This is an optimization exercise on Yosys and OpenROAD, whose aim is small area, not a production implementation. Only simulation tests tie the RTL to the original design; equivalence was not proved. The series may have gaps, and a smaller design here may also do less where the tests do not look. Power figures rest on the tool's default switching activity, not on a simulated workload.

==> flow/run.sh <==
#!/bin/bash
# synth_recipe.tcl (not shown) runs the flow's synth.tcl, then flattens the netlist and writes it again
# the make line also repeats each setting of config.mk as NAME=value (left out here)
make -C /OpenROAD-flow-scripts/flow DESIGN_CONFIG=/design/flow/config.mk WORK_HOME=/design/flow/orfs CLKGATE_MAP_FILE= SYNTH_SCRIPT=/design/flow/synth_recipe.tcl finish
==> flow/config.mk <==
export PLATFORM = sky130hd
export DESIGN_NAME = LCD_WATCH
export DESIGN_NICKNAME = LCD_WATCH
export VERILOG_FILES = /design/flow/design.v
export SDC_FILE = /design/flow/constraint.sdc
export NUM_CORES = 4
export LEC_CHECK = 0
export CAP_MARGIN = 20
export CORE_MARGIN = 2
export CORE_UTILIZATION = 40
export SLEW_MARGIN = 20
==> flow/constraint.sdc <==
create_clock -name core_clock -period 10.0 [get_ports {CLK}]
set_input_delay 2.0000 -clock core_clock [delete_from_list [all_inputs] [get_ports {CLK}]]
set_output_delay 2.0000 -clock core_clock [all_outputs]
set_load 0.01 [all_outputs]
==> flow/design.v <==
module ARALM (RESETN,CLK,
HOUR,MIN,U,D,COUNT,SW_A,M_A10,M_A1,H_A10,H_A1,ALR_ONOFF,s,OPTION);
input [3:0]OPTION;
input RESETN,CLK;
input SW_A,U,D;
input [3:0]COUNT;
input [6:0]HOUR,MIN;
output [3:0]M_A10,M_A1,H_A10,H_A1;
output ALR_ONOFF;
output s;
wire RESETN,CLK;
wire [6:0]HOUR_A,MIN_A;
wire U,D;
wire [3:0]COUNT;
wire [3:0]OPTION;
reg SW_A_EN,SW_A_LAST,ALR_ONOFF;
reg s;
parameter ON = 1 , OFF = 0;
always @(posedge CLK) 
begin
	SW_A_LAST <= SW_A;
	SW_A_EN <= SW_A & ~SW_A_LAST;
end
always @(negedge RESETN or posedge CLK)
begin
	if(RESETN==1'b0)
		begin
			ALR_ONOFF <= OFF;
		end
	else
		begin
			if(ALR_ONOFF == OFF)  
				begin
					if(SW_A_EN == 1)   
						begin 
							ALR_ONOFF <= ON;  
 						end
					else
						ALR_ONOFF <= OFF; 
				end
			else                   
				begin
					if(SW_A_EN == 1)    
						ALR_ONOFF <= OFF;     
					else
						ALR_ONOFF <= ON;     
				end
		end
end
always @(negedge RESETN or posedge CLK)
begin
	if(RESETN==1'b0)
		 s<=0;
	else
		begin
			if (ALR_ONOFF == ON)        
				begin
					if( (HOUR_A	== HOUR) && (MIN_A == MIN) )    
						begin
							s<=1;                    
						end
					else  
						 s<=0;                    
				end
			else                             
				begin
					s<=0;                     
				end
		end
end
ALARM_SET ALR_SET(RESETN,CLK,HOUR_A,MIN_A,U,D,COUNT,OPTION);
WT_SEP_SM M_A_SEP(MIN_A,M_A10,M_A1);  
WT_SEP_H H_A_SEP(HOUR_A,H_A10,H_A1);  
endmodule
module ALARM_SET (RESETN,CLK,HOUR_A,MIN_A,U,D,COUNT,OPTION);
input RESETN,CLK;
input U,D;
input [3:0]COUNT;
input [3:0]OPTION;
output [6:0]HOUR_A,MIN_A;
reg U_EN ,D_EN,U_LAST,D_LAST;
reg[6:0] HOUR_A,MIN_A;
always @(posedge CLK) 
begin
	U_LAST <= U;
	U_EN <= U & ~U_LAST;
	D_LAST <= D;
	D_EN <= D & ~D_LAST;
end
always @(negedge RESETN or posedge CLK )
begin
   if(RESETN==1'b0)
		begin
			HOUR_A <= 0;
			MIN_A <= 0;
		end
   else
		begin		
				if( (U_EN&&COUNT==4'b0010)&&OPTION==4'b0001 ) 
						begin
							if(HOUR_A >= 24) 
								HOUR_A<=0;
							else
								HOUR_A <= HOUR_A + 1; 			
							end
				else if( (D_EN&&COUNT==4'b0010)&&OPTION==4'b0001 )
						begin
							if(HOUR_A == 0)
								HOUR_A <= 23;
							else
								HOUR_A <= HOUR_A - 1;   
						end
				else if( (U_EN&&COUNT==4'b0001)&&OPTION==4'b0001 ) 
						begin
							if(MIN_A >= 59) 
								MIN_A<=0;
							else
								MIN_A <= MIN_A + 1; 			
							end
				else if((D_EN&&COUNT==4'b0001)&&OPTION==4'b0001)
						begin
							if(MIN_A == 0)
								MIN_A <= 59;
							else
								MIN_A <= MIN_A - 1;  
						end
				else
					begin
						HOUR_A <= HOUR_A;
						MIN_A <= MIN_A;
					end
		end				
end
endmodule
module LCD_WATCH_ampm(HOUR,HOUR_AMPM10,HOUR_AMPM1);
input [6:0]HOUR;
output [3:0]HOUR_AMPM10,HOUR_AMPM1;
reg[3:0] HOUR_AMPM10,HOUR_AMPM1;
wire[3:0] H10,H1;
always @(*)
begin
			if( ( (H10==1)&&(H1>=3) ) || ( (H10==2)&&(H1>=2) )  )   
				begin
					HOUR_AMPM10 = H10-1;
					HOUR_AMPM1 = H1-2; 
				end
			else if( (H10==2)&& (H1==0) )   
				begin
					HOUR_AMPM10 = 0;
					HOUR_AMPM1 = 8; 				
				end
			else if( (H10==2)&& (H1==1) )    
				begin
					HOUR_AMPM10 = 0;
					HOUR_AMPM1 = 9; 				
				end			
			else        
				begin
					HOUR_AMPM10 = H10;
					HOUR_AMPM1 = H1; 				
				end
end	
 WT_SEP_H H_SEP(HOUR,H10,H1);  
endmodule
module calender(
RESETN,CLK,HOUR,MIN,SEC,CNT1,U,D,COUNT,y10,y1,m10,m1,d10,d1,OPTION);
input [3:0]OPTION;
input RESETN,CLK;
input [6:0]HOUR,MIN,SEC;
input U,D;
input [3:0]COUNT;
input [9:0]CNT1;
output [3:0]y10,y1,m10,m1,d10,d1;
reg U_EN ,D_EN,U_LAST,D_LAST ;
reg[6:0] YEAR,MONTH,DAY;
wire[3:0]d1,d10,m1,m10,y1,y10;
always @(posedge CLK) 
begin
	U_LAST <= U;
	U_EN <= U & ~U_LAST;
	D_LAST <= D;
	D_EN <= D & ~D_LAST;
end
always @(negedge RESETN or posedge CLK)
begin
   if(RESETN==1'b0)
      DAY <= 15;
   else
      begin
           if( ((CNT1 == 999) && (SEC == 59)&& (MIN==59)&&(HOUR == 23)) || ((U_EN&&COUNT==4'b0001)&&OPTION==4'b0011) )  
              begin
							if(MONTH == 2)
								begin
									if(DAY==28)
											DAY<=1;
										else
											DAY <= DAY + 1;  
								end
							else if(MONTH == 4 || MONTH == 6 || MONTH == 9 || MONTH == 11 )
								begin		
										if(DAY==30)
											DAY<=1;
										else
											DAY <= DAY + 1;  
								end
							else
								begin		
										if(DAY==31)
											DAY<=1;
										else
											DAY <= DAY + 1;  
								end
					end
			  else if( (D_EN&&COUNT==4'b0001)&&OPTION==4'b0011 )
				  begin
							if(MONTH == 3)
								begin
									if(DAY==1)
											DAY<=28;
										else
											DAY <= DAY - 1;  
								end
							else if(MONTH == 5 || MONTH == 7 || MONTH == 10 || MONTH == 12 )
								begin		
										if(DAY==1)
											DAY<=30;
										else
											DAY <= DAY - 1;  
								end
							else
								begin		
										if(DAY==1)
											DAY<=31;
										else
											DAY <= DAY - 1;  
								end
				  end
			  else
					DAY <=DAY;
      end
end
always @(negedge RESETN or posedge CLK)
begin
   if(RESETN==1'b0)
      MONTH <= 12;
   else
      begin
           if( ( (CNT1 == 999) && (SEC == 59)&& (MIN==59)&&(HOUR == 23) && DAY == 31) ||  ( (U_EN&&COUNT==4'b0010)&&OPTION==4'b0011)  )  
              begin    
						if(MONTH==12)
							MONTH<=1;
						else
							MONTH <= MONTH + 1; 
					end
			  else if((D_EN&&COUNT==4'b0010)&&OPTION==4'b0011)
				  begin
						if(MONTH == 1)
							MONTH <=12;
						else
							MONTH <= MONTH -1;
				  end
				else
					MONTH <=MONTH;
      end
end
always @(negedge RESETN or posedge CLK )
begin
   if(RESETN==1'b0)
      YEAR <= 20;
   else
      begin
           if( ((CNT1 == 999) && (SEC == 59)&& (MIN==59)&&(HOUR == 23)&& DAY == 31 && MONTH==12) || ((U_EN&&COUNT==4'b0011)&&OPTION==4'b0011) )  
              begin    
						if(YEAR==99)
							YEAR<=1;
						else
							YEAR <= YEAR + 1; 
					end
				else if((D_EN&&COUNT==4'b0011)&&OPTION==4'b0011)
					begin
						if(YEAR==1)
							YEAR <= 99;
						else
							YEAR <= YEAR - 1;
					end
				else
					YEAR <= YEAR;
      end
end
WT_SEP_Y Y_SEP(YEAR,y10,y1); 
WT_SEP_M M_SEP(MONTH,m10,m1);
WT_SEP_D D_SEP(DAY,d10,d1);
endmodule
module WT_SEP_D(
NUMBER,A,B);
input [6:0] NUMBER;
output [3:0]A,B;
reg [3:0]A,B;
always @(NUMBER)
begin
	if(NUMBER <=9)
		begin
			A=0;
			B=NUMBER[3:0];
		end
	else if(NUMBER <=19)
		begin
			A=1;
			B=NUMBER -10;
		end
	else if(NUMBER <=29)
		begin
			A=2;
			B=NUMBER -20;
		end
	else if(NUMBER <=39)
		begin
			A=3;
			B=NUMBER -30;
		end
	else 
		begin
			A=0;
			B=0;
		end
end
endmodule
module WT_SEP_M(
NUMBER,A,B);
input [6:0] NUMBER;
output [3:0]A,B;
reg [3:0]A,B;
always @(NUMBER)
begin
	if(NUMBER <=9)
		begin
			A=0;
			B=NUMBER[3:0];
		end
	else if(NUMBER <=19)
		begin
			A=1;
			B=NUMBER -10;
		end
	else 
		begin
			A=0;
			B=0;
		end
end
endmodule
module WT_SEP_Y(
NUMBER,A,B);
input [6:0] NUMBER;
output [3:0]A,B;
reg [3:0]A,B;
always @(NUMBER)
begin
	if(NUMBER <=9)
		begin
			A=0;
			B=NUMBER[3:0];
		end
	else if(NUMBER <=19)
		begin
			A=1;
			B=NUMBER -10;
		end
	else if(NUMBER <=29)
		begin
			A=2;
			B=NUMBER -20;
		end
	else if(NUMBER <=39)
		begin
			A=3;
			B=NUMBER -30;
		end		
	else if(NUMBER <=49)
		begin
			A=4;
			B=NUMBER -40;
		end		
	else if(NUMBER <=59)
		begin
			A=5;
			B=NUMBER -50;
		end		
	else if(NUMBER <=69)
		begin
			A=6;
			B=NUMBER -60;
		end		
	else if(NUMBER <=79)
		begin
			A=7;
			B=NUMBER -70;
		end		
	else if(NUMBER <=89)
		begin
			A=8;
			B=NUMBER -80;
		end		
	else if(NUMBER <=99)
		begin
			A=9;
			B=NUMBER -90;
		end		
	else 
		begin
			A=0;
			B=0;
		end
end
endmodule
module COUNTDOWN(COUNT1,COUNT_DOWN,CLK,RESETN);
input CLK,RESETN;
input [31:0]COUNT1;
output [2:0]COUNT_DOWN;
reg [2:0]COUNT_DOWN;
always @(negedge RESETN or posedge CLK)
begin 
	if(RESETN ==1'b0)
		COUNT_DOWN <= 0;
	else
		 begin
						if( COUNT1>0 && COUNT1 <999)  
									COUNT_DOWN <= 3'b101; 		 
						else if( COUNT1>=1000 && COUNT1 <1999)  
									COUNT_DOWN <= 3'b100; 	 
						else if( COUNT1>=2000 && COUNT1 <2999)  
										COUNT_DOWN <= 3'b011;  
						else if( COUNT1>=3000 && COUNT1 <3999)  
										COUNT_DOWN <= 3'b010; 			 
						else if( COUNT1>=4000 && COUNT1 <4999)  
										COUNT_DOWN <= 3'b001;		 
						else 
									COUNT_DOWN <= 0;
		end
end
endmodule
module COUNTDOWN_game2(COUNT1,COUNT_DOWN,CLK,RESETN);
input CLK,RESETN;
input [31:0]COUNT1;
output [2:0]COUNT_DOWN;
reg [2:0]COUNT_DOWN;
always @(negedge RESETN or posedge CLK)
begin 
	if(RESETN ==1'b0)
		COUNT_DOWN <= 0;
	else
		 begin
						if( COUNT1>0 && COUNT1 <999)  
									COUNT_DOWN <= 3'b011; 		 
						else if( COUNT1>=1000 && COUNT1 <1999)  
									COUNT_DOWN <= 3'b010; 	 
						else if( COUNT1>=2000 && COUNT1 <2999)  
										COUNT_DOWN <= 3'b001;  
						else 
									COUNT_DOWN <= 0;
		end
end
endmodule
module game_2player(RESETN,CLK,P_1,P_2,
COUNT,COUNT_DOWN,P1_100,P1_10,P1_1,P2_100,P2_10,P2_1,
LOCATION,OPTION,SCREEN,P_1_2); 
input RESETN,CLK;
input [1:0]P_1,P_2,P_1_2;
input [3:0]COUNT;
input [3:0]OPTION;
output [2:0]COUNT_DOWN;
output [3:0] P1_100,P1_10,P1_1,P2_100,P2_10,P2_1;
output [2:0]LOCATION;
output [2:0]SCREEN;
reg [6:0]P_1_COUNT,P_2_COUNT;
reg [2:0]LOCATION;
reg [2:0] SCREEN ;
reg [31:0]COUNT1,COUNT2;
wire [1:0]P_1,P_2;
wire [1:0]P_1_EN,P_2_EN  ;
wire [3:0] P1_100,P1_10,P1_1,P2_100,P2_10,P2_1;
wire [7:0]SUB_COUNT ;
wire CLK,RESETN;
wire [2:0]COUNT_DOWN; 
assign SUB_COUNT = P_1_COUNT - P_2_COUNT + 127;
always @(negedge RESETN or posedge CLK)
begin
	if(RESETN == 1'b0) 
		P_1_COUNT <= 0;
	else
		begin
			if( COUNT1 == 0)
				P_1_COUNT <= 0;
			else if( P_1_EN[0] || P_1_EN[1] )
				P_1_COUNT <= P_1_COUNT + 1 ;
			else   
				P_1_COUNT <= P_1_COUNT;
		end
end
always @(negedge RESETN or posedge CLK)
begin
	if(RESETN == 1'b0) 
		P_2_COUNT <= 0;
	else
		begin
			if( COUNT1 == 0)
				P_2_COUNT <= 0;
			else if( P_2_EN[0] || P_2_EN[1] )
				P_2_COUNT <= P_2_COUNT + 1 ;
			else   
				P_2_COUNT <= P_2_COUNT;
		end
end
always @(negedge RESETN or posedge CLK)
begin	
	if(RESETN==1'b0)
		begin			
			COUNT1 <= 0;
			COUNT2 <= 0;
			SCREEN <= 3'b001;
			LOCATION <= 3'b011;
		end
	else if(OPTION != 4'b0111)	     
		begin			
			COUNT1 <= 0;
			SCREEN <= 3'b001;
			LOCATION <= 3'b011;
		end
	else 
		begin
			if(SCREEN == 3'b100)  
				begin
					if( P_1[1] && P_1[0] && P_1_2[1] && P_1_2[0] )  
					begin
						COUNT1 <= 0;     
						SCREEN <= 3'b001;  
						LOCATION <= 3'b011;  
					end
				end
			else if( SCREEN == 3'b001 )  
				begin
						if(COUNT2 <= 3000)   
							COUNT2 <= COUNT2 +1 ;
						else  
							begin
								COUNT2 <= 0;  
								SCREEN <= 3'b010; 
								LOCATION <= 3'b011;   
							end								
				end
			else if( SCREEN == 3'b010 )         
				begin
					COUNT1 <= 1;
					if(P_1_COUNT == 7'b0111111 || P_2_COUNT == 7'b0111111 )   
						begin
							LOCATION <= 3'b011;     
							SCREEN <= 3'b100;		  
							COUNT1<= 0;
						end
					else
						begin
							if( SUB_COUNT < 120 || SUB_COUNT > 134  )    
 								begin
									LOCATION <= 3'b011;                    
									SCREEN <= 3'b100;       
								end
							else if( SUB_COUNT == 120)
									LOCATION <= 3'b000;		
							else if( SUB_COUNT == 122 || SUB_COUNT == 121)
									LOCATION <= 3'b000;					
							else if( SUB_COUNT == 124 || SUB_COUNT == 123)
									LOCATION <= 3'b001;					
							else if( SUB_COUNT == 126 || SUB_COUNT == 125)
									LOCATION <= 3'b010;					
							else if( SUB_COUNT == 0 )	
									LOCATION <= 3'b011;					
							else if( SUB_COUNT == 128 || SUB_COUNT == 129)
									LOCATION <= 3'b100;					
							else if( SUB_COUNT == 130 || SUB_COUNT == 131)
									LOCATION <= 3'b101;					
							else if( SUB_COUNT == 132 || SUB_COUNT == 133)
									LOCATION <= 3'b110;	
							else if( SUB_COUNT == 134)
								LOCATION <= 3'b110;
							else 
									LOCATION <= 3'b011;
					end
				end
			else  
				begin
					COUNT1 <= 0;
					SCREEN <= 3'b001;
					LOCATION <= 3'b011;
				end
		end
end
COUNTDOWN_game2 COUNTDOWN(COUNT2,COUNT_DOWN,CLK,RESETN);
oneshot p_1_0_ENABLE(CLK,P_1[0],P_1_EN[0]);
oneshot p_1_1_ENABLE(CLK,P_1[1],P_1_EN[1]);
oneshot p_2_0_ENABLE(CLK,P_2[0],P_2_EN[0]);
oneshot p_2_1_ENABLE(CLK,P_2[1],P_2_EN[1]);
WT_SEP_PLAYER P1(P_1_COUNT,P1_100,P1_10,P1_1);
WT_SEP_PLAYER P2(P_2_COUNT,P2_100,P2_10,P2_1);
endmodule
module game1_1player(RESETN,CLK,
P_1,STATE_GAME,STATE3,G10,G1,P10,P1,LEVEL,COUNT1,COUNT2,COUNT_DOWN,P_1_2);  
input RESETN,CLK;
input [1:0]P_1,P_1_2;
input [3:0]STATE_GAME;  
output [3:0] G10,G1,P10,P1;
output [2:0]STATE3;
output [3:0] LEVEL; 
output [31:0]COUNT1,COUNT2;
output [3:0]COUNT_DOWN;
wire [3:0]COUNT_DOWN;
wire [2:0]STATE3 ; 
wire[3:0] G10,G1,P10,P1;
wire [7:0] DATA;
wire CLK,RESETN;
reg [6:0] LEVEL_COUNT;
reg LEVEL_CLEAR;
reg ALL_CLEAR;
reg LEVEL_FAIL;
reg [1:0]P_1_EN ,P_1_LAST;
reg [6:0]P_1_COUNT;
reg [3:0] LEVEL;
reg [31:0]COUNT1;
reg [31:0]COUNT2;
assign STATE3 = {ALL_CLEAR,LEVEL_FAIL,LEVEL_CLEAR};        
always @(*)
begin
	if(LEVEL <= 5)
	LEVEL_COUNT = 10*LEVEL;
	else
	LEVEL_COUNT = 0;
end
always @(posedge CLK) 
begin
	P_1_LAST[1] <= P_1[1];
	P_1_EN[1] <= P_1[1] & ~P_1_LAST[1];
	P_1_LAST[0] <= P_1[0];
	P_1_EN[0] <= P_1[0] & ~P_1_LAST[0];
end
always @(negedge RESETN or posedge CLK)
begin
	if(RESETN == 1'b0) 
		P_1_COUNT <= 0;
	else
		begin
			if( COUNT1 == 0)
				P_1_COUNT <= 0;
			else if( P_1_EN[0] || P_1_EN[1] ) 
				P_1_COUNT <= P_1_COUNT + 1 ;
			else   
				P_1_COUNT <= P_1_COUNT;
		end
end
always @(negedge RESETN or posedge CLK)
begin	
	if(RESETN==1'b0)
		begin			
			LEVEL_CLEAR <= 1;      
			LEVEL_FAIL <= 0;             
			COUNT1 <= 0;
			COUNT2 <= 0;
			LEVEL <= 1;	          
			ALL_CLEAR <= 0;
		end
	else if(STATE_GAME != 4'b0110)	   
		begin			 
			LEVEL_CLEAR <= 1;             
			LEVEL_FAIL <= 0;
			COUNT1 <= 0;
			LEVEL <= 1;	
			ALL_CLEAR <= 0;
		end
	else                           
		begin
			if(ALL_CLEAR ==1)         
				begin
					if(P_1[1] && P_1[0]&&P_1_2[0]&&P_1_2[1])	 
					begin
						ALL_CLEAR  <= 0; 
						LEVEL_CLEAR <= 1;          
					end
					else 
						begin
							ALL_CLEAR  <= 1; 
							LEVEL_CLEAR <= 0;
							LEVEL_FAIL <= 0;
						end
				end
			else 
			begin
				if(LEVEL_FAIL == 1)             
					begin
						if(P_1[1] && P_1[0]&&P_1_2[0]&&P_1_2[1])             
							begin
								LEVEL_FAIL <= 0;					
								LEVEL_CLEAR <= 1;         	  
							end
					end
				else   
					begin
						if( (LEVEL_CLEAR==1) && (COUNT2 <= 3000) )  
								COUNT2 <= COUNT2 +1 ;
						else if( (LEVEL_CLEAR==1) && (COUNT2 > 3000)  )  
											begin
												COUNT2 <= 0;
												LEVEL_CLEAR <= 0;
											end
						else	   
							begin
										if(LEVEL <=5)    
										begin
														if( (COUNT1 <= 5000) && ( LEVEL_COUNT >  P_1_COUNT ) )   
															begin
																LEVEL_CLEAR <= 0;  
																LEVEL_FAIL <= 0;
																LEVEL <= LEVEL;                               
 																COUNT1 <= COUNT1 + 1;   
															end
														else if( (COUNT1 <= 5000)  && ( LEVEL_COUNT  <=  P_1_COUNT ) )      
															begin
																if(LEVEL == 5)
																	LEVEL_CLEAR <= 0;     
																else
																	LEVEL_CLEAR <= 1; 
																LEVEL_FAIL <= 0;
																LEVEL <= LEVEL + 1;      
																COUNT1 <= 0;   
															end
														else 
															begin  
																LEVEL_CLEAR <= 0;
																LEVEL_FAIL <= 1;          
																LEVEL <= 1 ; 
																COUNT1 <= 0;    
															end
										end
										else    
											begin
												LEVEL <= 1;
												LEVEL_CLEAR <= 0;
												LEVEL_FAIL <= 0;
												COUNT1 <= 0;
												ALL_CLEAR <= 1;
											end
							end	
			end
		end
	end
end
COUNTDOWN count_down(COUNT1,COUNT_DOWN[2:0],CLK,RESETN);
assign COUNT_DOWN[3] = 1'b0;
WT_SEP_Y count_G_SEP(LEVEL_COUNT,G10,G1); 
WT_SEP_Y count_p_SEP(P_1_COUNT,P10,P1);
endmodule
module WT_SEP_PLAYER(
NUMBER,C,A,B);
input [6:0] NUMBER;
output [3:0]A,B,C;
reg [3:0]A,B,C;
always @(NUMBER)
begin
	if(NUMBER <=9)
		begin
			C=0;
			A=0;
			B=NUMBER[3:0];		
		end
	else if(NUMBER <=19)
		begin
			C=0;
			A=1;
			B=NUMBER -10;
		end
	else if(NUMBER <=29)
		begin
			C=0;
			A=2;
			B=NUMBER -20;
		end	
	else if(NUMBER <=39)
		begin
			C=0;
			A=3;
			B=NUMBER -30;
		end
	else if(NUMBER <=49)
		begin
			C=0;
			A=4;
			B=NUMBER -40;
		end
	else if(NUMBER <=59)
		begin
			C=0;
			A=5;
			B=NUMBER -50;
		end
	else if(NUMBER <=69)
		begin
			C=0;
			A=6;
			B=NUMBER -60;
		end
	else if(NUMBER <=79)
		begin
			C=0;
			A=7;
			B=NUMBER -70;
		end
	else if(NUMBER <=89)
		begin
			C=0;
			A=8;
			B=NUMBER -80;
		end
	else if(NUMBER <=99)
		begin
			C=0;
			A=9;
			B=NUMBER -90;
		end
	else if(NUMBER <=109)
		begin
			C=1;
			A=0;
			B=NUMBER -100;
		end
	else if(NUMBER <=119)
		begin
			C=1;
			A=1;
			B=NUMBER -110;
		end
	else if(NUMBER <=129)
		begin
			C=1;
			A=2;
			B=NUMBER -120;
		end
	else 
		begin
			C=0;
			A=0;
			B=0;
		end
end
endmodule
module WT_SEP_H(
NUMBER,A,B);
input [6:0] NUMBER;
output [3:0]A,B;
reg [3:0]A,B;
always @(NUMBER)
begin
	if(NUMBER <=9)
		begin
			A=0;
			B=NUMBER[3:0];
		end
	else if(NUMBER <=19)
		begin
			A=1;
			B=NUMBER -10;
		end
	else if(NUMBER <=23)
		begin
			A=2;
			B=NUMBER -20;
		end
	else 
		begin
			A=0;
			B=0;
		end
end
endmodule
module STOP_WATCH(RESETN,CLK,MIN_S10,MIN_S1,SEC_S10,SEC_S1,SW_S);
input RESETN,CLK;
input SW_S;
output [3:0]MIN_S10,MIN_S1,SEC_S10,SEC_S1;
reg [6:0]MIN_S,SEC_S;
reg [1:0]S;
wire [3:0]MIN_S10,MIN_S1,SEC_S10,SEC_S1;
wire SW_S;
wire [1:0]SW_S_MODE;
wire RESETN,CLK;
integer CNT;
always @(negedge RESETN or posedge CLK)
begin
   if(~RESETN)
      CNT <= 0;
   else
      begin
			if(SW_S_MODE == 2'b00)     
				CNT <= 0;
			else if(SW_S_MODE == 2'b01) 
				begin
					if(CNT>=999)  
						CNT <= 0;
					else
						CNT <= CNT+1;
				end
			else if(SW_S_MODE == 2'b10) 
				CNT <= CNT ;    
			else 
				CNT <= 0;       
      end
end
always @ (negedge RESETN or posedge CLK)
begin
	if(~RESETN)
		begin
			SEC_S <= 0;
		end
	else
		begin
			if(SW_S_MODE == 2'b00)        
					SEC_S <= 0;							
			else if(SW_S_MODE == 2'b01)    
				begin
					if( CNT==999 )  
					begin
						if(SEC_S >= 59)  
							SEC_S<=0;
					else
						SEC_S <= SEC_S + 1;  
					end
				end
			else if(SW_S_MODE == 2'b10)     
					SEC_S <= SEC_S;     
			else
				SEC_S <= 0; 
		end
end
always @(negedge RESETN or posedge CLK)
begin
   if(~RESETN)
      MIN_S<=0;
   else
		begin
			if(SW_S_MODE == 2'b00)        
					MIN_S <= 0;							
			else if(SW_S_MODE == 2'b01)    
				begin
					if( (CNT == 999) && (SEC_S == 59) )  
					begin
						if(MIN_S >= 59)  
							MIN_S<=0;
					else
						MIN_S <= MIN_S + 1;  
					end
				end				
			else if(SW_S_MODE == 2'b10)     
				begin
					MIN_S <= MIN_S;     
				end
			else
				MIN_S  <= 0; 
		end
end
SW_TRANSFER sw(RESETN,CLK,SW_S,SW_S_MODE);
WT_SEP_SM S_S_SEP(SEC_S,SEC_S10,SEC_S1); 
WT_SEP_SM S_M_SEP(MIN_S,MIN_S10,MIN_S1); 
endmodule
module oneshot(CLK,SW,SW_EN);
input SW,CLK;
output SW_EN;
reg SW_LAST,SW_EN;
always @(posedge CLK)
begin
	SW_LAST <= SW;
	SW_EN <= SW & ~SW_LAST;
end
endmodule
module SW_TRANSFER(RESETN,CLK,SW_S,SW_S_MODE);
input RESETN,CLK;
input SW_S;
output [1:0]SW_S_MODE;
reg [1:0]SW_S_MODE;
integer CLK_COUNT;
always @(negedge RESETN or posedge CLK)
begin
	if(~RESETN)
		begin
			SW_S_MODE <= 0;
		end
	else
		begin
			if(CLK_COUNT >= 1500)   
				begin
					SW_S_MODE <=2'b00;        
				end
			else if ( (CLK_COUNT > 0) && (CLK_COUNT<1500) )	 
				begin
					if(SW_S_MODE == 2'b00)    
							SW_S_MODE <= 2'b01;       
					else if(SW_S_MODE == 2'b01)    
							SW_S_MODE <= 2'b10;        
					else if (SW_S_MODE == 2'b10)    
						   SW_S_MODE <= 2'b01;       
					else 
						SW_S_MODE <= 2'b00;
				end
			else
				SW_S_MODE <= SW_S_MODE;       
		end
end	
always @(negedge RESETN or posedge CLK)
begin
		if(~RESETN)
			begin
				CLK_COUNT <=  0; 
			end
		else 
			begin
				if(SW_S == 1)
					CLK_COUNT <= CLK_COUNT + 1;      
				else
					CLK_COUNT <= 0;                   
			end	
end
endmodule
module TIEMR( 
RESETN,CLK,U,D,COUNT,SW_T,S_T10,S_T1,M_T10,M_T1,S,OPTION);
input [3:0]OPTION;
input RESETN,CLK;
input SW_T,U,D;
input [3:0]COUNT;
output [3:0]S_T10,S_T1,M_T10,M_T1;
output S;
wire U,D,SW_T;
wire [3:0]COUNT;
wire SW_T_EN,U_EN ,D_EN;
wire RESETN,CLK;
wire TIMER_ONOFF;
reg [6:0]MIN_A,SEC_A;
reg S;
integer CNT1;
parameter ON =1 , OFF = 0;
always @(negedge RESETN or posedge CLK)
begin
	if(RESETN==1'b0)
		 S<=0;
	else
		begin
			if (TIMER_ONOFF == ON)        
				begin
					if( (MIN_A	== 0) && (SEC_A == 0) )     
						begin
							S<=1;                    
						end
					else  
						 S<=0;                    
				end
			else                             
				begin
					S<=0;                     
				end
		end
end
always @(negedge RESETN or posedge CLK )
begin
   if(RESETN==1'b0)
		begin
			SEC_A <= 0;
			MIN_A <= 0;
			CNT1 <= 0;
		end
   else
		begin		
				if(TIMER_ONOFF == OFF)
					begin
						if( (U_EN&&COUNT==4'b0001)&&OPTION==4'b0010 ) 
								begin
									if(SEC_A >= 60 ) 
										SEC_A<=0;
									else
										SEC_A <= SEC_A + 1; 			
									end
						else if( (D_EN&&COUNT==4'b0001)&&OPTION==4'b0010 )
								begin
									if(SEC_A == 0)
										SEC_A <= 59;
									else
										SEC_A <= SEC_A - 1;   
								end
						else if( (U_EN&&COUNT==4'b0010)&&OPTION==4'b0010 )  
								begin
									if(MIN_A >= 59) 
										MIN_A<=0;
									else
										MIN_A <= MIN_A + 1; 			
									end
						else if((D_EN&&COUNT==4'b0010)&&OPTION==4'b0010)
								begin
									if(MIN_A == 0)
										MIN_A <= 59;
									else
										MIN_A <= MIN_A - 1;  
								end
						else
							begin
								SEC_A <= SEC_A;
								MIN_A <= MIN_A;
							end
				end
			else             
				begin
						if(CNT1 < 999)       
							CNT1 <= CNT1 + 1;     
						else                   
							begin
								if(MIN_A != 0 )        
									begin
										if(SEC_A != 0)          
												begin
													SEC_A <= SEC_A -1; 	 
													MIN_A <= MIN_A ; 		
													CNT1 <= 0;            
												end
											else                  
												begin   
													SEC_A <=59;         
													MIN_A <=MIN_A -1;   
													CNT1 <= 0;      
												end
									end
								else       
									begin
											if(SEC_A != 0)          
													begin
														SEC_A <= SEC_A -1; 	 
														MIN_A <= MIN_A ; 		
														CNT1 <= 0;            
													end
												else                  
													begin   
														SEC_A <=0;         
														MIN_A <=0;   
														CNT1 <= 0;      
													end
									end
							end				
				end			
		end				
end
oneshot U_ENABLE(CLK,U,U_EN);
oneshot D_ENABLE(CLK,D,D_EN);
oneshot SW_T_ENABLE(CLK,SW_T,SW_T_EN);
TIMER_ONOFF ONOFF(RESETN,CLK,TIMER_ONOFF,SW_T_EN);
WT_SEP_SM T_S_SEP(SEC_A,S_T10,S_T1);  
WT_SEP_SM T_M_SEP(MIN_A,M_T10,M_T1);  
endmodule
module TIMER_ONOFF(RESETN,CLK,TIMER_ONOFF,SW_T_EN);
input RESETN,CLK,SW_T_EN;
output TIMER_ONOFF;
reg TIMER_ONOFF;
parameter ON =1 , OFF = 0;
always @(negedge RESETN or posedge CLK)
begin
	if(RESETN==1'b0)
		begin
			TIMER_ONOFF <= OFF;
		end
	else
		begin
			if(TIMER_ONOFF == OFF)
				begin
					if(SW_T_EN == 1)
						begin
							TIMER_ONOFF <= ON;
						end
					else
						TIMER_ONOFF <= OFF;
				end
			else 
				begin
					if(SW_T_EN == 1)
						TIMER_ONOFF <= OFF;
					else
						TIMER_ONOFF <= ON;
				end
		end
end
endmodule
module WORLD_TIME(
RESETN,CLK,HOUR,HOUR_W10,HOUR_W1,W_SELECT,W_COUNT);
input RESETN,CLK;
input [6:0]HOUR;
input W_SELECT;
output [3:0]HOUR_W10,HOUR_W1;
output [2:0]W_COUNT;
wire W_SELECT;
wire [3:0]HOUR_W10,HOUR_W1;
wire CLK;
wire [6:0]HOUR_W;
wire [6:0]HOUR;
wire W_EN ;
reg [2:0]W_COUNT;
always @(negedge RESETN or posedge CLK)
begin
	if (RESETN==1'b0)
			W_COUNT <= 0;
	else
		begin
			if(W_EN==1)
				begin	
					if(W_COUNT >= 3'b011)  
						W_COUNT <= 0;
					else
						W_COUNT <= W_COUNT + 1;
				end
			else
				W_COUNT <= W_COUNT ;
		end 
end
HOUR_W_TRANSFER W_HOUR(HOUR_W,HOUR,W_COUNT);
oneshot W_ENABLE(CLK,W_SELECT,W_EN);
WT_SEP_H H_SEP(HOUR_W,HOUR_W10,HOUR_W1);  
endmodule
module up_down (RESETN,CLK,COUNT_U,COUNT_D, COUNT);
input RESETN,CLK,COUNT_U,COUNT_D; 
output [3:0]COUNT;
reg [3:0]COUNT;
wire U_EN,D_EN;
oneshot COUNT_U_ENABLE(CLK,COUNT_U,U_EN);
oneshot COUNT_D_ENABLE(CLK,COUNT_D,D_EN);
always @(negedge RESETN or posedge CLK)
begin
	if(RESETN==1'b0)
		COUNT <= 4'b0000;
	else
	if(U_EN && ~D_EN)  
		begin
			if(COUNT == 4'b0011) 
					COUNT<= 4'b0000;
			else
				COUNT <= COUNT + 1;
		end
	else if(~U_EN && D_EN) 
		begin
			if(COUNT == 4'b0000) 
					COUNT<= 4'b0011;
			else
				COUNT <= COUNT - 1;
		end
	else
		COUNT <= COUNT ;
end
endmodule
module HOUR_W_TRANSFER(HOUR_W,HOUR,W_COUNT);
input [6:0]HOUR;
input [2:0]W_COUNT;
output [6:0]HOUR_W ;
reg [6:0]HOUR_W ;
always @(*)
begin
	if(W_COUNT == 0)  
		begin
			if(HOUR < 22)          
				HOUR_W = HOUR + 2;     
			else if(HOUR == 23)       
				HOUR_W = 1;
			else                   
				HOUR_W =0;
		end	
	else if(W_COUNT == 3'b001) 
		begin
			if(HOUR >= 1 )   
				HOUR_W = HOUR - 1;
			else     
				HOUR_W = 23;
		end
	else if(W_COUNT == 3'b010) 
		begin
			if(HOUR >= 14 )   
				HOUR_W = HOUR - 14;
			else                  
				HOUR_W = HOUR + 10;
		end
	else  
		begin		
				if(HOUR >= 9 )   
				HOUR_W = HOUR - 9;
			else                  
			HOUR_W = HOUR + 15;
		end
end
endmodule
module WT_DECODER(BCD,BUFF);
input [3:0]BCD;
output [7:0]BUFF;
reg[7:0]BUFF;
always @(BCD)
begin 
	 case(BCD)
		4'b0000: BUFF =8'b00110000;
		4'b0001: BUFF =8'b00110001;
		4'b0010: BUFF =8'b00110010;
		4'b0011: BUFF =8'b00110011;
		4'b0100: BUFF =8'b00110100;
		4'b0101: BUFF =8'b00110101;
		4'b0110: BUFF =8'b00110110;
		4'b0111: BUFF =8'b00110111;
		4'b1000: BUFF =8'b00111000;
		4'b1001: BUFF =8'b00111001;
		4'b1011: BUFF =8'b01000111;          
		4'b1100: BUFF =8'b01001111;        
		4'b1101: BUFF =8'b00111010;        
		4'b1110: BUFF =8'b00100000;        
		default: BUFF =8'b00100000;		 
		endcase
	end
endmodule
module WT_SEP_SM(
NUMBER,A,B);
input [6:0] NUMBER;
output [3:0]A,B;
reg [3:0]A,B;
always @(NUMBER)
begin
	if(NUMBER <=9)
		begin
			A=0;
			B=NUMBER[3:0];
		end
	else if(NUMBER <=19)
		begin
			A=1;
			B=NUMBER -10;
		end
	else if(NUMBER <=29)
		begin
			A=2;
			B=NUMBER -20;
		end
	else if(NUMBER <=39)
		begin
			A=3;
			B=NUMBER -30;
		end		
	else if(NUMBER <=49)
		begin
			A=4;
			B=NUMBER -40;
		end		
	else if(NUMBER <=59)
		begin
			A=5;
			B=NUMBER -50;
		end		
	else 
		begin
			A=0;
			B=0;
		end
end
endmodule
module LCD_WATCH(
RESETN,CLK,LCD_E,LCD_RS,LCD_RW,LCD_DATA,
COUNT_U,COUNT_D,COUNT,U,D,
OPTION,SW_A,ALARM,TIMER_END,ALR_ONOFF,SW_T,W_SELECT,P_1,P_1_2,P_2,SW_S);
input RESETN,CLK;
input COUNT_U,COUNT_D,U,D;
input [3:0]OPTION;
input SW_A,SW_T,SW_S;
input W_SELECT;
input [1:0]P_1;
input [1:0]P_1_2,P_2;
output LCD_E,LCD_RS,LCD_RW;
output [7:0] LCD_DATA;
output [3:0] COUNT;
output ALARM,TIMER_END;
output ALR_ONOFF;
wire CLK_100HZ_EN;
wire LCD_E;
wire [7:0]DATA;
wire [7:0]DATAG;
wire[3:0] H10,H1,M10,M1,S10,S1; 
wire[3:0] H_A10,H_A1,M_A10,M_A1;      
wire[3:0] M_T10,M_T1,S_T10,S_T1;      
wire[3:0] HOUR_W10,HOUR_W1;          
wire[3:0] MIN_S10,MIN_S1,SEC_S10,SEC_S1;   
wire [3:0]y10,y1,m10,m1,d10,d1; 
wire RESETN,CLK;
wire COUNT_U,COUNT_D,U,D;
wire [3:0] COUNT;
wire s;
assign s = 1'b0;
wire [6:0] HOUR_A,MIN_A;
wire [6:0] MIN_T,SEC_T;
wire W_SELECT;
wire [2:0]W_COUNT;
wire [3:0] HOUR_AMPM10,HOUR_AMPM1;
wire [1:0]P_1;
wire [1:0]P_1_2,P_2;
wire [3:0]OPTION;
wire [2:0]STATE3;
wire [3:0]G10,G1,P10,P1;
wire [3:0]LEVEL;
wire [31:0]COUNT1,COUNT2;
wire [3:0]COUNT_DOWN;
wire A,T;
wire [2:0]COUNT_DOWN_2;
wire [3:0]P1_100,P1_10,P1_1,P2_100,P2_10,P2_1;
wire [2:0]LOCATION;
wire [2:0]SCREEN;
wire SW_A,SW_T,SW_S;
reg [9:0] CNT1;
reg LCD_RS,LCD_RW;
reg [7:0] LCD_DATA;
reg [2:0] STATE;
reg CLK_100HZ;
reg [6:0] HOUR,MIN,SEC;
reg [3:0] NUM;
reg [3:0] NUMG;
reg U_EN ,D_EN,U_LAST,D_LAST;
reg [7:0] DATA1;
parameter DELAY =3'b000,
          FUNCTION_SET =3'b001,
          ENTRY_MODE =3'b010,
          DISP_ONOFF =3'b011,
          LINE1 =3'b100,
          LINE2 =3'b101;
integer CNT2;
integer CNT_100HZ;
always @(posedge CLK) 
begin
	U_LAST <= U;
	U_EN <= U & ~U_LAST;
	D_LAST <= D;
	D_EN <= D & ~D_LAST;
end
always @(negedge RESETN or posedge CLK)
begin
   if(~RESETN)
      CNT1 <= 0;
   else
      begin
         if(CNT1>=999)  
            CNT1 <= 0;
         else
            CNT1 <= CNT1+1;
      end
end
always @(negedge RESETN or posedge CLK)
begin
   if(~RESETN)
      SEC <= 0;
   else
      begin
         if( CNT1==999 || ( (U_EN&&COUNT==4'b0001)&&OPTION==4'b0000)   )  
            begin
               if(SEC >= 59)  
                  SEC<=0;
               else
                  SEC <= SEC + 1;  
            end
			else if( (D_EN&&COUNT==4'b0001)&&OPTION==4'b0000 ) 
					begin
						if(SEC == 0)
							SEC <= 59;
						else
							SEC <= SEC - 1;    
					end
			else
				SEC <= SEC;
      end
end
always @(negedge RESETN or posedge CLK)
begin
   if(~RESETN)
      MIN<=0;
   else 
      begin
         if( ((CNT1 == 999) && (SEC == 59))||((U_EN&&COUNT==4'b0010)&&OPTION==4'b0000 )) 
            begin
               if(MIN >=59)  
                  MIN <=0;
               else
                  MIN <=MIN + 1;  
            end
			else if(  (D_EN && COUNT==4'b0010)&&OPTION==4'b0000 ) 
				begin
					if(MIN == 0)
							MIN <= 59;
					else						
							MIN<=MIN- 1;    
				end	
			else
				MIN <=MIN;
      end
end
always @(negedge RESETN or posedge CLK)
begin
   if(~RESETN)
      HOUR<=0;
   else 
      begin
         if( ((CNT1 == 999) && (SEC == 59)&& (MIN==59)) || ((U_EN&&COUNT==4'b0011)&&OPTION==4'b0000)    )  
            begin
               if(HOUR >=24)  
                  HOUR <=0;
               else
                  HOUR <=HOUR + 1;  
            end
			else if( (D_EN&&COUNT==4'b0011)&&OPTION==4'b0000 ) 
				begin
					if(HOUR == 0)
							HOUR <= 23;
					else						
							HOUR <= HOUR- 1;    
				end	
			else	
				HOUR <= HOUR;
      end
end
always @ (negedge RESETN or posedge CLK)
begin
   if (RESETN == 1'b0)
   begin
      CNT_100HZ<=0;
      CLK_100HZ<=1'b0;
   end
   else if( CNT_100HZ >=4)
   begin
      CNT_100HZ<=0;
      CLK_100HZ<= ~CLK_100HZ;
   end
   else
      CNT_100HZ <= CNT_100HZ+1;
end
always @(negedge RESETN or posedge CLK)
begin
   if(RESETN ==1'b0)
         STATE <= DELAY;
   else if(CLK_100HZ_EN)
      begin
         case(STATE)
            DELAY:
               if(CNT2==70) STATE <= FUNCTION_SET;   
            FUNCTION_SET:
               if(CNT2==30) STATE <= DISP_ONOFF;
            DISP_ONOFF:
               if(CNT2==30) STATE <= ENTRY_MODE;
            ENTRY_MODE:
               if(CNT2==30) STATE <= LINE1;    
            LINE1:      
               if(CNT2==20) STATE <= LINE2;     
            LINE2:       
               if(CNT2==20) STATE <= LINE1;
            default : STATE <= DELAY;
         endcase
      end
end
always @(negedge RESETN or posedge CLK)
begin
   if(RESETN ==1'b0)
      CNT2 <= 0;
   else if(CLK_100HZ_EN)
      begin
         case(STATE)
         DELAY :
            if(CNT2 >=70) CNT2 <=0;
            else CNT2 <= CNT2 +1;
         FUNCTION_SET:
            if(CNT2 >=30) CNT2 <=0;
            else CNT2 <= CNT2 +1;
         DISP_ONOFF:
            if(CNT2 >=30) CNT2 <=0;
            else CNT2 <= CNT2 +1;
         ENTRY_MODE:
            if(CNT2 >=30) CNT2 <=0;
            else CNT2 <= CNT2 +1;               
         LINE1:
            if(CNT2 >=20) CNT2 <=0;
            else CNT2 <= CNT2 +1;   
         LINE2:
            if(CNT2 >=20) CNT2 <=0;
            else CNT2 <= CNT2 +1;   
         default : CNT2 <= 0;
         endcase
      end
   end
always @(*)
begin
	DATA1 = 8'b00100000;
	NUM = 10;
	if(OPTION ==4'b0000)
		begin
			if(STATE == LINE1)
				case(CNT2)
					2:	DATA1 = 8'b01001100;  
					3: DATA1 = 8'b01000011;  
					4: DATA1 = 8'b01000100;  
					5: DATA1 = 8'b01011111;  
					6: DATA1 = 8'b01010111;  
					7: DATA1 = 8'b01000001;  
					8: DATA1 = 8'b01010100;  
					9: DATA1 = 8'b01000011; 
					10:DATA1 = 8'b01001000; 
					default: DATA1 = 8'b00100000;
				endcase
			else if(STATE == LINE2)
				case(CNT2)
					4: NUM =H10;
					5: NUM =H1;
					6: NUM = 13;
					7: NUM =M10;
					8: NUM =M1;
					9: NUM = 13;
					10: NUM =S10;
					11: NUM =S1;
					16: if(A==1)
							NUM =1;
						 else
							NUM = 0;
					default NUM=10;
				endcase
			else
				begin
					NUM =0;
					DATA1 = 8'b00100000;
				end
		end
	else if(OPTION ==4'b0001)
		begin
			if(STATE == LINE1)
					case(CNT2)
						2:	DATA1 = 8'b01001100;  
                  3: DATA1 = 8'b01000011;  
                  4: DATA1 = 8'b01000100;  
                  5: DATA1 = 8'b01011111;  
                  6: DATA1 = 8'b01000001;  
                  7: DATA1 = 8'b01001100;  
                  8: DATA1 = 8'b01000001;  
                  9: DATA1 = 8'b01010010; 
                  10:DATA1 = 8'b01001101; 
                  default: DATA1 = 8'b00100000;
					endcase
			else if(STATE == LINE2)
					case(CNT2)
						4: NUM =H_A10;
						5: NUM =H_A1;
						6: NUM = 13;
						7: NUM =M_A10;
						8: NUM =M_A1;
						default NUM=10;
					endcase
				else
					begin
						NUM =0;
						DATA1 = 8'b00100000;
					end		
		end
	else if(OPTION ==4'b0010)
		begin
			if(STATE == LINE1)
					case(CNT2)
						2:	DATA1 = 8'b01001100;  
                  3: DATA1 = 8'b01000011;  
                  4: DATA1 = 8'b01000100;  
                  5: DATA1 = 8'b01011111;  
                  6: DATA1 = 8'b01010100;  
                  7: DATA1 = 8'b01001001;   
                  8: DATA1 = 8'b01001101;  
                  9: DATA1 = 8'b01000101; 
                  10:DATA1 = 8'b01010010; 
                  default: DATA1 = 8'b00100000;
					endcase
			else if(STATE == LINE2)
					case(CNT2)
						4: NUM =M_T10;
						5: NUM =M_T1;	
						6: NUM = 13;	
						7: NUM =S_T10;
						8: NUM =S_T1;
						default NUM=10;
					endcase		
				else
					begin
						NUM =0;
						DATA1 = 8'b00100000;
					end		
		end
	else if(OPTION ==4'b0011)
		begin
			if(STATE == LINE1)
					case(CNT2)
						2:	DATA1 = 8'b01001100;  
                  3: DATA1 = 8'b01000011;  
                  4: DATA1 = 8'b01000100;  
                  5: DATA1 = 8'b01011111;  
                  6: DATA1 = 8'b01000011;  
                  7: DATA1 = 8'b01000001;  
                  8: DATA1 = 8'b01001100;  
                  9: DATA1 = 8'b01000101; 
                  10:DATA1 = 8'b01001110; 
                  11:DATA1 = 8'b01000100; 
                  12:DATA1 = 8'b01000101; 
                  13:DATA1 = 8'b01010010; 
                  default: DATA1 = 8'b00100000;
					endcase
			else if(STATE == LINE2)
					case(CNT2)
						2: NUM =2;
						3: NUM =0;
						4: NUM =y10;
						5: NUM =y1;
						7: NUM =m10;
						8: NUM =m1;
						10: NUM =d10;
						11: NUM =d1;
						default NUM=10;
					endcase		
				else
					begin
						NUM =0;
						DATA1 = 8'b00100000;
					end		
		end
	else if(OPTION ==4'b0100)
		begin
			if(STATE == LINE1)
					case(CNT2)
                  2:
                     begin
								if(W_COUNT == 0)
									DATA1 = 8'b01010011;            
								else if(W_COUNT == 1)
									DATA1 = 8'b01000010;            
								else if(W_COUNT == 2)
									DATA1 = 8'b01001110;             
								else 
									DATA1 = 8'b01001100;             
                     end
                  3:
                     begin
								if(W_COUNT == 0)
									DATA1 = 8'b01011001;            
								else if(W_COUNT == 1)
									DATA1 = 8'b01000101;            
								else if(W_COUNT == 2)
									DATA1 = 8'b01000101;            
								else 
									DATA1 = 8'b01001111;            
                     end
                  4:
                     begin
								if(W_COUNT == 0)
									DATA1 = 8'b01000100;            
								else if(W_COUNT == 1)
									DATA1 = 8'b01001001;            
								else if(W_COUNT == 2)
									DATA1 = 8'b01010111;            
								else 
									DATA1 = 8'b01001110;             
                     end
                  5:
                     begin
								if(W_COUNT == 0)
									DATA1 = 8'b01001110;      		  
								else if(W_COUNT == 1)
									DATA1 = 8'b01001010;            
								else if(W_COUNT == 2)
									DATA1 = 8'b01011001;            
								else 
									DATA1 = 8'b01000100;      		  
                     end
                  6:
                     begin
								if(W_COUNT == 0)
									DATA1 = 8'b01000101;           
								else if(W_COUNT == 1)
									DATA1 = 8'b01001001;        	 
								else if(W_COUNT == 2)
									DATA1 = 8'b01001111;         	 
								else
									DATA1 = 8'b01001111;            
                     end
                  7:
                     begin
								if(W_COUNT == 0)
									DATA1 = 8'b01011001;				  
								else if(W_COUNT == 1)
									DATA1 = 8'b01001110;             
								else if(W_COUNT == 2)
									DATA1 = 8'b01010010;         	 
								else 
									DATA1 = 8'b01001110;               
                     end
                  8:
                     begin    
								if(W_COUNT == 0)								
									DATA1 = 8'b00100000;           
								else if(W_COUNT == 1)
									DATA1 = 8'b01000111;     		  
								else if(W_COUNT == 2)
									DATA1 = 8'b01001011;            
								else 
									DATA1 = 8'b00100000;             
                     end
                  default: DATA1 = 8'b00100000;
					endcase
			else if(STATE == LINE2)
					case(CNT2)
						4: NUM =HOUR_W10;
						5: NUM =HOUR_W1;
						6: NUM = 13;
						7: NUM =M10;
						8: NUM =M1;
						9: NUM = 13;
						10: NUM =S10;
						11: NUM =S1;
						default NUM=10;
					endcase		
				else
					begin
						NUM =0;
						DATA1 = 8'b00100000;
					end		
		end
		else if(OPTION ==4'b0101)
		begin
				if(STATE == LINE1)
					case(CNT2)
						2:	DATA1 = 8'b01001100;  
                  3: DATA1 = 8'b01000011;  
                  4: DATA1 = 8'b01000100;  
                  5: DATA1 = 8'b01011111;  
                  6: DATA1 = 8'b01010111;  
                  7: DATA1 = 8'b01000001;  
                  8: DATA1 = 8'b01010100;  
                  9: DATA1 = 8'b01000011; 
                  10:DATA1 = 8'b01001000; 
                  12:	if(HOUR >=12)
									DATA1 = 8'b01010000;  
								else
									DATA1 = 8'b01000001;  
                  13:DATA1 = 8'b01001101;  
                  default: DATA1 = 8'b00100000;
					endcase
				else if(STATE == LINE2)
					case(CNT2)
						4: NUM =HOUR_AMPM10;
						5: NUM =HOUR_AMPM1;
						6: NUM = 13;
						7: NUM =M10;
						8: NUM =M1;
						9: NUM = 13;
						10: NUM =S10;
						11: NUM =S1;
						16: if(s==1)
								NUM =1;
							 else
								NUM = 0;
						default NUM=10;
					endcase
				else
					begin
						NUM =0;
						DATA1 = 8'b00100000;
					end
		end
		else if(OPTION ==4'b0110)
		begin
				if(STATE == LINE1)
					case(CNT2)
						2:	if(STATE3 == 3'b000)
							DATA1 = 8'b01001100;          
							else if(STATE3 == 3'b001)
							DATA1 = 8'b01010010;			   
							else 
							DATA1 = 8'b00100000;
						3: if(STATE3 == 3'b000)
							DATA1 = 8'b01000101;          
							else if(STATE3 == 3'b001)
							DATA1 = 8'b01000101;			   
							else if(STATE3 == 3'b100)
							DATA1 = 8'b01000011;		 
							else 
							DATA1 = 8'b00100000;
                  4: 
							if(STATE3 == 3'b000)
							DATA1 = 8'b01010110;          
							else if(STATE3 == 3'b001)		   
							DATA1 = 8'b01000001;
							else if(STATE3 == 3'b100)  
							DATA1 = 8'b01001100;
							else 
							DATA1 = 8'b00100000;
				    	5: if(STATE3 == 3'b000)
							DATA1 = 8'b01000101;          
							else if(STATE3 == 3'b001)        
							DATA1 = 8'b01000100;
							else if(STATE3 == 3'b100)
							DATA1 = 8'b01000101;   
							else 
							DATA1 = 8'b00100000;
					   6: if(STATE3 == 3'b000)
							DATA1 = 8'b01001100;          
							else if(STATE3 == 3'b001)		   
							DATA1 = 8'b01011001;
							else if(STATE3 == 3'b100)
							DATA1 = 8'b01000001;   
							else 
							DATA1 = 8'b00100000;
                  7: 	if(STATE3 == 3'b010)
								DATA1 = 8'b01000110;       
								else if(STATE3 == 3'b100)
								DATA1 = 8'b01010010;  
								else 
								DATA1 = 8'b00100000;     
                  8: 	if(STATE3 == 3'b000)
                        DATA1 = DATAG ;       
								else if(STATE3 == 3'b001)
								DATA1 = DATAG;      
								else if(STATE3 == 3'b010)
								DATA1 = 8'b01000001;      
								else 
								DATA1 = 8'b00100000;
                  9:    if(STATE3 == 3'b010)
								DATA1 = 8'b01001001;     
								else if(STATE3 == 3'b100)
								DATA1 = 8'b01010010;  
								else 
								DATA1 = 8'b00100000;     
                  10:	if(STATE3 == 3'b000)
                        DATA1 = 8'b01010100;     
								else if(STATE3 == 3'b010)
								DATA1 = 8'b01001100;     
								else if(STATE3 == 3'b100)
								DATA1 = 8'b01000101;  
								else 
								DATA1 = 8'b00100000;
						11:	
								if(STATE3 == 3'b000)
                        DATA1 = 8'b01001001;    
								else if(STATE3 == 3'b100)
								DATA1 = 8'b01010000;     
								else 
								DATA1 = 8'b00100000;
						12:	if(STATE3 == 3'b000)
                        DATA1 = 8'b01001101;          
								else if(STATE3 == 3'b100)
								DATA1 = 8'b01001100;     
								else 
								DATA1 = 8'b00100000;
						13:	if(STATE3 == 3'b000)
                        DATA1 = 8'b01000101;       
								else if(STATE3 == 3'b100)
								DATA1 = 8'b01000001;     
								else 
								DATA1 = 8'b00100000; 
						14:	if(STATE3 == 3'b000)
								DATA1 = DATAG;	
								else if(STATE3 == 3'b100)
								DATA1 = 8'b01011001;     
								else 
								DATA1 = 8'b00100000;
						15:	if(STATE3 == 3'b100)
								DATA1 = 8'b00111111;  
								else 
								DATA1 = 8'b00100000;
                  default: DATA1 = 8'b00100000;
					endcase
				else if(STATE == LINE2)
					case(CNT2)
                  1:		if(STATE3 == 3'b000)
                        NUM=11;   
								else 
								NUM=10; 
						2:
								if(STATE3 == 3'b000)
								NUM = 12;        
								else 
								NUM=10; 
						4:		if(STATE3 == 3'b000)
                        NUM = G10;
								else 
								NUM = 10;
						5:		if(STATE3 == 3'b000)
                        NUM = G1;
								else 
								NUM = 10;
						10:	if(STATE3 == 3'b000)
                        NUM = P10;         
								else 
								NUM=10;
						11:	if(STATE3 == 3'b000)
                        NUM = P1;         
								else 
								NUM=10;							
						default NUM=10;
					endcase
				else
					begin
						NUM =0;
						DATA1 = 8'b00100000;
					end					
			end
	else if(OPTION ==4'b0111)
		begin
				if(STATE == LINE1)
					case(CNT2)
						2:	if(SCREEN == 3'b010)
							DATA1 = 8'b00110001;         
							else 
							DATA1 = 8'b00100000;
						3: if(SCREEN == 3'b001)
                     DATA1 = 8'b01010010;			   
							else if(SCREEN == 3'b010)
							DATA1 = 8'b01010000;			   
							else if(SCREEN == 3'b100)
							DATA1 = 8'b01000111;         
							else 
							DATA1 = 8'b00100000;
                  4: if(SCREEN == 3'b001)
                     DATA1 = 8'b01000101;			   
							else if(SCREEN == 3'b100)
							DATA1 = 8'b01000001;          
							else 
							DATA1 = 8'b00100000;
				    	5: if(SCREEN == 3'b001)
                     DATA1 = 8'b01000001;		   
							else if(SCREEN == 3'b010)
							DATA1 = 8'b01111100;        
							else if(SCREEN == 3'b100)
							DATA1 = 8'b01001101;          
							else 
							DATA1 = 8'b00100000;
					   6: if(SCREEN == 3'b001)
                     DATA1 = 8'b01000100;         
							else if(SCREEN == 3'b010)
							begin
								if(LOCATION == 3'b000)
										DATA1 = 8'b10111011;       
								else
										DATA1 = 8'b00100000;
							end
							else if(SCREEN == 3'b100)
							DATA1 = 8'b01000101;          
							else  
							DATA1 = 8'b00100000;
                  7: 	if(SCREEN == 3'b001)
                        DATA1 = 8'b01011001;          
								else if(SCREEN == 3'b010)
							   begin
									if(LOCATION == 3'b001)
											DATA1 = 8'b10111011;       
									else
											DATA1 = 8'b00100000;
								end
								else if(SCREEN == 3'b100)
								DATA1 = 8'b00100000;
								else 
								DATA1 = 8'b00100000;     
                  8: 	if(SCREEN == 3'b010)
								begin
									if(LOCATION == 3'b010)
											DATA1 = 8'b10111011;       
									else
											DATA1 = 8'b00100000;
								end
								else if(SCREEN == 3'b100)
								DATA1 = 8'b01001111;          
								else 
								DATA1 = 8'b00100000;
                  9:  	if(SCREEN == 3'b001)
									begin
										if(COUNT_DOWN_2==3'b011)
										DATA1 = 8'b00110011;         
										else if(COUNT_DOWN_2==3'b010)
										DATA1 = 8'b00110010;			 
										else if(COUNT_DOWN_2==3'b001)	
										DATA1 = 8'b00110001;		    
										else 
										DATA1 = 8'b00100000;
									end						
								else if(SCREEN == 3'b010)
								begin
									if(LOCATION == 3'b011)
											DATA1 = 8'b01111100;       
									else
											DATA1 = 8'b00100000;
								end
								else if(SCREEN == 3'b100)
								DATA1 = 8'b01010110;             
								else 
								DATA1 = 8'b00100000;     
                  10:	if(SCREEN == 3'b010)
								begin
									if(LOCATION == 3'b100)
											DATA1 = 8'b10111100;       
									else
											DATA1 = 8'b00100000;
								end
								else if(SCREEN == 3'b100)
								DATA1 = 8'b01000101;           
								else 
								DATA1 = 8'b00100000;
						11:	if(SCREEN == 3'b010)
								begin
									if(LOCATION == 3'b101)
											DATA1 = 8'b10111100;       
									else
											DATA1 = 8'b00100000;
								end
								else if(SCREEN == 3'b100)
								DATA1 = 8'b01010010;           
								else 
								DATA1 = 8'b00100000;
						12:	if(SCREEN == 3'b010)
								begin
									if(LOCATION == 3'b110)
											DATA1 = 8'b10111100;       
									else
											DATA1 = 8'b00100000;
								end
								else 
								DATA1 = 8'b00100000;
						13:	if(SCREEN == 3'b010)
								DATA1 = 8'b01111100;         
								else 
								DATA1 = 8'b00100000;
						15: 	if(SCREEN == 3'b010)
								DATA1 = 8'b00110010;         
								else
								DATA1 = 8'b00100000;
						16: 	if(SCREEN == 3'b010)
								DATA1 = 8'b01010000;			   
								else
								DATA1 = 8'b00100000;
                  default: DATA1 = 8'b00100000;
					endcase
				else if(STATE == LINE2)
					case(CNT2) 
						2:		if(SCREEN == 3'b010)
								NUM = P1_100; 
								else
								NUM = 10;
						3:   if(SCREEN == 3'b010)
								NUM = P1_10; 
								else
								NUM = 10; 
						4:		if(SCREEN == 3'b010)
								NUM = P1_1; 
								else
								NUM = 10;
						14:	if(SCREEN == 3'b010)
								NUM = P2_100; 
								else
								NUM = 10;
						15:	if(SCREEN == 3'b010)
								NUM = P2_10; 
								else
								NUM = 10;
						16:	if(SCREEN == 3'b010)
								NUM = P2_1; 
								else
								NUM = 10;
						default NUM=10;
					endcase
				else
					begin
						NUM =0;
						DATA1 = 8'b00100000;
					end				
		end	
		else if(OPTION ==4'b1000)
		begin
			if(STATE == LINE1)
					case(CNT2)
						1: DATA1 = 8'b01010011;	 
						2:	DATA1 = 8'b01010100;  
                  3: DATA1 = 8'b01001111;  
                  4: DATA1 = 8'b01010000;  
                  5: DATA1 = 8'b01011111;  
                  6: DATA1 = 8'b01010111;  
                  7: DATA1 = 8'b01000001;  
                  8: DATA1 = 8'b01010100;  
                  9: DATA1 = 8'b01000011; 
                  10:DATA1 = 8'b01001000; 
                  default: DATA1 = 8'b00100000;
					endcase
			else if(STATE == LINE2)
					case(CNT2)
						4: NUM =MIN_S10;
						5: NUM =MIN_S1;
						6: NUM =13;
						7: NUM =SEC_S10;
						8: NUM =SEC_S1;
						default NUM=10;
					endcase
				else
					begin
						NUM =0;
						DATA1 = 8'b00100000;
					end		
		end	
end
always @(*)
begin
	NUMG = 0;
	if (STATE == LINE1)  
		case(CNT2)
			8: 
				if(STATE3 == 3'b000)
					NUMG =LEVEL;
				else if(STATE3 == 3'b001)
					begin
						if( COUNT2 && COUNT2 <999)  
									NUMG = 3; 		 
						else if( COUNT2>=1000 && COUNT2 <1999)  
									NUMG = 2; 	 
						else if( COUNT2>=2000 && COUNT2 <2999)  
									NUMG = 1;  
						else
							NUMG = 0;
					end  
			14: if(STATE3 == 3'b000)
					NUMG =COUNT_DOWN;
			default NUMG=0;
		endcase	
end
always @(negedge RESETN or posedge CLK)
begin
   if(RESETN ==1'b0)
      begin
         LCD_RS <=1'b1;
         LCD_RW <=1'b1;
         LCD_DATA <=8'b00000000;
      end
   else if(CLK_100HZ_EN)
      begin
         case(STATE)
            FUNCTION_SET :
               begin
                  LCD_RS <= 1'b0;
                  LCD_RW <= 1'b0;
                  LCD_DATA <= 8'b00111100;
               end   
            DISP_ONOFF :
               begin
                  LCD_RS <= 1'b0;
                  LCD_RW <= 1'b0;
                  LCD_DATA <= 8'b00001100;
               end      
            ENTRY_MODE :
               begin
                  LCD_RS <= 1'b0;
                  LCD_RW <= 1'b0;
                  LCD_DATA <= 8'b00000110;
               end
            LINE1 :   
               begin
                  LCD_RW <= 1'b0;
                  case(CNT2)
                  0:
                     begin
                        LCD_RS <= 1'b0;
                        LCD_DATA <= 8'b10000000;
                     end
                  1:
                     begin
                        LCD_RS <= 1'b1;
                        LCD_DATA <= DATA1;
                     end
                  2:
                     begin
                        LCD_RS <= 1'b1;
                        LCD_DATA <= DATA1;
                     end
                  3:
                     begin
                        LCD_RS <= 1'b1;
                        LCD_DATA <= DATA1;
                     end
                  4:
                     begin
                        LCD_RS <= 1'b1;
                        LCD_DATA <= DATA1;
                     end
                  5:
                     begin
                        LCD_RS <= 1'b1;
                        LCD_DATA <= DATA1;
                     end
                  6:
                     begin
                        LCD_RS <= 1'b1;
                        LCD_DATA <= DATA1;
                     end
                  7:
                     begin
                        LCD_RS <= 1'b1;
                        LCD_DATA <= DATA1;
                     end
                  8:
                     begin
                        LCD_RS <= 1'b1;
                        LCD_DATA <= DATA1;
                     end
                  9:
                     begin
                        LCD_RS <= 1'b1;
                        LCD_DATA <= DATA1;
                     end
                  10:
                     begin
                        LCD_RS <= 1'b1;
                        LCD_DATA <= DATA1;
                     end
                  11:
                     begin
                        LCD_RS <= 1'b1;
                        LCD_DATA <= DATA1;
                     end
                  12:
                     begin
                        LCD_RS <= 1'b1;
                        LCD_DATA <= DATA1;
                     end
                  13:
                     begin
                        LCD_RS <= 1'b1;
                        LCD_DATA <= DATA1;
                     end
                  14:
                     begin
                        LCD_RS <= 1'b1;
                        LCD_DATA <= DATA1;
                     end
                  15:
                     begin
                        LCD_RS <= 1'b1;
                        LCD_DATA <= DATA1;
                     end
                  16:
                     begin
                        LCD_RS <= 1'b1;
                        LCD_DATA <= DATA1;
                     end
                  default:
                     begin
                        LCD_RS <=1'b1;
                        LCD_DATA <=8'b00100000;
                     end
                  endcase
               end
               LINE2 :   
               begin
                  LCD_RW <= 1'b0;
                  case(CNT2)
                  0:
                     begin
                        LCD_RS <= 1'b0;
                        LCD_DATA <= 8'b11000000;
                     end
                  1:
                     begin
                        LCD_RS <= 1'b1;
                        LCD_DATA <= DATA;
                     end
                  2:
                     begin
                        LCD_RS <= 1'b1;
                        LCD_DATA <= DATA;                    
                        end
                  3:
                     begin
                        LCD_RS <= 1'b1;
                        LCD_DATA <= DATA;
                     end
                  4:
                     begin
                        LCD_RS <= 1'b1;                  
                        LCD_DATA <= DATA;
                     end
                  5:
                     begin
                        LCD_RS <= 1'b1;   
                        LCD_DATA <= DATA;
                     end
                  6:
                     begin
                        LCD_RS <= 1'b1;
                        LCD_DATA <= DATA;  
                     end
                  7:
                     begin
                        LCD_RS <= 1'b1;                 
                        LCD_DATA <= DATA;
                     end
                  8:
                     begin
                        LCD_RS <= 1'b1;                  
                        LCD_DATA <= DATA;
                     end
                  9:
                     begin
                        LCD_RS <= 1'b1;
                        LCD_DATA <= 8'b00100000; 
                     end
                  10:
                     begin
                        LCD_RS <= 1'b1;                
                        LCD_DATA <= DATA;
                     end
                  11:
                     begin
                        LCD_RS <= 1'b1;                 
                        LCD_DATA <= DATA;
                     end
                  12:
                     begin
                        LCD_RS <= 1'b1;
                        LCD_DATA <= DATA;
                     end
                  13:
                     begin
                        LCD_RS <= 1'b1;
                        LCD_DATA <= DATA;
                     end
                  14:
                     begin
                        LCD_RS <= 1'b1;
                        LCD_DATA <= DATA;
                     end
                  15:
                     begin
                        LCD_RS <= 1'b1;
                        LCD_DATA <= DATA;
                     end
                  16:
                     begin
                        LCD_RS <= 1'b1;
                        LCD_DATA <= DATA;
                     end
                  default:
                     begin
                        LCD_RS <=1'b1;
                        LCD_DATA <=8'b00100000;
                     end
                  endcase
            end
         default :
            begin   
               LCD_RS <=1'b1;
               LCD_RW <=1'b1;
               LCD_DATA <=8'b00000000;
            end      
         endcase
      end
end
assign LCD_E = CLK_100HZ;
assign CLK_100HZ_EN = (CNT_100HZ >= 4) && (CLK_100HZ == 1'b0);
assign ALARM = A;
assign TIMER_END = T;
WT_SEP_SM S_SEP(SEC,S10,S1);  
WT_SEP_SM M_SEP(MIN,M10,M1);  
WT_SEP_H H_SEP(HOUR,H10,H1);  
up_down option(RESETN,CLK,COUNT_U,COUNT_D, COUNT);
WT_DECODER S_DECODE(NUM,DATA);
WT_DECODER S_1_DECODE(NUMG,DATAG);
ARALM option1(RESETN,CLK,HOUR,MIN,U,D,COUNT,SW_A,M_A10,M_A1,H_A10,H_A1,ALR_ONOFF,A,OPTION);
TIEMR option2(RESETN,CLK,U,D,COUNT,SW_T,S_T10,S_T1,M_T10,M_T1,T,OPTION);
calender option3(RESETN,CLK,HOUR,MIN,SEC,CNT1,U,D,COUNT,y10,y1,m10,m1,d10,d1,OPTION);
WORLD_TIME option4(RESETN,CLK,HOUR,HOUR_W10,HOUR_W1,W_SELECT,W_COUNT);
LCD_WATCH_ampm option5(HOUR,HOUR_AMPM10,HOUR_AMPM1);
game1_1player option6(RESETN,CLK,P_1,OPTION,STATE3,G10,G1,P10,P1,LEVEL,COUNT1,COUNT2,COUNT_DOWN,P_1_2);
game_2player option7(RESETN,CLK,P_1_2,P_2,COUNT,COUNT_DOWN_2,P1_100,P1_10,P1_1,P2_100,P2_10,P2_1,LOCATION,OPTION,SCREEN,P_1); 
STOP_WATCH option8(RESETN,CLK,MIN_S10,MIN_S1,SEC_S10,SEC_S1,SW_S);
endmodule
==> summary.txt, run 1 <==
post-synth cell types: 104
P_clk: 2.13 mW
DR vias/cell: 6.35
main combinational cell family by area after synthesis: compound AO/OA/AOI/OAI gates
Clock Latency Late Sink: 660 ps
Power Sequential: 2.27 mW
WL met1: 60,700 um
Yosys top cell by area: dfrtp_1
mux share of post-synthesis cell area: 0.00659
power density over the cells: 163 nW/um2
Register Area: 11,000 um2
EDFF count, synth: 0
Iter 0 DRT Violations: 4,254
Buffers excl. clock: 100
Seq/Total Area, Yosys: 0.285
worst hold-check path type: reg -> reg
layout cells sized above 1: 0.0591
clk slew on worst S/H paths: 70 ps
worst vdd ir: 0.000151 V
busiest grt layer: met2
Clock-cell share: 0.0457
Max-cap violations: 0
top cells by area, synth: dfrtp_1 26%, ha_1 7.5%, o21ai_0 5.0%
Synth Area in Compound Gates: 0.270
WHS: 378 ps
commonest non-fill, non-tap cell in the layout: nand2_1
post-route ant nets: 0
DRC Markers: 0
GR Layer Usage met3: 0.0458
Worst R2R Path Depth: 11
xor/xnor share of the synthesized area: 0.0488
worst reg2reg startpoint: CNT2[8]$_DFFE_PN0P_
combinational power share: 0.357
first-pass GRT wire length: 215,000 um
io pins: 38
CP max FO: 12
Critical Path Start: CNT2[8]$_DFFE_PN0P_
synth warn: 24
sum of negative setup slack: 0 ps
GRT met1 Usage: 0.382
Sw Ratio: 0.398
clk_skew: 24.8 ps
Synth top area share: 0.261
Post-Synth Simple-Gate Area: 0.268
Core ar.: 95,300 um2
die height: 314 um
Routed met2 length: 59,300 um
Seq cells post-synth: 443
multi-input combinational area share: 0.619
Post-synth ARST share: 0.941
placed cell count: 6,101
Rows: 113
hold_sp: option3.D_LAST$_DFF_P_
Crit Path Category: reg -> reg
Die Wd: 314 um
top_reg_cell synth: dfrtp_1
Synth Instances: 5,021
sequential cells: 443
initial core utilization: 0.405
wire per inst: 22.2 um
status: timing/DRC/antenna clean
IO buf count: 37
design area: 41,900 um2
highest-power group: combinational logic
postcts setup bufs: 0
Seq pwr share: 0.332
CTS tree: done
clock tree buffer depth: 3
largest net degree at the start of global routing: 125
P_int: 4.12 mW
post-CTS sizing: 0
most frequent CP cell: nor2_1
Run 1, CTS result over the die:
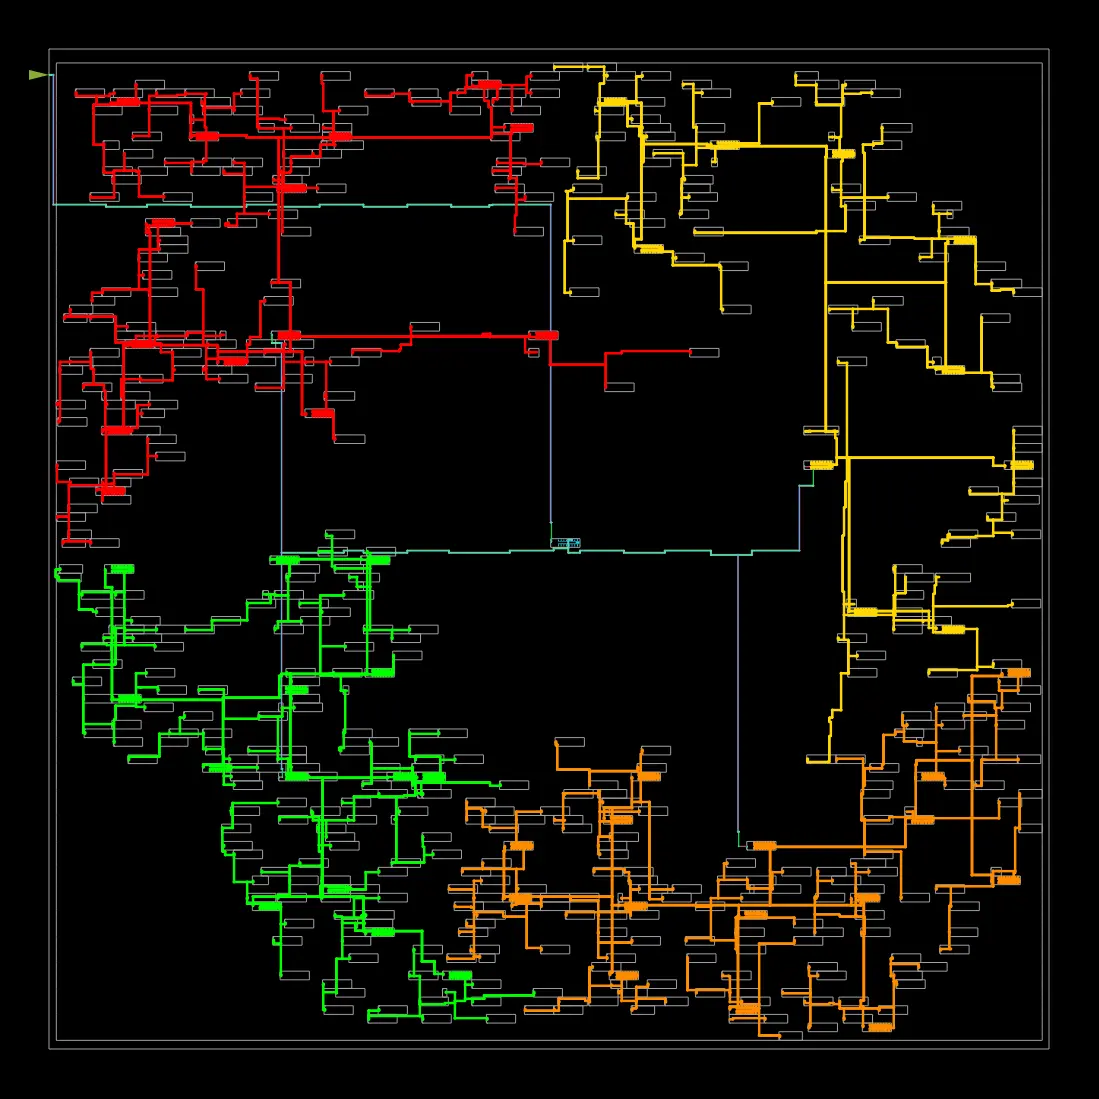
Root Buffer: clkbuf_16
CTS Buf Count: 54
CTS HTree Levels: 2
clock sink total: 443

Run 1, hierarchy map of the flops:
Other sequential cells in the stronger gray, the rest of the logic in the fainter gray.
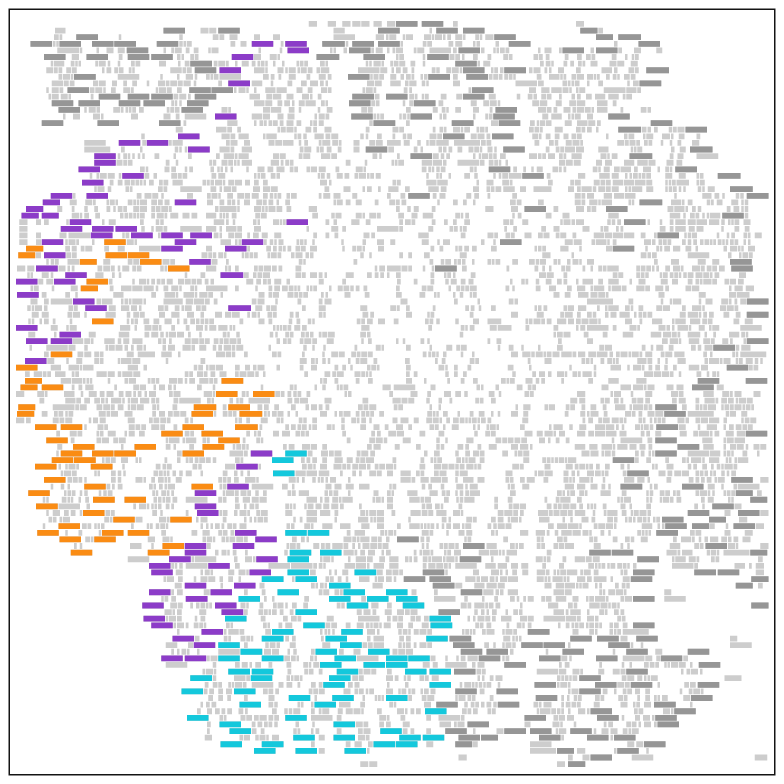
| scope | color | sequential cells |
|---|---|---|
| option7 | orange | 63 |
| option8 | cyan | 80 |
| option6 | purple | 85 |
Core Util, Final: 0.440
Die ar.: 98,900 um2
final std cells w/o fill: 6,203

Run 1, metal 2:
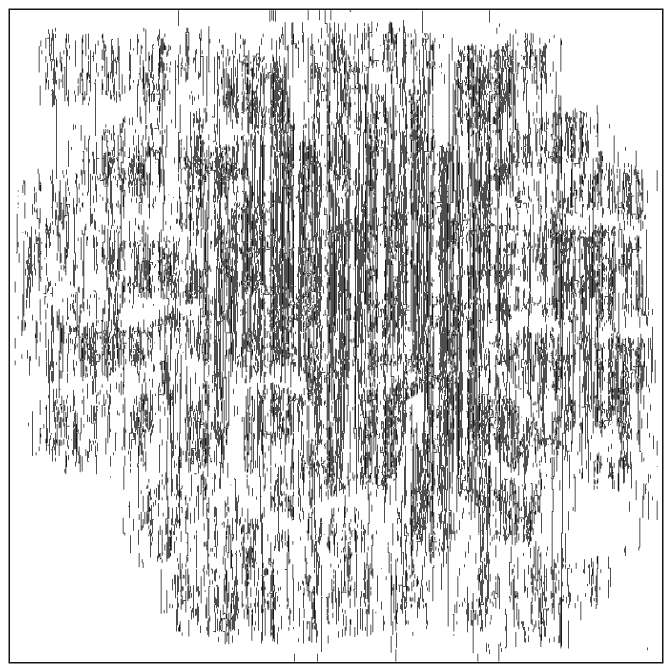
wire length on this layer: 59.3 mm
share of all routed wire: 43%
DR vias: 39,400
M2 GR Usage: 0.411
DRT Wirelength: 138,000 um

--- run 2 (changed files replaced; the others as in run 1) ---
==> flow/design.v <==
module LCD_WATCH(
RESETN,CLK,LCD_E,LCD_RS,LCD_RW,LCD_DATA,
COUNT_U,COUNT_D,COUNT,U,D,
OPTION,SW_A,ALARM,TIMER_END,ALR_ONOFF,SW_T,W_SELECT,P_1,P_1_2,P_2,SW_S);
input RESETN,CLK;
input COUNT_U,COUNT_D,U,D;
input [3:0]OPTION;
input SW_A,SW_T,SW_S;
input W_SELECT;
input [1:0]P_1;
input [1:0]P_1_2,P_2;
output LCD_E,LCD_RS,LCD_RW;
output [7:0] LCD_DATA;
output [3:0] COUNT;
output ALARM,TIMER_END;
output ALR_ONOFF;
reg LCD_RS,LCD_RW;
reg [7:0] LCD_DATA;
reg u_l, u_e, d_l, d_e, cu_l, cu_e, cd_l, cd_e;
reg a_l, a_e, t_l, t_e, w_l, w_e;
reg [1:0] p1_l, p12_l, p2_l;
reg g1_inc, g2a_inc, g2b_inc;
always @(posedge CLK)
begin
	u_l <= U;        u_e <= U & ~u_l;
	d_l <= D;        d_e <= D & ~d_l;
	cu_l <= COUNT_U; cu_e <= COUNT_U & ~cu_l;
	cd_l <= COUNT_D; cd_e <= COUNT_D & ~cd_l;
	a_l <= SW_A;     a_e <= SW_A & ~a_l;
	t_l <= SW_T;     t_e <= SW_T & ~t_l;
	w_l <= W_SELECT; w_e <= W_SELECT & ~w_l;
	p1_l <= P_1;     g1_inc  <= |(P_1 & ~p1_l);
	p12_l <= P_1_2;  g2a_inc <= |(P_1_2 & ~p12_l);
	p2_l <= P_2;     g2b_inc <= |(P_2 & ~p2_l);
end
wire o0 = (OPTION == 4'd0);
wire o1 = (OPTION == 4'd1);
wire o2 = (OPTION == 4'd2);
wire o3 = (OPTION == 4'd3);
wire o6 = (OPTION == 4'd6);
wire o7 = (OPTION == 4'd7);
reg [1:0] cnt;
assign COUNT = {2'b00, cnt};
always @(negedge RESETN or posedge CLK)
	if (!RESETN) cnt <= 2'd0;
	else if (cu_e & ~cd_e) cnt <= cnt + 2'd1;
	else if (~cu_e & cd_e) cnt <= cnt - 2'd1;
wire cs1 = (cnt == 2'd1);
wire cs2 = (cnt == 2'd2);
wire cs3 = (cnt == 2'd3);
reg [9:0] ms;
reg [5:0] sec, min;
reg [4:0] hour;
wire tick = (ms == 10'd999);
wire sec59 = (sec == 6'd59);
wire min59 = (min == 6'd59);
always @(negedge RESETN or posedge CLK)
	if (!RESETN) ms <= 10'd0;
	else if (tick) ms <= 10'd0;
	else ms <= ms + 10'd1;
wire s_up = tick | (u_e & cs1 & o0);
wire s_dn = d_e & cs1 & o0;
wire m_up = (tick & sec59) | (u_e & cs2 & o0);
wire m_dn = d_e & cs2 & o0;
wire h_up = (tick & sec59 & min59) | (u_e & cs3 & o0);
wire h_dn = d_e & cs3 & o0;
always @(negedge RESETN or posedge CLK)
	if (!RESETN) begin sec <= 0; min <= 0; hour <= 0; end
	else begin
		if (s_up) sec <= sec59 ? 6'd0 : sec + 6'd1;
		else if (s_dn) sec <= (sec == 0) ? 6'd59 : sec - 6'd1;
		if (m_up) min <= min59 ? 6'd0 : min + 6'd1;
		else if (m_dn) min <= (min == 0) ? 6'd59 : min - 6'd1;
		if (h_up) hour <= (hour == 5'd24) ? 5'd0 : hour + 5'd1;
		else if (h_dn) hour <= (hour == 0) ? 5'd23 : hour - 5'd1;
	end
reg alr_on, alr_s;
reg [4:0] hour_a;
reg [5:0] min_a;
assign ALR_ONOFF = alr_on;
assign ALARM = alr_s;
always @(negedge RESETN or posedge CLK)
	if (!RESETN) begin alr_on <= 0; alr_s <= 0; hour_a <= 0; min_a <= 0; end
	else begin
		alr_on <= alr_on ^ a_e;
		alr_s <= alr_on & (hour_a == hour) & (min_a == min);
		if (o1) begin
			if (u_e & cs2) hour_a <= (hour_a == 5'd24) ? 5'd0 : hour_a + 5'd1;
			else if (d_e & cs2) hour_a <= (hour_a == 0) ? 5'd23 : hour_a - 5'd1;
			else if (u_e & cs1) min_a <= (min_a == 6'd59) ? 6'd0 : min_a + 6'd1;
			else if (d_e & cs1) min_a <= (min_a == 0) ? 6'd59 : min_a - 6'd1;
		end
	end
reg t_on, t_s;
reg [5:0] t_sec, t_min;
reg [9:0] t_ms;
assign TIMER_END = t_s;
always @(negedge RESETN or posedge CLK)
	if (!RESETN) begin t_on <= 0; t_s <= 0; t_sec <= 0; t_min <= 0; t_ms <= 0; end
	else begin
		t_on <= t_on ^ t_e;
		t_s <= t_on & (t_min == 0) & (t_sec == 0);
		if (!t_on) begin
			if (o2) begin
				if (u_e & cs1) t_sec <= (t_sec == 6'd60) ? 6'd0 : t_sec + 6'd1;
				else if (d_e & cs1) t_sec <= (t_sec == 0) ? 6'd59 : t_sec - 6'd1;
				else if (u_e & cs2) t_min <= (t_min == 6'd59) ? 6'd0 : t_min + 6'd1;
				else if (d_e & cs2) t_min <= (t_min == 0) ? 6'd59 : t_min - 6'd1;
			end
		end else begin
			if (t_ms != 10'd999) t_ms <= t_ms + 10'd1;
			else begin
				t_ms <= 0;
				if (t_sec != 0) t_sec <= t_sec - 6'd1;
				else if (t_min != 0) begin t_sec <= 6'd59; t_min <= t_min - 6'd1; end
			end
		end
	end
reg [6:0] day, year;
reg [3:0] month;
wire midnight = tick & sec59 & min59 & (hour == 5'd23);
wire d_up = midnight | (u_e & cs1 & o3);
wire d_dn = d_e & cs1 & o3;
wire mo_up = (midnight & (day == 7'd31)) | (u_e & cs2 & o3);
wire mo_dn = d_e & cs2 & o3;
wire y_up = (midnight & (day == 7'd31) & (month == 4'd12)) | (u_e & cs3 & o3);
wire y_dn = d_e & cs3 & o3;
wire m30 = (month == 4) | (month == 6) | (month == 9) | (month == 11);
wire p30 = (month == 5) | (month == 7) | (month == 10) | (month == 12);
wire [6:0] dlast_up = (month == 2) ? 7'd28 : m30 ? 7'd30 : 7'd31;
wire [6:0] dlast_dn = (month == 3) ? 7'd28 : p30 ? 7'd30 : 7'd31;
always @(negedge RESETN or posedge CLK)
	if (!RESETN) begin day <= 7'd15; month <= 4'd12; year <= 7'd20; end
	else begin
		if (d_up) day <= (day == dlast_up) ? 7'd1 : day + 7'd1;
		else if (d_dn) day <= (day == 7'd1) ? dlast_dn : day - 7'd1;
		if (mo_up) month <= (month == 4'd12) ? 4'd1 : month + 4'd1;
		else if (mo_dn) month <= (month == 4'd1) ? 4'd12 : month - 4'd1;
		if (y_up) year <= (year == 7'd99) ? 7'd1 : year + 7'd1;
		else if (y_dn) year <= (year == 7'd1) ? 7'd99 : year - 7'd1;
	end
reg [1:0] wc;
always @(negedge RESETN or posedge CLK)
	if (!RESETN) wc <= 0;
	else wc <= wc + {1'b0, w_e};
reg [4:0] hour_w;
always @(*)
begin
	case (wc)
	2'd0: hour_w = (hour < 5'd22) ? hour + 5'd2 : (hour == 5'd23) ? 5'd1 : 5'd0;
	2'd1: hour_w = (hour >= 5'd1) ? hour - 5'd1 : 5'd23;
	2'd2: hour_w = (hour >= 5'd14) ? hour - 5'd14 : hour + 5'd10;
	default: hour_w = (hour >= 5'd9) ? hour - 5'd9 : hour + 5'd15;
	endcase
end
wire [4:0] hour_ap = (hour > 5'd12 && hour < 5'd24) ? hour - 5'd12 : hour;
reg [10:0] sw_cc;   
reg [1:0] sw_mode;
reg [9:0] sw_ms;
reg [5:0] sw_sec, sw_min;
always @(posedge CLK)
	if (!SW_S) sw_cc <= 0;
	else if (sw_cc != 11'd1500) sw_cc <= sw_cc + 11'd1;
wire sw_long = (sw_cc == 11'd1500);
wire sw_short = (sw_cc != 0) & ~sw_long;
always @(negedge RESETN or posedge CLK)
	if (!RESETN) sw_mode <= 0;
	else if (sw_long) sw_mode <= 0;
	else if (sw_short) sw_mode <= (sw_mode == 2'd1) ? 2'd2 : (sw_mode == 2'd3) ? 2'd0 : 2'd1;
always @(negedge RESETN or posedge CLK)
	if (!RESETN) begin sw_ms <= 0; sw_sec <= 0; sw_min <= 0; end
	else if (sw_mode == 2'd1) begin
		if (sw_ms == 10'd999) begin
			sw_ms <= 0;
			sw_sec <= (sw_sec == 6'd59) ? 6'd0 : sw_sec + 6'd1;
			if (sw_sec == 6'd59) sw_min <= (sw_min == 6'd59) ? 6'd0 : sw_min + 6'd1;
		end else sw_ms <= sw_ms + 10'd1;
	end else if (sw_mode != 2'd2) begin
		sw_ms <= 0; sw_sec <= 0; sw_min <= 0;
	end
wire restart = P_1[1] & P_1[0] & P_1_2[1] & P_1_2[0];
reg [1:0] g1s;
reg [2:0] lvl;
reg [2:0] g1_s;      
reg [9:0] g1_ms;     
reg [5:0] g1_p;
reg [2:0] g1_cd;     
wire g1_ms0 = (g1_ms == 10'd0);
wire g1_ms999 = (g1_ms == 10'd999);
wire g1_zero = (g1_s == 3'd0) & g1_ms0;
wire g1_le3000 = (g1_s < 3'd3) | ((g1_s == 3'd3) & g1_ms0);
wire g1_le5000 = (g1_s < 3'd5) | ((g1_s == 3'd5) & g1_ms0);
wire [5:0] lvl_cnt = {lvl, 3'b000} + {2'b00, lvl, 1'b0};   
wire g1_more = (lvl_cnt > g1_p);
wire [2:0] g1_s_inc = g1_ms999 ? g1_s + 3'd1 : g1_s;
wire [9:0] g1_ms_inc = g1_ms999 ? 10'd0 : g1_ms + 10'd1;
wire g1_c1_zero = (g1s == 2'd1) | g1_zero;    
always @(negedge RESETN or posedge CLK)
	if (!RESETN) begin g1s <= 2'd1; lvl <= 3'd1; g1_s <= 0; g1_ms <= 0; end
	else if (!o6) begin
		g1s <= 2'd1; lvl <= 3'd1;
		if (g1s != 2'd1) begin g1_s <= 0; g1_ms <= 0; end
	end else begin
		case (g1s)
		2'd3: if (restart) g1s <= 2'd1;
		2'd2: if (restart) g1s <= 2'd1;
		2'd1: if (g1_le3000) begin g1_s <= g1_s_inc; g1_ms <= g1_ms_inc; end
		      else begin g1_s <= 0; g1_ms <= 0; g1s <= 2'd0; end
		default:
			if (lvl <= 3'd5) begin
				if (g1_le5000 & g1_more) begin g1_s <= g1_s_inc; g1_ms <= g1_ms_inc; end
				else if (g1_le5000) begin
					g1s <= (lvl == 3'd5) ? 2'd0 : 2'd1;
					lvl <= lvl + 3'd1;
					g1_s <= 0; g1_ms <= 0;
				end else begin
					g1s <= 2'd2; lvl <= 3'd1; g1_s <= 0; g1_ms <= 0;
				end
			end else begin
				lvl <= 3'd1; g1_s <= 0; g1_ms <= 0; g1s <= 2'd3;
			end
		endcase
	end
always @(negedge RESETN or posedge CLK)
	if (!RESETN) g1_p <= 0;
	else if (g1_c1_zero) g1_p <= 0;
	else if (g1_inc) g1_p <= g1_p + 6'd1;
always @(negedge RESETN or posedge CLK)
	if (!RESETN) g1_cd <= 0;
	else if (g1s == 2'd1 || g1_ms999 || g1_zero || g1_s >= 3'd5) g1_cd <= 0;
	else g1_cd <= 3'd5 - g1_s;
wire [1:0] g1_c2d = (g1_ms999 || g1_zero || g1_s >= 3'd3) ? 2'd0 : 2'd3 - g1_s[1:0];
reg [1:0] g2s;
reg g2_c1;
reg [1:0] g2_s;
reg [9:0] g2_ms;
reg [5:0] g2_p1, g2_p2;
reg [2:0] g2_loc;
reg [1:0] g2_cd;
wire g2_ms0 = (g2_ms == 10'd0);
wire g2_ms999 = (g2_ms == 10'd999);
wire g2_le3000 = (g2_s != 2'd3) | g2_ms0;
wire [3:0] g2_d = g2_p1[3:0] - g2_p2[3:0];
wire g2_out = (g2_d == 4'b1000);
wire g2_end = (g2_p1 == 6'd63) | (g2_p2 == 6'd63);
reg [2:0] g2_map;
always @(*)
begin
	case (g2_d)
	4'd9, 4'd10, 4'd11: g2_map = 3'd0;    
	4'd12, 4'd13:       g2_map = 3'd1;    
	4'd14, 4'd15:       g2_map = 3'd2;    
	4'd0:               g2_map = 3'd3;
	4'd1, 4'd2:         g2_map = 3'd4;
	4'd3, 4'd4:         g2_map = 3'd5;
	default:            g2_map = 3'd6;    
	endcase
end
always @(negedge RESETN or posedge CLK)
	if (!RESETN) begin g2s <= 0; g2_c1 <= 0; g2_s <= 0; g2_ms <= 0; g2_loc <= 3'd3; end
	else if (!o7) begin
		g2s <= 0; g2_c1 <= 0; g2_loc <= 3'd3;
	end else begin
		case (g2s)
		2'd2: if (restart) begin g2_c1 <= 0; g2s <= 0; g2_loc <= 3'd3; end
		2'd0: if (g2_le3000) begin
		          g2_s <= g2_ms999 ? g2_s + 2'd1 : g2_s;
		          g2_ms <= g2_ms999 ? 10'd0 : g2_ms + 10'd1;
		      end else begin
		          g2_s <= 0; g2_ms <= 0; g2s <= 2'd1; g2_loc <= 3'd3;
		      end
		2'd1: begin
		          g2_c1 <= 1'b1;
		          if (g2_end) begin g2_loc <= 3'd3; g2s <= 2'd2; g2_c1 <= 1'b0; end
		          else if (g2_out) begin g2_loc <= 3'd3; g2s <= 2'd2; end
		          else g2_loc <= g2_map;
		      end
		default: begin g2_c1 <= 0; g2s <= 0; g2_loc <= 3'd3; end
		endcase
	end
always @(negedge RESETN or posedge CLK)
	if (!RESETN) begin g2_p1 <= 0; g2_p2 <= 0; end
	else if (!g2_c1) begin g2_p1 <= 0; g2_p2 <= 0; end
	else begin
		if (g2a_inc) g2_p1 <= g2_p1 + 6'd1;
		if (g2b_inc) g2_p2 <= g2_p2 + 6'd1;
	end
always @(negedge RESETN or posedge CLK)
	if (!RESETN) g2_cd <= 0;
	else if (g2_ms999 || (g2_s == 2'd0 && g2_ms0) || g2_s == 2'd3) g2_cd <= 0;
	else g2_cd <= 2'd3 - g2_s;
reg [2:0] c100;
reg e100;
assign LCD_E = e100;
wire en = (c100 == 3'd4) & ~e100;
always @(negedge RESETN or posedge CLK)
	if (!RESETN) begin c100 <= 0; e100 <= 0; end
	else if (c100 == 3'd4) begin c100 <= 0; e100 <= ~e100; end
	else c100 <= c100 + 3'd1;
parameter DELAY = 3'd0, FUNCTION_SET = 3'd1, ENTRY_MODE = 3'd2, DISP_ONOFF = 3'd3, LINE1 = 3'd4, LINE2 = 3'd5;
reg [2:0] st;
reg [6:0] lc2;
wire [6:0] c2lim = (st == DELAY) ? 7'd70 : (st == LINE1 || st == LINE2) ? 7'd20 : 7'd30;
wire c2end = (lc2 == c2lim);
always @(negedge RESETN or posedge CLK)
	if (!RESETN) begin st <= DELAY; lc2 <= 0; end
	else if (en) begin
		lc2 <= c2end ? 7'd0 : lc2 + 7'd1;
		if (c2end)
			case (st)
			DELAY: st <= FUNCTION_SET;
			FUNCTION_SET: st <= DISP_ONOFF;
			DISP_ONOFF: st <= ENTRY_MODE;
			ENTRY_MODE: st <= LINE1;
			LINE1: st <= LINE2;
			default: st <= LINE1;
			endcase
	end
wire [4:0] pos = lc2[4:0];
reg [6:0] cv;        
reg cz;              
reg [1:0] ck;        
reg [3:0] kc;        
always @(*)
begin
	cv = 7'd0; cz = 1'b0; ck = 2'd0; kc = 4'd10;
	case (OPTION)
	4'd0: case (pos)
		5'd4, 5'd5: begin cv = {2'b0, hour}; cz = (hour == 5'd24); ck = (pos == 5'd4) ? 2'd1 : 2'd2; end
		5'd6: kc = 4'd13;
		5'd7, 5'd8: begin cv = {1'b0, min}; ck = (pos == 5'd7) ? 2'd1 : 2'd2; end
		5'd10, 5'd11: begin cv = {1'b0, sec}; ck = (pos == 5'd10) ? 2'd1 : 2'd2; end
		5'd16: kc = {3'b000, alr_s};
		default: ;
		endcase
	4'd1: case (pos)
		5'd4, 5'd5: begin cv = {2'b0, hour_a}; cz = (hour_a == 5'd24); ck = (pos == 5'd4) ? 2'd1 : 2'd2; end
		5'd6: kc = 4'd13;
		5'd7, 5'd8: begin cv = {1'b0, min_a}; ck = (pos == 5'd7) ? 2'd1 : 2'd2; end
		default: ;
		endcase
	4'd2: case (pos)
		5'd4, 5'd5: begin cv = {1'b0, t_min}; ck = (pos == 5'd4) ? 2'd1 : 2'd2; end
		5'd6: kc = 4'd13;
		5'd7, 5'd8: begin cv = {1'b0, t_sec}; cz = (t_sec == 6'd60); ck = (pos == 5'd7) ? 2'd1 : 2'd2; end
		default: ;
		endcase
	4'd3: case (pos)
		5'd2: kc = 4'd2;
		5'd3: kc = 4'd0;
		5'd4, 5'd5: begin cv = year; ck = (pos == 5'd4) ? 2'd1 : 2'd2; end
		5'd7, 5'd8: begin cv = {3'b0, month}; ck = (pos == 5'd7) ? 2'd1 : 2'd2; end
		5'd10, 5'd11: begin cv = day; cz = (day > 7'd39); ck = (pos == 5'd10) ? 2'd1 : 2'd2; end
		default: ;
		endcase
	4'd4: case (pos)
		5'd4, 5'd5: begin cv = {2'b0, hour_w}; ck = (pos == 5'd4) ? 2'd1 : 2'd2; end
		5'd6: kc = 4'd13;
		5'd7, 5'd8: begin cv = {1'b0, min}; ck = (pos == 5'd7) ? 2'd1 : 2'd2; end
		5'd10, 5'd11: begin cv = {1'b0, sec}; ck = (pos == 5'd10) ? 2'd1 : 2'd2; end
		default: ;
		endcase
	4'd5: case (pos)
		5'd4, 5'd5: begin cv = {2'b0, hour_ap}; cz = (hour == 5'd24); ck = (pos == 5'd4) ? 2'd1 : 2'd2; end
		5'd6: kc = 4'd13;
		5'd7, 5'd8: begin cv = {1'b0, min}; ck = (pos == 5'd7) ? 2'd1 : 2'd2; end
		5'd10, 5'd11: begin cv = {1'b0, sec}; ck = (pos == 5'd10) ? 2'd1 : 2'd2; end
		5'd16: kc = 4'd0;
		default: ;
		endcase
	4'd6: if (g1s == 2'd0) case (pos)
		5'd1: kc = 4'd11;
		5'd2: kc = 4'd12;
		5'd4: kc = (lvl <= 3'd5) ? {1'b0, lvl} : 4'd0;
		5'd5: kc = 4'd0;
		5'd10, 5'd11: begin cv = {1'b0, g1_p}; ck = (pos == 5'd10) ? 2'd1 : 2'd2; end
		default: ;
		endcase
	4'd7: if (g2s == 2'd1) case (pos)
		5'd2, 5'd14: kc = 4'd0;
		5'd3, 5'd4: begin cv = {1'b0, g2_p1}; ck = (pos == 5'd3) ? 2'd1 : 2'd2; end
		5'd15, 5'd16: begin cv = {1'b0, g2_p2}; ck = (pos == 5'd15) ? 2'd1 : 2'd2; end
		default: ;
		endcase
	4'd8: case (pos)
		5'd4, 5'd5: begin cv = {1'b0, sw_min}; ck = (pos == 5'd4) ? 2'd1 : 2'd2; end
		5'd6: kc = 4'd13;
		5'd7, 5'd8: begin cv = {1'b0, sw_sec}; ck = (pos == 5'd7) ? 2'd1 : 2'd2; end
		default: ;
		endcase
	default: ;
	endcase
end
reg [7:0] bcd;
integer bi;
always @(*)
begin
	bcd = 8'd0;
	for (bi = 6; bi >= 0; bi = bi - 1) begin
		if (bcd[3:0] >= 4'd5) bcd[3:0] = bcd[3:0] + 4'd3;
		if (bcd[7:4] >= 4'd5) bcd[7:4] = bcd[7:4] + 4'd3;
		bcd = {bcd[6:0], cv[bi]};
	end
end
wire [3:0] num = (ck == 2'd0) ? kc : cz ? 4'd0 : (ck == 2'd1) ? bcd[7:4] : bcd[3:0];
function [7:0] dec;
	input [3:0] n;
	begin
		case (n)
		4'd0, 4'd1, 4'd2, 4'd3, 4'd4, 4'd5, 4'd6, 4'd7, 4'd8, 4'd9: dec = {4'b0011, n};
		4'd11: dec = 8'h47;
		4'd12: dec = 8'h4F;
		4'd13: dec = 8'h3A;
		default: dec = 8'h20;
		endcase
	end
endfunction
wire [7:0] data2 = dec(num);
reg [7:0] data1;
always @(*)
begin
	data1 = 8'h20;
	case (OPTION)
	4'd0: case (pos)
		2: data1 = "L"; 3: data1 = "C"; 4: data1 = "D"; 5: data1 = "_"; 6: data1 = "W";
		7: data1 = "A"; 8: data1 = "T"; 9: data1 = "C"; 10: data1 = "H";
		default: ;
		endcase
	4'd1: case (pos)
		2: data1 = "L"; 3: data1 = "C"; 4: data1 = "D"; 5: data1 = "_"; 6: data1 = "A";
		7: data1 = "L"; 8: data1 = "A"; 9: data1 = "R"; 10: data1 = "M";
		default: ;
		endcase
	4'd2: case (pos)
		2: data1 = "L"; 3: data1 = "C"; 4: data1 = "D"; 5: data1 = "_"; 6: data1 = "T";
		7: data1 = "I"; 8: data1 = "M"; 9: data1 = "E"; 10: data1 = "R";
		default: ;
		endcase
	4'd3: case (pos)
		2: data1 = "L"; 3: data1 = "C"; 4: data1 = "D"; 5: data1 = "_"; 6: data1 = "C";
		7: data1 = "A"; 8: data1 = "L"; 9: data1 = "E"; 10: data1 = "N"; 11: data1 = "D";
		12: data1 = "E"; 13: data1 = "R";
		default: ;
		endcase
	4'd4: case (wc)
		2'd0: case (pos) 2: data1 = "S"; 3: data1 = "Y"; 4: data1 = "D"; 5: data1 = "N"; 6: data1 = "E"; 7: data1 = "Y"; default: ; endcase
		2'd1: case (pos) 2: data1 = "B"; 3: data1 = "E"; 4: data1 = "I"; 5: data1 = "J"; 6: data1 = "I"; 7: data1 = "N"; 8: data1 = "G"; default: ; endcase
		2'd2: case (pos) 2: data1 = "N"; 3: data1 = "E"; 4: data1 = "W"; 5: data1 = "Y"; 6: data1 = "O"; 7: data1 = "R"; 8: data1 = "K"; default: ; endcase
		default: case (pos) 2: data1 = "L"; 3: data1 = "O"; 4: data1 = "N"; 5: data1 = "D"; 6: data1 = "O"; 7: data1 = "N"; default: ; endcase
		endcase
	4'd5: case (pos)
		2: data1 = "L"; 3: data1 = "C"; 4: data1 = "D"; 5: data1 = "_"; 6: data1 = "W";
		7: data1 = "A"; 8: data1 = "T"; 9: data1 = "C"; 10: data1 = "H";
		12: data1 = (hour >= 5'd12) ? "P" : "A";
		13: data1 = "M";
		default: ;
		endcase
	4'd6: case (g1s)
		2'd0: case (pos)   
			2: data1 = "L"; 3: data1 = "E"; 4: data1 = "V"; 5: data1 = "E"; 6: data1 = "L";
			8: data1 = {5'b00110, lvl};
			10: data1 = "T"; 11: data1 = "I"; 12: data1 = "M"; 13: data1 = "E";
			14: data1 = {5'b00110, g1_cd};
			default: ;
			endcase
		2'd1: case (pos)   
			2: data1 = "R"; 3: data1 = "E"; 4: data1 = "A"; 5: data1 = "D"; 6: data1 = "Y";
			8: data1 = {6'b001100, g1_c2d};
			default: ;
			endcase
		2'd2: case (pos)   
			7: data1 = "F"; 8: data1 = "A"; 9: data1 = "I"; 10: data1 = "L";
			default: ;
			endcase
		default: case (pos)   
			3: data1 = "C"; 4: data1 = "L"; 5: data1 = "E"; 6: data1 = "A"; 7: data1 = "R";
			9: data1 = "R"; 10: data1 = "E"; 11: data1 = "P"; 12: data1 = "L"; 13: data1 = "A";
			14: data1 = "Y"; 15: data1 = "?";
			default: ;
			endcase
		endcase
	4'd7: case (g2s)
		2'd0: case (pos)   
			3: data1 = "R"; 4: data1 = "E"; 5: data1 = "A"; 6: data1 = "D"; 7: data1 = "Y";
			9: data1 = (g2_cd == 2'd0) ? 8'h20 : {6'b001100, g2_cd};
			default: ;
			endcase
		2'd1: case (pos)
			2: data1 = "1"; 3: data1 = "P"; 5: data1 = 8'h7C;
			6: data1 = (g2_loc == 3'd0) ? 8'hBB : 8'h20;
			7: data1 = (g2_loc == 3'd1) ? 8'hBB : 8'h20;
			8: data1 = (g2_loc == 3'd2) ? 8'hBB : 8'h20;
			9: data1 = (g2_loc == 3'd3) ? 8'h7C : 8'h20;
			10: data1 = (g2_loc == 3'd4) ? 8'hBC : 8'h20;
			11: data1 = (g2_loc == 3'd5) ? 8'hBC : 8'h20;
			12: data1 = (g2_loc == 3'd6) ? 8'hBC : 8'h20;
			13: data1 = 8'h7C; 15: data1 = "2"; 16: data1 = "P";
			default: ;
			endcase
		2'd2: case (pos)   
			3: data1 = "G"; 4: data1 = "A"; 5: data1 = "M"; 6: data1 = "E";
			8: data1 = "O"; 9: data1 = "V"; 10: data1 = "E"; 11: data1 = "R";
			default: ;
			endcase
		default: ;
		endcase
	4'd8: case (pos)
		1: data1 = "S"; 2: data1 = "T"; 3: data1 = "O"; 4: data1 = "P"; 5: data1 = "_";
		6: data1 = "W"; 7: data1 = "A"; 8: data1 = "T"; 9: data1 = "C"; 10: data1 = "H";
		default: ;
		endcase
	default: ;
	endcase
end
always @(negedge RESETN or posedge CLK)
	if (!RESETN) begin LCD_RS <= 1'b1; LCD_RW <= 1'b1; LCD_DATA <= 8'h00; end
	else if (en) begin
		case (st)
		FUNCTION_SET: begin LCD_RS <= 0; LCD_RW <= 0; LCD_DATA <= 8'h3C; end
		DISP_ONOFF:   begin LCD_RS <= 0; LCD_RW <= 0; LCD_DATA <= 8'h0C; end
		ENTRY_MODE:   begin LCD_RS <= 0; LCD_RW <= 0; LCD_DATA <= 8'h06; end
		LINE1: begin
			LCD_RW <= 0;
			if (lc2 == 0) begin LCD_RS <= 0; LCD_DATA <= 8'h80; end
			else begin LCD_RS <= 1; LCD_DATA <= data1; end
		end
		LINE2: begin
			LCD_RW <= 0;
			if (lc2 == 0) begin LCD_RS <= 0; LCD_DATA <= 8'hC0; end
			else begin LCD_RS <= 1; LCD_DATA <= data2; end
		end
		default: begin LCD_RS <= 1; LCD_RW <= 1; LCD_DATA <= 8'h00; end
		endcase
	end
endmodule
Run 2, met1 routing:
The bar under the picture is 50 um long. Supply wires on this layer in gray. Cells faint in the background.
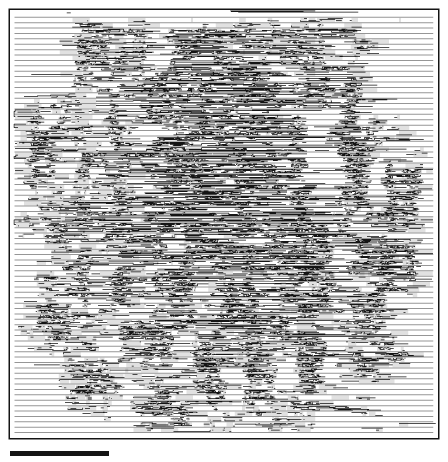
nets with wire on the layer: 2,244
wire length on this layer: 27.1 mm
longest straight run: 75.9 um
main direction: horizontal

Run 2, CTS result over the die:
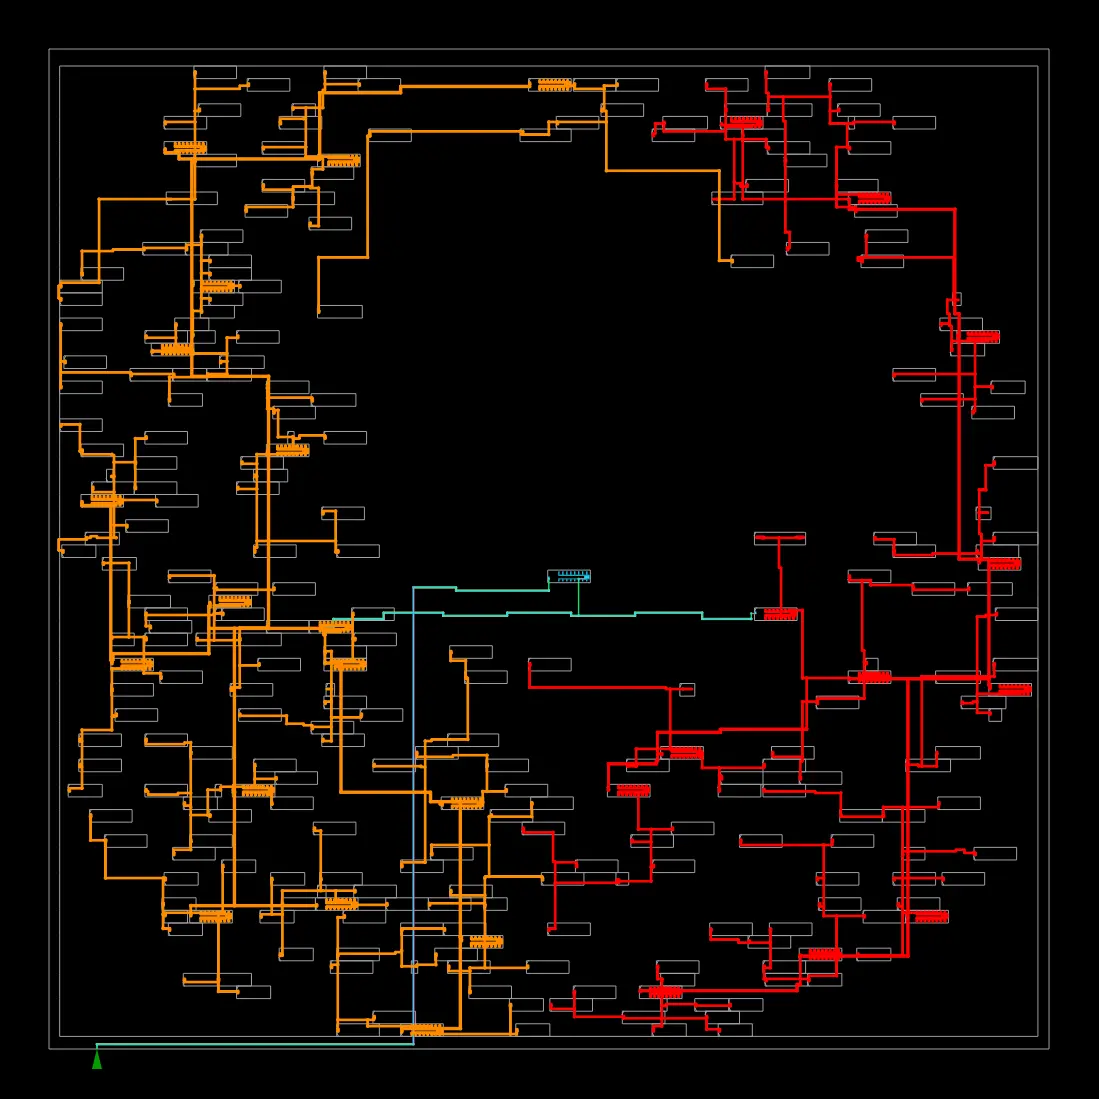
sequential cells: 227
CTS Buf Count: 30

==> run 2 against run 1 <==
  * Still clean
  * Non-clock buffer count is 30 lower
  * Routed wire length is 56% lower
  * Combinational power is 56% lower
  * Cell count is 53% lower
  * Global-route usage is 1.8 points lower
  * Register-to-register slack worse by 2300 ps
  * Sequential cell count is 216 lower
  * Maximum frequency is 31% lower
  * Total power is 48% lower
  * Via count is 54% lower
  * Worst setup slack worse by 2700 ps
  * Synthesized area is 53% lower
  * Critical path type is now in -> reg
==> summary.txt, run 2 <==
Sw Ratio: 0.379 (-0.0192)
largest net degree at the start of global routing: 84 (-33%)
Root Buffer: clkbuf_16
Register Area: 5530 um2 (-50%)
post-CTS sizing: 0 (unchanged)
clk slew on worst S/H paths: 60 ps (about the same)
P_int: 2.20 mW (-47%)
top cells by area, synth: dfrtp_1 25%, ha_1 7.0%, o21ai_0 6.6%
most frequent cells in the layout: 235 x o21ai_0, 234 x nand2_1, 218 x nor2_1, 178 x dfrtp_1, 161 x a21oi_1
IO buf count: 35 (-5.4%)
EDFF count, synth: 0 (unchanged)
initial core utilization: 0.406 (+0.00127)
most frequent CP cell: ha_1
CTS HTree Levels: 1 (-1)
Iter 0 DRT Violations: 1,988 (-53%)
DR vias: 18,000 (-54%)
CTS tree: done
Die ar.: 46,600 um2 (-53%)
worst hold-check path type: reg -> reg
first-pass GRT wire length: 95,700 um (-56%)
sum of negative setup slack: 0 ps (unchanged)
Seq pwr share: 0.373 (+0.041)
Seq cells post-synth: 227 (-49%)
postcts setup bufs: 0 (unchanged)
highest-power group: sequential cells
synth warn: 1 (-96%)
worst vdd ir: 0.000134 V (-11%)
M2 GR Usage: 0.399 (-0.0118)
Buffers excl. clock: 70 (-30%)
Yosys top cell by area: dfrtp_1
Crit Reg-Reg Endpoint: LCD_DATA[5]$_DFFE_PN0P_
Leakage: 7.97 nW
worst reg2reg startpoint: lc2[1]$_DFFE_PN0P_
final std cells w/o fill: 2,919 (-53%)
layout cells sized above 1: 0.0598 (+0.000665)
post-synth cell types: 93 (-11%)
DRT Wirelength: 60,600 um (-56%)
Rows: 77 (-32%)
busiest grt layer: met2
Die Wd: 216 um (-31%)
mux share of post-synthesis cell area: 0.0120 (+0.00540)
clk_skew: 29.9 ps (+5.11 ps)
GRT met1 Usage: 0.351 (-0.0312)
Seq/Total Area, Yosys: 0.308 (+0.0234)
Synth top area share: 0.250 (-0.0113)
Routed met2 length: 27,000 um (-55%)
multi-input combinational area share: 0.580 (-0.0390)
Worst R2R Path Depth: 30 (+19)
main combinational cell family by area after synthesis: compound AO/OA/AOI/OAI gates
combinational power share: 0.302 (-0.055)
Crit Path Category: in -> reg
clock tree buffer depth: 3 (unchanged)
io pins: 38 (unchanged)
Post-Synth Simple-Gate Area: 0.255 (-0.0130)
Synth Area in Compound Gates: 0.258 (-0.0112)
design area: 19,900 um2 (-53%)
Max-cap violations: 0 (unchanged)
DR vias/cell: 6.15 (-3.2%)
Clock-cell share: 0.0536 (+0.00790)
Clock Latency Late Sink: 600 ps (-60 ps)
Synth Instances: 2,336 (-53%)
WL met1: 27,100 um (-55%)
xor/xnor share of the synthesized area: 0.0427 (-0.00618)
DRC Markers: 0 (unchanged)
power density over the cells: 178 nW/um2 (+9.3%)
Post-synth ARST share: 0.850 (-0.0911)
P_clk: 1.15 mW (-46%)
status: timing/DRC/antenna clean
Core ar.: 44,200 um2 (-54%)
Run 2, routing congestion:
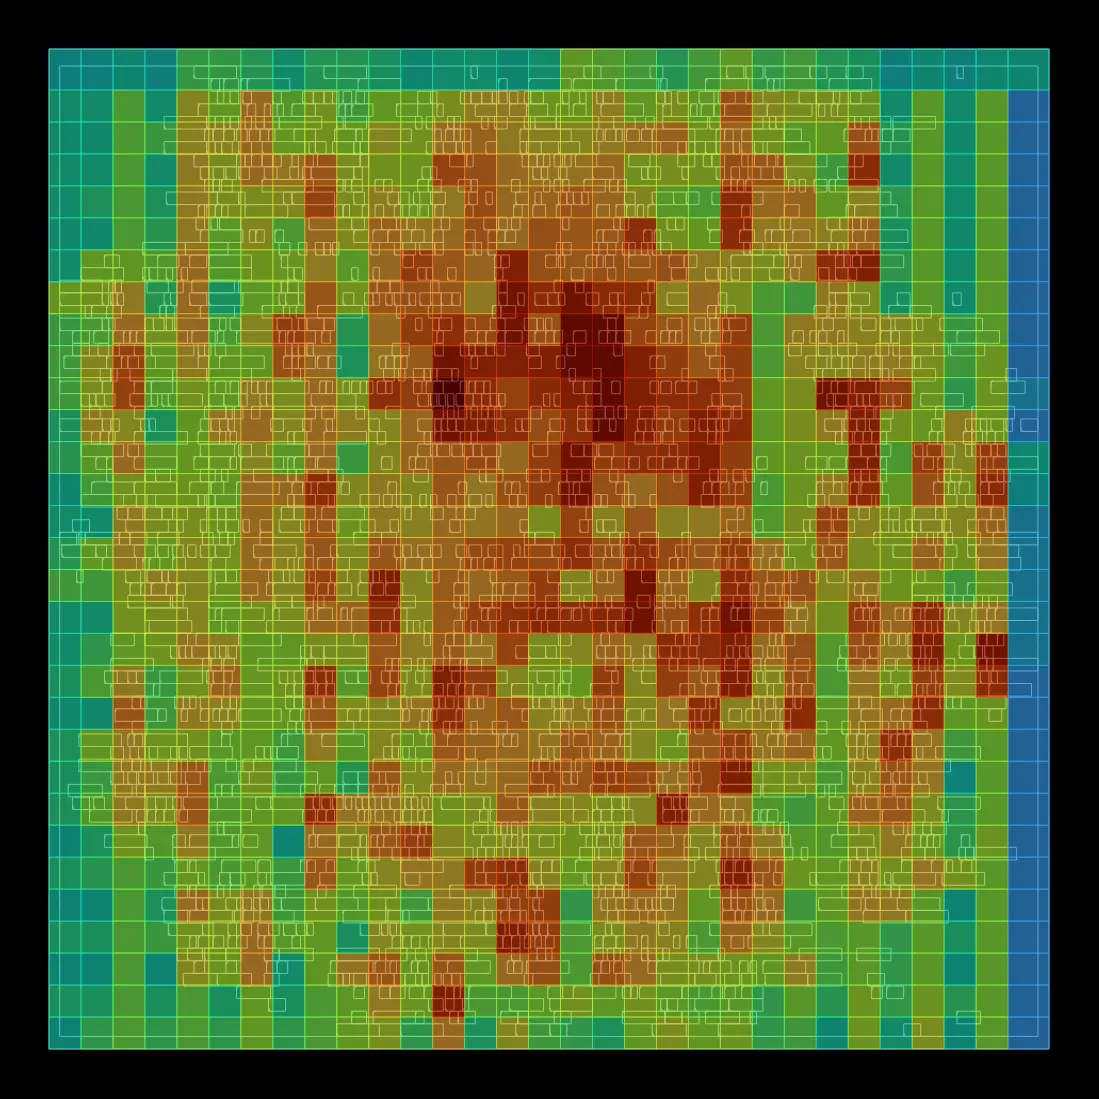
GR Layer Usage met3: 0.0482
Core Util, Final: 0.449
Tot GR Track Use: 0.254
wire per inst: 20.8 um

==> run 2 -> run 3 <==
==> flow/flow/run.sh (new file) <==
#!/bin/bash
# Layout flow: the standard flow (standard.sh) unchanged, except that Yosys's
# full/half-adder extraction is turned off (ADDER_MAP_FILE empty), so ABC maps the
# counters' arithmetic together with the logic around it. All tool output goes to
# flow.log in this folder (ORFS also keeps its per-step logs under orfs/logs).
set -euo pipefail
bash standard.sh ADDER_MAP_FILE= finish > flow.log 2>&1
==> flow/standard.sh (new file) <==
#!/bin/bash
# synth_recipe.tcl (not shown) runs the flow's synth.tcl, then flattens the netlist and writes it again
# the make line also repeats each setting of config.mk as NAME=value (left out here)
make -C /OpenROAD-flow-scripts/flow DESIGN_CONFIG=/design/flow/config.mk WORK_HOME=/design/flow/orfs CLKGATE_MAP_FILE= SYNTH_SCRIPT=/design/flow/synth_recipe.tcl "${@:-finish}"
--- a/flow/config.mk
+++ b/flow/config.mk
@@ -5,6 +5,7 @@
 export SDC_FILE = /design/flow/constraint.sdc
 export NUM_CORES = 4
 export LEC_CHECK = 0
+export ABC_AREA = 1
 export CAP_MARGIN = 20
 export CORE_MARGIN = 2
 export CORE_UTILIZATION = 40
removed: flow/run.sh
Run 3, routing congestion:
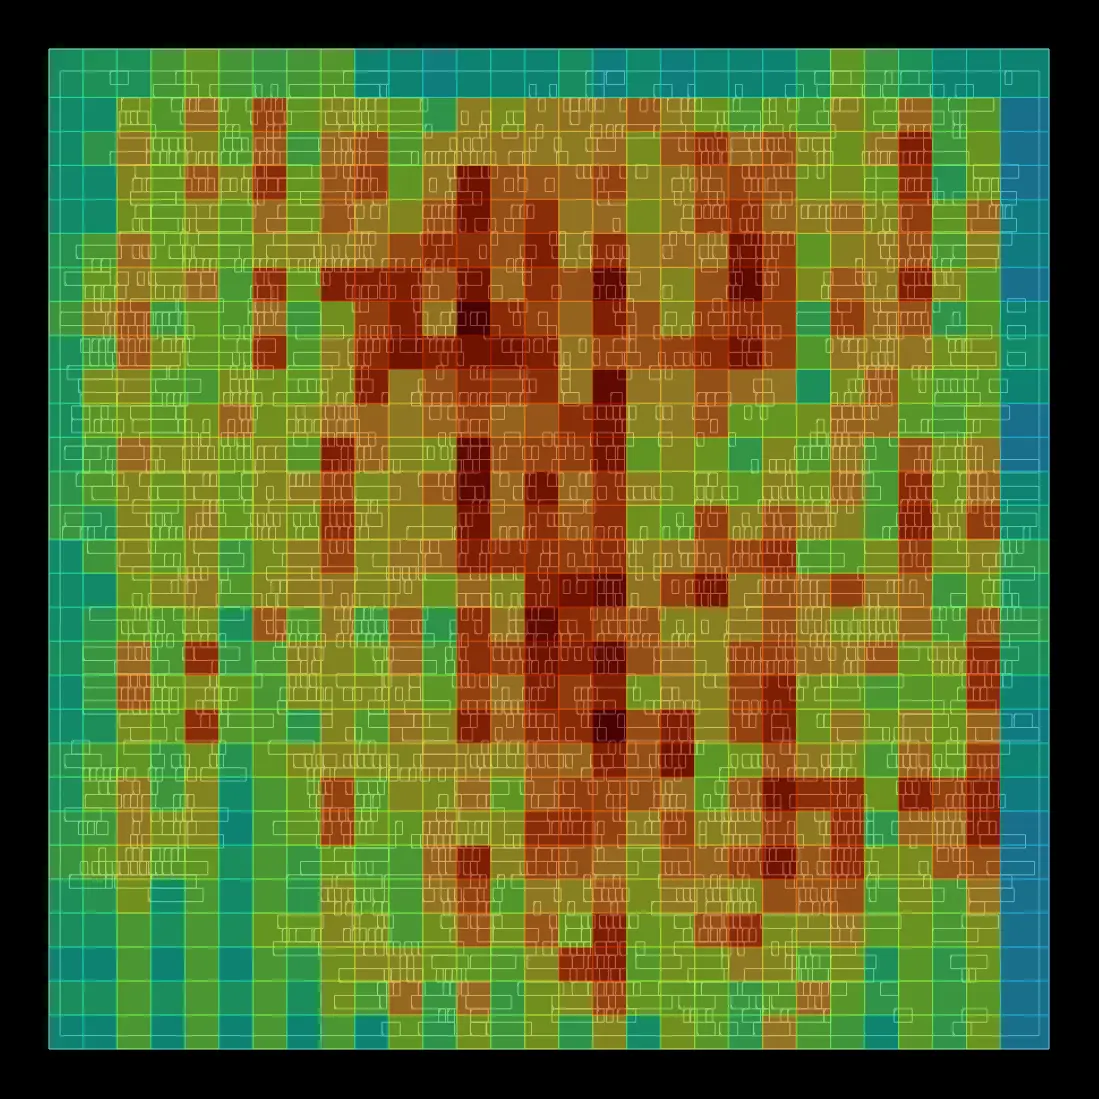
M2 GR Usage: 0.408
GRT met1 Usage: 0.349
Core Util, Final: 0.458

Run 3, CTS result over the die:
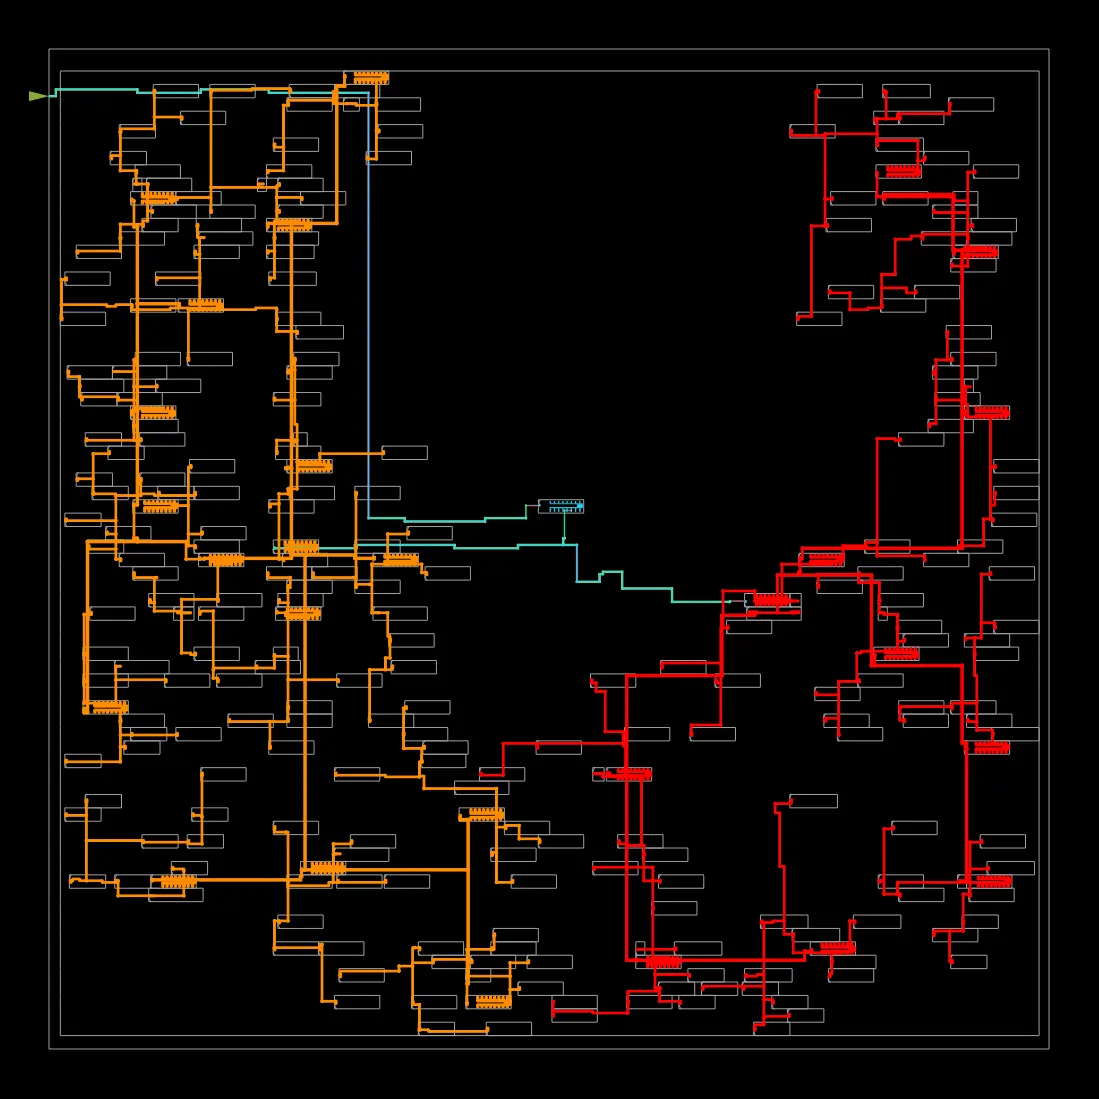
CTS HTree Levels: 1
CTS Buf Count: 28
clock sink total: 227

==> run 3 against run 2 <==
  * Clock-buffer cell count is 10 lower
  * Via count down 7.9%
  * Critical path type unchanged
  * Design area fell by 10%
  * First-iteration DRC count down 23%
  * Non-clock buffer count is 28 lower
  * Maximum frequency rose by 59%
==> summary.txt, run 3 <==
design area: 17,800 um2 (-10%)
Post-Synth Simple-Gate Area: 0.325 (+0.0699)
Top class by area: multi-input gates
Post-synth ARST share: 0.850 (unchanged)
Critical Path Start: OPTION[1]
initial core utilization: 0.407 (+0.00127)
placed cell count: 2,946
Arr. time, crit path: 5990 ps
slowest stage cell, crit path: nor3_2
Yosys top cell by area: dfrtp_1
Seq/Total Area, Yosys: 0.349 (+0.0409)
Die Wd: 203 um (-5.9%)
P_int: 2.20 mW (about the same)
top-count cell post-synth: nand2_1
clk_skew: 14.5 ps (-15.5 ps)
Tap Cells: 518
crit path launch type: input port
Max Fclk: 182 MHz
Synth Instances: 2,417 (+3.5%)
DRT Wirelength: 52,900 um (-13%)
Seq pwr share: 0.364 (-0.009)
P_clk: 1.17 mW (about the same)
comb pwr: 1.10 mW
Rows: 72 (-6.5%)
Die ar.: 41,200 um2 (-12%)
final std cells w/o fill: 2,999 (+2.7%)
post-synthesis adder-cell area fraction: 0
worst reg2reg startpoint: lc2[4]$_DFFE_PN0P_
CP max stage delay: 590 ps
routability cong.: 0.984
commonest cells in the netlist: 508 x nand2_1, 402 x inv_1, 374 x nor2_1, 198 x o21ai_0, 179 x dfrtp_1
die height: 203 um
grt total ovfl: 0
First-pass DRT Iterations: 6
WL met1: 24,200 um (-11%)
number of clock buffers in the layout: 33
hold depth: 1
Worst Setup EP: LCD_DATA[6]$_DFFE_PN0P_
WP buf/inv: 4
hold_sp: cu_l$_DFF_P_
Tot GR Track Use: 0.255 (+0.00104)
Worst R2R Path Depth: 31 (+3.3%)
worst vdd ir: 0.000126 V (-5.7%)
synth warn: 1 (unchanged)
DRC Markers: 0 (unchanged)
CP Data Required Time: 10,500 ps
Leakage: 8.42 nW (+5.6%)
Core ar.: 38,900 um2 (-12%)
Synth Area in Compound Gates: 0.190 (-0.0682)
nets: 2,478
sum of negative setup slack: 0 ps (unchanged)
Iter 0 DRT Violations: 1,536 (-23%)
post-synth cell types: 67 (-28%)
Inverters: 423
Post-CTS Hold Buffers: 0
multi-input gate count: 1,736
Fill cells: 4,072
largest net degree at the start of global routing: 79 (-6.0%)
combinational power share: 0.309 (+0.007)
first-pass GRT wire length: 84,400 um (-12%)
detailed placement HPWL: 41,200 um
highest-power group: sequential cells
EDFF count, synth: 0 (unchanged)
most flop-heavy register: sw_cc
Max-cap violations: 0 (unchanged)
IO buf count: 35 (unchanged)
area taken by multi-input logic gates: 8530 um2
mux share of post-synthesis cell area: 0 (-0.0120)
commonest non-fill, non-tap cell in the layout: nand2_1
CP max FO: 8
Synth Cell Area: 15,800 um2
postcts setup bufs: 0 (unchanged)
Ant. Diodes: 1
endpoints failing setup: 0
Area after DPL: 16,700 um2
clock share of power: 0.328
most frequent CP cell: nand2_1
main combinational cell family by area after synthesis: simple AND/OR/NAND/NOR gates
Routed met2 length: 23,400 um (-13%)
Fin. Hold Viols: 0
wire per inst: 17.6 um (-15%)
DR vias: 16,500 (-7.9%)
power density over the cells: 201 nW/um2 (+12%)
Final Worst Setup Slack: 4510 ps
Final Cycle Share: 0.549
WHS: 379 ps
layout cells sized above 1: 0.0601 (+0.000270)
CP Depth: 34
total power: 3.57 mW
max reg flops: 11
Crit Path Category: in -> reg
slew margin rel.: 0.368
CTS tree: done
buffer share of cell area: 0.0228
vias in the first global route: 15,700
Seq cells post-synth: 227 (unchanged)
Synth top area share: 0.283 (+0.0331)
sw power: 1.37 mW
status: timing/DRC/antenna clean
busiest grt layer: met2
Slew @ Worst Pin: 944 ps
Setup WS pre-CTS: 4010 ps
Register Area: 5530 um2 (about the same)
xor/xnor share of the synthesized area: 0.0227 (-0.0200)
io pins: 38 (unchanged)
highest routed layer: met5
most frequent cells in the layout: 508 x nand2_1, 402 x inv_1, 374 x nor2_1, 198 x o21ai_0, 179 x dfrtp_1
CP Capture Type: register
Root Buffer: clkbuf_16
multi-input combinational area share: 0.479 (-0.100)
DR vias/cell: 5.51 (-10%)
sequential cells: 227 (unchanged)
cell family with most CP delay: simple AND/OR/NAND/NOR gates
GR Layer Usage met3: 0.0374 (-0.0108)
top cells by area, synth: dfrtp_1 28%, nand2_1 12%, inv_1 9.5%
Area Overhead vs Synth: 12.4%
initial antenna violation count: 1
post-route ant nets: 0
worst hold-check path type: reg -> reg
Sw Ratio: 0.384 (+0.00488)
fraction of area in registers: 0.310
Clock-cell share: 0.0613 (+0.00766)
Buffers excl. clock: 42 (-40%)
clock tree buffer depth: 3 (unchanged)
met3 WL post-DR: 3140 um
post-route minimum period: 5490 ps
Synth Area per Inst: 6.56 um2
max-slew violation count: 0
clk slew on worst S/H paths: 60 ps (about the same)
Crit Reg-Reg Endpoint: LCD_DATA[6]$_DFFE_PN0P_
unrepaired setup endpoints after global routing: false
Clock Latency Late Sink: 580 ps (-20 ps)
post-CTS sizing: 0 (unchanged)
Run 3, M3 wires:
The bar under the picture is 50 um long.
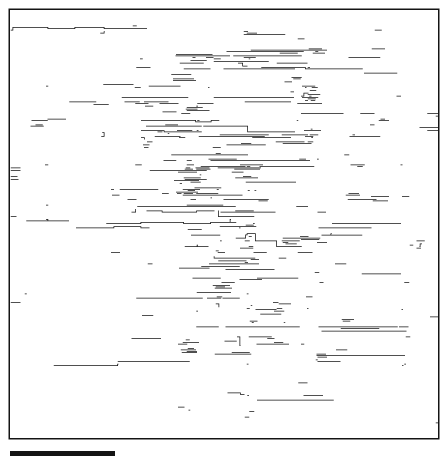
nets with wire on the layer: 227
main direction: horizontal

==> run 3 -> run 4 <==
--- a/flow/design.v
+++ b/flow/design.v
@@ -14,7 +14,7 @@
 output [3:0] COUNT;
 output ALARM,TIMER_END;
 output ALR_ONOFF;
-reg LCD_RS,LCD_RW;
+reg LCD_RS;
 reg [7:0] LCD_DATA;
 reg u_l, u_e, d_l, d_e, cu_l, cu_e, cd_l, cd_e;
 reg a_l, a_e, t_l, t_e, w_l, w_e;
@@ -48,16 +48,20 @@
 wire cs1 = (cnt == 2'd1);
 wire cs2 = (cnt == 2'd2);
 wire cs3 = (cnt == 2'd3);
-reg [9:0] ms;
+reg [4:0] u10;
+reg [6:0] q100;
 reg [5:0] sec, min;
 reg [4:0] hour;
-wire tick = (ms == 10'd999);
+wire u_is9 = u10[4] & ~u10[3];
+wire tick = u_is9 & (q100 == 7'h4B);
 wire sec59 = (sec == 6'd59);
 wire min59 = (min == 6'd59);
 always @(negedge RESETN or posedge CLK)
-	if (!RESETN) ms <= 10'd0;
-	else if (tick) ms <= 10'd0;
-	else ms <= ms + 10'd1;
+	if (!RESETN) begin u10 <= 5'd0; q100 <= 7'd0; end
+	else begin
+		u10 <= {u10[3:0], ~u10[4]};
+		if (u_is9) q100 <= (q100 == 7'h4B) ? 7'd0 : {q100[5:0], q100[6] ~^ q100[5]};
+	end
 wire s_up = tick | (u_e & cs1 & o0);
 wire s_dn = d_e & cs1 & o0;
 wire m_up = (tick & sec59) | (u_e & cs2 & o0);
@@ -108,7 +112,7 @@
 				else if (d_e & cs2) t_min <= (t_min == 0) ? 6'd59 : t_min - 6'd1;
 			end
 		end else begin
-			if (t_ms != 10'd999) t_ms <= t_ms + 10'd1;
+			if (t_ms != 10'h2B2) t_ms <= {t_ms[8:0], t_ms[9] ~^ t_ms[6]};
 			else begin
 				t_ms <= 0;
 				if (t_sec != 0) t_sec <= t_sec - 6'd1;
@@ -160,8 +164,8 @@
 reg [5:0] sw_sec, sw_min;
 always @(posedge CLK)
 	if (!SW_S) sw_cc <= 0;
-	else if (sw_cc != 11'd1500) sw_cc <= sw_cc + 11'd1;
-wire sw_long = (sw_cc == 11'd1500);
+	else if (sw_cc != 11'h02F) sw_cc <= {sw_cc[9:0], sw_cc[10] ~^ sw_cc[8]};
+wire sw_long = (sw_cc == 11'h02F);
 wire sw_short = (sw_cc != 0) & ~sw_long;
 always @(negedge RESETN or posedge CLK)
 	if (!RESETN) sw_mode <= 0;
@@ -170,11 +174,11 @@
 always @(negedge RESETN or posedge CLK)
 	if (!RESETN) begin sw_ms <= 0; sw_sec <= 0; sw_min <= 0; end
 	else if (sw_mode == 2'd1) begin
-		if (sw_ms == 10'd999) begin
+		if (sw_ms == 10'h2B2) begin
 			sw_ms <= 0;
 			sw_sec <= (sw_sec == 6'd59) ? 6'd0 : sw_sec + 6'd1;
 			if (sw_sec == 6'd59) sw_min <= (sw_min == 6'd59) ? 6'd0 : sw_min + 6'd1;
-		end else sw_ms <= sw_ms + 10'd1;
+		end else sw_ms <= {sw_ms[8:0], sw_ms[9] ~^ sw_ms[6]};
 	end else if (sw_mode != 2'd2) begin
 		sw_ms <= 0; sw_sec <= 0; sw_min <= 0;
 	end
@@ -186,14 +190,14 @@
 reg [5:0] g1_p;
 reg [2:0] g1_cd;     
 wire g1_ms0 = (g1_ms == 10'd0);
-wire g1_ms999 = (g1_ms == 10'd999);
+wire g1_ms999 = (g1_ms == 10'h2B2);
 wire g1_zero = (g1_s == 3'd0) & g1_ms0;
 wire g1_le3000 = (g1_s < 3'd3) | ((g1_s == 3'd3) & g1_ms0);
 wire g1_le5000 = (g1_s < 3'd5) | ((g1_s == 3'd5) & g1_ms0);
 wire [5:0] lvl_cnt = {lvl, 3'b000} + {2'b00, lvl, 1'b0};   
 wire g1_more = (lvl_cnt > g1_p);
 wire [2:0] g1_s_inc = g1_ms999 ? g1_s + 3'd1 : g1_s;
-wire [9:0] g1_ms_inc = g1_ms999 ? 10'd0 : g1_ms + 10'd1;
+wire [9:0] g1_ms_inc = g1_ms999 ? 10'd0 : {g1_ms[8:0], g1_ms[9] ~^ g1_ms[6]};
 wire g1_c1_zero = (g1s == 2'd1) | g1_zero;    
 always @(negedge RESETN or posedge CLK)
 	if (!RESETN) begin g1s <= 2'd1; lvl <= 3'd1; g1_s <= 0; g1_ms <= 0; end
@@ -238,7 +242,7 @@
 reg [2:0] g2_loc;
 reg [1:0] g2_cd;
 wire g2_ms0 = (g2_ms == 10'd0);
-wire g2_ms999 = (g2_ms == 10'd999);
+wire g2_ms999 = (g2_ms == 10'h2B2);
 wire g2_le3000 = (g2_s != 2'd3) | g2_ms0;
 wire [3:0] g2_d = g2_p1[3:0] - g2_p2[3:0];
 wire g2_out = (g2_d == 4'b1000);
@@ -265,7 +269,7 @@
 		2'd2: if (restart) begin g2_c1 <= 0; g2s <= 0; g2_loc <= 3'd3; end
 		2'd0: if (g2_le3000) begin
 		          g2_s <= g2_ms999 ? g2_s + 2'd1 : g2_s;
-		          g2_ms <= g2_ms999 ? 10'd0 : g2_ms + 10'd1;
+		          g2_ms <= g2_ms999 ? 10'd0 : {g2_ms[8:0], g2_ms[9] ~^ g2_ms[6]};
 		      end else begin
 		          g2_s <= 0; g2_ms <= 0; g2s <= 2'd1; g2_loc <= 3'd3;
 		      end
@@ -289,14 +293,8 @@
 	if (!RESETN) g2_cd <= 0;
 	else if (g2_ms999 || (g2_s == 2'd0 && g2_ms0) || g2_s == 2'd3) g2_cd <= 0;
 	else g2_cd <= 2'd3 - g2_s;
-reg [2:0] c100;
-reg e100;
-assign LCD_E = e100;
-wire en = (c100 == 3'd4) & ~e100;
-always @(negedge RESETN or posedge CLK)
-	if (!RESETN) begin c100 <= 0; e100 <= 0; end
-	else if (c100 == 3'd4) begin c100 <= 0; e100 <= ~e100; end
-	else c100 <= c100 + 3'd1;
+assign LCD_E = u10[4];
+wire en = ~u10[4] & u10[3];
 parameter DELAY = 3'd0, FUNCTION_SET = 3'd1, ENTRY_MODE = 3'd2, DISP_ONOFF = 3'd3, LINE1 = 3'd4, LINE2 = 3'd5;
 reg [2:0] st;
 reg [6:0] lc2;
@@ -512,24 +510,23 @@
 	default: ;
 	endcase
 end
+assign LCD_RW = (st == DELAY) | ((st == FUNCTION_SET) & (lc2 == 7'd0));
 always @(negedge RESETN or posedge CLK)
-	if (!RESETN) begin LCD_RS <= 1'b1; LCD_RW <= 1'b1; LCD_DATA <= 8'h00; end
+	if (!RESETN) begin LCD_RS <= 1'b1; LCD_DATA <= 8'h00; end
 	else if (en) begin
 		case (st)
-		FUNCTION_SET: begin LCD_RS <= 0; LCD_RW <= 0; LCD_DATA <= 8'h3C; end
-		DISP_ONOFF:   begin LCD_RS <= 0; LCD_RW <= 0; LCD_DATA <= 8'h0C; end
-		ENTRY_MODE:   begin LCD_RS <= 0; LCD_RW <= 0; LCD_DATA <= 8'h06; end
+		FUNCTION_SET: begin LCD_RS <= 0; LCD_DATA <= 8'h3C; end
+		DISP_ONOFF:   begin LCD_RS <= 0; LCD_DATA <= 8'h0C; end
+		ENTRY_MODE:   begin LCD_RS <= 0; LCD_DATA <= 8'h06; end
 		LINE1: begin
-			LCD_RW <= 0;
 			if (lc2 == 0) begin LCD_RS <= 0; LCD_DATA <= 8'h80; end
 			else begin LCD_RS <= 1; LCD_DATA <= data1; end
 		end
 		LINE2: begin
-			LCD_RW <= 0;
 			if (lc2 == 0) begin LCD_RS <= 0; LCD_DATA <= 8'hC0; end
 			else begin LCD_RS <= 1; LCD_DATA <= data2; end
 		end
-		default: begin LCD_RS <= 1; LCD_RW <= 1; LCD_DATA <= 8'h00; end
+		default: begin LCD_RS <= 1; LCD_DATA <= 8'h00; end
 		endcase
 	end
 endmodule
==> flow/flow/run.sh (replaced) <==
#!/bin/bash
# Layout flow. 1) the standard synthesis (standard.sh synth), with Yosys's adder
# extraction off (ADDER_MAP_FILE empty). 2) The combinational logic of that netlist is
# re-mapped with a stronger ABC script (flow/remap.ys, flow/deep.abc); every register
# keeps its cell and name. 3) the standard layout (standard.sh) on that netlist,
# with clock-tree synthesis told not to add dummy loads.
# Each tool's full output goes to its own log file in this folder.
set -euo pipefail
W=$PWD
LIB=$FLOW_HOME/platforms/sky130hd/lib/sky130_fd_sc_hd__tt_025C_1v80.lib
bash standard.sh ADDER_MAP_FILE= synth > synth_std.log 2>&1
cp orfs/results/sky130hd/LCD_WATCH/base/1_2_yosys.v synth_std.v
sed "s|LIBFILE|$LIB|g" flow/remap.ys > remap_run.ys
yosys -s remap_run.ys > remap.log 2>&1
mv orfs orfs_std
bash standard.sh ADDER_MAP_FILE= SYNTH_NETLIST_FILES=$W/synth_remap.v \
  "CTS_ARGS=-sink_clustering_enable -repair_clock_nets -dont_use_dummy_load" finish > layout.log 2>&1
==> flow/flow/deep.abc (new file) <==
strash
ifraig
scorr
dc2
strash
&get -n
&deepsyn -T 120
&dch -f
&nf
&put
==> flow/flow/remap.ys (new file) <==
# Re-map the combinational logic of the standard synthesis netlist (synth_std.v) with a
# stronger ABC script. Registers and their output nets keep their cells and names.
read_liberty -ignore_miss_func LIBFILE
blackbox sky130_fd_sc_hd__df*
blackbox sky130_fd_sc_hd__conb_1
read_verilog synth_std.v
hierarchy -top LCD_WATCH
flatten
rename -hide w:_*_.*
opt
abc -script flow/deep.abc -liberty LIBFILE -dont_use sky130_fd_sc_hd__lpflow_bleeder_1 -dont_use sky130_fd_sc_hd__lpflow_clkbufkapwr_1 -dont_use sky130_fd_sc_hd__lpflow_clkbufkapwr_16 -dont_use sky130_fd_sc_hd__lpflow_clkbufkapwr_2 -dont_use sky130_fd_sc_hd__lpflow_clkbufkapwr_4 -dont_use sky130_fd_sc_hd__lpflow_clkbufkapwr_8 -dont_use sky130_fd_sc_hd__lpflow_clkinvkapwr_1 -dont_use sky130_fd_sc_hd__lpflow_clkinvkapwr_16 -dont_use sky130_fd_sc_hd__lpflow_clkinvkapwr_2 -dont_use sky130_fd_sc_hd__lpflow_clkinvkapwr_4 -dont_use sky130_fd_sc_hd__lpflow_clkinvkapwr_8 -dont_use sky130_fd_sc_hd__lpflow_decapkapwr_12 -dont_use sky130_fd_sc_hd__lpflow_decapkapwr_3 -dont_use sky130_fd_sc_hd__lpflow_decapkapwr_4 -dont_use sky130_fd_sc_hd__lpflow_decapkapwr_6 -dont_use sky130_fd_sc_hd__lpflow_decapkapwr_8 -dont_use sky130_fd_sc_hd__lpflow_inputiso0n_1 -dont_use sky130_fd_sc_hd__lpflow_inputiso0p_1 -dont_use sky130_fd_sc_hd__lpflow_inputiso1n_1 -dont_use sky130_fd_sc_hd__lpflow_inputiso1p_1 -dont_use sky130_fd_sc_hd__lpflow_inputisolatch_1 -dont_use sky130_fd_sc_hd__lpflow_isobufsrc_1 -dont_use sky130_fd_sc_hd__lpflow_isobufsrc_16 -dont_use sky130_fd_sc_hd__lpflow_isobufsrc_2 -dont_use sky130_fd_sc_hd__lpflow_isobufsrc_4 -dont_use sky130_fd_sc_hd__lpflow_isobufsrc_8 -dont_use sky130_fd_sc_hd__lpflow_isobufsrckapwr_16 -dont_use sky130_fd_sc_hd__lpflow_lsbuf_lh_hl_isowell_tap_1 -dont_use sky130_fd_sc_hd__lpflow_lsbuf_lh_hl_isowell_tap_2 -dont_use sky130_fd_sc_hd__lpflow_lsbuf_lh_hl_isowell_tap_4 -dont_use sky130_fd_sc_hd__lpflow_lsbuf_lh_isowell_4 -dont_use sky130_fd_sc_hd__lpflow_lsbuf_lh_isowell_tap_1 -dont_use sky130_fd_sc_hd__lpflow_lsbuf_lh_isowell_tap_2 -dont_use sky130_fd_sc_hd__lpflow_lsbuf_lh_isowell_tap_4 -dont_use sky130_fd_sc_hd__probe_p_8 -dont_use sky130_fd_sc_hd__probec_p_8 
opt_clean
hilomap -singleton -hicell sky130_fd_sc_hd__conb_1 HI -locell sky130_fd_sc_hd__conb_1 LO
insbuf -buf sky130_fd_sc_hd__buf_4 A X
opt_clean
tee -o synth_remap_stat.txt stat -liberty LIBFILE
write_verilog -noattr -nohex -nodec synth_remap.v
Run 4, M3 wires:
The bar under the picture is 50 um long.
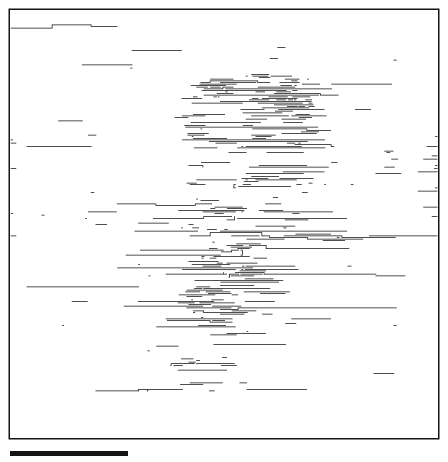
GR Layer Usage met3: 0.0551
DR vias: 12,100

Run 4, metal 2:
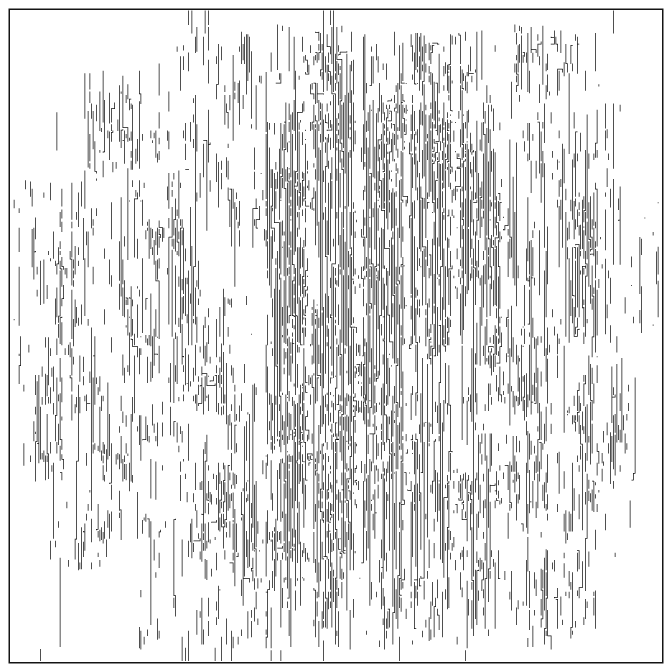
longest straight run: 85.7 um
nets with wire on the layer: 1,302
share of all routed wire: 43%
DRT Wirelength: 43,000 um
M2 GR Usage: 0.383

==> run 4 against run 3 <==
  * Still clean
  * Combinational power fell by 44%
  * Maximum frequency shrank 21%
  * Sequential cell count down 3
  * Synthesized cell count shrank 39%
  * Clock-buffer cell count down 7
  * Critical path type unchanged
  * Critical endpoint is now LCD_DATA[1]$_DFFE_PN0P_
  * Largest power group unchanged
==> summary.txt, run 4 <==
status: timing/DRC/antenna clean
most frequent cells in the layout: 177 x dfrtp_1, 171 x nor2_1, 162 x nand2_1, 106 x a21oi_1, 100 x o21ai_0
io pins: 38 (unchanged)
first-pass GRT wire length: 67,000 um (-21%)
Post-CTS Hold Buffers: 0 (unchanged)
hold_sp: u10[0]$_DFF_PN0_
number of clock buffers in the layout: 26 (-21%)
placed cell count: 1,933 (-34%)
post-CTS sizing: 0 (unchanged)
Top class by area: multi-input gates
max reg flops: 11 (unchanged)
Clock-cell share: 0.0454 (-0.0159)
Setup WS pre-CTS: 2740 ps (-1270 ps)
vias in the first global route: 11,400 (-28%)
P_int: 1.80 mW (-18%)
highest routed layer: met4
Leakage: 5.66 nW (-33%)
postcts setup bufs: 0 (unchanged)
slew margin rel.: 0.357 (-0.0116)
First-pass DRT Iterations: 9 (+3)
Worst Setup EP: LCD_DATA[1]$_DFFE_PN0P_
post-route ant nets: 0 (unchanged)
worst reg2reg startpoint: lc2[3]$_DFFE_PN0P_
Register Area: 5450 um2 (-1.4%)
final std cells w/o fill: 1,959 (-35%)
initial core utilization: 0.404 (-0.00293)
Tap Cells: 402 (-22%)
Crit Reg-Reg Endpoint: LCD_DATA[1]$_DFFE_PN0P_
endpoints failing setup: 0 (unchanged)
Buffers excl. clock: 55 (+31%)
Critical Path Start: OPTION[1]
WL met1: 19,600 um (-19%)
sequential cells: 224 (-1.3%)
CP max FO: 12 (+4)
Iter 0 DRT Violations: 1,182 (-23%)
initial antenna violation count: 0 (-1)
cell family with most CP delay: simple AND/OR/NAND/NOR gates
DRC Markers: 0 (unchanged)
Area Overhead vs Synth: 13.0%
Core ar.: 31,400 um2 (-19%)
combinational power share: 0.222 (-0.087)
wire per inst: 21.9 um (+24%)
WP buf/inv: 1 (-3)
CTS HTree Levels: 1 (unchanged)
clock tree buffer depth: 3 (unchanged)
total power: 2.75 mW (-23%)
largest net degree at the start of global routing: 80 (+1.3%)
CP Capture Type: register
clk_skew: 18.5 ps (+4.03 ps)
Synth Area per Inst: 8.59 um2 (+31%)
Slew @ Worst Pin: 963 ps (+18.8 ps)
Routed met2 length: 18,400 um (-21%)
IO buf count: 35 (unchanged)
Worst R2R Path Depth: 17 (-45%)
Sw Ratio: 0.346 (-0.0382)
worst hold-check path type: reg -> reg
Synth Cell Area: 12,700 um2 (-20%)
CP max stage delay: 780 ps (+190 ps)
crit path launch type: input port
Synth Instances: 1,477 (-39%)
Max-cap violations: 0 (unchanged)
grt total ovfl: 0 (unchanged)
CTS Buf Count: 26 (-7.1%)
hold depth: 0 (-1)
Die Wd: 182 um (-10%)
power density over the cells: 192 nW/um2 (-4.3%)
Seq pwr share: 0.488 (+0.124)
fraction of area in registers: 0.380 (+0.0698)
multi-input gate count: 1,210 (-30%)
commonest non-fill, non-tap cell in the layout: dfrtp_1
Final Cycle Share: 0.695 (+0.146)
Final Worst Setup Slack: 3050 ps (-1460 ps)
Crit Path Category: in -> reg
Max Fclk: 144 MHz (-21%)
layout cells sized above 1: 0.0385 (-0.0215)
sum of negative setup slack: 0 ps (unchanged)
detailed placement HPWL: 31,800 um (-23%)
design area: 14,300 um2 (-19%)
synth warn: 0 (-1)
sw power: 0.952 mW (-31%)
buffer share of cell area: 0.0352 (+0.0123)
slowest stage cell, crit path: clkdlybuf4s50_1
Arr. time, crit path: 7370 ps (+1380 ps)
area taken by multi-input logic gates: 7070 um2 (-17%)
Clock Latency Late Sink: 540 ps (-40 ps)
clk slew on worst S/H paths: 50 ps (about the same)
comb pwr: 0.612 mW (-44%)
CP Depth: 16 (-53%)
Run 4, routing congestion:
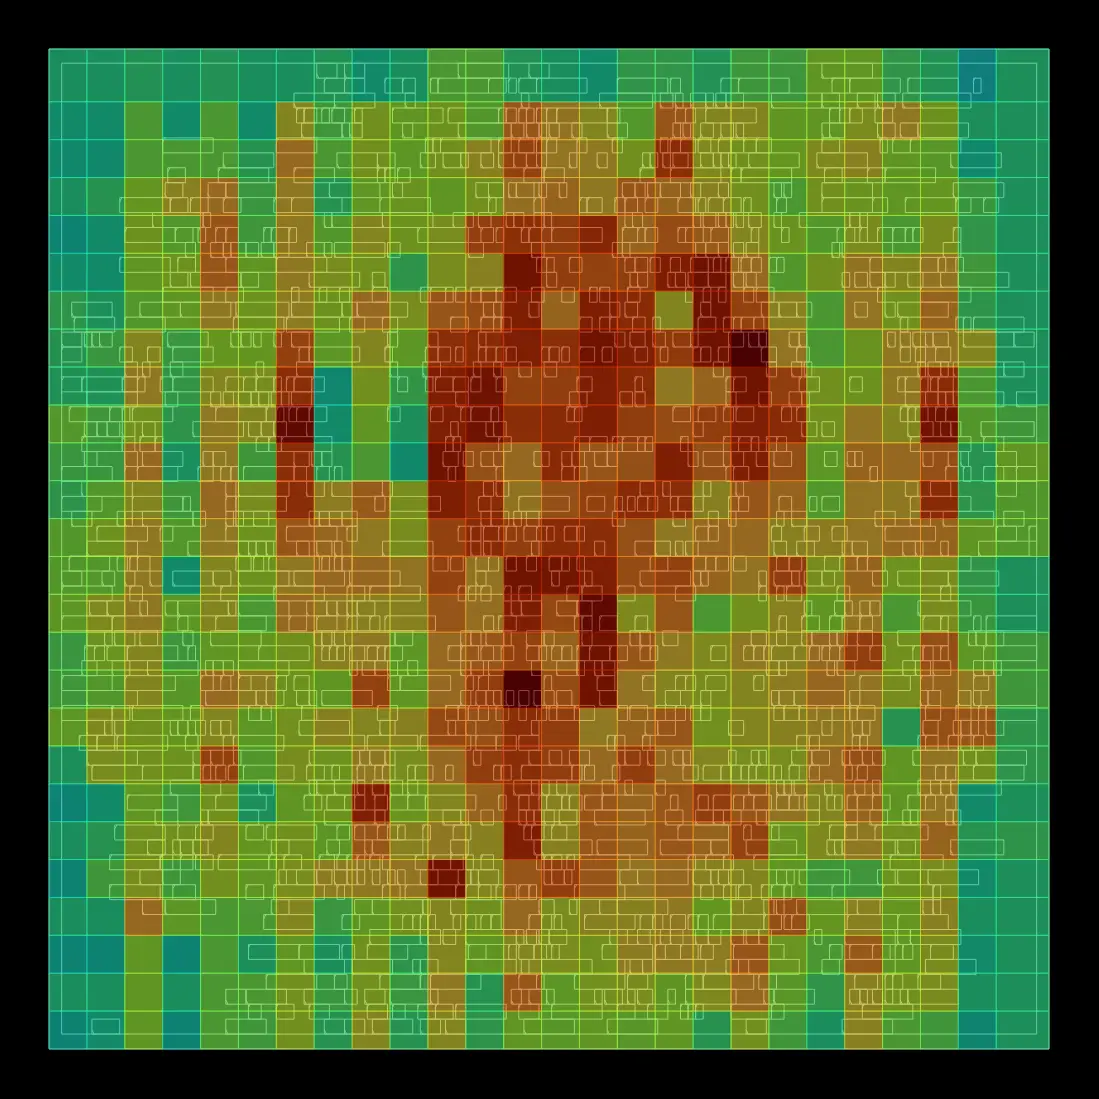
busiest grt layer: met2
Core Util, Final: 0.457

==> run 4 -> run 5 <==
--- a/flow/design.v
+++ b/flow/design.v
@@ -225,20 +225,24 @@
 			end
 		endcase
 	end
+reg g2_c1;           
+wire g1_act = ~g1_c1_zero & o6;
+wire g2_act = g2_c1 & o7;
 always @(negedge RESETN or posedge CLK)
 	if (!RESETN) g1_p <= 0;
-	else if (g1_c1_zero) g1_p <= 0;
-	else if (g1_inc) g1_p <= g1_p + 6'd1;
+	else if (g1_act) begin if (g1_inc) g1_p <= g1_p + 6'd1; end
+	else if (g2_act) begin if (g2a_inc) g1_p <= g1_p + 6'd1; end
+	else g1_p <= 0;
 always @(negedge RESETN or posedge CLK)
 	if (!RESETN) g1_cd <= 0;
 	else if (g1s == 2'd1 || g1_ms999 || g1_zero || g1_s >= 3'd5) g1_cd <= 0;
 	else g1_cd <= 3'd5 - g1_s;
 wire [1:0] g1_c2d = (g1_ms999 || g1_zero || g1_s >= 3'd3) ? 2'd0 : 2'd3 - g1_s[1:0];
 reg [1:0] g2s;
-reg g2_c1;
 reg [1:0] g2_s;
 reg [9:0] g2_ms;
-reg [5:0] g2_p1, g2_p2;
+reg [5:0] g2_p2;
+wire [5:0] g2_p1 = g1_p;
 reg [2:0] g2_loc;
 reg [1:0] g2_cd;
 wire g2_ms0 = (g2_ms == 10'd0);
@@ -283,12 +287,9 @@
 		endcase
 	end
 always @(negedge RESETN or posedge CLK)
-	if (!RESETN) begin g2_p1 <= 0; g2_p2 <= 0; end
-	else if (!g2_c1) begin g2_p1 <= 0; g2_p2 <= 0; end
-	else begin
-		if (g2a_inc) g2_p1 <= g2_p1 + 6'd1;
-		if (g2b_inc) g2_p2 <= g2_p2 + 6'd1;
-	end
+	if (!RESETN) g2_p2 <= 0;
+	else if (!g2_c1) g2_p2 <= 0;
+	else if (g2b_inc) g2_p2 <= g2_p2 + 6'd1;
 always @(negedge RESETN or posedge CLK)
 	if (!RESETN) g2_cd <= 0;
 	else if (g2_ms999 || (g2_s == 2'd0 && g2_ms0) || g2_s == 2'd3) g2_cd <= 0;
Run 5, routed metal, one color a layer:
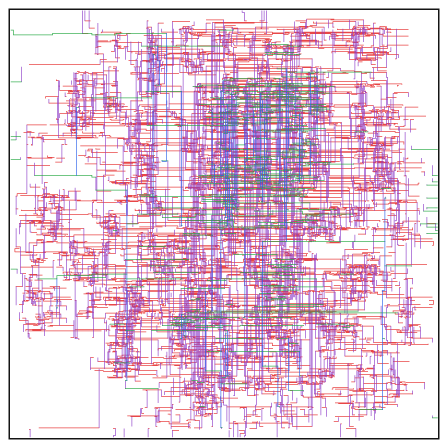
| layer | color | wire length |
|---|---|---|
| met4 | blue | 1,640 um |
| met1 | red | 17,700 um |
| met2 | purple | 16,700 um |
| met3 | green | 3,190 um |
wire per inst: 20.8 um
Tot GR Track Use: 0.237
DRT Wirelength: 39,200 um
DR vias: 11,800

Run 5, routing congestion:
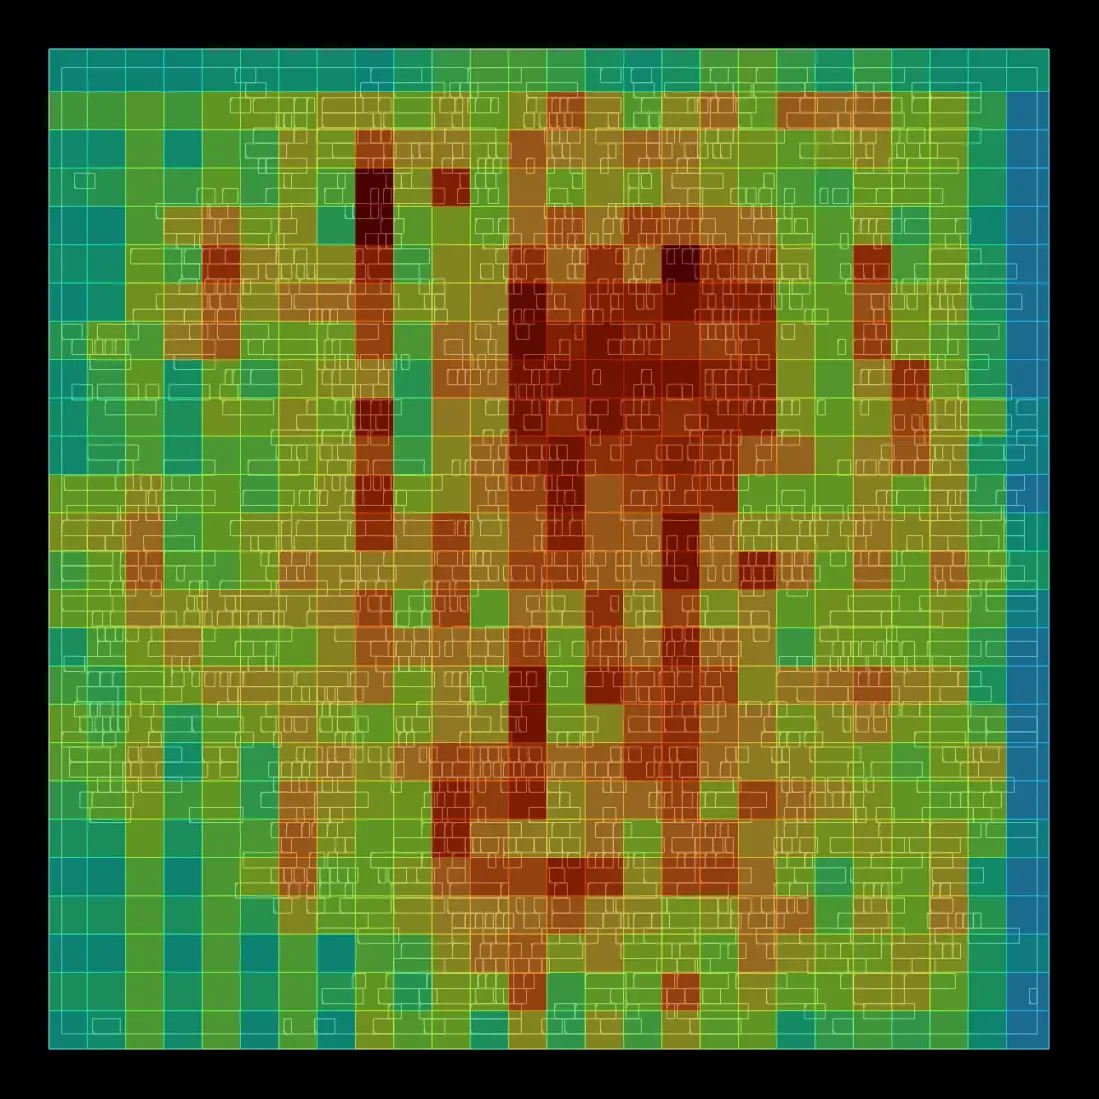
GRT met1 Usage: 0.342
Core Util, Final: 0.461
GR Layer Usage met3: 0.0420
M2 GR Usage: 0.353

==> run 5 against run 4 <==
  * Clock-buffer cell count is the same
  * Combinational power is 3.6% higher
  * Core utilization increased by 0.39 points
  * Total power rose by 0.79%
  * Critical endpoint is now LCD_DATA[6]$_DFFE_PN0P_
==> summary.txt, run 5 <==
hold_sp: u10[1]$_DFF_PN0_
Area Overhead vs Synth: 13.5%
unrepaired setup endpoints after global routing: false
slew margin rel.: 0.302 (-0.0552)
clock share of power: 0.280
CTS Buf Count: 26 (unchanged)
Clock Latency Late Sink: 520 ps (-20 ps)
Sw Ratio: 0.347 (+0.00121)
Arr. time, crit path: 7380 ps (about the same)
reg2reg setup slack: 4420 ps
Area after DPL: 13,400 um2
routability cong.: 1.00
sequential cells: 218 (-2.7%)
max-slew violation count: 0
clock tree buffer depth: 3 (unchanged)
synth warn: 0 (unchanged)
worst hold-check path type: reg -> reg
Final Cycle Share: 0.698 (+0.00278)
layout cells sized above 1: 0.0442 (+0.00567)
Leakage: 5.56 nW (-1.7%)
endpoints failing setup: 0 (unchanged)
Crit Path Category: in -> reg
WHS: 349 ps
CP Cell Sequence: clkdlybuf4s50_1, and4b_1, nand3_1, nand2b_1, o21ai_0, a221o_1, or4_1, xnor2_1, or3_1, a21oi_1, o21ai_0, o31ai_1, o211ai_1, o21ai_0, a31oi_1, a31o_1
Critical Path Start: OPTION[0]
Power Sequential: 1.36 mW
CTS tree: done
sum of negative setup slack: 0 ps (unchanged)
Die Wd: 180 um (-1.1%)
met3 WL post-DR: 3190 um
DRC Markers: 0 (unchanged)
slowest stage cell, crit path: clkdlybuf4s50_1
CP Depth: 16 (unchanged)
die height: 180 um
Final Worst Setup Slack: 3020 ps (-27.8 ps)
design area: 14,100 um2 (-1.7%)
buffer share of cell area: 0.0358 (+0.000621)
Hold Path End: u10[2]$_DFF_PN0_
combinational power share: 0.228 (+0.006)
Top class by area: multi-input gates
postcts setup bufs: 0 (unchanged)
CTS HTree Levels: 1 (unchanged)
CP Capture Type: register
status: timing/DRC/antenna clean
Seq pwr share: 0.491 (+0.003)
Register Area: 5300 um2 (-2.8%)
First-pass DRT Iterations: 8 (-1)
Tap Cells: 396 (-1.5%)
WL met1: 17,700 um (-9.6%)
Post-CTS Hold Buffers: 0 (unchanged)
vias in the first global route: 11,100 (-2.3%)
first-pass GRT wire length: 62,600 um (-6.5%)
highest-power group: sequential cells
Inverters: 46
Worst R2R Path Depth: 16 (-1)
clk_skew: 16.0 ps (-2.48 ps)
worst reg2reg startpoint: lc2[3]$_DFFE_PN0P_
post-route ant nets: 0 (unchanged)
grt total ovfl: 0 (unchanged)
clk slew on worst S/H paths: 50 ps (about the same)
fraction of area in registers: 0.376 (-0.00394)
CP max stage delay: 880 ps (+100 ps)
most flop-heavy register: sw_cc
Root Buffer: clkbuf_16
power density over the cells: 197 nW/um2 (+2.6%)
crit path launch type: input port
Fill cells: 2,992
P_int: 1.81 mW (+0.60%)
placed cell count: 1,863 (-3.6%)
hold depth: 0 (unchanged)
number of clock buffers in the layout: 26 (unchanged)
multi-input gate count: 1,148 (-5.1%)
Worst Setup EP: LCD_DATA[6]$_DFFE_PN0P_
detailed placement HPWL: 28,600 um (-10%)
P_clk: 0.778 mW
multi-input combinational area share: 0.494
final std cells w/o fill: 1,889 (-3.6%)
max reg flops: 11 (unchanged)
highest routed layer: met4
Routed met2 length: 16,700 um (-9.2%)
Synth Instances: 1,413 (-4.3%)
io pins: 38 (unchanged)
most frequent CP cell: o21ai_0
nets: 1,515
total power: 2.78 mW (+0.79%)
Clock-cell share: 0.0462 (+0.000802)
Synth Cell Area: 12,400 um2 (-2.2%)
Fin. Hold Viols: 0
Max-cap violations: 0 (unchanged)
Crit Reg-Reg Endpoint: LCD_DATA[6]$_DFFE_PN0P_
Synth Area per Inst: 8.78 um2 (+2.2%)
comb pwr: 0.634 mW (+3.6%)
Core ar.: 30,600 um2 (-2.6%)
DR vias/cell: 6.24
initial core utilization: 0.406 (+0.00153)
Setup WS pre-CTS: 2600 ps (-138 ps)
Slew @ Worst Pin: 1050 ps (+84.9 ps)
Rows: 64
CP Data Required Time: 10,400 ps
busiest grt layer: met2
commonest non-fill, non-tap cell in the layout: dfrtp_1
post-route minimum period: 6980 ps
Ant. Diodes: 0
CP max FO: 20 (+8)
area taken by multi-input logic gates: 6960 um2 (-1.5%)
IO buf count: 35 (unchanged)
largest net degree at the start of global routing: 114 (+43%)
post-CTS sizing: 0 (unchanged)
Iter 0 DRT Violations: 1,266 (+7.1%)
Max Fclk: 143 MHz (-0.40%)
Die ar.: 32,500 um2
cell family with most CP delay: compound AO/OA/AOI/OAI gates
WP buf/inv: 1 (unchanged)
initial antenna violation count: 0 (unchanged)
sw power: 0.962 mW (+1.1%)
clock sink total: 218
Buffers excl. clock: 55 (unchanged)
worst vdd ir: 0.000124 V
most frequent cells in the layout: 171 x dfrtp_1, 164 x nand2_1, 139 x nor2_1, 101 x a21oi_1, 93 x o21ai_0
Run 5, met1 routing:
The bar under the picture is 50 um long. Supply wires on this layer in gray. Cells faint in the background.
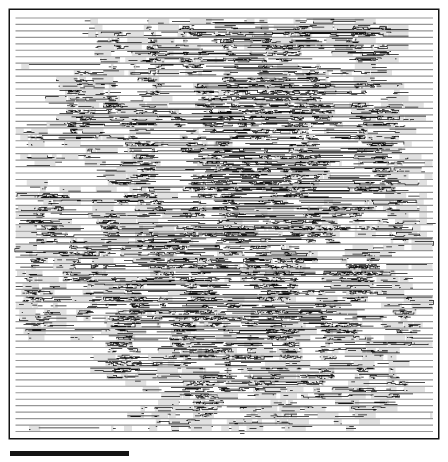
nets with wire on the layer: 1,431
wire length on this layer: 17,700 um
main direction: horizontal

==> run 5 -> run 6 <==
--- a/flow/design.v
+++ b/flow/design.v
@@ -188,7 +188,6 @@
 reg [2:0] g1_s;      
 reg [9:0] g1_ms;     
 reg [5:0] g1_p;
-reg [2:0] g1_cd;     
 wire g1_ms0 = (g1_ms == 10'd0);
 wire g1_ms999 = (g1_ms == 10'h2B2);
 wire g1_zero = (g1_s == 3'd0) & g1_ms0;
@@ -198,7 +197,7 @@
 wire g1_more = (lvl_cnt > g1_p);
 wire [2:0] g1_s_inc = g1_ms999 ? g1_s + 3'd1 : g1_s;
 wire [9:0] g1_ms_inc = g1_ms999 ? 10'd0 : {g1_ms[8:0], g1_ms[9] ~^ g1_ms[6]};
-wire g1_c1_zero = (g1s == 2'd1) | g1_zero;    
+wire g1_c1_zero = (g1s == 2'd1) | g1_zero | (lvl[2] & lvl[1]);    
 always @(negedge RESETN or posedge CLK)
 	if (!RESETN) begin g1s <= 2'd1; lvl <= 3'd1; g1_s <= 0; g1_ms <= 0; end
 	else if (!o6) begin
@@ -216,7 +215,8 @@
 				else if (g1_le5000) begin
 					g1s <= (lvl == 3'd5) ? 2'd0 : 2'd1;
 					lvl <= lvl + 3'd1;
-					g1_s <= 0; g1_ms <= 0;
+					g1_s <= (lvl == 3'd5) ? g1_s_inc : 3'd0;
+					g1_ms <= (lvl == 3'd5) ? g1_ms_inc : 10'd0;
 				end else begin
 					g1s <= 2'd2; lvl <= 3'd1; g1_s <= 0; g1_ms <= 0;
 				end
@@ -233,10 +233,8 @@
 	else if (g1_act) begin if (g1_inc) g1_p <= g1_p + 6'd1; end
 	else if (g2_act) begin if (g2a_inc) g1_p <= g1_p + 6'd1; end
 	else g1_p <= 0;
-always @(negedge RESETN or posedge CLK)
-	if (!RESETN) g1_cd <= 0;
-	else if (g1s == 2'd1 || g1_ms999 || g1_zero || g1_s >= 3'd5) g1_cd <= 0;
-	else g1_cd <= 3'd5 - g1_s;
+wire g1_ms1 = (g1_ms == 10'd1);
+wire [2:0] g1_cd = (g1_ms0 || (g1_s == 3'd0 && g1_ms1) || g1_s >= 3'd5) ? 3'd0 : 3'd5 - g1_s;
 wire [1:0] g1_c2d = (g1_ms999 || g1_zero || g1_s >= 3'd3) ? 2'd0 : 2'd3 - g1_s[1:0];
 reg [1:0] g2s;
 reg [1:0] g2_s;
--- a/flow/flow/run.sh
+++ b/flow/flow/run.sh
@@ -3,7 +3,7 @@
 # extraction off (ADDER_MAP_FILE empty). 2) The combinational logic of that netlist is
 # re-mapped with a stronger ABC script (flow/remap.ys, flow/deep.abc); every register
 # keeps its cell and name. 3) the standard layout (standard.sh) on that netlist,
-# with clock-tree synthesis told not to add dummy loads.
+# with clock-tree synthesis told not to add dummy loads and to use clkbuf_4 buffers.
 # Each tool's full output goes to its own log file in this folder.
 set -euo pipefail
 W=$PWD
@@ -14,4 +14,4 @@
 yosys -s remap_run.ys > remap.log 2>&1
 mv orfs orfs_std
 bash standard.sh ADDER_MAP_FILE= SYNTH_NETLIST_FILES=$W/synth_remap.v \
-  "CTS_ARGS=-sink_clustering_enable -repair_clock_nets -dont_use_dummy_load" finish > layout.log 2>&1
+  "CTS_ARGS=-sink_clustering_enable -repair_clock_nets -dont_use_dummy_load -buf_list sky130_fd_sc_hd__clkbuf_4" finish > layout.log 2>&1
Run 6, CTS result over the die:
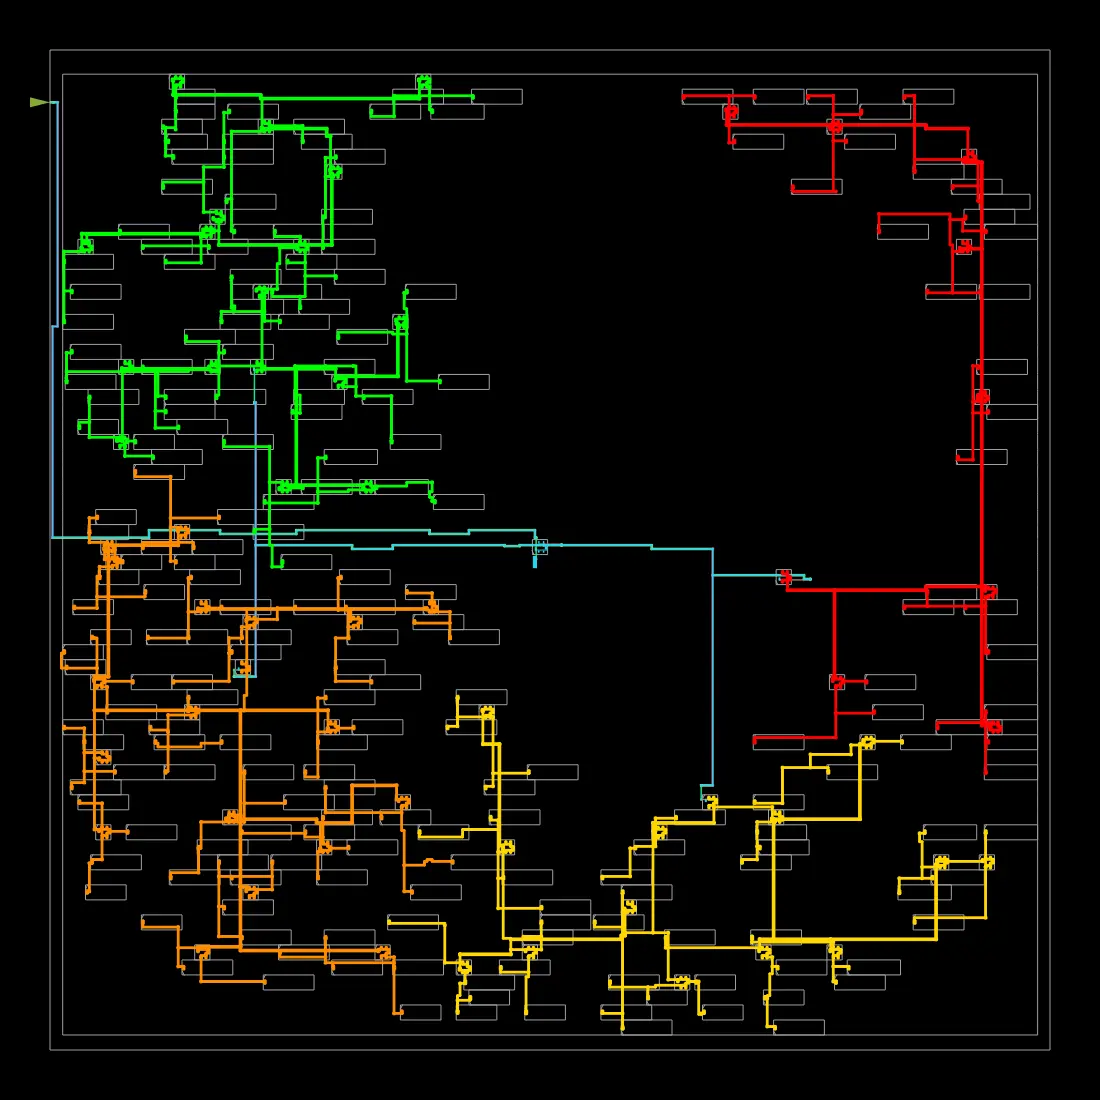
clock sink total: 215
Root Buffer: clkbuf_4
CTS HTree Levels: 2
CTS Buf Count: 60

Run 6, M3 wires:
The bar under the picture is 50 um long.
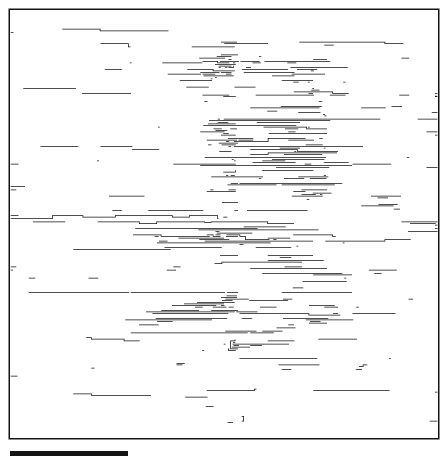
share of all routed wire: 8.7%
nets with wire on the layer: 192
wire length on this layer: 3,750 um
longest straight run: 66.0 um
GR Layer Usage met3: 0.0583
DRT Wirelength: 43,100 um

==> run 6 against run 5 <==
  * Core utilization down 0.31 points
  * Critical path depth up 1
  * Routed wire length up 9.7%
  * First-iteration DRC count rose by 0.47%
  * Total power shrank 4.3%
  * Sequential power hardly changed
  * Worst setup slack worse by 54 ps
  * Via count up 4.4%
  * Synthesized area grew 1.2%
  * Critical path type unchanged
  * Critical endpoint is now LCD_DATA[1]$_DFFE_PN0P_
  * Largest power group unchanged
  * Highest routed layer unchanged
==> summary.txt, run 6 <==
status: timing/DRC/antenna clean
Area Overhead vs Synth: 12.0%
detailed placement HPWL: 32,000 um (+12%)
nets: 1,598 (+5.5%)
multi-input combinational area share: 0.513 (+0.0189)
Hold Path End: u10[2]$_DFF_PN0_
Iter 0 DRT Violations: 1,272 (+0.47%)
Slew @ Worst Pin: 1110 ps (+62.9 ps)
cell family with most CP delay: compound AO/OA/AOI/OAI gates
sequential cells: 215 (-1.4%)
clk_skew: 113 ps (+97.3 ps)
unrepaired setup endpoints after global routing: false
GRT met1 Usage: 0.382 (+0.0397)
Setup WS pre-CTS: 2380 ps (-217 ps)
io pins: 38 (unchanged)
area taken by multi-input logic gates: 7220 um2 (+3.6%)
placed cell count: 1,912 (+2.6%)
Synth Area per Inst: 8.61 um2 (-2.0%)
commonest non-fill, non-tap cell in the layout: dfrtp_1
reg2reg setup slack: 4440 ps (+20 ps)
CP max FO: 21 (+5.0%)
routability cong.: 1.03 (+2.5%)
Fin. Hold Viols: 0 (unchanged)
vias in the first global route: 11,800 (+6.5%)
total power: 2.66 mW (-4.3%)
Fill cells: 3,111 (+4.0%)
Routed met2 length: 18,000 um (+8.0%)
worst vdd ir: 0.000103 V (-17%)
Seq pwr share: 0.513 (+0.022)
slew margin rel.: 0.253 (-0.0487)
Inverters: 39 (-15%)
DRC Markers: 0 (unchanged)
initial core utilization: 0.408 (+0.00261)
combinational power share: 0.265 (+0.037)
Crit Reg-Reg Endpoint: LCD_DATA[1]$_DFFE_PN0P_
Tot GR Track Use: 0.265 (+0.0274)
highest routed layer: met4
Tap Cells: 396 (unchanged)
Synth Cell Area: 12,600 um2 (+1.2%)
WHS: 337 ps (-12.4 ps)
Rows: 64 (unchanged)
comb pwr: 0.704 mW (+11%)
Worst Setup EP: LCD_DATA[1]$_DFFE_PN0P_
postcts setup bufs: 0 (unchanged)
highest-power group: sequential cells
CP Depth: 17 (+1)
IO buf count: 35 (unchanged)
wire per inst: 21.8 um (+5.0%)
P_int: 1.64 mW (-9.6%)
Arr. time, crit path: 7600 ps (+220 ps)
initial antenna violation count: 1 (+1)
Die Wd: 181 um (+0.57%)
clock share of power: 0.222 (-0.058)
power density over the cells: 189 nW/um2 (-4.2%)
DR vias/cell: 6.24 (about the same)
slowest stage cell, crit path: clkdlybuf4s50_1
largest net degree at the start of global routing: 111 (-2.6%)
max reg flops: 11 (unchanged)
Sw Ratio: 0.383 (+0.0357)
clock tree buffer depth: 3 (unchanged)
Register Area: 5230 um2 (-1.4%)
Core Util, Final: 0.457 (-0.00313)
Post-CTS Hold Buffers: 0 (unchanged)
Max Fclk: 142 MHz (-0.77%)
Core ar.: 30,700 um2 (+0.52%)
Worst R2R Path Depth: 16 (unchanged)
buffer share of cell area: 0.0375 (+0.00166)
sum of negative setup slack: 0 ps (unchanged)
post-route ant nets: 0 (unchanged)
synth warn: 0 (unchanged)
CP Capture Type: register
CP max stage delay: 810 ps (-70 ps)
post-route minimum period: 7040 ps (+54.1 ps)
multi-input gate count: 1,204 (+4.9%)
Area after DPL: 13,600 um2 (+1.3%)
CP Cell Sequence: clkdlybuf4s50_1, nand3_1, or3_1, o21ai_0, a221o_1, or4_1, or3_1, mux2i_1, o221ai_1, a31oi_1, o221ai_1, a22oi_1, clkinv_1, o21ai_0, o21ai_0, o31ai_1, o22a_1
endpoints failing setup: 0 (unchanged)
most flop-heavy register: sw_cc
busiest grt layer: met2
clk slew on worst S/H paths: 60 ps (about the same)
Critical Path Start: OPTION[2]
CP Data Required Time: 10,560 ps (+160 ps)
final std cells w/o fill: 1,973 (+4.4%)
max-slew violation count: 0 (unchanged)
WL met1: 19,700 um (+11%)
Leakage: 5.50 nW (-1.1%)
CTS tree: done
design area: 14,100 um2 (-0.16%)
Final Worst Setup Slack: 2960 ps (-54.1 ps)
M2 GR Usage: 0.385 (+0.0316)
WP buf/inv: 2 (+1)
Buffers excl. clock: 58 (+5.5%)
fraction of area in registers: 0.372 (-0.00473)
Final Cycle Share: 0.704 (+0.00541)
Clock Latency Late Sink: 740 ps (+220 ps)
Synth Instances: 1,459 (+3.3%)
Ant. Diodes: 1 (+1)
P_clk: 0.588 mW (-24%)
Max-cap violations: 0 (unchanged)
hold depth: 0 (unchanged)
die height: 181 um (+0.57%)
worst reg2reg startpoint: lc2[0]$_DFFE_PN0P_
DR vias: 12,300 (+4.4%)
Power Sequential: 1.36 mW (about the same)
Top class by area: multi-input gates
most frequent CP cell: o21ai_0
Die ar.: 32,800 um2 (+1.1%)
first-pass GRT wire length: 68,400 um (+9.2%)
met3 WL post-DR: 3750 um (+18%)
sw power: 1.02 mW (+5.5%)
worst hold-check path type: reg -> reg
Clock-cell share: 0.0320 (-0.0142)
most frequent cells in the layout: 168 x dfrtp_1, 157 x nand2_1, 157 x nor2_1, 101 x o21ai_0, 99 x a21oi_1
Crit Path Category: in -> reg
grt total ovfl: 0 (unchanged)
First-pass DRT Iterations: 6 (-2)
hold_sp: u10[1]$_DFF_PN0_
post-CTS sizing: 0 (unchanged)
layout cells sized above 1: 0.0654 (+0.0211)
number of clock buffers in the layout: 60 (+130%)
crit path launch type: input port
Run 6, routed metal, one color a layer:
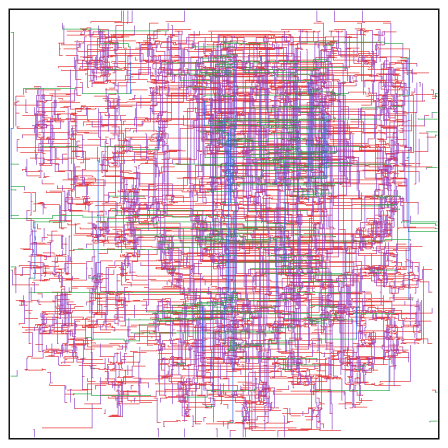
| layer | color | wire length |
|---|---|---|
| met3 | green | 3,750 um |
| met2 | purple | 18,000 um |
| met4 | blue | 1,580 um |
| met1 | red | 19,700 um |

==> run 6 -> run 7 <==
--- a/flow/flow/run.sh
+++ b/flow/flow/run.sh
@@ -3,7 +3,8 @@
 # extraction off (ADDER_MAP_FILE empty). 2) The combinational logic of that netlist is
 # re-mapped with a stronger ABC script (flow/remap.ys, flow/deep.abc); every register
 # keeps its cell and name. 3) the standard layout (standard.sh) on that netlist,
-# with clock-tree synthesis told not to add dummy loads and to use clkbuf_4 buffers.
+# with clock-tree synthesis told to add no dummy loads and to use clkbuf_2 buffers, and
+# the ports buffered with buf_1 cells.
 # Each tool's full output goes to its own log file in this folder.
 set -euo pipefail
 W=$PWD
@@ -14,4 +15,5 @@
 yosys -s remap_run.ys > remap.log 2>&1
 mv orfs orfs_std
 bash standard.sh ADDER_MAP_FILE= SYNTH_NETLIST_FILES=$W/synth_remap.v \
-  "CTS_ARGS=-sink_clustering_enable -repair_clock_nets -dont_use_dummy_load -buf_list sky130_fd_sc_hd__clkbuf_4" finish > layout.log 2>&1
+  "CTS_ARGS=-sink_clustering_enable -repair_clock_nets -dont_use_dummy_load -buf_list sky130_fd_sc_hd__clkbuf_2" \
+  "BUFFER_PORTS_ARGS=-buffer_cell sky130_fd_sc_hd__buf_1" finish > layout.log 2>&1
==> flow/flow/deep.abc (replaced) <==
strash
ifraig
scorr
dc2
strash
&get -n
&deepsyn -T 300
&dch -f
&nf
&put
Run 7, met1 routing:
The bar under the picture is 50 um long. Supply wires on this layer in gray. Cells faint in the background.
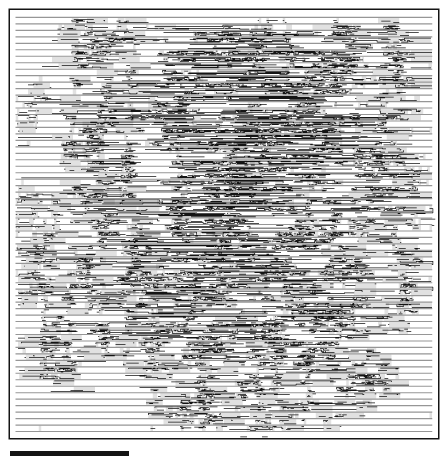
longest straight run: 62.1 um
share of all routed wire: 45%
main direction: horizontal
nets with wire on the layer: 1,483
wire length on this layer: 19,300 um

Run 7, M3 wires:
The bar under the picture is 50 um long.
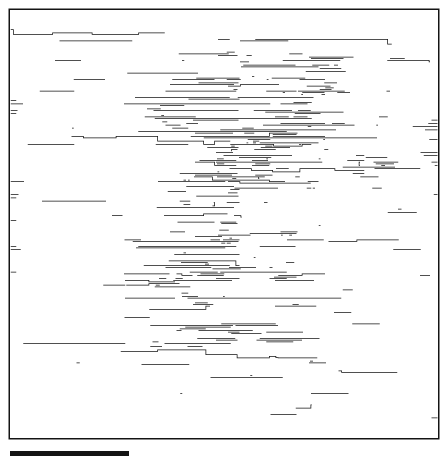
DRT Wirelength: 42,500 um
DR vias: 12,100

==> run 7 against run 6 <==
  * Still clean
  * Critical path type unchanged
  * Total power down 8.5%
  * Register-to-register slack improved by 560 ps
  * Cell count fell by 0.81%
  * First-iteration DRC count unchanged
  * Critical endpoint unchanged
==> summary.txt, run 7 <==
slowest stage cell, crit path: nor4b_2
Synth Instances: 1,443 (-1.1%)
highest routed layer: met4
multi-input gate count: 1,178 (-2.2%)
comb pwr: 0.639 mW (-9.2%)
buffer share of cell area: 0.0233 (-0.0141)
multi-input combinational area share: 0.518 (+0.00502)
IO buf count: 35 (unchanged)
CP Depth: 17 (unchanged)
Core Util, Final: 0.443 (-0.0143)
Die ar.: 32,400 um2 (-1.4%)
Die Wd: 180 um (-0.69%)
CTS HTree Levels: 2 (unchanged)
Sw Ratio: 0.399 (+0.0167)
number of clock buffers in the layout: 57 (-5.0%)
CP Capture Type: register
worst reg2reg startpoint: lc2[2]$_DFFE_PN0P_
Final Worst Setup Slack: 4370 ps (+1410 ps)
CTS tree: done
Worst Setup EP: LCD_DATA[1]$_DFFE_PN0P_
initial core utilization: 0.406 (-0.00257)
M2 GR Usage: 0.385 (-0.000460)
max-slew violation count: 0 (unchanged)
post-route minimum period: 5630 ps (-1410 ps)
Slew @ Worst Pin: 1300 ps (+189 ps)
Seq pwr share: 0.540 (+0.027)
most flop-heavy register: sw_cc
post-route ant nets: 0 (unchanged)
Root Buffer: clkbuf_2
Tap Cells: 396 (unchanged)
Post-CTS Hold Buffers: 0 (unchanged)
routability cong.: 1.02 (-0.66%)
combinational power share: 0.263 (-0.002)
total power: 2.43 mW (-8.5%)
Crit Reg-Reg Endpoint: LCD_DATA[1]$_DFFE_PN0P_
grt total ovfl: 0 (unchanged)
Critical Path Start: OPTION[2]
unrepaired setup endpoints after global routing: false
P_int: 1.46 mW (-11%)
worst hold-check path type: reg -> reg
Arr. time, crit path: 6480 ps (-1120 ps)
post-CTS sizing: 0 (unchanged)
GRT met1 Usage: 0.377 (-0.00488)
sw power: 0.970 mW (-4.5%)
Routed met2 length: 18,200 um (+0.75%)
CP Data Required Time: 10,850 ps (+290 ps)
met3 WL post-DR: 3870 um (+3.1%)
clk_skew: 69.3 ps (-44.1 ps)
CP max stage delay: 630 ps (-180 ps)
detailed placement HPWL: 31,100 um (-2.8%)
cell family with most CP delay: simple AND/OR/NAND/NOR gates
Power Sequential: 1.31 mW (-4%)
Synth Area per Inst: 8.58 um2 (-0.31%)
Fill cells: 3,100 (-0.35%)
clk slew on worst S/H paths: 90 ps (+30 ps)
initial antenna violation count: 2 (+1)
WL met1: 19,300 um (-1.8%)
Hold Path End: u10[1]$_DFF_PN0_
busiest grt layer: met2
Iter 0 DRT Violations: 1,272 (unchanged)
hold_sp: u10[0]$_DFF_PN0_
Setup WS pre-CTS: 3120 ps (+735 ps)
io pins: 38 (unchanged)
postcts setup bufs: 0 (unchanged)
Area Overhead vs Synth: 9.19%
max reg flops: 11 (unchanged)
Max-cap violations: 0 (unchanged)
design area: 13,500 um2 (-3.9%)
area taken by multi-input logic gates: 7000 um2 (-2.9%)
first-pass GRT wire length: 66,800 um (-2.3%)
clock tree buffer depth: 3 (unchanged)
commonest non-fill, non-tap cell in the layout: dfrtp_1
sequential cells: 215 (unchanged)
hold depth: 0 (unchanged)
Final Cycle Share: 0.563 (-0.141)
status: timing/DRC/antenna clean
Worst R2R Path Depth: 16 (unchanged)
synth warn: 0 (unchanged)
most frequent cells in the layout: 168 x dfrtp_1, 161 x nand2_1, 153 x nor2_1, 112 x a21oi_1, 92 x o21ai_0
Area after DPL: 13,200 um2 (-2.8%)
Clock Latency Late Sink: 960 ps (+220 ps)
highest-power group: sequential cells
layout cells sized above 1: 0.0648 (-0.000529)
slew margin rel.: 0.111 (-0.142)
CP Cell Sequence: buf_1, buf_4, nor4b_2, nand3b_1, a21oi_1, or3_1, a31oi_1, nor4_1, nor2_1, mux2i_1, xor2_1, o21ai_0, or3_1, a221o_1, or3_1, nand3_1, o2bb2ai_1
placed cell count: 1,897 (-0.78%)
most frequent CP cell: or3_1
sum of negative setup slack: 0 ps (unchanged)
WHS: 356 ps (+18.6 ps)
clock sink total: 215 (unchanged)
reg2reg setup slack: 5000 ps (+560 ps)
CP max FO: 21 (unchanged)
Buffers excl. clock: 59 (+1.7%)
Core ar.: 30,500 um2 (-0.78%)
largest net degree at the start of global routing: 70 (-37%)
Register Area: 5230 um2 (unchanged)
worst vdd ir: 0.000136 V (+32%)
GR Layer Usage met3: 0.0662 (+0.00799)
P_clk: 0.477 mW (-19%)
Inverters: 49 (+26%)
DRC Markers: 0 (unchanged)
clock share of power: 0.197 (-0.025)
Top class by area: multi-input gates
DR vias/cell: 6.20 (-0.60%)
Synth Cell Area: 12,400 um2 (-1.4%)
nets: 1,580 (-1.1%)
final std cells w/o fill: 1,957 (-0.81%)
vias in the first global route: 11,400 (-3.7%)
WP buf/inv: 2 (unchanged)
die height: 180 um (-0.69%)
Rows: 64 (unchanged)
CTS Buf Count: 57 (-5.0%)
fraction of area in registers: 0.387 (+0.0150)
Leakage: 5.36 nW (-2.6%)
Run 7, routed metal, one color a layer:
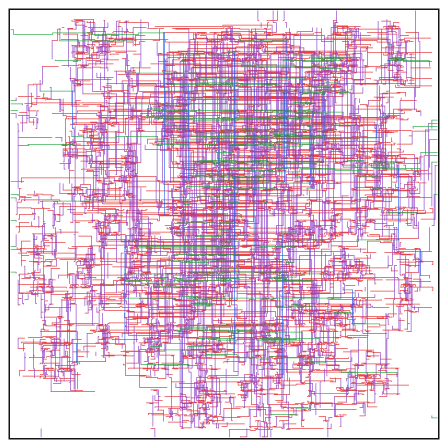
| layer | color | wire length |
|---|---|---|
| met2 | purple | 18,200 um |
| met3 | green | 3,870 um |
| met1 | red | 19,300 um |
| met4 | blue | 1,160 um |
Tot GR Track Use: 0.262
wire per inst: 21.7 um

==> run 7 -> run 8 <==
--- a/flow/design.v
+++ b/flow/design.v
@@ -294,26 +294,19 @@
 	else g2_cd <= 2'd3 - g2_s;
 assign LCD_E = u10[4];
 wire en = ~u10[4] & u10[3];
-parameter DELAY = 3'd0, FUNCTION_SET = 3'd1, ENTRY_MODE = 3'd2, DISP_ONOFF = 3'd3, LINE1 = 3'd4, LINE2 = 3'd5;
+parameter DELAY1 = 3'd0, DELAY2 = 3'd1, DELAY3 = 3'd2, FUNCTION_SET = 3'd3, DISP_ONOFF = 3'd4,
+          ENTRY_MODE = 3'd5, LINE1 = 3'd6, LINE2 = 3'd7;
 reg [2:0] st;
-reg [6:0] lc2;
-wire [6:0] c2lim = (st == DELAY) ? 7'd70 : (st == LINE1 || st == LINE2) ? 7'd20 : 7'd30;
+reg [4:0] lc2;
+wire [4:0] c2lim = (st == DELAY3) ? 5'd8 : (st[2] & st[1]) ? 5'd20 : 5'd30;
 wire c2end = (lc2 == c2lim);
 always @(negedge RESETN or posedge CLK)
-	if (!RESETN) begin st <= DELAY; lc2 <= 0; end
+	if (!RESETN) begin st <= DELAY1; lc2 <= 0; end
 	else if (en) begin
-		lc2 <= c2end ? 7'd0 : lc2 + 7'd1;
-		if (c2end)
-			case (st)
-			DELAY: st <= FUNCTION_SET;
-			FUNCTION_SET: st <= DISP_ONOFF;
-			DISP_ONOFF: st <= ENTRY_MODE;
-			ENTRY_MODE: st <= LINE1;
-			LINE1: st <= LINE2;
-			default: st <= LINE1;
-			endcase
+		lc2 <= c2end ? 5'd0 : lc2 + 5'd1;
+		if (c2end) st <= (st == LINE2) ? LINE1 : st + 3'd1;
 	end
-wire [4:0] pos = lc2[4:0];
+wire [4:0] pos = lc2;
 reg [6:0] cv;        
 reg cz;              
 reg [1:0] ck;        
@@ -509,7 +502,7 @@
 	default: ;
 	endcase
 end
-assign LCD_RW = (st == DELAY) | ((st == FUNCTION_SET) & (lc2 == 7'd0));
+assign LCD_RW = (st < FUNCTION_SET) | ((st == FUNCTION_SET) & (lc2 == 5'd0));
 always @(negedge RESETN or posedge CLK)
 	if (!RESETN) begin LCD_RS <= 1'b1; LCD_DATA <= 8'h00; end
 	else if (en) begin
==> flow/flow/deep.abc (replaced) <==
strash
ifraig
scorr
dc2
strash
&get -n
&deepsyn -T 300
&dch -f
&nf -R 1000
&put
Run 8, met1 routing:
The bar under the picture is 50 um long. Supply wires on this layer in gray. Cells faint in the background.
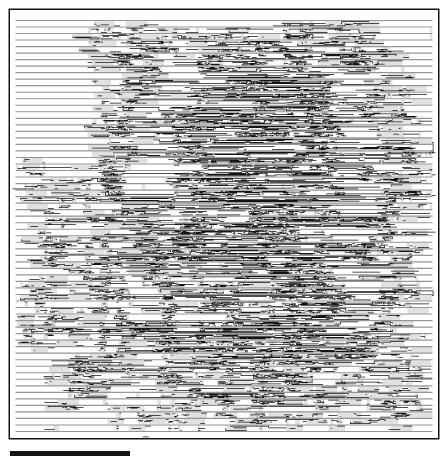
DRT Wirelength: 40,400 um
GRT met1 Usage: 0.385
DR vias: 11,700

Run 8, routed metal, one color a layer:
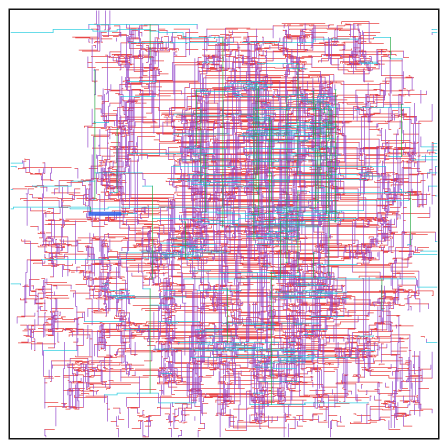
Tot GR Track Use: 0.258
wire per inst: 21.0 um

==> run 8 against run 7 <==
  * Total power is 1.4% lower
  * Sequential share of layout area is 0.59 points higher
  * Sequential cell count is 2 lower
  * Clock power is 3% lower
  * Non-clock buffer count is 9 lower
  * Highest routed layer is now met5
==> summary.txt, run 8 <==
Synth Instances: 1,425 (-1.2%)
Arr. time, crit path: 6850 ps (+370 ps)
status: timing/DRC/antenna clean
detailed placement HPWL: 29,800 um (-4.2%)
clock tree buffer depth: 3 (unchanged)
routability cong.: 0.972 (-4.6%)
max reg flops: 11 (unchanged)
DRC Markers: 0 (unchanged)
Power Sequential: 1.31 mW (about the same)
Routed met2 length: 16,700 um (-7.9%)
worst hold-check path type: reg -> reg
slowest stage cell, crit path: or4_1
Die Wd: 178 um (-0.83%)
vias in the first global route: 11,000 (-3.4%)
largest net degree at the start of global routing: 66 (-5.7%)
Top class by area: multi-input gates
GR Layer Usage met3: 0.0567 (-0.00956)
sequential cells: 213 (-0.93%)
IO buf count: 35 (unchanged)
Setup WS pre-CTS: 3170 ps (+54.5 ps)
highest routed layer: met5
Critical Path Start: OPTION[1]
fraction of area in registers: 0.392 (+0.00585)
multi-input gate count: 1,171 (-0.59%)
Worst Setup EP: LCD_DATA[1]$_DFFE_PN0P_
most frequent cells in the layout: 172 x nor2_1, 172 x nand2_1, 166 x dfrtp_1, 86 x a21oi_1, 85 x o21ai_0
clk_skew: 131 ps (+61.4 ps)
layout cells sized above 1: 0.0568 (-0.00800)
clock sink total: 213 (-0.93%)
Root Buffer: clkbuf_2
CTS HTree Levels: 2 (unchanged)
post-route minimum period: 6200 ps (+574 ps)
combinational power share: 0.261 (-0.002)
design area: 13,200 um2 (-2.4%)
grt total ovfl: 0 (unchanged)
Seq pwr share: 0.546 (+0.006)
P_int: 1.45 mW (-0.53%)
clock share of power: 0.193 (-0.004)
initial antenna violation count: 2 (unchanged)
post-CTS sizing: 0 (unchanged)
buffer share of cell area: 0.0188 (-0.00454)
max-slew violation count: 0 (unchanged)
Slew @ Worst Pin: 951 ps (-349 ps)
CTS tree: done
placed cell count: 1,864 (-1.7%)
hold depth: 0 (unchanged)
CP max FO: 13 (-38%)
M2 GR Usage: 0.365 (-0.0192)
Post-CTS Hold Buffers: 0 (unchanged)
postcts setup bufs: 0 (unchanged)
slew margin rel.: 0.363 (+0.252)
final std cells w/o fill: 1,922 (-1.8%)
Worst R2R Path Depth: 20 (+4)
WHS: 354 ps (-1.52 ps)
multi-input combinational area share: 0.519 (about the same)
CTS Buf Count: 57 (unchanged)
Core ar.: 29,800 um2 (-2.3%)
Area Overhead vs Synth: 8.36%
hold_sp: u10[1]$_DFF_PN0_
cell family with most CP delay: simple AND/OR/NAND/NOR gates
P_clk: 0.462 mW (-3%)
Fill cells: 3,016 (-2.7%)
WP buf/inv: 1 (-1)
total power: 2.40 mW (-1.4%)
die height: 178 um (-0.83%)
reg2reg setup slack: 4650 ps (-350 ps)
CP Capture Type: register
CP max stage delay: 540 ps (-90 ps)
unrepaired setup endpoints after global routing: false
Synth Cell Area: 12,200 um2 (-1.7%)
most frequent CP cell: nand2_1
initial core utilization: 0.408 (+0.00270)
Sw Ratio: 0.394 (-0.00521)
Run 8, routing congestion:
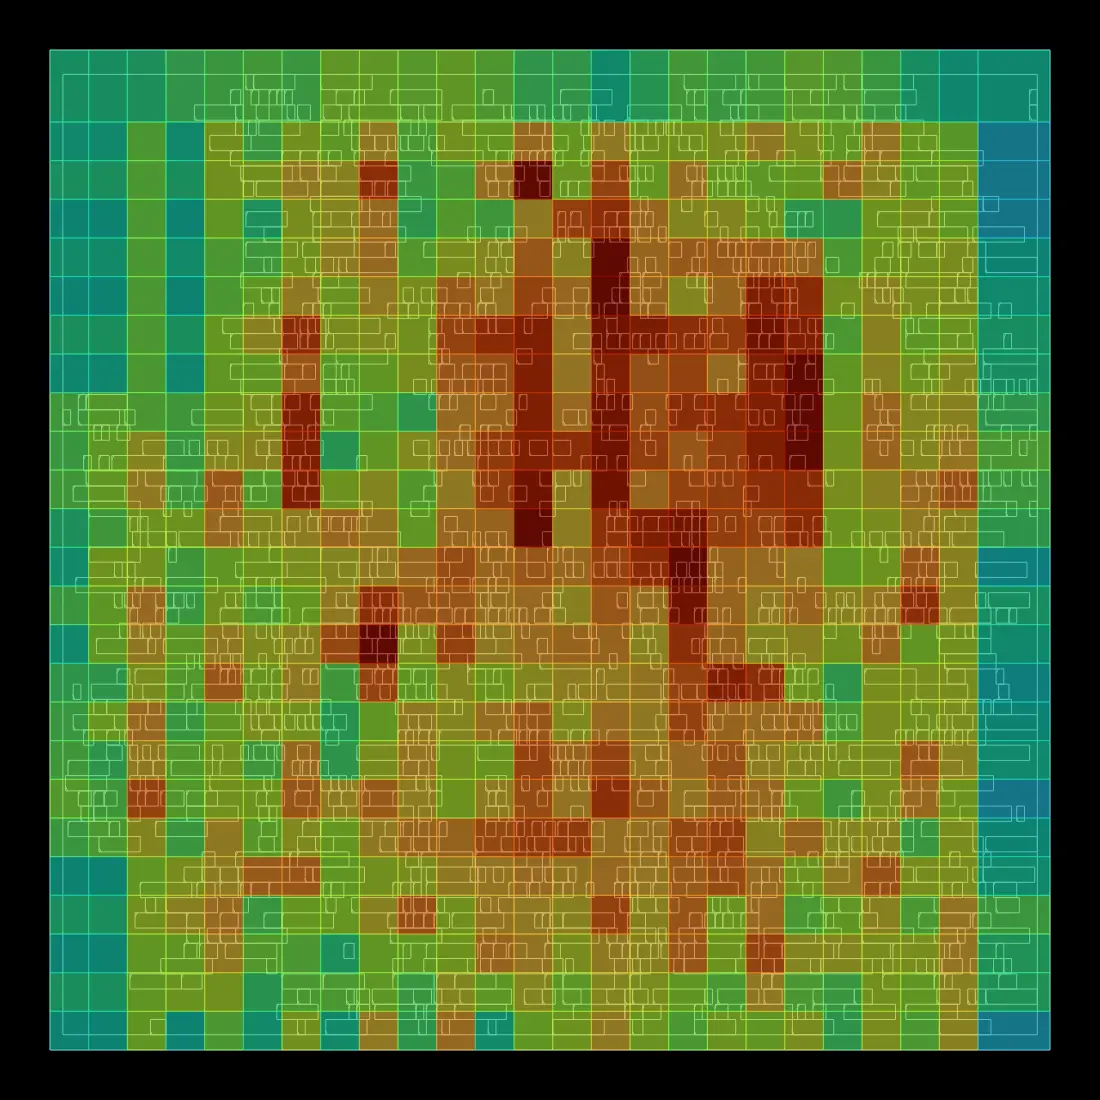
Core Util, Final: 0.443
busiest grt layer: met1

==> run 8 -> run 9 <==
--- a/flow/design.v
+++ b/flow/design.v
@@ -83,11 +83,11 @@
 reg [5:0] min_a;
 assign ALR_ONOFF = alr_on;
 assign ALARM = alr_s;
+always @(posedge CLK) alr_s <= alr_on & (hour_a == hour) & (min_a == min);
 always @(negedge RESETN or posedge CLK)
-	if (!RESETN) begin alr_on <= 0; alr_s <= 0; hour_a <= 0; min_a <= 0; end
+	if (!RESETN) begin alr_on <= 0; hour_a <= 0; min_a <= 0; end
 	else begin
 		alr_on <= alr_on ^ a_e;
-		alr_s <= alr_on & (hour_a == hour) & (min_a == min);
 		if (o1) begin
 			if (u_e & cs2) hour_a <= (hour_a == 5'd24) ? 5'd0 : hour_a + 5'd1;
 			else if (d_e & cs2) hour_a <= (hour_a == 0) ? 5'd23 : hour_a - 5'd1;
@@ -99,11 +99,11 @@
 reg [5:0] t_sec, t_min;
 reg [9:0] t_ms;
 assign TIMER_END = t_s;
+always @(posedge CLK) t_s <= t_on & (t_min == 0) & (t_sec == 0);
 always @(negedge RESETN or posedge CLK)
-	if (!RESETN) begin t_on <= 0; t_s <= 0; t_sec <= 0; t_min <= 0; t_ms <= 0; end
+	if (!RESETN) begin t_on <= 0; t_sec <= 0; t_min <= 0; t_ms <= 0; end
 	else begin
 		t_on <= t_on ^ t_e;
-		t_s <= t_on & (t_min == 0) & (t_sec == 0);
 		if (!t_on) begin
 			if (o2) begin
 				if (u_e & cs1) t_sec <= (t_sec == 6'd60) ? 6'd0 : t_sec + 6'd1;
@@ -228,9 +228,8 @@
 reg g2_c1;           
 wire g1_act = ~g1_c1_zero & o6;
 wire g2_act = g2_c1 & o7;
-always @(negedge RESETN or posedge CLK)
-	if (!RESETN) g1_p <= 0;
-	else if (g1_act) begin if (g1_inc) g1_p <= g1_p + 6'd1; end
+always @(posedge CLK)
+	if (g1_act) begin if (g1_inc) g1_p <= g1_p + 6'd1; end
 	else if (g2_act) begin if (g2a_inc) g1_p <= g1_p + 6'd1; end
 	else g1_p <= 0;
 wire g1_ms1 = (g1_ms == 10'd1);
@@ -263,34 +262,34 @@
 	endcase
 end
 always @(negedge RESETN or posedge CLK)
-	if (!RESETN) begin g2s <= 0; g2_c1 <= 0; g2_s <= 0; g2_ms <= 0; g2_loc <= 3'd3; end
+	if (!RESETN) begin g2s <= 0; g2_c1 <= 0; g2_s <= 0; g2_ms <= 0; end
 	else if (!o7) begin
-		g2s <= 0; g2_c1 <= 0; g2_loc <= 3'd3;
+		g2s <= 0; g2_c1 <= 0;
 	end else begin
 		case (g2s)
-		2'd2: if (restart) begin g2_c1 <= 0; g2s <= 0; g2_loc <= 3'd3; end
+		2'd2: if (restart) begin g2_c1 <= 0; g2s <= 0; end
 		2'd0: if (g2_le3000) begin
 		          g2_s <= g2_ms999 ? g2_s + 2'd1 : g2_s;
 		          g2_ms <= g2_ms999 ? 10'd0 : {g2_ms[8:0], g2_ms[9] ~^ g2_ms[6]};
 		      end else begin
-		          g2_s <= 0; g2_ms <= 0; g2s <= 2'd1; g2_loc <= 3'd3;
+		          g2_s <= 0; g2_ms <= 0; g2s <= 2'd1;
 		      end
 		2'd1: begin
 		          g2_c1 <= 1'b1;
-		          if (g2_end) begin g2_loc <= 3'd3; g2s <= 2'd2; g2_c1 <= 1'b0; end
-		          else if (g2_out) begin g2_loc <= 3'd3; g2s <= 2'd2; end
-		          else g2_loc <= g2_map;
+		          if (g2_end) begin g2s <= 2'd2; g2_c1 <= 1'b0; end
+		          else if (g2_out) g2s <= 2'd2;
 		      end
-		default: begin g2_c1 <= 0; g2s <= 0; g2_loc <= 3'd3; end
+		default: begin g2_c1 <= 0; g2s <= 0; end
 		endcase
 	end
-always @(negedge RESETN or posedge CLK)
-	if (!RESETN) g2_p2 <= 0;
-	else if (!g2_c1) g2_p2 <= 0;
+always @(posedge CLK)
+	if (o7 & (g2s == 2'd0) & ~g2_le3000) g2_loc <= 3'd3;
+	else if (o7 & (g2s == 2'd1) & ~g2_end & ~g2_out) g2_loc <= g2_map;
+always @(posedge CLK)
+	if (!g2_c1) g2_p2 <= 0;
 	else if (g2b_inc) g2_p2 <= g2_p2 + 6'd1;
-always @(negedge RESETN or posedge CLK)
-	if (!RESETN) g2_cd <= 0;
-	else if (g2_ms999 || (g2_s == 2'd0 && g2_ms0) || g2_s == 2'd3) g2_cd <= 0;
+always @(posedge CLK)
+	if (g2_ms999 || (g2_s == 2'd0 && g2_ms0) || g2_s == 2'd3) g2_cd <= 0;
 	else g2_cd <= 2'd3 - g2_s;
 assign LCD_E = u10[4];
 wire en = ~u10[4] & u10[3];
==> run 9 against run 8 <==
  * The flow now stops in netlist read-in after synthesis
==> summary.txt, run 9 <==
status: stopped before the end
synth warn: 0
Run Error: [ERROR STA-0171] /design/flow/orfs/results/sky130hd/LCD_WATCH/base/1_2_yosys.v line 1270, syntax error
Failed at: netlist read-in after synthesis
==> run 9 -> run 10 <==
--- a/flow/flow/run.sh
+++ b/flow/flow/run.sh
@@ -12,7 +12,11 @@
 bash standard.sh ADDER_MAP_FILE= synth > synth_std.log 2>&1
 cp orfs/results/sky130hd/LCD_WATCH/base/1_2_yosys.v synth_std.v
 sed "s|LIBFILE|$LIB|g" flow/remap.ys > remap_run.ys
-yosys -s remap_run.ys > remap.log 2>&1
+# fall back to the standard netlist if the re-mapping fails or leaves any behavioural register
+if ! yosys -s remap_run.ys > remap.log 2>&1 || grep -q '^ *reg ' synth_remap.v; then
+  echo "remap failed; using the standard netlist" >> remap.log
+  cp synth_std.v synth_remap.v
+fi
 mv orfs orfs_std
 bash standard.sh ADDER_MAP_FILE= SYNTH_NETLIST_FILES=$W/synth_remap.v \
   "CTS_ARGS=-sink_clustering_enable -repair_clock_nets -dont_use_dummy_load -buf_list sky130_fd_sc_hd__clkbuf_2" \
--- a/flow/flow/remap.ys
+++ b/flow/flow/remap.ys
@@ -2,6 +2,9 @@
 # stronger ABC script. Registers and their output nets keep their cells and names.
 read_liberty -ignore_miss_func LIBFILE
 blackbox sky130_fd_sc_hd__df*
+blackbox sky130_fd_sc_hd__edf*
+blackbox sky130_fd_sc_hd__sdf*
+blackbox sky130_fd_sc_hd__dl*
 blackbox sky130_fd_sc_hd__conb_1
 read_verilog synth_std.v
 hierarchy -top LCD_WATCH
Run 10, routed metal, one color a layer:
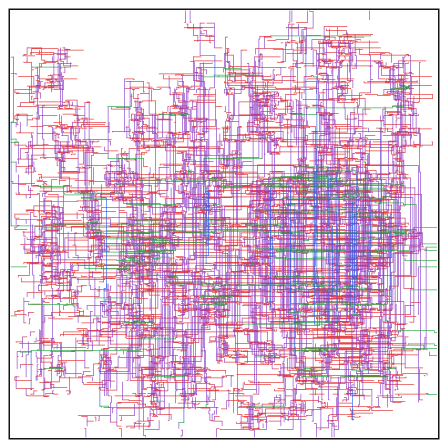
DRT Wirelength: 40,400 um
Tot GR Track Use: 0.258
DR vias: 11,700
wire per inst: 21.0 um

Run 10, met1 routing:
The bar under the picture is 50 um long. Supply wires on this layer in gray. Cells faint in the background.
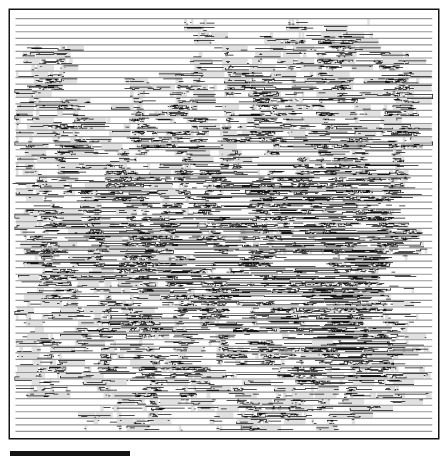
main direction: horizontal
nets with wire on the layer: 1,463
longest straight run: 43.2 um
wire length on this layer: 17,100 um

==> run 10 against run 9 <==
  * Now clean on timing, DRC and antenna
==> summary.txt, run 10 <==
CP Capture Type: register
CTS HTree Levels: 2
Post-CTS Hold Buffers: 0
Core ar.: 29,600 um2
Synth Cell Area: 12,100 um2
nets: 1,554
crit path launch type: input port
routability cong.: 0.992
Synth Instances: 1,423
sequential cells: 213
first-pass GRT wire length: 63,500 um
largest net degree at the start of global routing: 74
clock sink total: 213
multi-input gate count: 1,161
P_int: 1.46 mW
CTS Buf Count: 58
CP Data Required Time: 10,720 ps
Routed met2 length: 18,600 um
post-CTS sizing: 0
endpoints failing setup: 0
IO buf count: 35
Crit Reg-Reg Endpoint: LCD_DATA[6]$_DFFE_PN0P_
Arr. time, crit path: 7440 ps
Die ar.: 31,600 um2
final std cells w/o fill: 1,923
hold_sp: u10[1]$_DFF_PN0_
detailed placement HPWL: 30,000 um
power density over the cells: 184 nW/um2
highest routed layer: met4
Clock-cell share: 0.0222
Area Overhead vs Synth: 8.60%
Worst R2R Path Depth: 21
slew margin rel.: 0.319
status: timing/DRC/antenna clean
CP Cell Sequence: buf_1, nand2b_1, and2_0, nand2_1, nor2_1, o21ai_0, a21oi_1, a2111oi_0, nand3_1, o21ai_0, o221ai_1, xnor2_1, a211oi_1, a21oi_1, nor2_1, and3_1, o22ai_1, and2_0, o21ai_0, a31oi_1, nor2_1
initial antenna violation count: 1
DR vias/cell: 6.11
most flop-heavy register: sw_cc
worst reg2reg startpoint: lc2[2]$_DFFE_PN0P_
DRC Markers: 0
Rows: 63
Final Cycle Share: 0.672
synth warn: 0 (unchanged)
CP max FO: 14
P_clk: 0.473 mW
hold depth: 0
Power Sequential: 1.33 mW
max reg flops: 11
sw power: 0.954 mW
grt total ovfl: 0
cell family with most CP delay: compound AO/OA/AOI/OAI gates
unrepaired setup endpoints after global routing: false
worst hold-check path type: reg -> reg
GRT met1 Usage: 0.343
Critical Path Start: OPTION[0]
max-slew violation count: 0
vias in the first global route: 11,100
WL met1: 17,100 um
clk slew on worst S/H paths: 90 ps
Worst Setup EP: LCD_DATA[6]$_DFFE_PN0P_
Top class by area: multi-input gates
Max Fclk: 149 MHz
sum of negative setup slack: 0 ps
CP max stage delay: 780 ps
Leakage: 5.27 nW
buffer share of cell area: 0.0201
commonest non-fill, non-tap cell in the layout: nor2_1
layout cells sized above 1: 0.0574
Crit Path Category: in -> reg
area taken by multi-input logic gates: 6740 um2
total power: 2.42 mW
clk_skew: 69.1 ps
Fin. Hold Viols: 0
multi-input combinational area share: 0.514
WHS: 355 ps
Ant. Diodes: 1
worst vdd ir: 0.000118 V
Fill cells: 3,053
postcts setup bufs: 0
clock tree buffer depth: 3
fraction of area in registers: 0.392
post-route minimum period: 6720 ps
number of clock buffers in the layout: 58
WP buf/inv: 1
Iter 0 DRT Violations: 1,282
initial core utilization: 0.407
Register Area: 5140 um2
combinational power share: 0.255
Synth Area per Inst: 8.48 um2
Sw Ratio: 0.395
Inverters: 48
slowest stage cell, crit path: a2111oi_0
CP Depth: 21
Root Buffer: clkbuf_2
highest-power group: sequential cells
Max-cap violations: 0
Clock Latency Late Sink: 890 ps
design area: 13,100 um2
Area after DPL: 12,800 um2
Hold Path End: u10[2]$_DFF_PN0_
comb pwr: 0.617 mW
CTS tree: done
Seq pwr share: 0.549
Die Wd: 178 um
First-pass DRT Iterations: 10
Buffers excl. clock: 52
Slew @ Worst Pin: 1020 ps
die height: 178 um
reg2reg setup slack: 3890 ps
Tap Cells: 390
Final Worst Setup Slack: 3280 ps
io pins: 38
most frequent cells in the layout: 182 x nor2_1, 160 x nand2_1, 149 x dfrtp_1, 104 x o21ai_0, 94 x a21oi_1
placed cell count: 1,864
post-route ant nets: 0
Setup WS pre-CTS: 2610 ps
clock share of power: 0.196
met3 WL post-DR: 3160 um
Run 10, routing congestion:
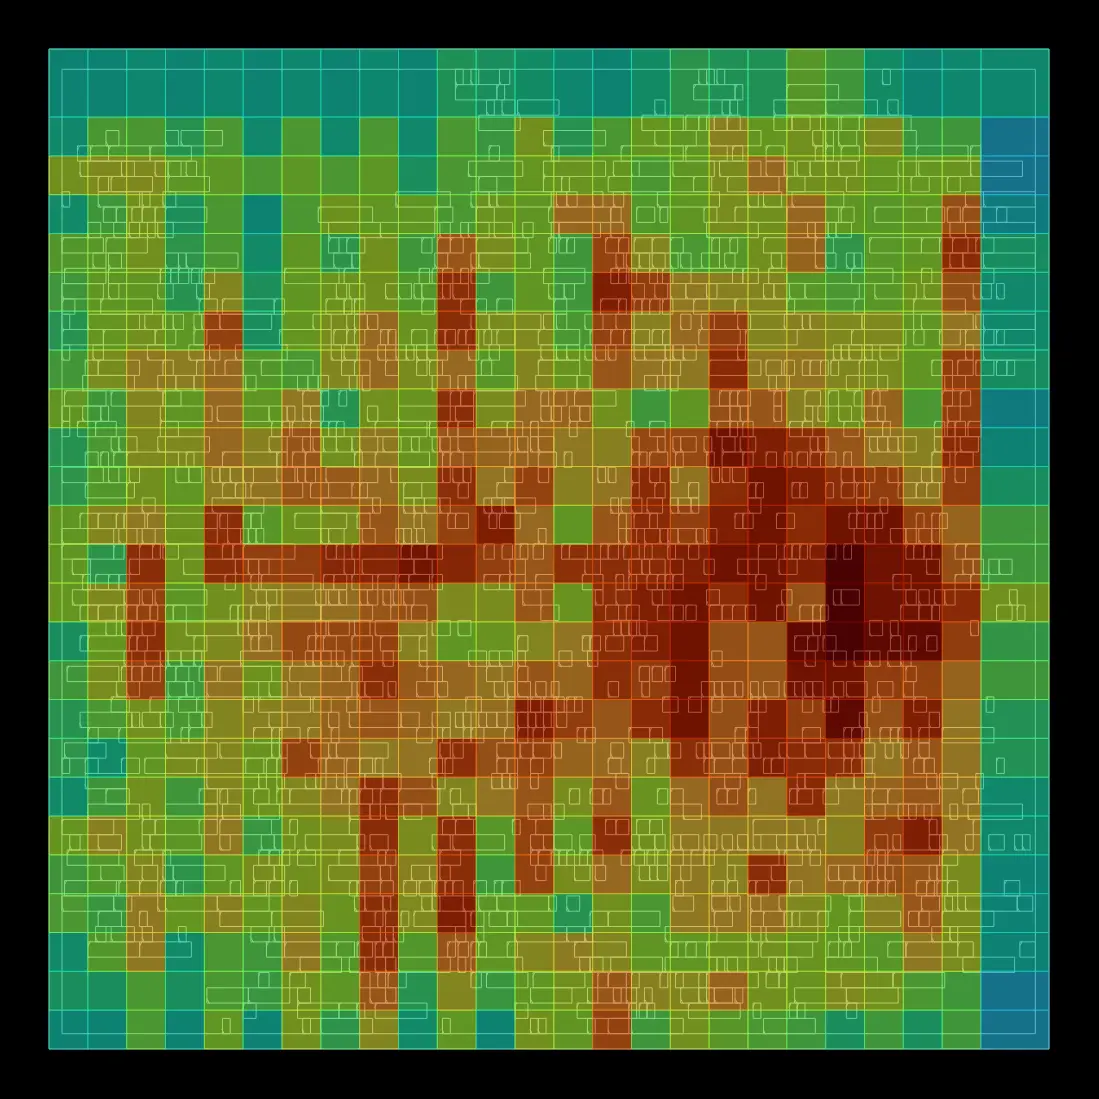
Core Util, Final: 0.442
GR Layer Usage met3: 0.0476
M2 GR Usage: 0.410
busiest grt layer: met2

==> run 10 -> run 11 <==
==> flow/flow/run.sh (replaced) <==
#!/bin/bash
# Layout flow. 1) the standard synthesis (standard.sh synth), with Yosys's adder
# extraction off (ADDER_MAP_FILE empty). 2) The combinational logic of that netlist is
# re-mapped with a stronger ABC script (flow/remap.ys, flow/deep.abc, three seeds, the
# smallest kept); every register
# keeps its cell and name. 3) the standard layout (standard.sh) on that netlist,
# with clock-tree synthesis told to add no dummy loads and to use clkbuf_2 buffers, and
# the ports buffered with buf_1 cells.
# Each tool's full output goes to its own log file in this folder.
set -euo pipefail
W=$PWD
LIB=$FLOW_HOME/platforms/sky130hd/lib/sky130_fd_sc_hd__tt_025C_1v80.lib
bash standard.sh ADDER_MAP_FILE= synth > synth_std.log 2>&1
cp orfs/results/sky130hd/LCD_WATCH/base/1_2_yosys.v synth_std.v
# three re-mappings with different ABC seeds, run side by side; the smallest valid one is kept
for S in 0 1 2; do
  mkdir -p remap$S
  sed "s|SEED|$S|" flow/deep.abc > remap$S/deep.abc
  sed "s|LIBFILE|$LIB|g; s|OUTDIR|remap$S|g" flow/remap.ys > remap$S/remap.ys
  ( yosys -s remap$S/remap.ys > remap$S/remap.log 2>&1 || true ) &
done
wait
cp synth_std.v synth_remap.v
BEST=""
BESTA=""
for S in 0 1 2; do
  if [[ -s remap$S/net.v && -s remap$S/stat.txt ]] && ! grep -q '^ *reg ' remap$S/net.v; then
    A=$(grep 'Chip area' remap$S/stat.txt | awk '{print $NF}')
    if [[ -z "$BESTA" ]] || awk -v a="$A" -v b="$BESTA" 'BEGIN{exit !(a<b)}'; then BEST=$S; BESTA=$A; fi
  fi
done
echo "chosen re-mapping: ${BEST:-none (standard netlist)} area ${BESTA:-}" > remap_choice.log
if [[ -n "$BEST" ]]; then cp remap$BEST/net.v synth_remap.v; fi
mv orfs orfs_std
bash standard.sh ADDER_MAP_FILE= SYNTH_NETLIST_FILES=$W/synth_remap.v \
  "CTS_ARGS=-sink_clustering_enable -repair_clock_nets -dont_use_dummy_load -buf_list sky130_fd_sc_hd__clkbuf_2" \
  "BUFFER_PORTS_ARGS=-buffer_cell sky130_fd_sc_hd__buf_1" finish > layout.log 2>&1
==> flow/flow/deep.abc (replaced) <==
strash
ifraig
scorr
dc2
strash
&get -n
&deepsyn -T 300 -S SEED
&dch -f
&nf -R 1000
&put
==> flow/flow/remap.ys (replaced) <==
# Re-map the combinational logic of the standard synthesis netlist (synth_std.v) with a
# stronger ABC script. Registers and their output nets keep their cells and names.
read_liberty -ignore_miss_func LIBFILE
blackbox sky130_fd_sc_hd__df*
blackbox sky130_fd_sc_hd__edf*
blackbox sky130_fd_sc_hd__sdf*
blackbox sky130_fd_sc_hd__dl*
blackbox sky130_fd_sc_hd__conb_1
read_verilog synth_std.v
hierarchy -top LCD_WATCH
flatten
rename -hide w:_*_.*
opt
abc -script OUTDIR/deep.abc -liberty LIBFILE -dont_use sky130_fd_sc_hd__lpflow_bleeder_1 -dont_use sky130_fd_sc_hd__lpflow_clkbufkapwr_1 -dont_use sky130_fd_sc_hd__lpflow_clkbufkapwr_16 -dont_use sky130_fd_sc_hd__lpflow_clkbufkapwr_2 -dont_use sky130_fd_sc_hd__lpflow_clkbufkapwr_4 -dont_use sky130_fd_sc_hd__lpflow_clkbufkapwr_8 -dont_use sky130_fd_sc_hd__lpflow_clkinvkapwr_1 -dont_use sky130_fd_sc_hd__lpflow_clkinvkapwr_16 -dont_use sky130_fd_sc_hd__lpflow_clkinvkapwr_2 -dont_use sky130_fd_sc_hd__lpflow_clkinvkapwr_4 -dont_use sky130_fd_sc_hd__lpflow_clkinvkapwr_8 -dont_use sky130_fd_sc_hd__lpflow_decapkapwr_12 -dont_use sky130_fd_sc_hd__lpflow_decapkapwr_3 -dont_use sky130_fd_sc_hd__lpflow_decapkapwr_4 -dont_use sky130_fd_sc_hd__lpflow_decapkapwr_6 -dont_use sky130_fd_sc_hd__lpflow_decapkapwr_8 -dont_use sky130_fd_sc_hd__lpflow_inputiso0n_1 -dont_use sky130_fd_sc_hd__lpflow_inputiso0p_1 -dont_use sky130_fd_sc_hd__lpflow_inputiso1n_1 -dont_use sky130_fd_sc_hd__lpflow_inputiso1p_1 -dont_use sky130_fd_sc_hd__lpflow_inputisolatch_1 -dont_use sky130_fd_sc_hd__lpflow_isobufsrc_1 -dont_use sky130_fd_sc_hd__lpflow_isobufsrc_16 -dont_use sky130_fd_sc_hd__lpflow_isobufsrc_2 -dont_use sky130_fd_sc_hd__lpflow_isobufsrc_4 -dont_use sky130_fd_sc_hd__lpflow_isobufsrc_8 -dont_use sky130_fd_sc_hd__lpflow_isobufsrckapwr_16 -dont_use sky130_fd_sc_hd__lpflow_lsbuf_lh_hl_isowell_tap_1 -dont_use sky130_fd_sc_hd__lpflow_lsbuf_lh_hl_isowell_tap_2 -dont_use sky130_fd_sc_hd__lpflow_lsbuf_lh_hl_isowell_tap_4 -dont_use sky130_fd_sc_hd__lpflow_lsbuf_lh_isowell_4 -dont_use sky130_fd_sc_hd__lpflow_lsbuf_lh_isowell_tap_1 -dont_use sky130_fd_sc_hd__lpflow_lsbuf_lh_isowell_tap_2 -dont_use sky130_fd_sc_hd__lpflow_lsbuf_lh_isowell_tap_4 -dont_use sky130_fd_sc_hd__probe_p_8 -dont_use sky130_fd_sc_hd__probec_p_8 
opt_clean
hilomap -hicell sky130_fd_sc_hd__conb_1 HI -locell sky130_fd_sc_hd__conb_1 LO
insbuf -buf sky130_fd_sc_hd__buf_4 A X
opt_clean
tee -o OUTDIR/stat.txt stat -liberty LIBFILE
write_verilog -noattr -nohex -nodec OUTDIR/net.v
Run 11, CTS result over the die:
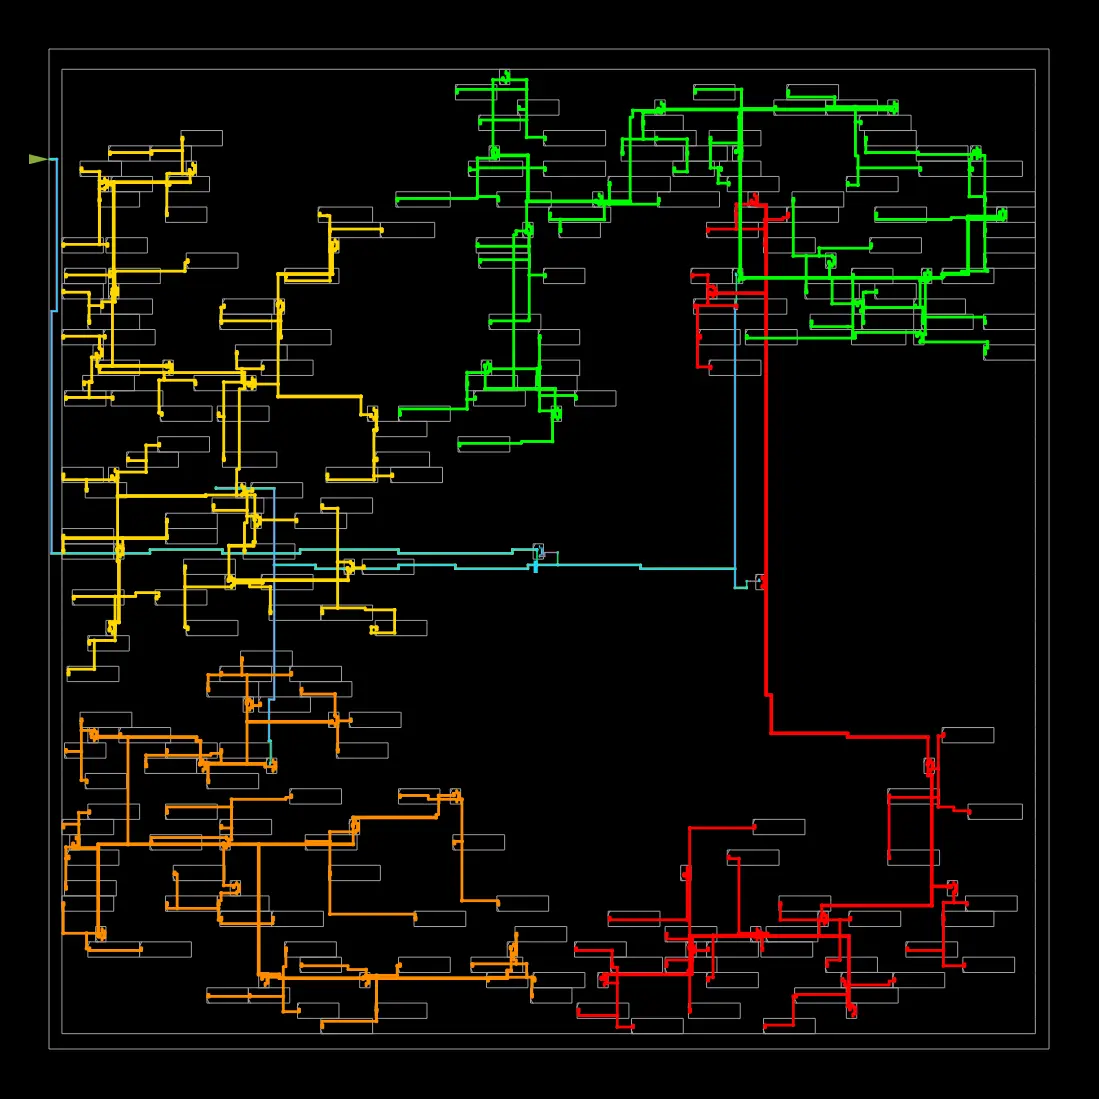
sequential cells: 213
clock sink total: 213
Root Buffer: clkbuf_2

Run 11, metal 2:
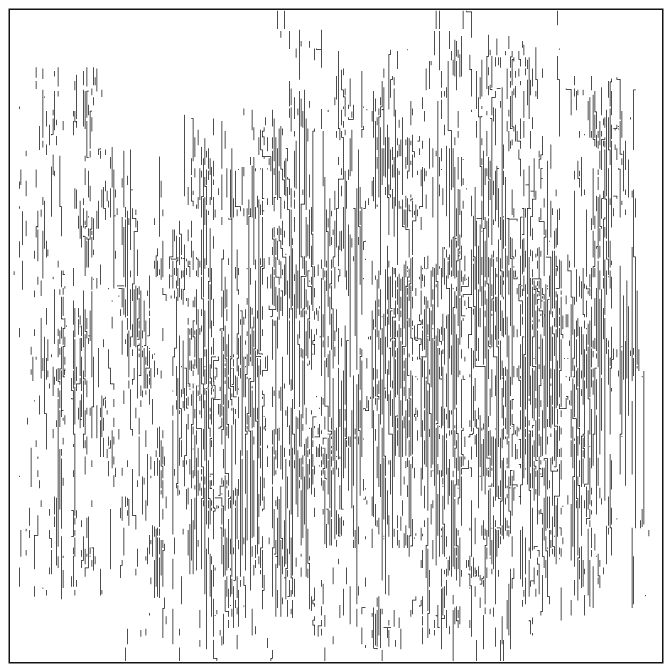
share of all routed wire: 46%
nets with wire on the layer: 1,289
main direction: vertical
longest straight run: 73.9 um

==> run 11 against run 10 <==
  * Non-clock buffer count did not move
  * Clock-buffer cell count did not move
  * Clock power barely moved
  * Core utilization did not move
==> summary.txt, run 11 <==
post-route ant nets: 0 (unchanged)
initial antenna violation count: 1 (unchanged)
Power Sequential: 1.33 mW (about the same)
worst reg2reg startpoint: lc2[2]$_DFFE_PN0P_
detailed placement HPWL: 30,000 um (unchanged)
max reg flops: 11 (unchanged)
Top class by area: multi-input gates
Critical Path Start: OPTION[0]
Leakage: 5.27 nW (unchanged)
total power: 2.42 mW (unchanged)
Max Fclk: 149 MHz (unchanged)
highest routed layer: met4
Core ar.: 29,600 um2 (unchanged)
clock share of power: 0.196 (about the same)
Setup WS pre-CTS: 2610 ps (unchanged)
Fin. Hold Viols: 0 (unchanged)
hold_sp: u10[1]$_DFF_PN0_
Final Cycle Share: 0.672 (unchanged)
Hold Path End: u10[2]$_DFF_PN0_
sum of negative setup slack: 0 ps (unchanged)
highest-power group: sequential cells
Arr. time, crit path: 7440 ps (about the same)
met3 WL post-DR: 3160 um (unchanged)
status: timing/DRC/antenna clean
postcts setup bufs: 0 (unchanged)
vias in the first global route: 11,100 (unchanged)
clk_skew: 69.1 ps (unchanged)
Clock-cell share: 0.0222 (unchanged)
nets: 1,554 (unchanged)
Inverters: 48 (unchanged)
CP Depth: 21 (unchanged)
design area: 13,100 um2 (unchanged)
Iter 0 DRT Violations: 1,282 (unchanged)
synth warn: 0 (unchanged)
Rows: 63 (unchanged)
worst vdd ir: 0.000118 V (unchanged)
layout cells sized above 1: 0.0574 (unchanged)
multi-input gate count: 1,161 (unchanged)
commonest non-fill, non-tap cell in the layout: nor2_1
cell family with most CP delay: compound AO/OA/AOI/OAI gates
CTS tree: done
worst hold-check path type: reg -> reg
GR Layer Usage met3: 0.0476 (unchanged)
Post-CTS Hold Buffers: 0 (unchanged)
reg2reg setup slack: 3890 ps (about the same)
wire per inst: 21.0 um (unchanged)
CP Data Required Time: 10,720 ps (about the same)
Buffers excl. clock: 52 (unchanged)
Crit Path Category: in -> reg
Tot GR Track Use: 0.258 (unchanged)
Synth Area per Inst: 8.48 um2 (unchanged)
Final Worst Setup Slack: 3280 ps (unchanged)
number of clock buffers in the layout: 58 (unchanged)
P_int: 1.46 mW (unchanged)
largest net degree at the start of global routing: 74 (unchanged)
clk slew on worst S/H paths: 90 ps (about the same)
CP max stage delay: 780 ps (about the same)
io pins: 38 (unchanged)
fraction of area in registers: 0.392 (unchanged)
DRT Wirelength: 40,400 um (unchanged)
grt total ovfl: 0 (unchanged)
clock tree buffer depth: 3 (unchanged)
comb pwr: 0.617 mW (about the same)
Worst Setup EP: LCD_DATA[6]$_DFFE_PN0P_
Seq pwr share: 0.549 (about the same)
CP max FO: 14 (unchanged)
IO buf count: 35 (unchanged)
busiest grt layer: met2
unrepaired setup endpoints after global routing: false
max-slew violation count: 0 (unchanged)
Register Area: 5140 um2 (unchanged)
CP Capture Type: register
routability cong.: 0.992 (unchanged)
endpoints failing setup: 0 (unchanged)
Die ar.: 31,600 um2 (unchanged)
GRT met1 Usage: 0.343 (unchanged)
placed cell count: 1,864 (unchanged)
Run 11, M3 wires:
The bar under the picture is 50 um long.
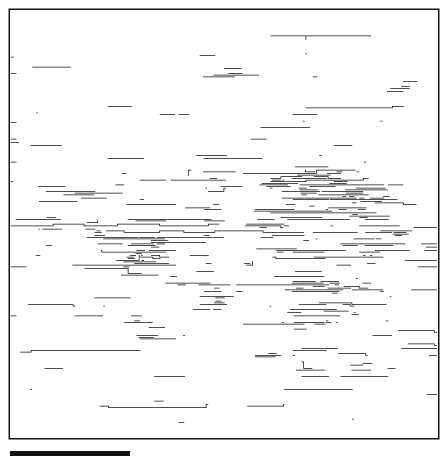
longest straight run: 45.3 um
main direction: horizontal
nets with wire on the layer: 195
wire length on this layer: 3,160 um
share of all routed wire: 7.8%

==> run 11 -> run 12 <==
--- a/flow/design.v
+++ b/flow/design.v
@@ -147,16 +147,9 @@
 always @(negedge RESETN or posedge CLK)
 	if (!RESETN) wc <= 0;
 	else wc <= wc + {1'b0, w_e};
-reg [4:0] hour_w;
-always @(*)
-begin
-	case (wc)
-	2'd0: hour_w = (hour < 5'd22) ? hour + 5'd2 : (hour == 5'd23) ? 5'd1 : 5'd0;
-	2'd1: hour_w = (hour >= 5'd1) ? hour - 5'd1 : 5'd23;
-	2'd2: hour_w = (hour >= 5'd14) ? hour - 5'd14 : hour + 5'd10;
-	default: hour_w = (hour >= 5'd9) ? hour - 5'd9 : hour + 5'd15;
-	endcase
-end
+wire [4:0] w_off = (wc == 2'd0) ? 5'd2 : (wc == 2'd1) ? 5'd23 : (wc == 2'd2) ? 5'd10 : 5'd15;
+wire [5:0] w_sum = {1'b0, hour} + {1'b0, w_off};
+wire [4:0] hour_w = ((wc == 2'd0) && (hour == 5'd24)) ? 5'd0 : (w_sum >= 6'd24) ? w_sum[4:0] - 5'd24 : w_sum[4:0];
 wire [4:0] hour_ap = (hour > 5'd12 && hour < 5'd24) ? hour - 5'd12 : hour;
 reg [10:0] sw_cc;   
 reg [1:0] sw_mode;
--- a/flow/flow/run.sh
+++ b/flow/flow/run.sh
@@ -5,7 +5,7 @@
 # smallest kept); every register
 # keeps its cell and name. 3) the standard layout (standard.sh) on that netlist,
 # with clock-tree synthesis told to add no dummy loads and to use clkbuf_2 buffers, and
-# the ports buffered with buf_1 cells.
+# the ports buffered with buf_1 cells (clkbuf_4 instead if the clock-pin slew is high).
 # Each tool's full output goes to its own log file in this folder.
 set -euo pipefail
 W=$PWD
@@ -35,3 +35,12 @@
 bash standard.sh ADDER_MAP_FILE= SYNTH_NETLIST_FILES=$W/synth_remap.v \
   "CTS_ARGS=-sink_clustering_enable -repair_clock_nets -dont_use_dummy_load -buf_list sky130_fd_sc_hd__clkbuf_2" \
   "BUFFER_PORTS_ARGS=-buffer_cell sky130_fd_sc_hd__buf_1" finish > layout.log 2>&1
+RES=$W/orfs/results/sky130hd/LCD_WATCH/base LIB=$LIB openroad -no_init -exit flow/slew.tcl > slew.log 2>&1 || true
+SL=$(grep MAXCLKSLEW slew.log | awk '{print $2}')
+if [[ -z "$SL" ]] || awk -v s="$SL" 'BEGIN{exit !(s > 0.112)}'; then
+  mv orfs orfs_clkbuf2
+  rm -f out/final.def
+  bash standard.sh ADDER_MAP_FILE= SYNTH_NETLIST_FILES=$W/synth_remap.v \
+    "CTS_ARGS=-sink_clustering_enable -repair_clock_nets -dont_use_dummy_load -buf_list sky130_fd_sc_hd__clkbuf_4" \
+    "BUFFER_PORTS_ARGS=-buffer_cell sky130_fd_sc_hd__buf_1" finish > layout_clkbuf4.log 2>&1
+fi
==> flow/flow/slew.tcl (new file) <==
# largest slew at a flip-flop clock pin of the final layout (ns), printed as MAXCLKSLEW
set R $::env(RES)
read_liberty $::env(LIB)
read_db $R/6_final.odb
read_sdc $R/6_final.sdc
read_spef $R/6_final.spef
set_propagated_clock [all_clocks]
set mx 0
foreach p [get_pins -hierarchical */CLK] {
  set s [get_property $p slew_max]
  if {$s > $mx} { set mx $s }
}
puts "MAXCLKSLEW $mx"
Run 12, met1 routing:
The bar under the picture is 50 um long. Supply wires on this layer in gray. Cells faint in the background.
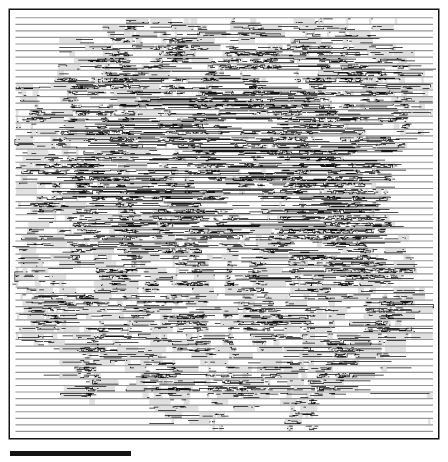
wire length on this layer: 17,000 um
share of all routed wire: 43%
nets with wire on the layer: 1,454
main direction: horizontal

Run 12, routed metal, one color a layer:
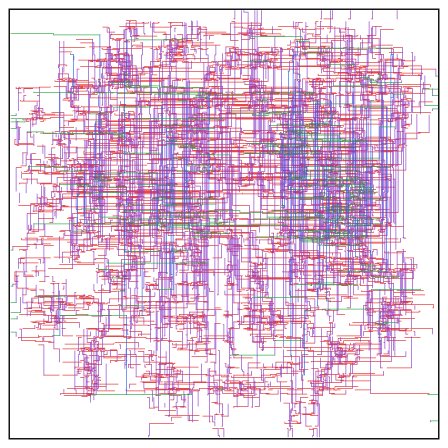
| layer | color | wire length |
|---|---|---|
| met1 | red | 17,000 um |
| met3 | green | 2,650 um |
| met4 | blue | 1,970 um |
| met2 | purple | 17,900 um |
DRT Wirelength: 39,500 um
DR vias: 11,700
Tot GR Track Use: 0.256

==> run 12 against run 11 <==
  * Critical path type unchanged
  * Clock-buffer cell count is 1 lower
  * Core utilization is 0.29 points higher
  * Highest routed layer unchanged
  * Still clean
  * First-iteration DRC count is 11% lower
  * Clock skew is 18 ps higher
==> summary.txt, run 12 <==
status: timing/DRC/antenna clean
synth warn: 0 (unchanged)
slew margin rel.: 0.248
design area: 13,200 um2 (+0.65%)
IO buf count: 35 (unchanged)
largest net degree at the start of global routing: 75 (+1.4%)
Rows: 63 (unchanged)
clk slew on worst S/H paths: 60 ps (-30 ps)
Arr. time, crit path: 7260 ps (-180 ps)
clock share of power: 0.217 (+0.021)
placed cell count: 1,855 (-0.48%)
Slew @ Worst Pin: 1120 ps
commonest non-fill, non-tap cell in the layout: nand2_1
total power: 2.64 mW (+9.0%)
area taken by multi-input logic gates: 6690 um2
grt total ovfl: 0 (unchanged)
DR vias/cell: 6.12
combinational power share: 0.263
CP max FO: 16 (+2)
Worst Setup EP: LCD_DATA[0]$_DFFE_PN0P_
final std cells w/o fill: 1,913
Final Worst Setup Slack: 3300 ps (+23.9 ps)
most flop-heavy register: sw_cc
CTS HTree Levels: 2
Synth Instances: 1,413
die height: 177 um
fraction of area in registers: 0.390 (-0.00253)
worst reg2reg startpoint: lc2[1]$_DFFE_PN0P_
hold_sp: u10[2]$_DFF_PN0_
Sw Ratio: 0.388
sw power: 1.02 mW
highest-power group: sequential cells
cell family with most CP delay: simple AND/OR/NAND/NOR gates
clock tree buffer depth: 3 (unchanged)
Seq pwr share: 0.521 (-0.028)
Iter 0 DRT Violations: 1,136 (-11%)
multi-input combinational area share: 0.507
most frequent cells in the layout: 190 x nand2_1, 161 x nor2_1, 149 x dfrtp_1, 89 x o21ai_0, 87 x a21oi_1
reg2reg setup slack: 4750 ps (+860 ps)
buffer share of cell area: 0.0205
worst hold-check path type: reg -> reg
GRT met1 Usage: 0.342 (-0.00116)
Ant. Diodes: 1
initial antenna violation count: 1 (unchanged)
Tap Cells: 390
WHS: 347 ps
detailed placement HPWL: 29,200 um (-2.8%)
crit path launch type: input port
Die ar.: 31,400 um2 (-0.44%)
Crit Path Category: in -> reg
endpoints failing setup: 0 (unchanged)
Power Sequential: 1.37 mW (+3%)
slowest stage cell, crit path: nor2_1
unrepaired setup endpoints after global routing: false
initial core utilization: 0.405
met3 WL post-DR: 2650 um (-16%)
Clock Latency Late Sink: 730 ps
P_clk: 0.571 mW
busiest grt layer: met2
hold depth: 0
GR Layer Usage met3: 0.0441 (-0.00343)
Fill cells: 3,042
sequential cells: 213 (unchanged)
post-route ant nets: 0 (unchanged)
nets: 1,544 (-0.64%)
comb pwr: 0.693 mW (+12%)
CP Cell Sequence: buf_1, nand2b_1, or2_0, nor2_1, a22oi_1, a21oi_1, nor2_1, o21ai_0, nor2_1, or2_0, nor3_1, nor2_1, nand2_1, nand2b_1, a21oi_1, a211oi_1, o21ai_0, and2_0, or2_0, nor2_1, o311ai_0, a21oi_1, o211ai_1
io pins: 38 (unchanged)
Buffers excl. clock: 53 (+1.9%)
Synth Cell Area: 12,000 um2
wire per inst: 20.6 um (-1.8%)
post-route minimum period: 6700 ps
CP Data Required Time: 10,570 ps (-150 ps)
layout cells sized above 1: 0.0572 (-0.000280)
Synth Area per Inst: 8.50 um2 (+0.25%)
routability cong.: 1.02 (+2.5%)
P_int: 1.61 mW (+10%)
vias in the first global route: 11,100 (-0.27%)
Leakage: 5.23 nW (-0.78%)
sum of negative setup slack: 0 ps (unchanged)
Clock-cell share: 0.0324 (+0.0103)
DRC Markers: 0
CP Depth: 23 (+9.5%)
Max-cap violations: 0
CTS Buf Count: 57
CTS tree: done
Worst R2R Path Depth: 23
Final Cycle Share: 0.670 (-0.00239)
max-slew violation count: 0 (unchanged)
Core ar.: 29,600 um2 (unchanged)
highest routed layer: met4
WP buf/inv: 1
clk_skew: 87.3 ps (+18.2 ps)
Register Area: 5140 um2 (unchanged)
postcts setup bufs: 0 (unchanged)
Area after DPL: 12,800 um2
clock sink total: 213 (unchanged)
number of clock buffers in the layout: 57 (-1.7%)
Setup WS pre-CTS: 2800 ps (+188 ps)
max reg flops: 11 (unchanged)
power density over the cells: 200 nW/um2
Inverters: 46 (-4.2%)
Hold Path End: u10[3]$_DFF_PN0_
Critical Path Start: OPTION[1]
First-pass DRT Iterations: 6
multi-input gate count: 1,153 (-0.69%)
Die Wd: 177 um
Max Fclk: 149 MHz (+0.36%)
CP max stage delay: 710 ps (-70 ps)
Top class by area: multi-input gates
Area Overhead vs Synth: 9.80%
WL met1: 17,000 um
worst vdd ir: 0.000139 V (+18%)
Root Buffer: clkbuf_4
Core Util, Final: 0.445
Post-CTS Hold Buffers: 0 (unchanged)
most frequent CP cell: nor2_1
Routed met2 length: 17,900 um
Fin. Hold Viols: 0 (unchanged)
Crit Reg-Reg Endpoint: LCD_DATA[0]$_DFFE_PN0P_
post-CTS sizing: 0
CP Capture Type: register
first-pass GRT wire length: 62,900 um
Run 12, metal 2:
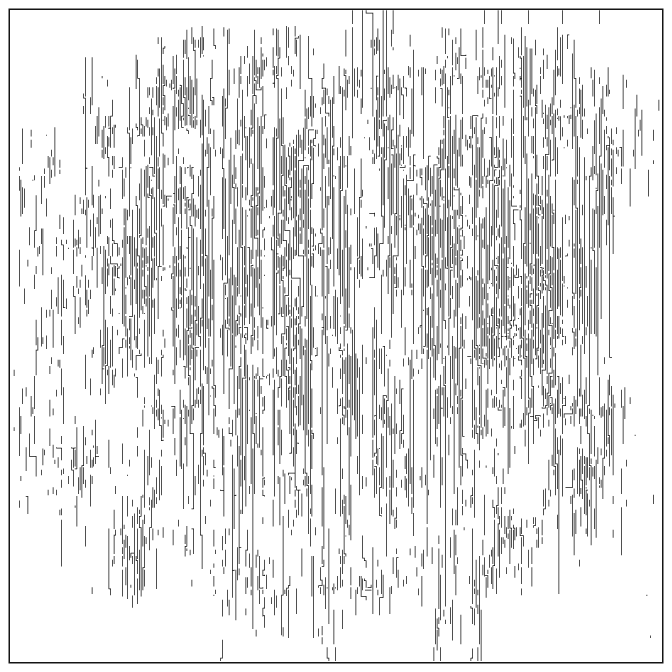
M2 GR Usage: 0.405

==> run 12 -> run 13 <==
--- a/flow/flow/run.sh
+++ b/flow/flow/run.sh
@@ -4,8 +4,9 @@
 # re-mapped with a stronger ABC script (flow/remap.ys, flow/deep.abc, three seeds, the
 # smallest kept); every register
 # keeps its cell and name. 3) the standard layout (standard.sh) on that netlist,
-# with clock-tree synthesis told to add no dummy loads and to use clkbuf_2 buffers, and
-# the ports buffered with buf_1 cells (clkbuf_4 instead if the clock-pin slew is high).
+# with clock-tree synthesis told to add no dummy loads and to use clkbuf_2 buffers in
+# clusters at most 50 um across, and
+# the ports buffered with buf_1 cells (clkbuf_2/clkbuf_4 if the clock-pin slew is high).
 # Each tool's full output goes to its own log file in this folder.
 set -euo pipefail
 W=$PWD
@@ -33,7 +34,7 @@
 if [[ -n "$BEST" ]]; then cp remap$BEST/net.v synth_remap.v; fi
 mv orfs orfs_std
 bash standard.sh ADDER_MAP_FILE= SYNTH_NETLIST_FILES=$W/synth_remap.v \
-  "CTS_ARGS=-sink_clustering_enable -repair_clock_nets -dont_use_dummy_load -buf_list sky130_fd_sc_hd__clkbuf_2" \
+  "CTS_ARGS=-sink_clustering_enable -repair_clock_nets -dont_use_dummy_load -buf_list sky130_fd_sc_hd__clkbuf_2 -sink_clustering_max_diameter 50" \
   "BUFFER_PORTS_ARGS=-buffer_cell sky130_fd_sc_hd__buf_1" finish > layout.log 2>&1
 RES=$W/orfs/results/sky130hd/LCD_WATCH/base LIB=$LIB openroad -no_init -exit flow/slew.tcl > slew.log 2>&1 || true
 SL=$(grep MAXCLKSLEW slew.log | awk '{print $2}')
@@ -41,6 +42,6 @@
   mv orfs orfs_clkbuf2
   rm -f out/final.def
   bash standard.sh ADDER_MAP_FILE= SYNTH_NETLIST_FILES=$W/synth_remap.v \
-    "CTS_ARGS=-sink_clustering_enable -repair_clock_nets -dont_use_dummy_load -buf_list sky130_fd_sc_hd__clkbuf_4" \
+    "CTS_ARGS=-sink_clustering_enable -repair_clock_nets -dont_use_dummy_load -buf_list sky130_fd_sc_hd__clkbuf_2 sky130_fd_sc_hd__clkbuf_4" \
     "BUFFER_PORTS_ARGS=-buffer_cell sky130_fd_sc_hd__buf_1" finish > layout_clkbuf4.log 2>&1
 fi
Run 13, M3 wires:
The bar under the picture is 50 um long.
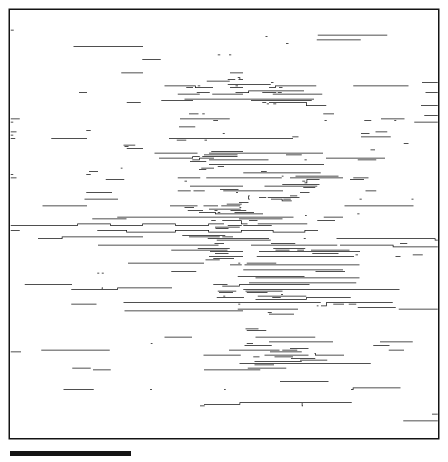
longest straight run: 81.4 um
share of all routed wire: 8.7%
DR vias: 11,800
GR Layer Usage met3: 0.0660

Run 13, routed metal, one color a layer:
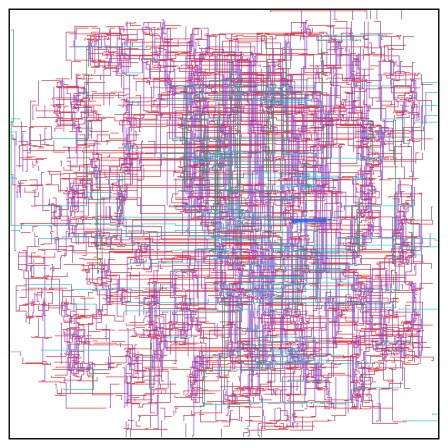
| layer | color | wire length |
|---|---|---|
| met4 | green | 1,430 um |
| met1 | red | 18,100 um |
| met2 | purple | 18,100 um |
| met5 | blue | 12.9 um |
| met3 | cyan | 3,580 um |
wire per inst: 21.5 um
Tot GR Track Use: 0.267
DRT Wirelength: 41,200 um

==> run 13 against run 12 <==
  * Non-clock buffer count grew 3
  * Core utilization is 0.37 points lower
  * Combinational power is 19% lower
  * Clock-buffer cell count did not move
  * Die area about the same
  * Total power fell by 11%
  * Worst setup slack improved by 260 ps
  * Hold slack got worse by 3.1 ps
  * Via count up 0.86%
  * Maximum frequency is 4.0% higher
  * Synthesized area about the same
  * Routed wire length is 4.4% higher
==> summary.txt, run 13 <==
total power: 2.34 mW (-11%)
Synth Instances: 1,416 (+0.21%)
commonest non-fill, non-tap cell in the layout: nor2_1
first-pass GRT wire length: 64,600 um (+2.7%)
Slew @ Worst Pin: 1080 ps (-35.8 ps)
busiest grt layer: met2
vias in the first global route: 11,300 (+1.9%)
area taken by multi-input logic gates: 6710 um2 (+0.37%)
DRC Markers: 0 (unchanged)
highest-power group: sequential cells
slowest stage cell, crit path: nor2_1
Area Overhead vs Synth: 8.84%
Final Cycle Share: 0.644 (-0.0258)
post-CTS sizing: 0 (unchanged)
clock sink total: 213 (unchanged)
Buffers excl. clock: 56 (+5.7%)
clk slew on worst S/H paths: 90 ps (+30 ps)
Critical Path Start: OPTION[2]
max reg flops: 11 (unchanged)
worst reg2reg startpoint: lc2[3]$_DFFE_PN0P_
synth warn: 0 (unchanged)
Max Fclk: 155 MHz (+4.0%)
postcts setup bufs: 0 (unchanged)
grt total ovfl: 0 (unchanged)
final std cells w/o fill: 1,919 (+0.31%)
power density over the cells: 179 nW/um2 (-11%)
Top class by area: multi-input gates
detailed placement HPWL: 30,600 um (+4.8%)
worst vdd ir: 0.0000948 V (-32%)
GRT met1 Usage: 0.365 (+0.0233)
CTS HTree Levels: 2 (unchanged)
combinational power share: 0.240 (-0.023)
Crit Reg-Reg Endpoint: LCD_DATA[5]$_DFFE_PN0P_
sequential cells: 213 (unchanged)
sum of negative setup slack: 0 ps (unchanged)
CP Depth: 22 (-4.3%)
largest net degree at the start of global routing: 65 (-13%)
post-route minimum period: 6440 ps (-258 ps)
Clock-cell share: 0.0218 (-0.0106)
placed cell count: 1,861 (+0.32%)
initial core utilization: 0.405 (about the same)
unrepaired setup endpoints after global routing: false
Final Worst Setup Slack: 3560 ps (+258 ps)
IO buf count: 35 (unchanged)
Rows: 63 (unchanged)
number of clock buffers in the layout: 57 (unchanged)
fraction of area in registers: 0.393 (+0.00328)
worst hold-check path type: reg -> reg
Root Buffer: clkbuf_2
clock share of power: 0.200 (-0.017)
slew margin rel.: 0.274 (+0.0252)
P_clk: 0.468 mW (-18%)
CP max FO: 16 (unchanged)
initial antenna violation count: 2 (+1)
Sw Ratio: 0.390 (+0.00170)
most flop-heavy register: sw_cc
multi-input combinational area share: 0.513 (+0.00618)
crit path launch type: input port
Routed met2 length: 18,100 um (+1.1%)
most frequent cells in the layout: 175 x nor2_1, 153 x nand2_1, 149 x dfrtp_1, 117 x a21oi_1, 85 x o21ai_0
Power Sequential: 1.31 mW (-4%)
WP buf/inv: 2 (+1)
max-slew violation count: 0 (unchanged)
endpoints failing setup: 0 (unchanged)
Iter 0 DRT Violations: 1,325 (+17%)
sw power: 0.912 mW (-11%)
Ant. Diodes: 1 (unchanged)
First-pass DRT Iterations: 6 (unchanged)
post-route ant nets: 0 (unchanged)
DR vias/cell: 6.16 (+0.55%)
hold_sp: w_l$_DFF_P_
Fin. Hold Viols: 0 (unchanged)
io pins: 38 (unchanged)
Inverters: 42 (-8.7%)
WHS: 344 ps (-3.08 ps)
design area: 13,100 um2 (-0.83%)
Die ar.: 31,400 um2 (about the same)
Seq pwr share: 0.560 (+0.039)
P_int: 1.43 mW (-12%)
Register Area: 5140 um2 (unchanged)
status: timing/DRC/antenna clean
CP max stage delay: 620 ps (-90 ps)
reg2reg setup slack: 4560 ps (-190 ps)
Tap Cells: 390 (unchanged)
comb pwr: 0.561 mW (-19%)
multi-input gate count: 1,160 (+0.61%)
Worst Setup EP: LCD_DATA[5]$_DFFE_PN0P_
buffer share of cell area: 0.0224 (+0.00189)
CP Capture Type: register
M2 GR Usage: 0.404 (-0.000973)
hold depth: 1 (+1)
WL met1: 18,100 um (+6.8%)
Worst R2R Path Depth: 21 (-8.7%)
CP Data Required Time: 10,650 ps (+80 ps)
nets: 1,550 (+0.39%)
Die Wd: 177 um (about the same)
Synth Area per Inst: 8.49 um2 (-0.17%)
Crit Path Category: in -> reg
CTS tree: done
clock tree buffer depth: 3 (unchanged)
Max-cap violations: 0 (unchanged)
Core ar.: 29,600 um2 (unchanged)
Arr. time, crit path: 7090 ps (-170 ps)
Synth Cell Area: 12,000 um2 (about the same)
Clock Latency Late Sink: 880 ps (+150 ps)
highest routed layer: met5
clk_skew: 153 ps (+65.8 ps)
CP Cell Sequence: buf_1, nand2b_1, nor2_1, nand2_1, o21ai_0, buf_4, a222oi_1, o211ai_1, a31oi_1, o21ai_0, nor2_1, or2_0, a22oi_1, nor3_1, a21o_1, or2_0, o21ai_0, a21oi_1, nor4_1, nand2_1, nand3_1, a21boi_0
die height: 177 um (about the same)
Hold Path End: w_e$_DFF_P_
met3 WL post-DR: 3580 um (+35%)
Leakage: 5.21 nW (-0.48%)
Core Util, Final: 0.441 (-0.00372)
most frequent CP cell: o21ai_0
cell family with most CP delay: simple AND/OR/NAND/NOR gates
Fill cells: 3,060 (+0.59%)
Area after DPL: 12,800 um2 (+0.25%)
Setup WS pre-CTS: 3020 ps (+221 ps)
layout cells sized above 1: 0.0596 (+0.00239)
Post-CTS Hold Buffers: 0 (unchanged)
routability cong.: 0.993 (-2.4%)
Run 13, CTS result over the die:
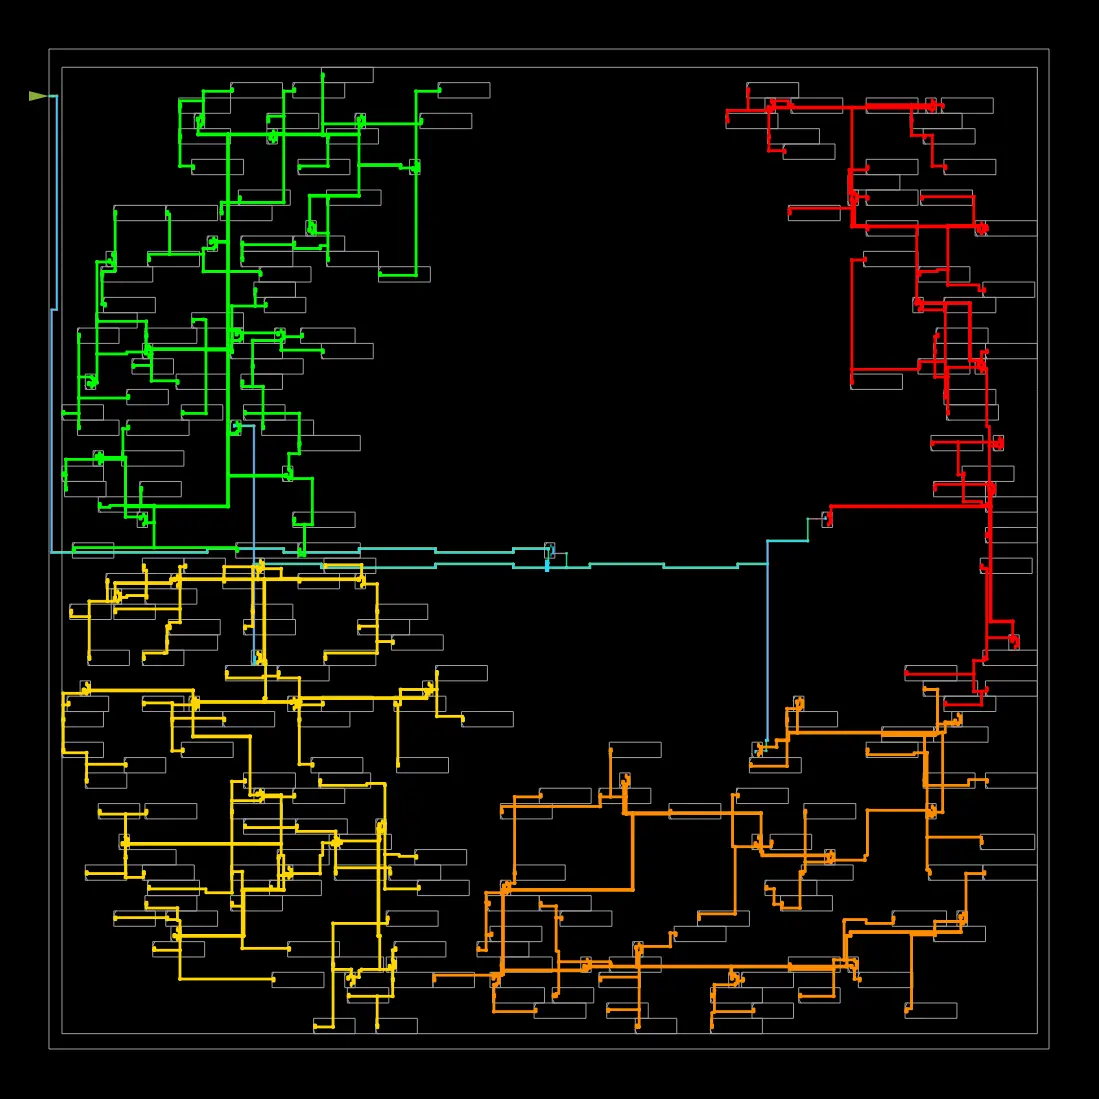
CTS Buf Count: 57

==> run 13 -> run 14 <==
--- a/flow/design.v
+++ b/flow/design.v
@@ -14,7 +14,6 @@
 output [3:0] COUNT;
 output ALARM,TIMER_END;
 output ALR_ONOFF;
-reg LCD_RS;
 reg [7:0] LCD_DATA;
 reg u_l, u_e, d_l, d_e, cu_l, cu_e, cd_l, cd_e;
 reg a_l, a_e, t_l, t_e, w_l, w_e;
@@ -48,6 +47,11 @@
 wire cs1 = (cnt == 2'd1);
 wire cs2 = (cnt == 2'd2);
 wire cs3 = (cnt == 2'd3);
+function [6:0] pm1;
+	input [6:0] x;
+	input dn;
+	pm1 = x + {dn, dn, dn, dn, dn, dn, 1'b1};
+endfunction
 reg [4:0] u10;
 reg [6:0] q100;
 reg [5:0] sec, min;
@@ -71,12 +75,9 @@
 always @(negedge RESETN or posedge CLK)
 	if (!RESETN) begin sec <= 0; min <= 0; hour <= 0; end
 	else begin
-		if (s_up) sec <= sec59 ? 6'd0 : sec + 6'd1;
-		else if (s_dn) sec <= (sec == 0) ? 6'd59 : sec - 6'd1;
-		if (m_up) min <= min59 ? 6'd0 : min + 6'd1;
-		else if (m_dn) min <= (min == 0) ? 6'd59 : min - 6'd1;
-		if (h_up) hour <= (hour == 5'd24) ? 5'd0 : hour + 5'd1;
-		else if (h_dn) hour <= (hour == 0) ? 5'd23 : hour - 5'd1;
+		if (s_up | s_dn) sec <= (s_up & sec59) ? 6'd0 : (~s_up & (sec == 0)) ? 6'd59 : pm1({1'b0, sec}, ~s_up);
+		if (m_up | m_dn) min <= (m_up & min59) ? 6'd0 : (~m_up & (min == 0)) ? 6'd59 : pm1({1'b0, min}, ~m_up);
+		if (h_up | h_dn) hour <= (h_up & (hour == 5'd24)) ? 5'd0 : (~h_up & (hour == 0)) ? 5'd23 : pm1({2'b0, hour}, ~h_up);
 	end
 reg alr_on, alr_s;
 reg [4:0] hour_a;
@@ -136,12 +137,9 @@
 always @(negedge RESETN or posedge CLK)
 	if (!RESETN) begin day <= 7'd15; month <= 4'd12; year <= 7'd20; end
 	else begin
-		if (d_up) day <= (day == dlast_up) ? 7'd1 : day + 7'd1;
-		else if (d_dn) day <= (day == 7'd1) ? dlast_dn : day - 7'd1;
-		if (mo_up) month <= (month == 4'd12) ? 4'd1 : month + 4'd1;
-		else if (mo_dn) month <= (month == 4'd1) ? 4'd12 : month - 4'd1;
-		if (y_up) year <= (year == 7'd99) ? 7'd1 : year + 7'd1;
-		else if (y_dn) year <= (year == 7'd1) ? 7'd99 : year - 7'd1;
+		if (d_up | d_dn) day <= (d_up & (day == dlast_up)) ? 7'd1 : (~d_up & (day == 7'd1)) ? dlast_dn : pm1(day, ~d_up);
+		if (mo_up | mo_dn) month <= (mo_up & (month == 4'd12)) ? 4'd1 : (~mo_up & (month == 4'd1)) ? 4'd12 : pm1({3'b0, month}, ~mo_up);
+		if (y_up | y_dn) year <= (y_up & (year == 7'd99)) ? 7'd1 : (~y_up & (year == 7'd1)) ? 7'd99 : pm1(year, ~y_up);
 	end
 reg [1:0] wc;
 always @(negedge RESETN or posedge CLK)
@@ -494,23 +492,25 @@
 	default: ;
 	endcase
 end
+assign LCD_RS = ~((LCD_DATA == 8'h3C) | (LCD_DATA == 8'h0C) | (LCD_DATA == 8'h06) |
+                  (LCD_DATA == 8'h80) | (LCD_DATA == 8'hC0));
 assign LCD_RW = (st < FUNCTION_SET) | ((st == FUNCTION_SET) & (lc2 == 5'd0));
 always @(negedge RESETN or posedge CLK)
-	if (!RESETN) begin LCD_RS <= 1'b1; LCD_DATA <= 8'h00; end
+	if (!RESETN) LCD_DATA <= 8'h00;
 	else if (en) begin
 		case (st)
-		FUNCTION_SET: begin LCD_RS <= 0; LCD_DATA <= 8'h3C; end
-		DISP_ONOFF:   begin LCD_RS <= 0; LCD_DATA <= 8'h0C; end
-		ENTRY_MODE:   begin LCD_RS <= 0; LCD_DATA <= 8'h06; end
+		FUNCTION_SET: LCD_DATA <= 8'h3C;
+		DISP_ONOFF:   LCD_DATA <= 8'h0C;
+		ENTRY_MODE:   LCD_DATA <= 8'h06;
 		LINE1: begin
-			if (lc2 == 0) begin LCD_RS <= 0; LCD_DATA <= 8'h80; end
-			else begin LCD_RS <= 1; LCD_DATA <= data1; end
+			if (lc2 == 0) LCD_DATA <= 8'h80;
+			else LCD_DATA <= data1;
 		end
 		LINE2: begin
-			if (lc2 == 0) begin LCD_RS <= 0; LCD_DATA <= 8'hC0; end
-			else begin LCD_RS <= 1; LCD_DATA <= data2; end
+			if (lc2 == 0) LCD_DATA <= 8'hC0;
+			else LCD_DATA <= data2;
 		end
-		default: begin LCD_RS <= 1; LCD_DATA <= 8'h00; end
+		default: LCD_DATA <= 8'h00;
 		endcase
 	end
 endmodule
--- a/flow/flow/run.sh
+++ b/flow/flow/run.sh
@@ -4,9 +4,8 @@
 # re-mapped with a stronger ABC script (flow/remap.ys, flow/deep.abc, three seeds, the
 # smallest kept); every register
 # keeps its cell and name. 3) the standard layout (standard.sh) on that netlist,
-# with clock-tree synthesis told to add no dummy loads and to use clkbuf_2 buffers in
-# clusters at most 50 um across, and
-# the ports buffered with buf_1 cells (clkbuf_2/clkbuf_4 if the clock-pin slew is high).
+# with clock-tree synthesis told to add no dummy loads and to use clkbuf_2 buffers, and
+# the ports buffered with buf_1 cells.
 # Each tool's full output goes to its own log file in this folder.
 set -euo pipefail
 W=$PWD
@@ -34,14 +33,5 @@
 if [[ -n "$BEST" ]]; then cp remap$BEST/net.v synth_remap.v; fi
 mv orfs orfs_std
 bash standard.sh ADDER_MAP_FILE= SYNTH_NETLIST_FILES=$W/synth_remap.v \
-  "CTS_ARGS=-sink_clustering_enable -repair_clock_nets -dont_use_dummy_load -buf_list sky130_fd_sc_hd__clkbuf_2 -sink_clustering_max_diameter 50" \
+  "CTS_ARGS=-sink_clustering_enable -repair_clock_nets -dont_use_dummy_load -buf_list sky130_fd_sc_hd__clkbuf_2" \
   "BUFFER_PORTS_ARGS=-buffer_cell sky130_fd_sc_hd__buf_1" finish > layout.log 2>&1
-RES=$W/orfs/results/sky130hd/LCD_WATCH/base LIB=$LIB openroad -no_init -exit flow/slew.tcl > slew.log 2>&1 || true
-SL=$(grep MAXCLKSLEW slew.log | awk '{print $2}')
-if [[ -z "$SL" ]] || awk -v s="$SL" 'BEGIN{exit !(s > 0.112)}'; then
-  mv orfs orfs_clkbuf2
-  rm -f out/final.def
-  bash standard.sh ADDER_MAP_FILE= SYNTH_NETLIST_FILES=$W/synth_remap.v \
-    "CTS_ARGS=-sink_clustering_enable -repair_clock_nets -dont_use_dummy_load -buf_list sky130_fd_sc_hd__clkbuf_2 sky130_fd_sc_hd__clkbuf_4" \
-    "BUFFER_PORTS_ARGS=-buffer_cell sky130_fd_sc_hd__buf_1" finish > layout_clkbuf4.log 2>&1
-fi
removed: flow/flow/slew.tcl
Run 14, routed metal, one color a layer:
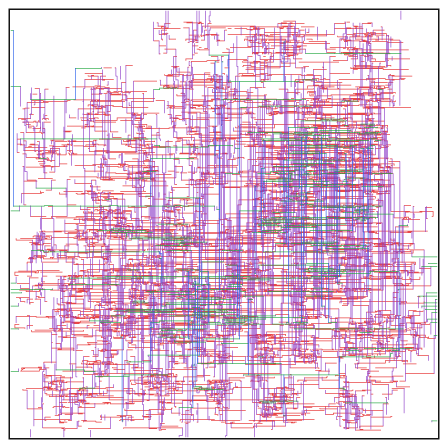
wire per inst: 20.5 um
Tot GR Track Use: 0.254

Run 14, M3 wires:
The bar under the picture is 50 um long.
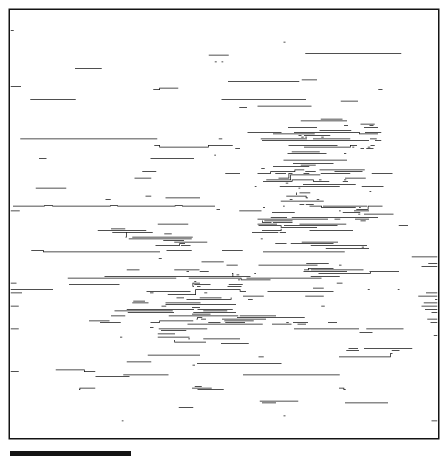
DRT Wirelength: 39,300 um
DR vias: 11,600

==> run 14 against run 13 <==
  * Clock skew fell by 29 ps
  * Critical path type unchanged
  * Total power shrank 2.0%
  * Sequential cell count down 1
  * Largest power group unchanged
  * Sequential share of layout area is 0.23 points lower
  * Via count shrank 1.9%
==> summary.txt, run 14 <==
layout cells sized above 1: 0.0569 (-0.00266)
CTS tree: done
worst hold-check path type: reg -> reg
synth warn: 0 (unchanged)
Top class by area: multi-input gates
WP buf/inv: 2 (unchanged)
initial antenna violation count: 1 (-1)
CP Capture Type: register
commonest non-fill, non-tap cell in the layout: nor2_1
vias in the first global route: 11,000 (-2.6%)
WL met1: 16,800 um (-7.6%)
status: timing/DRC/antenna clean
Buffers excl. clock: 53 (-5.4%)
CP max FO: 15 (-1)
Root Buffer: clkbuf_2
reg2reg setup slack: 4310 ps (-250 ps)
multi-input gate count: 1,161 (+0.086%)
Fill cells: 3,073 (+0.42%)
sw power: 0.877 mW (-3.9%)
Ant. Diodes: 1 (unchanged)
Inverters: 45 (+7.1%)
Crit Reg-Reg Endpoint: LCD_DATA[1]$_DFFE_PN0P_
hold depth: 0 (-1)
combinational power share: 0.245 (+0.005)
First-pass DRT Iterations: 8 (+2)
power density over the cells: 175 nW/um2 (-2.1%)
post-route ant nets: 0 (unchanged)
placed cell count: 1,861 (unchanged)
Register Area: 5110 um2 (-0.51%)
CTS HTree Levels: 2 (unchanged)
crit path launch type: input port
DRC Markers: 0 (unchanged)
clock sink total: 212 (-0.47%)
IO buf count: 35 (unchanged)
Setup WS pre-CTS: 2750 ps (-270 ps)
CP Cell Sequence: buf_1, clkinv_1, nand2_1, nor2_1, nand2_1, nor2_1, a31oi_1, nand2_1, a2111oi_1, and4_1, nand2b_1, nand2_1, o21ai_0, o21ai_0, mux2i_1, o21a_1, a21oi_1, nor2_1, nor2_1, xor2_1, o221a_1, xnor2_1, a21oi_1
max reg flops: 11 (unchanged)
Core ar.: 29,600 um2 (unchanged)
Iter 0 DRT Violations: 1,324 (-0.075%)
sum of negative setup slack: 0 ps (unchanged)
initial core utilization: 0.406 (+0.00101)
worst vdd ir: 0.000129 V (+36%)
CTS Buf Count: 58 (+1.8%)
Tap Cells: 390 (unchanged)
Leakage: 5.19 nW (-0.28%)
Arr. time, crit path: 7320 ps (+230 ps)
highest routed layer: met4
busiest grt layer: met2
Rows: 63 (unchanged)
clock tree buffer depth: 3 (unchanged)
cell family with most CP delay: compound AO/OA/AOI/OAI gates
area taken by multi-input logic gates: 6760 um2 (+0.61%)
Fin. Hold Viols: 0 (unchanged)
Die ar.: 31,500 um2 (+0.24%)
slew margin rel.: 0.329 (+0.0553)
grt total ovfl: 0 (unchanged)
hold_sp: u10[0]$_DFF_PN0_
postcts setup bufs: 0 (unchanged)
design area: 13,100 um2 (about the same)
max-slew violation count: 0 (unchanged)
Run 14, routing congestion:
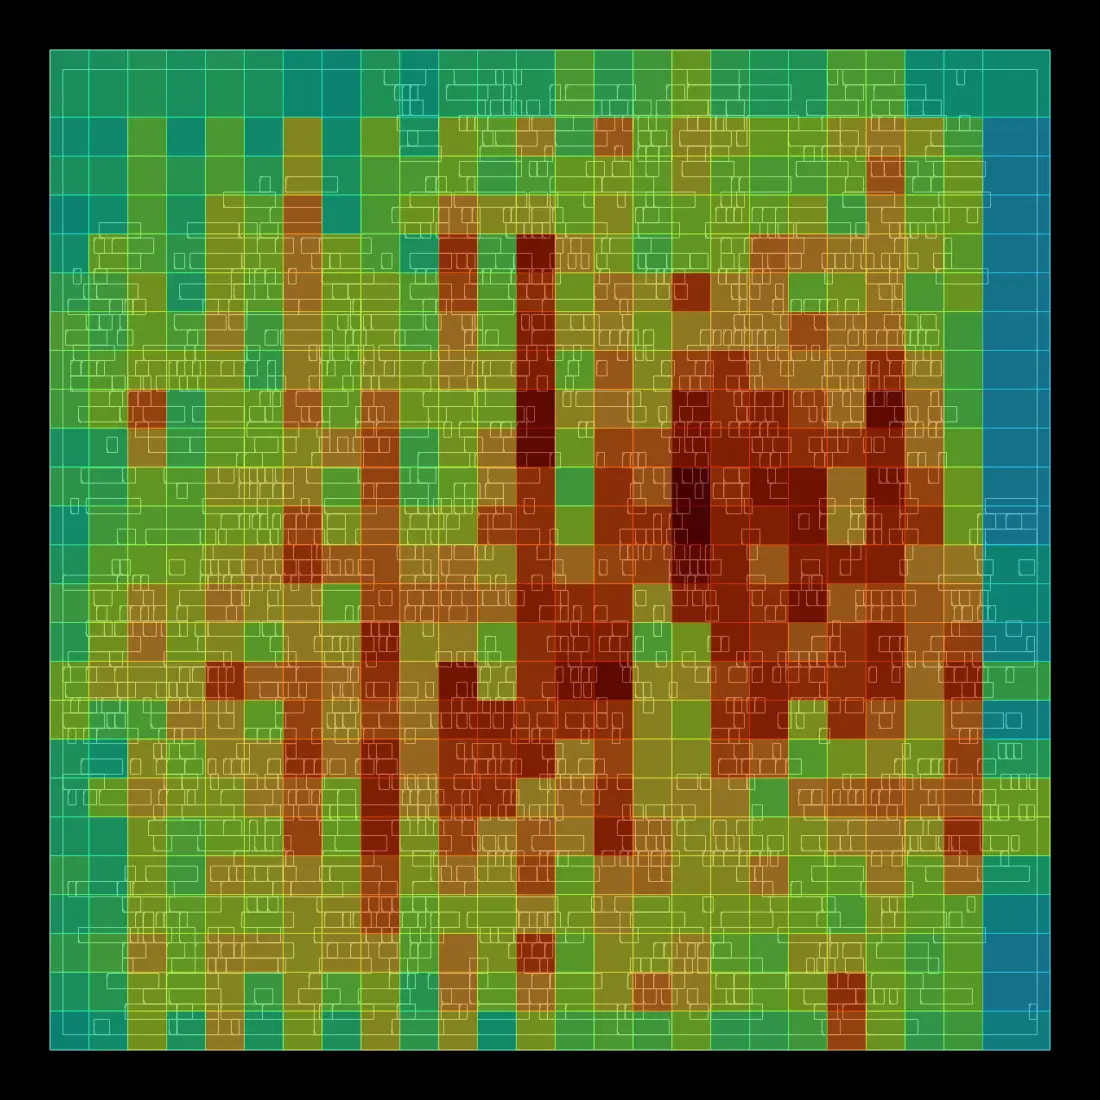
Core Util, Final: 0.442
M2 GR Usage: 0.397
GR Layer Usage met3: 0.0497
GRT met1 Usage: 0.341


==> gallery <==
Metal 2.
image #1
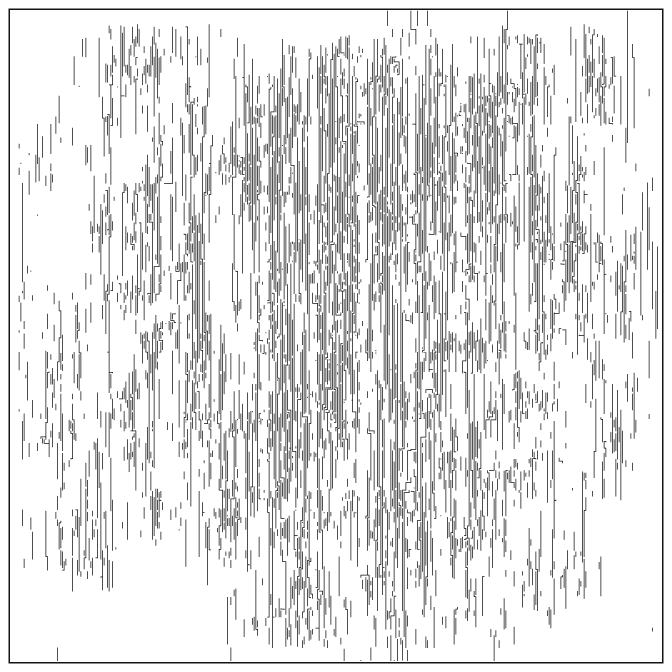
image #2
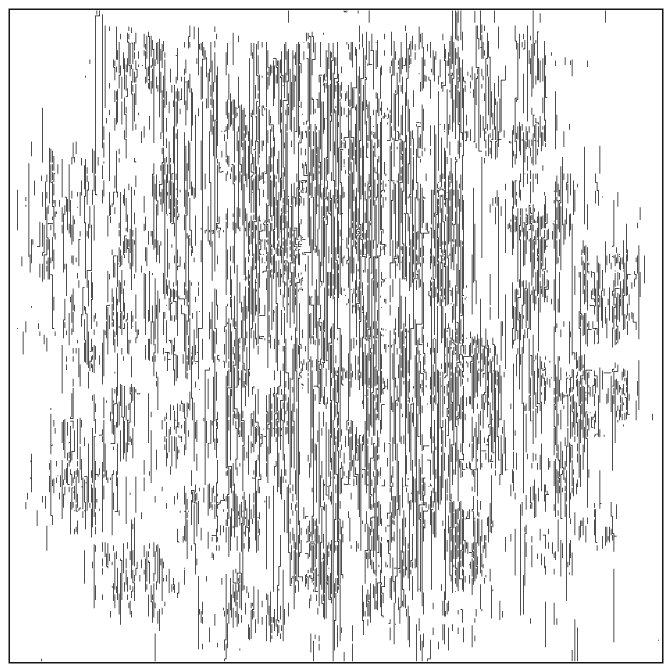
image #3
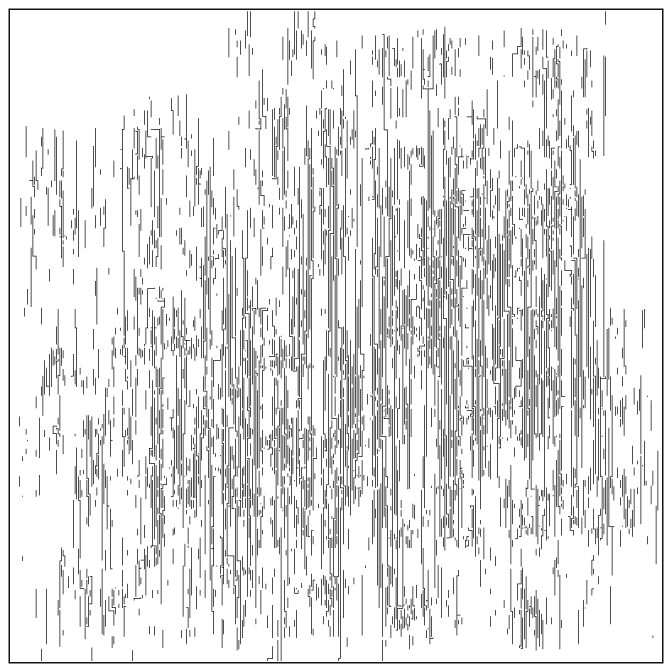
Run 14 is image #3.
Run 2 is image #2.
Run 7 is image #1.

Key to image #3:
longest straight run: 63.2 um
wire length on this layer: 17,800 um
share of all routed wire: 45%
main direction: vertical


==> screenshots <==
Metal 2.
panel A
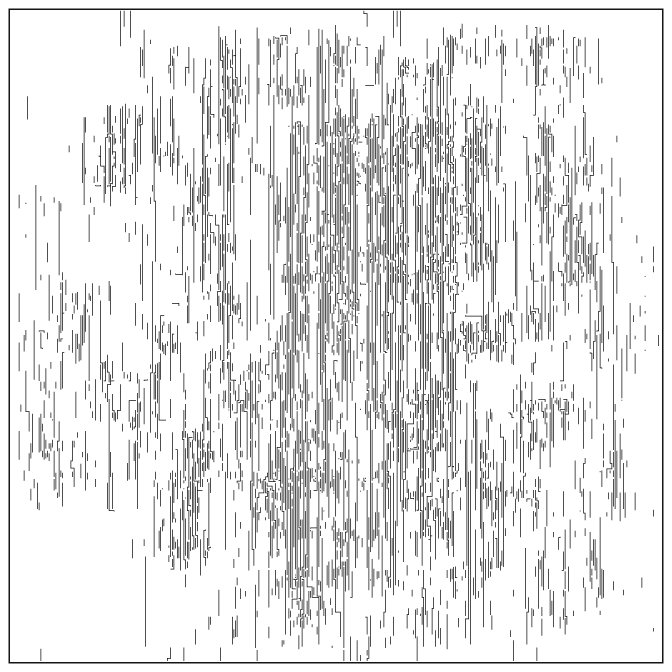
panel B
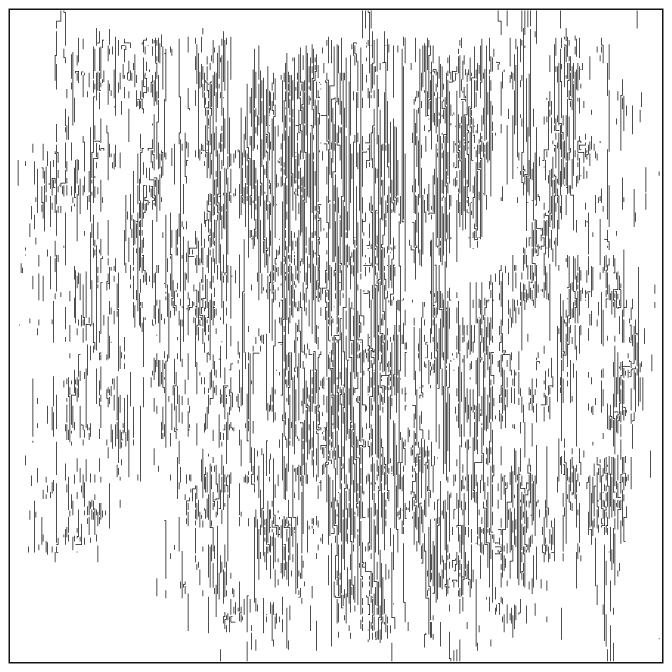
For run 3, see panel B.
For run 5, see panel A.

## port drivers added, routing unchanged
The flow's constraints put no driver on any port. The routed layouts listed below were extracted and timed again, unchanged, in two steps.
Step 1 sets driving cells, clkbuf_16 on the clock port and buf_2 on the other inputs (assumed; they add their load-dependent delay and slew).
Step 2 times the ports against the registers' clock, not the clock port: input delays grow and output delays shrink by t, the midpoint of the rising clock arrivals with the driver on.
a / b / c = ideal / step 1 / step 2; a / b = the first two.
run | t (ns) | slack for setup (ns) | worst setup path at the end | worst slew at a driven data input, ns | pins driven straight from the clock port
run 1 | 0.717 | 3.973 / 3.973 / 3.698 | input to register | 0.09 | 1
run 2 | 0.644 | 1.293 / 1.260 / 0.616 | input to register | 0.09 | 1
run 3 | 0.627 | 4.511 / 4.547 / 3.919 | input to register | 0.04 | 1
run 4 | 0.580 | 3.046 / 3.058 / 2.478 | input to register | 0.08 | 1
run 5 | 0.564 | 3.019 / 3.043 / 2.480 | input to register | 0.03 | 1
run 6 | 0.720 | 2.964 / 2.975 / 2.255 | input to register | 0.04 | 1
run 7 | 0.976 | 4.371 / 4.388 / 3.411 | input to register | 0.04 | 1
run 8 | 0.858 | 3.797 / 3.759 / 2.902 | input to register | 0.08 | 1
run 10 | 0.895 | 3.280 / 3.290 / 2.396 | input to register | 0.03 | 1
run 11 | 0.895 | 3.280 / 3.290 / 2.396 | input to register | 0.03 | 1
run 12 | 0.731 | 3.304 / 3.313 / 2.582 | input to register | 0.04 | 1
run 13 | 0.846 | 3.562 / 3.544 / 2.698 | input to register | 0.06 | 1
run 14 | 0.827 | 3.326 / 3.317 / 2.490 | input to register | 0.05 | 1
After both steps every run listed still meets setup and hold. For run 7, which loses most, drivers alone change the setup slack by +0.017 ns; drivers and shift together by -0.960 ns.
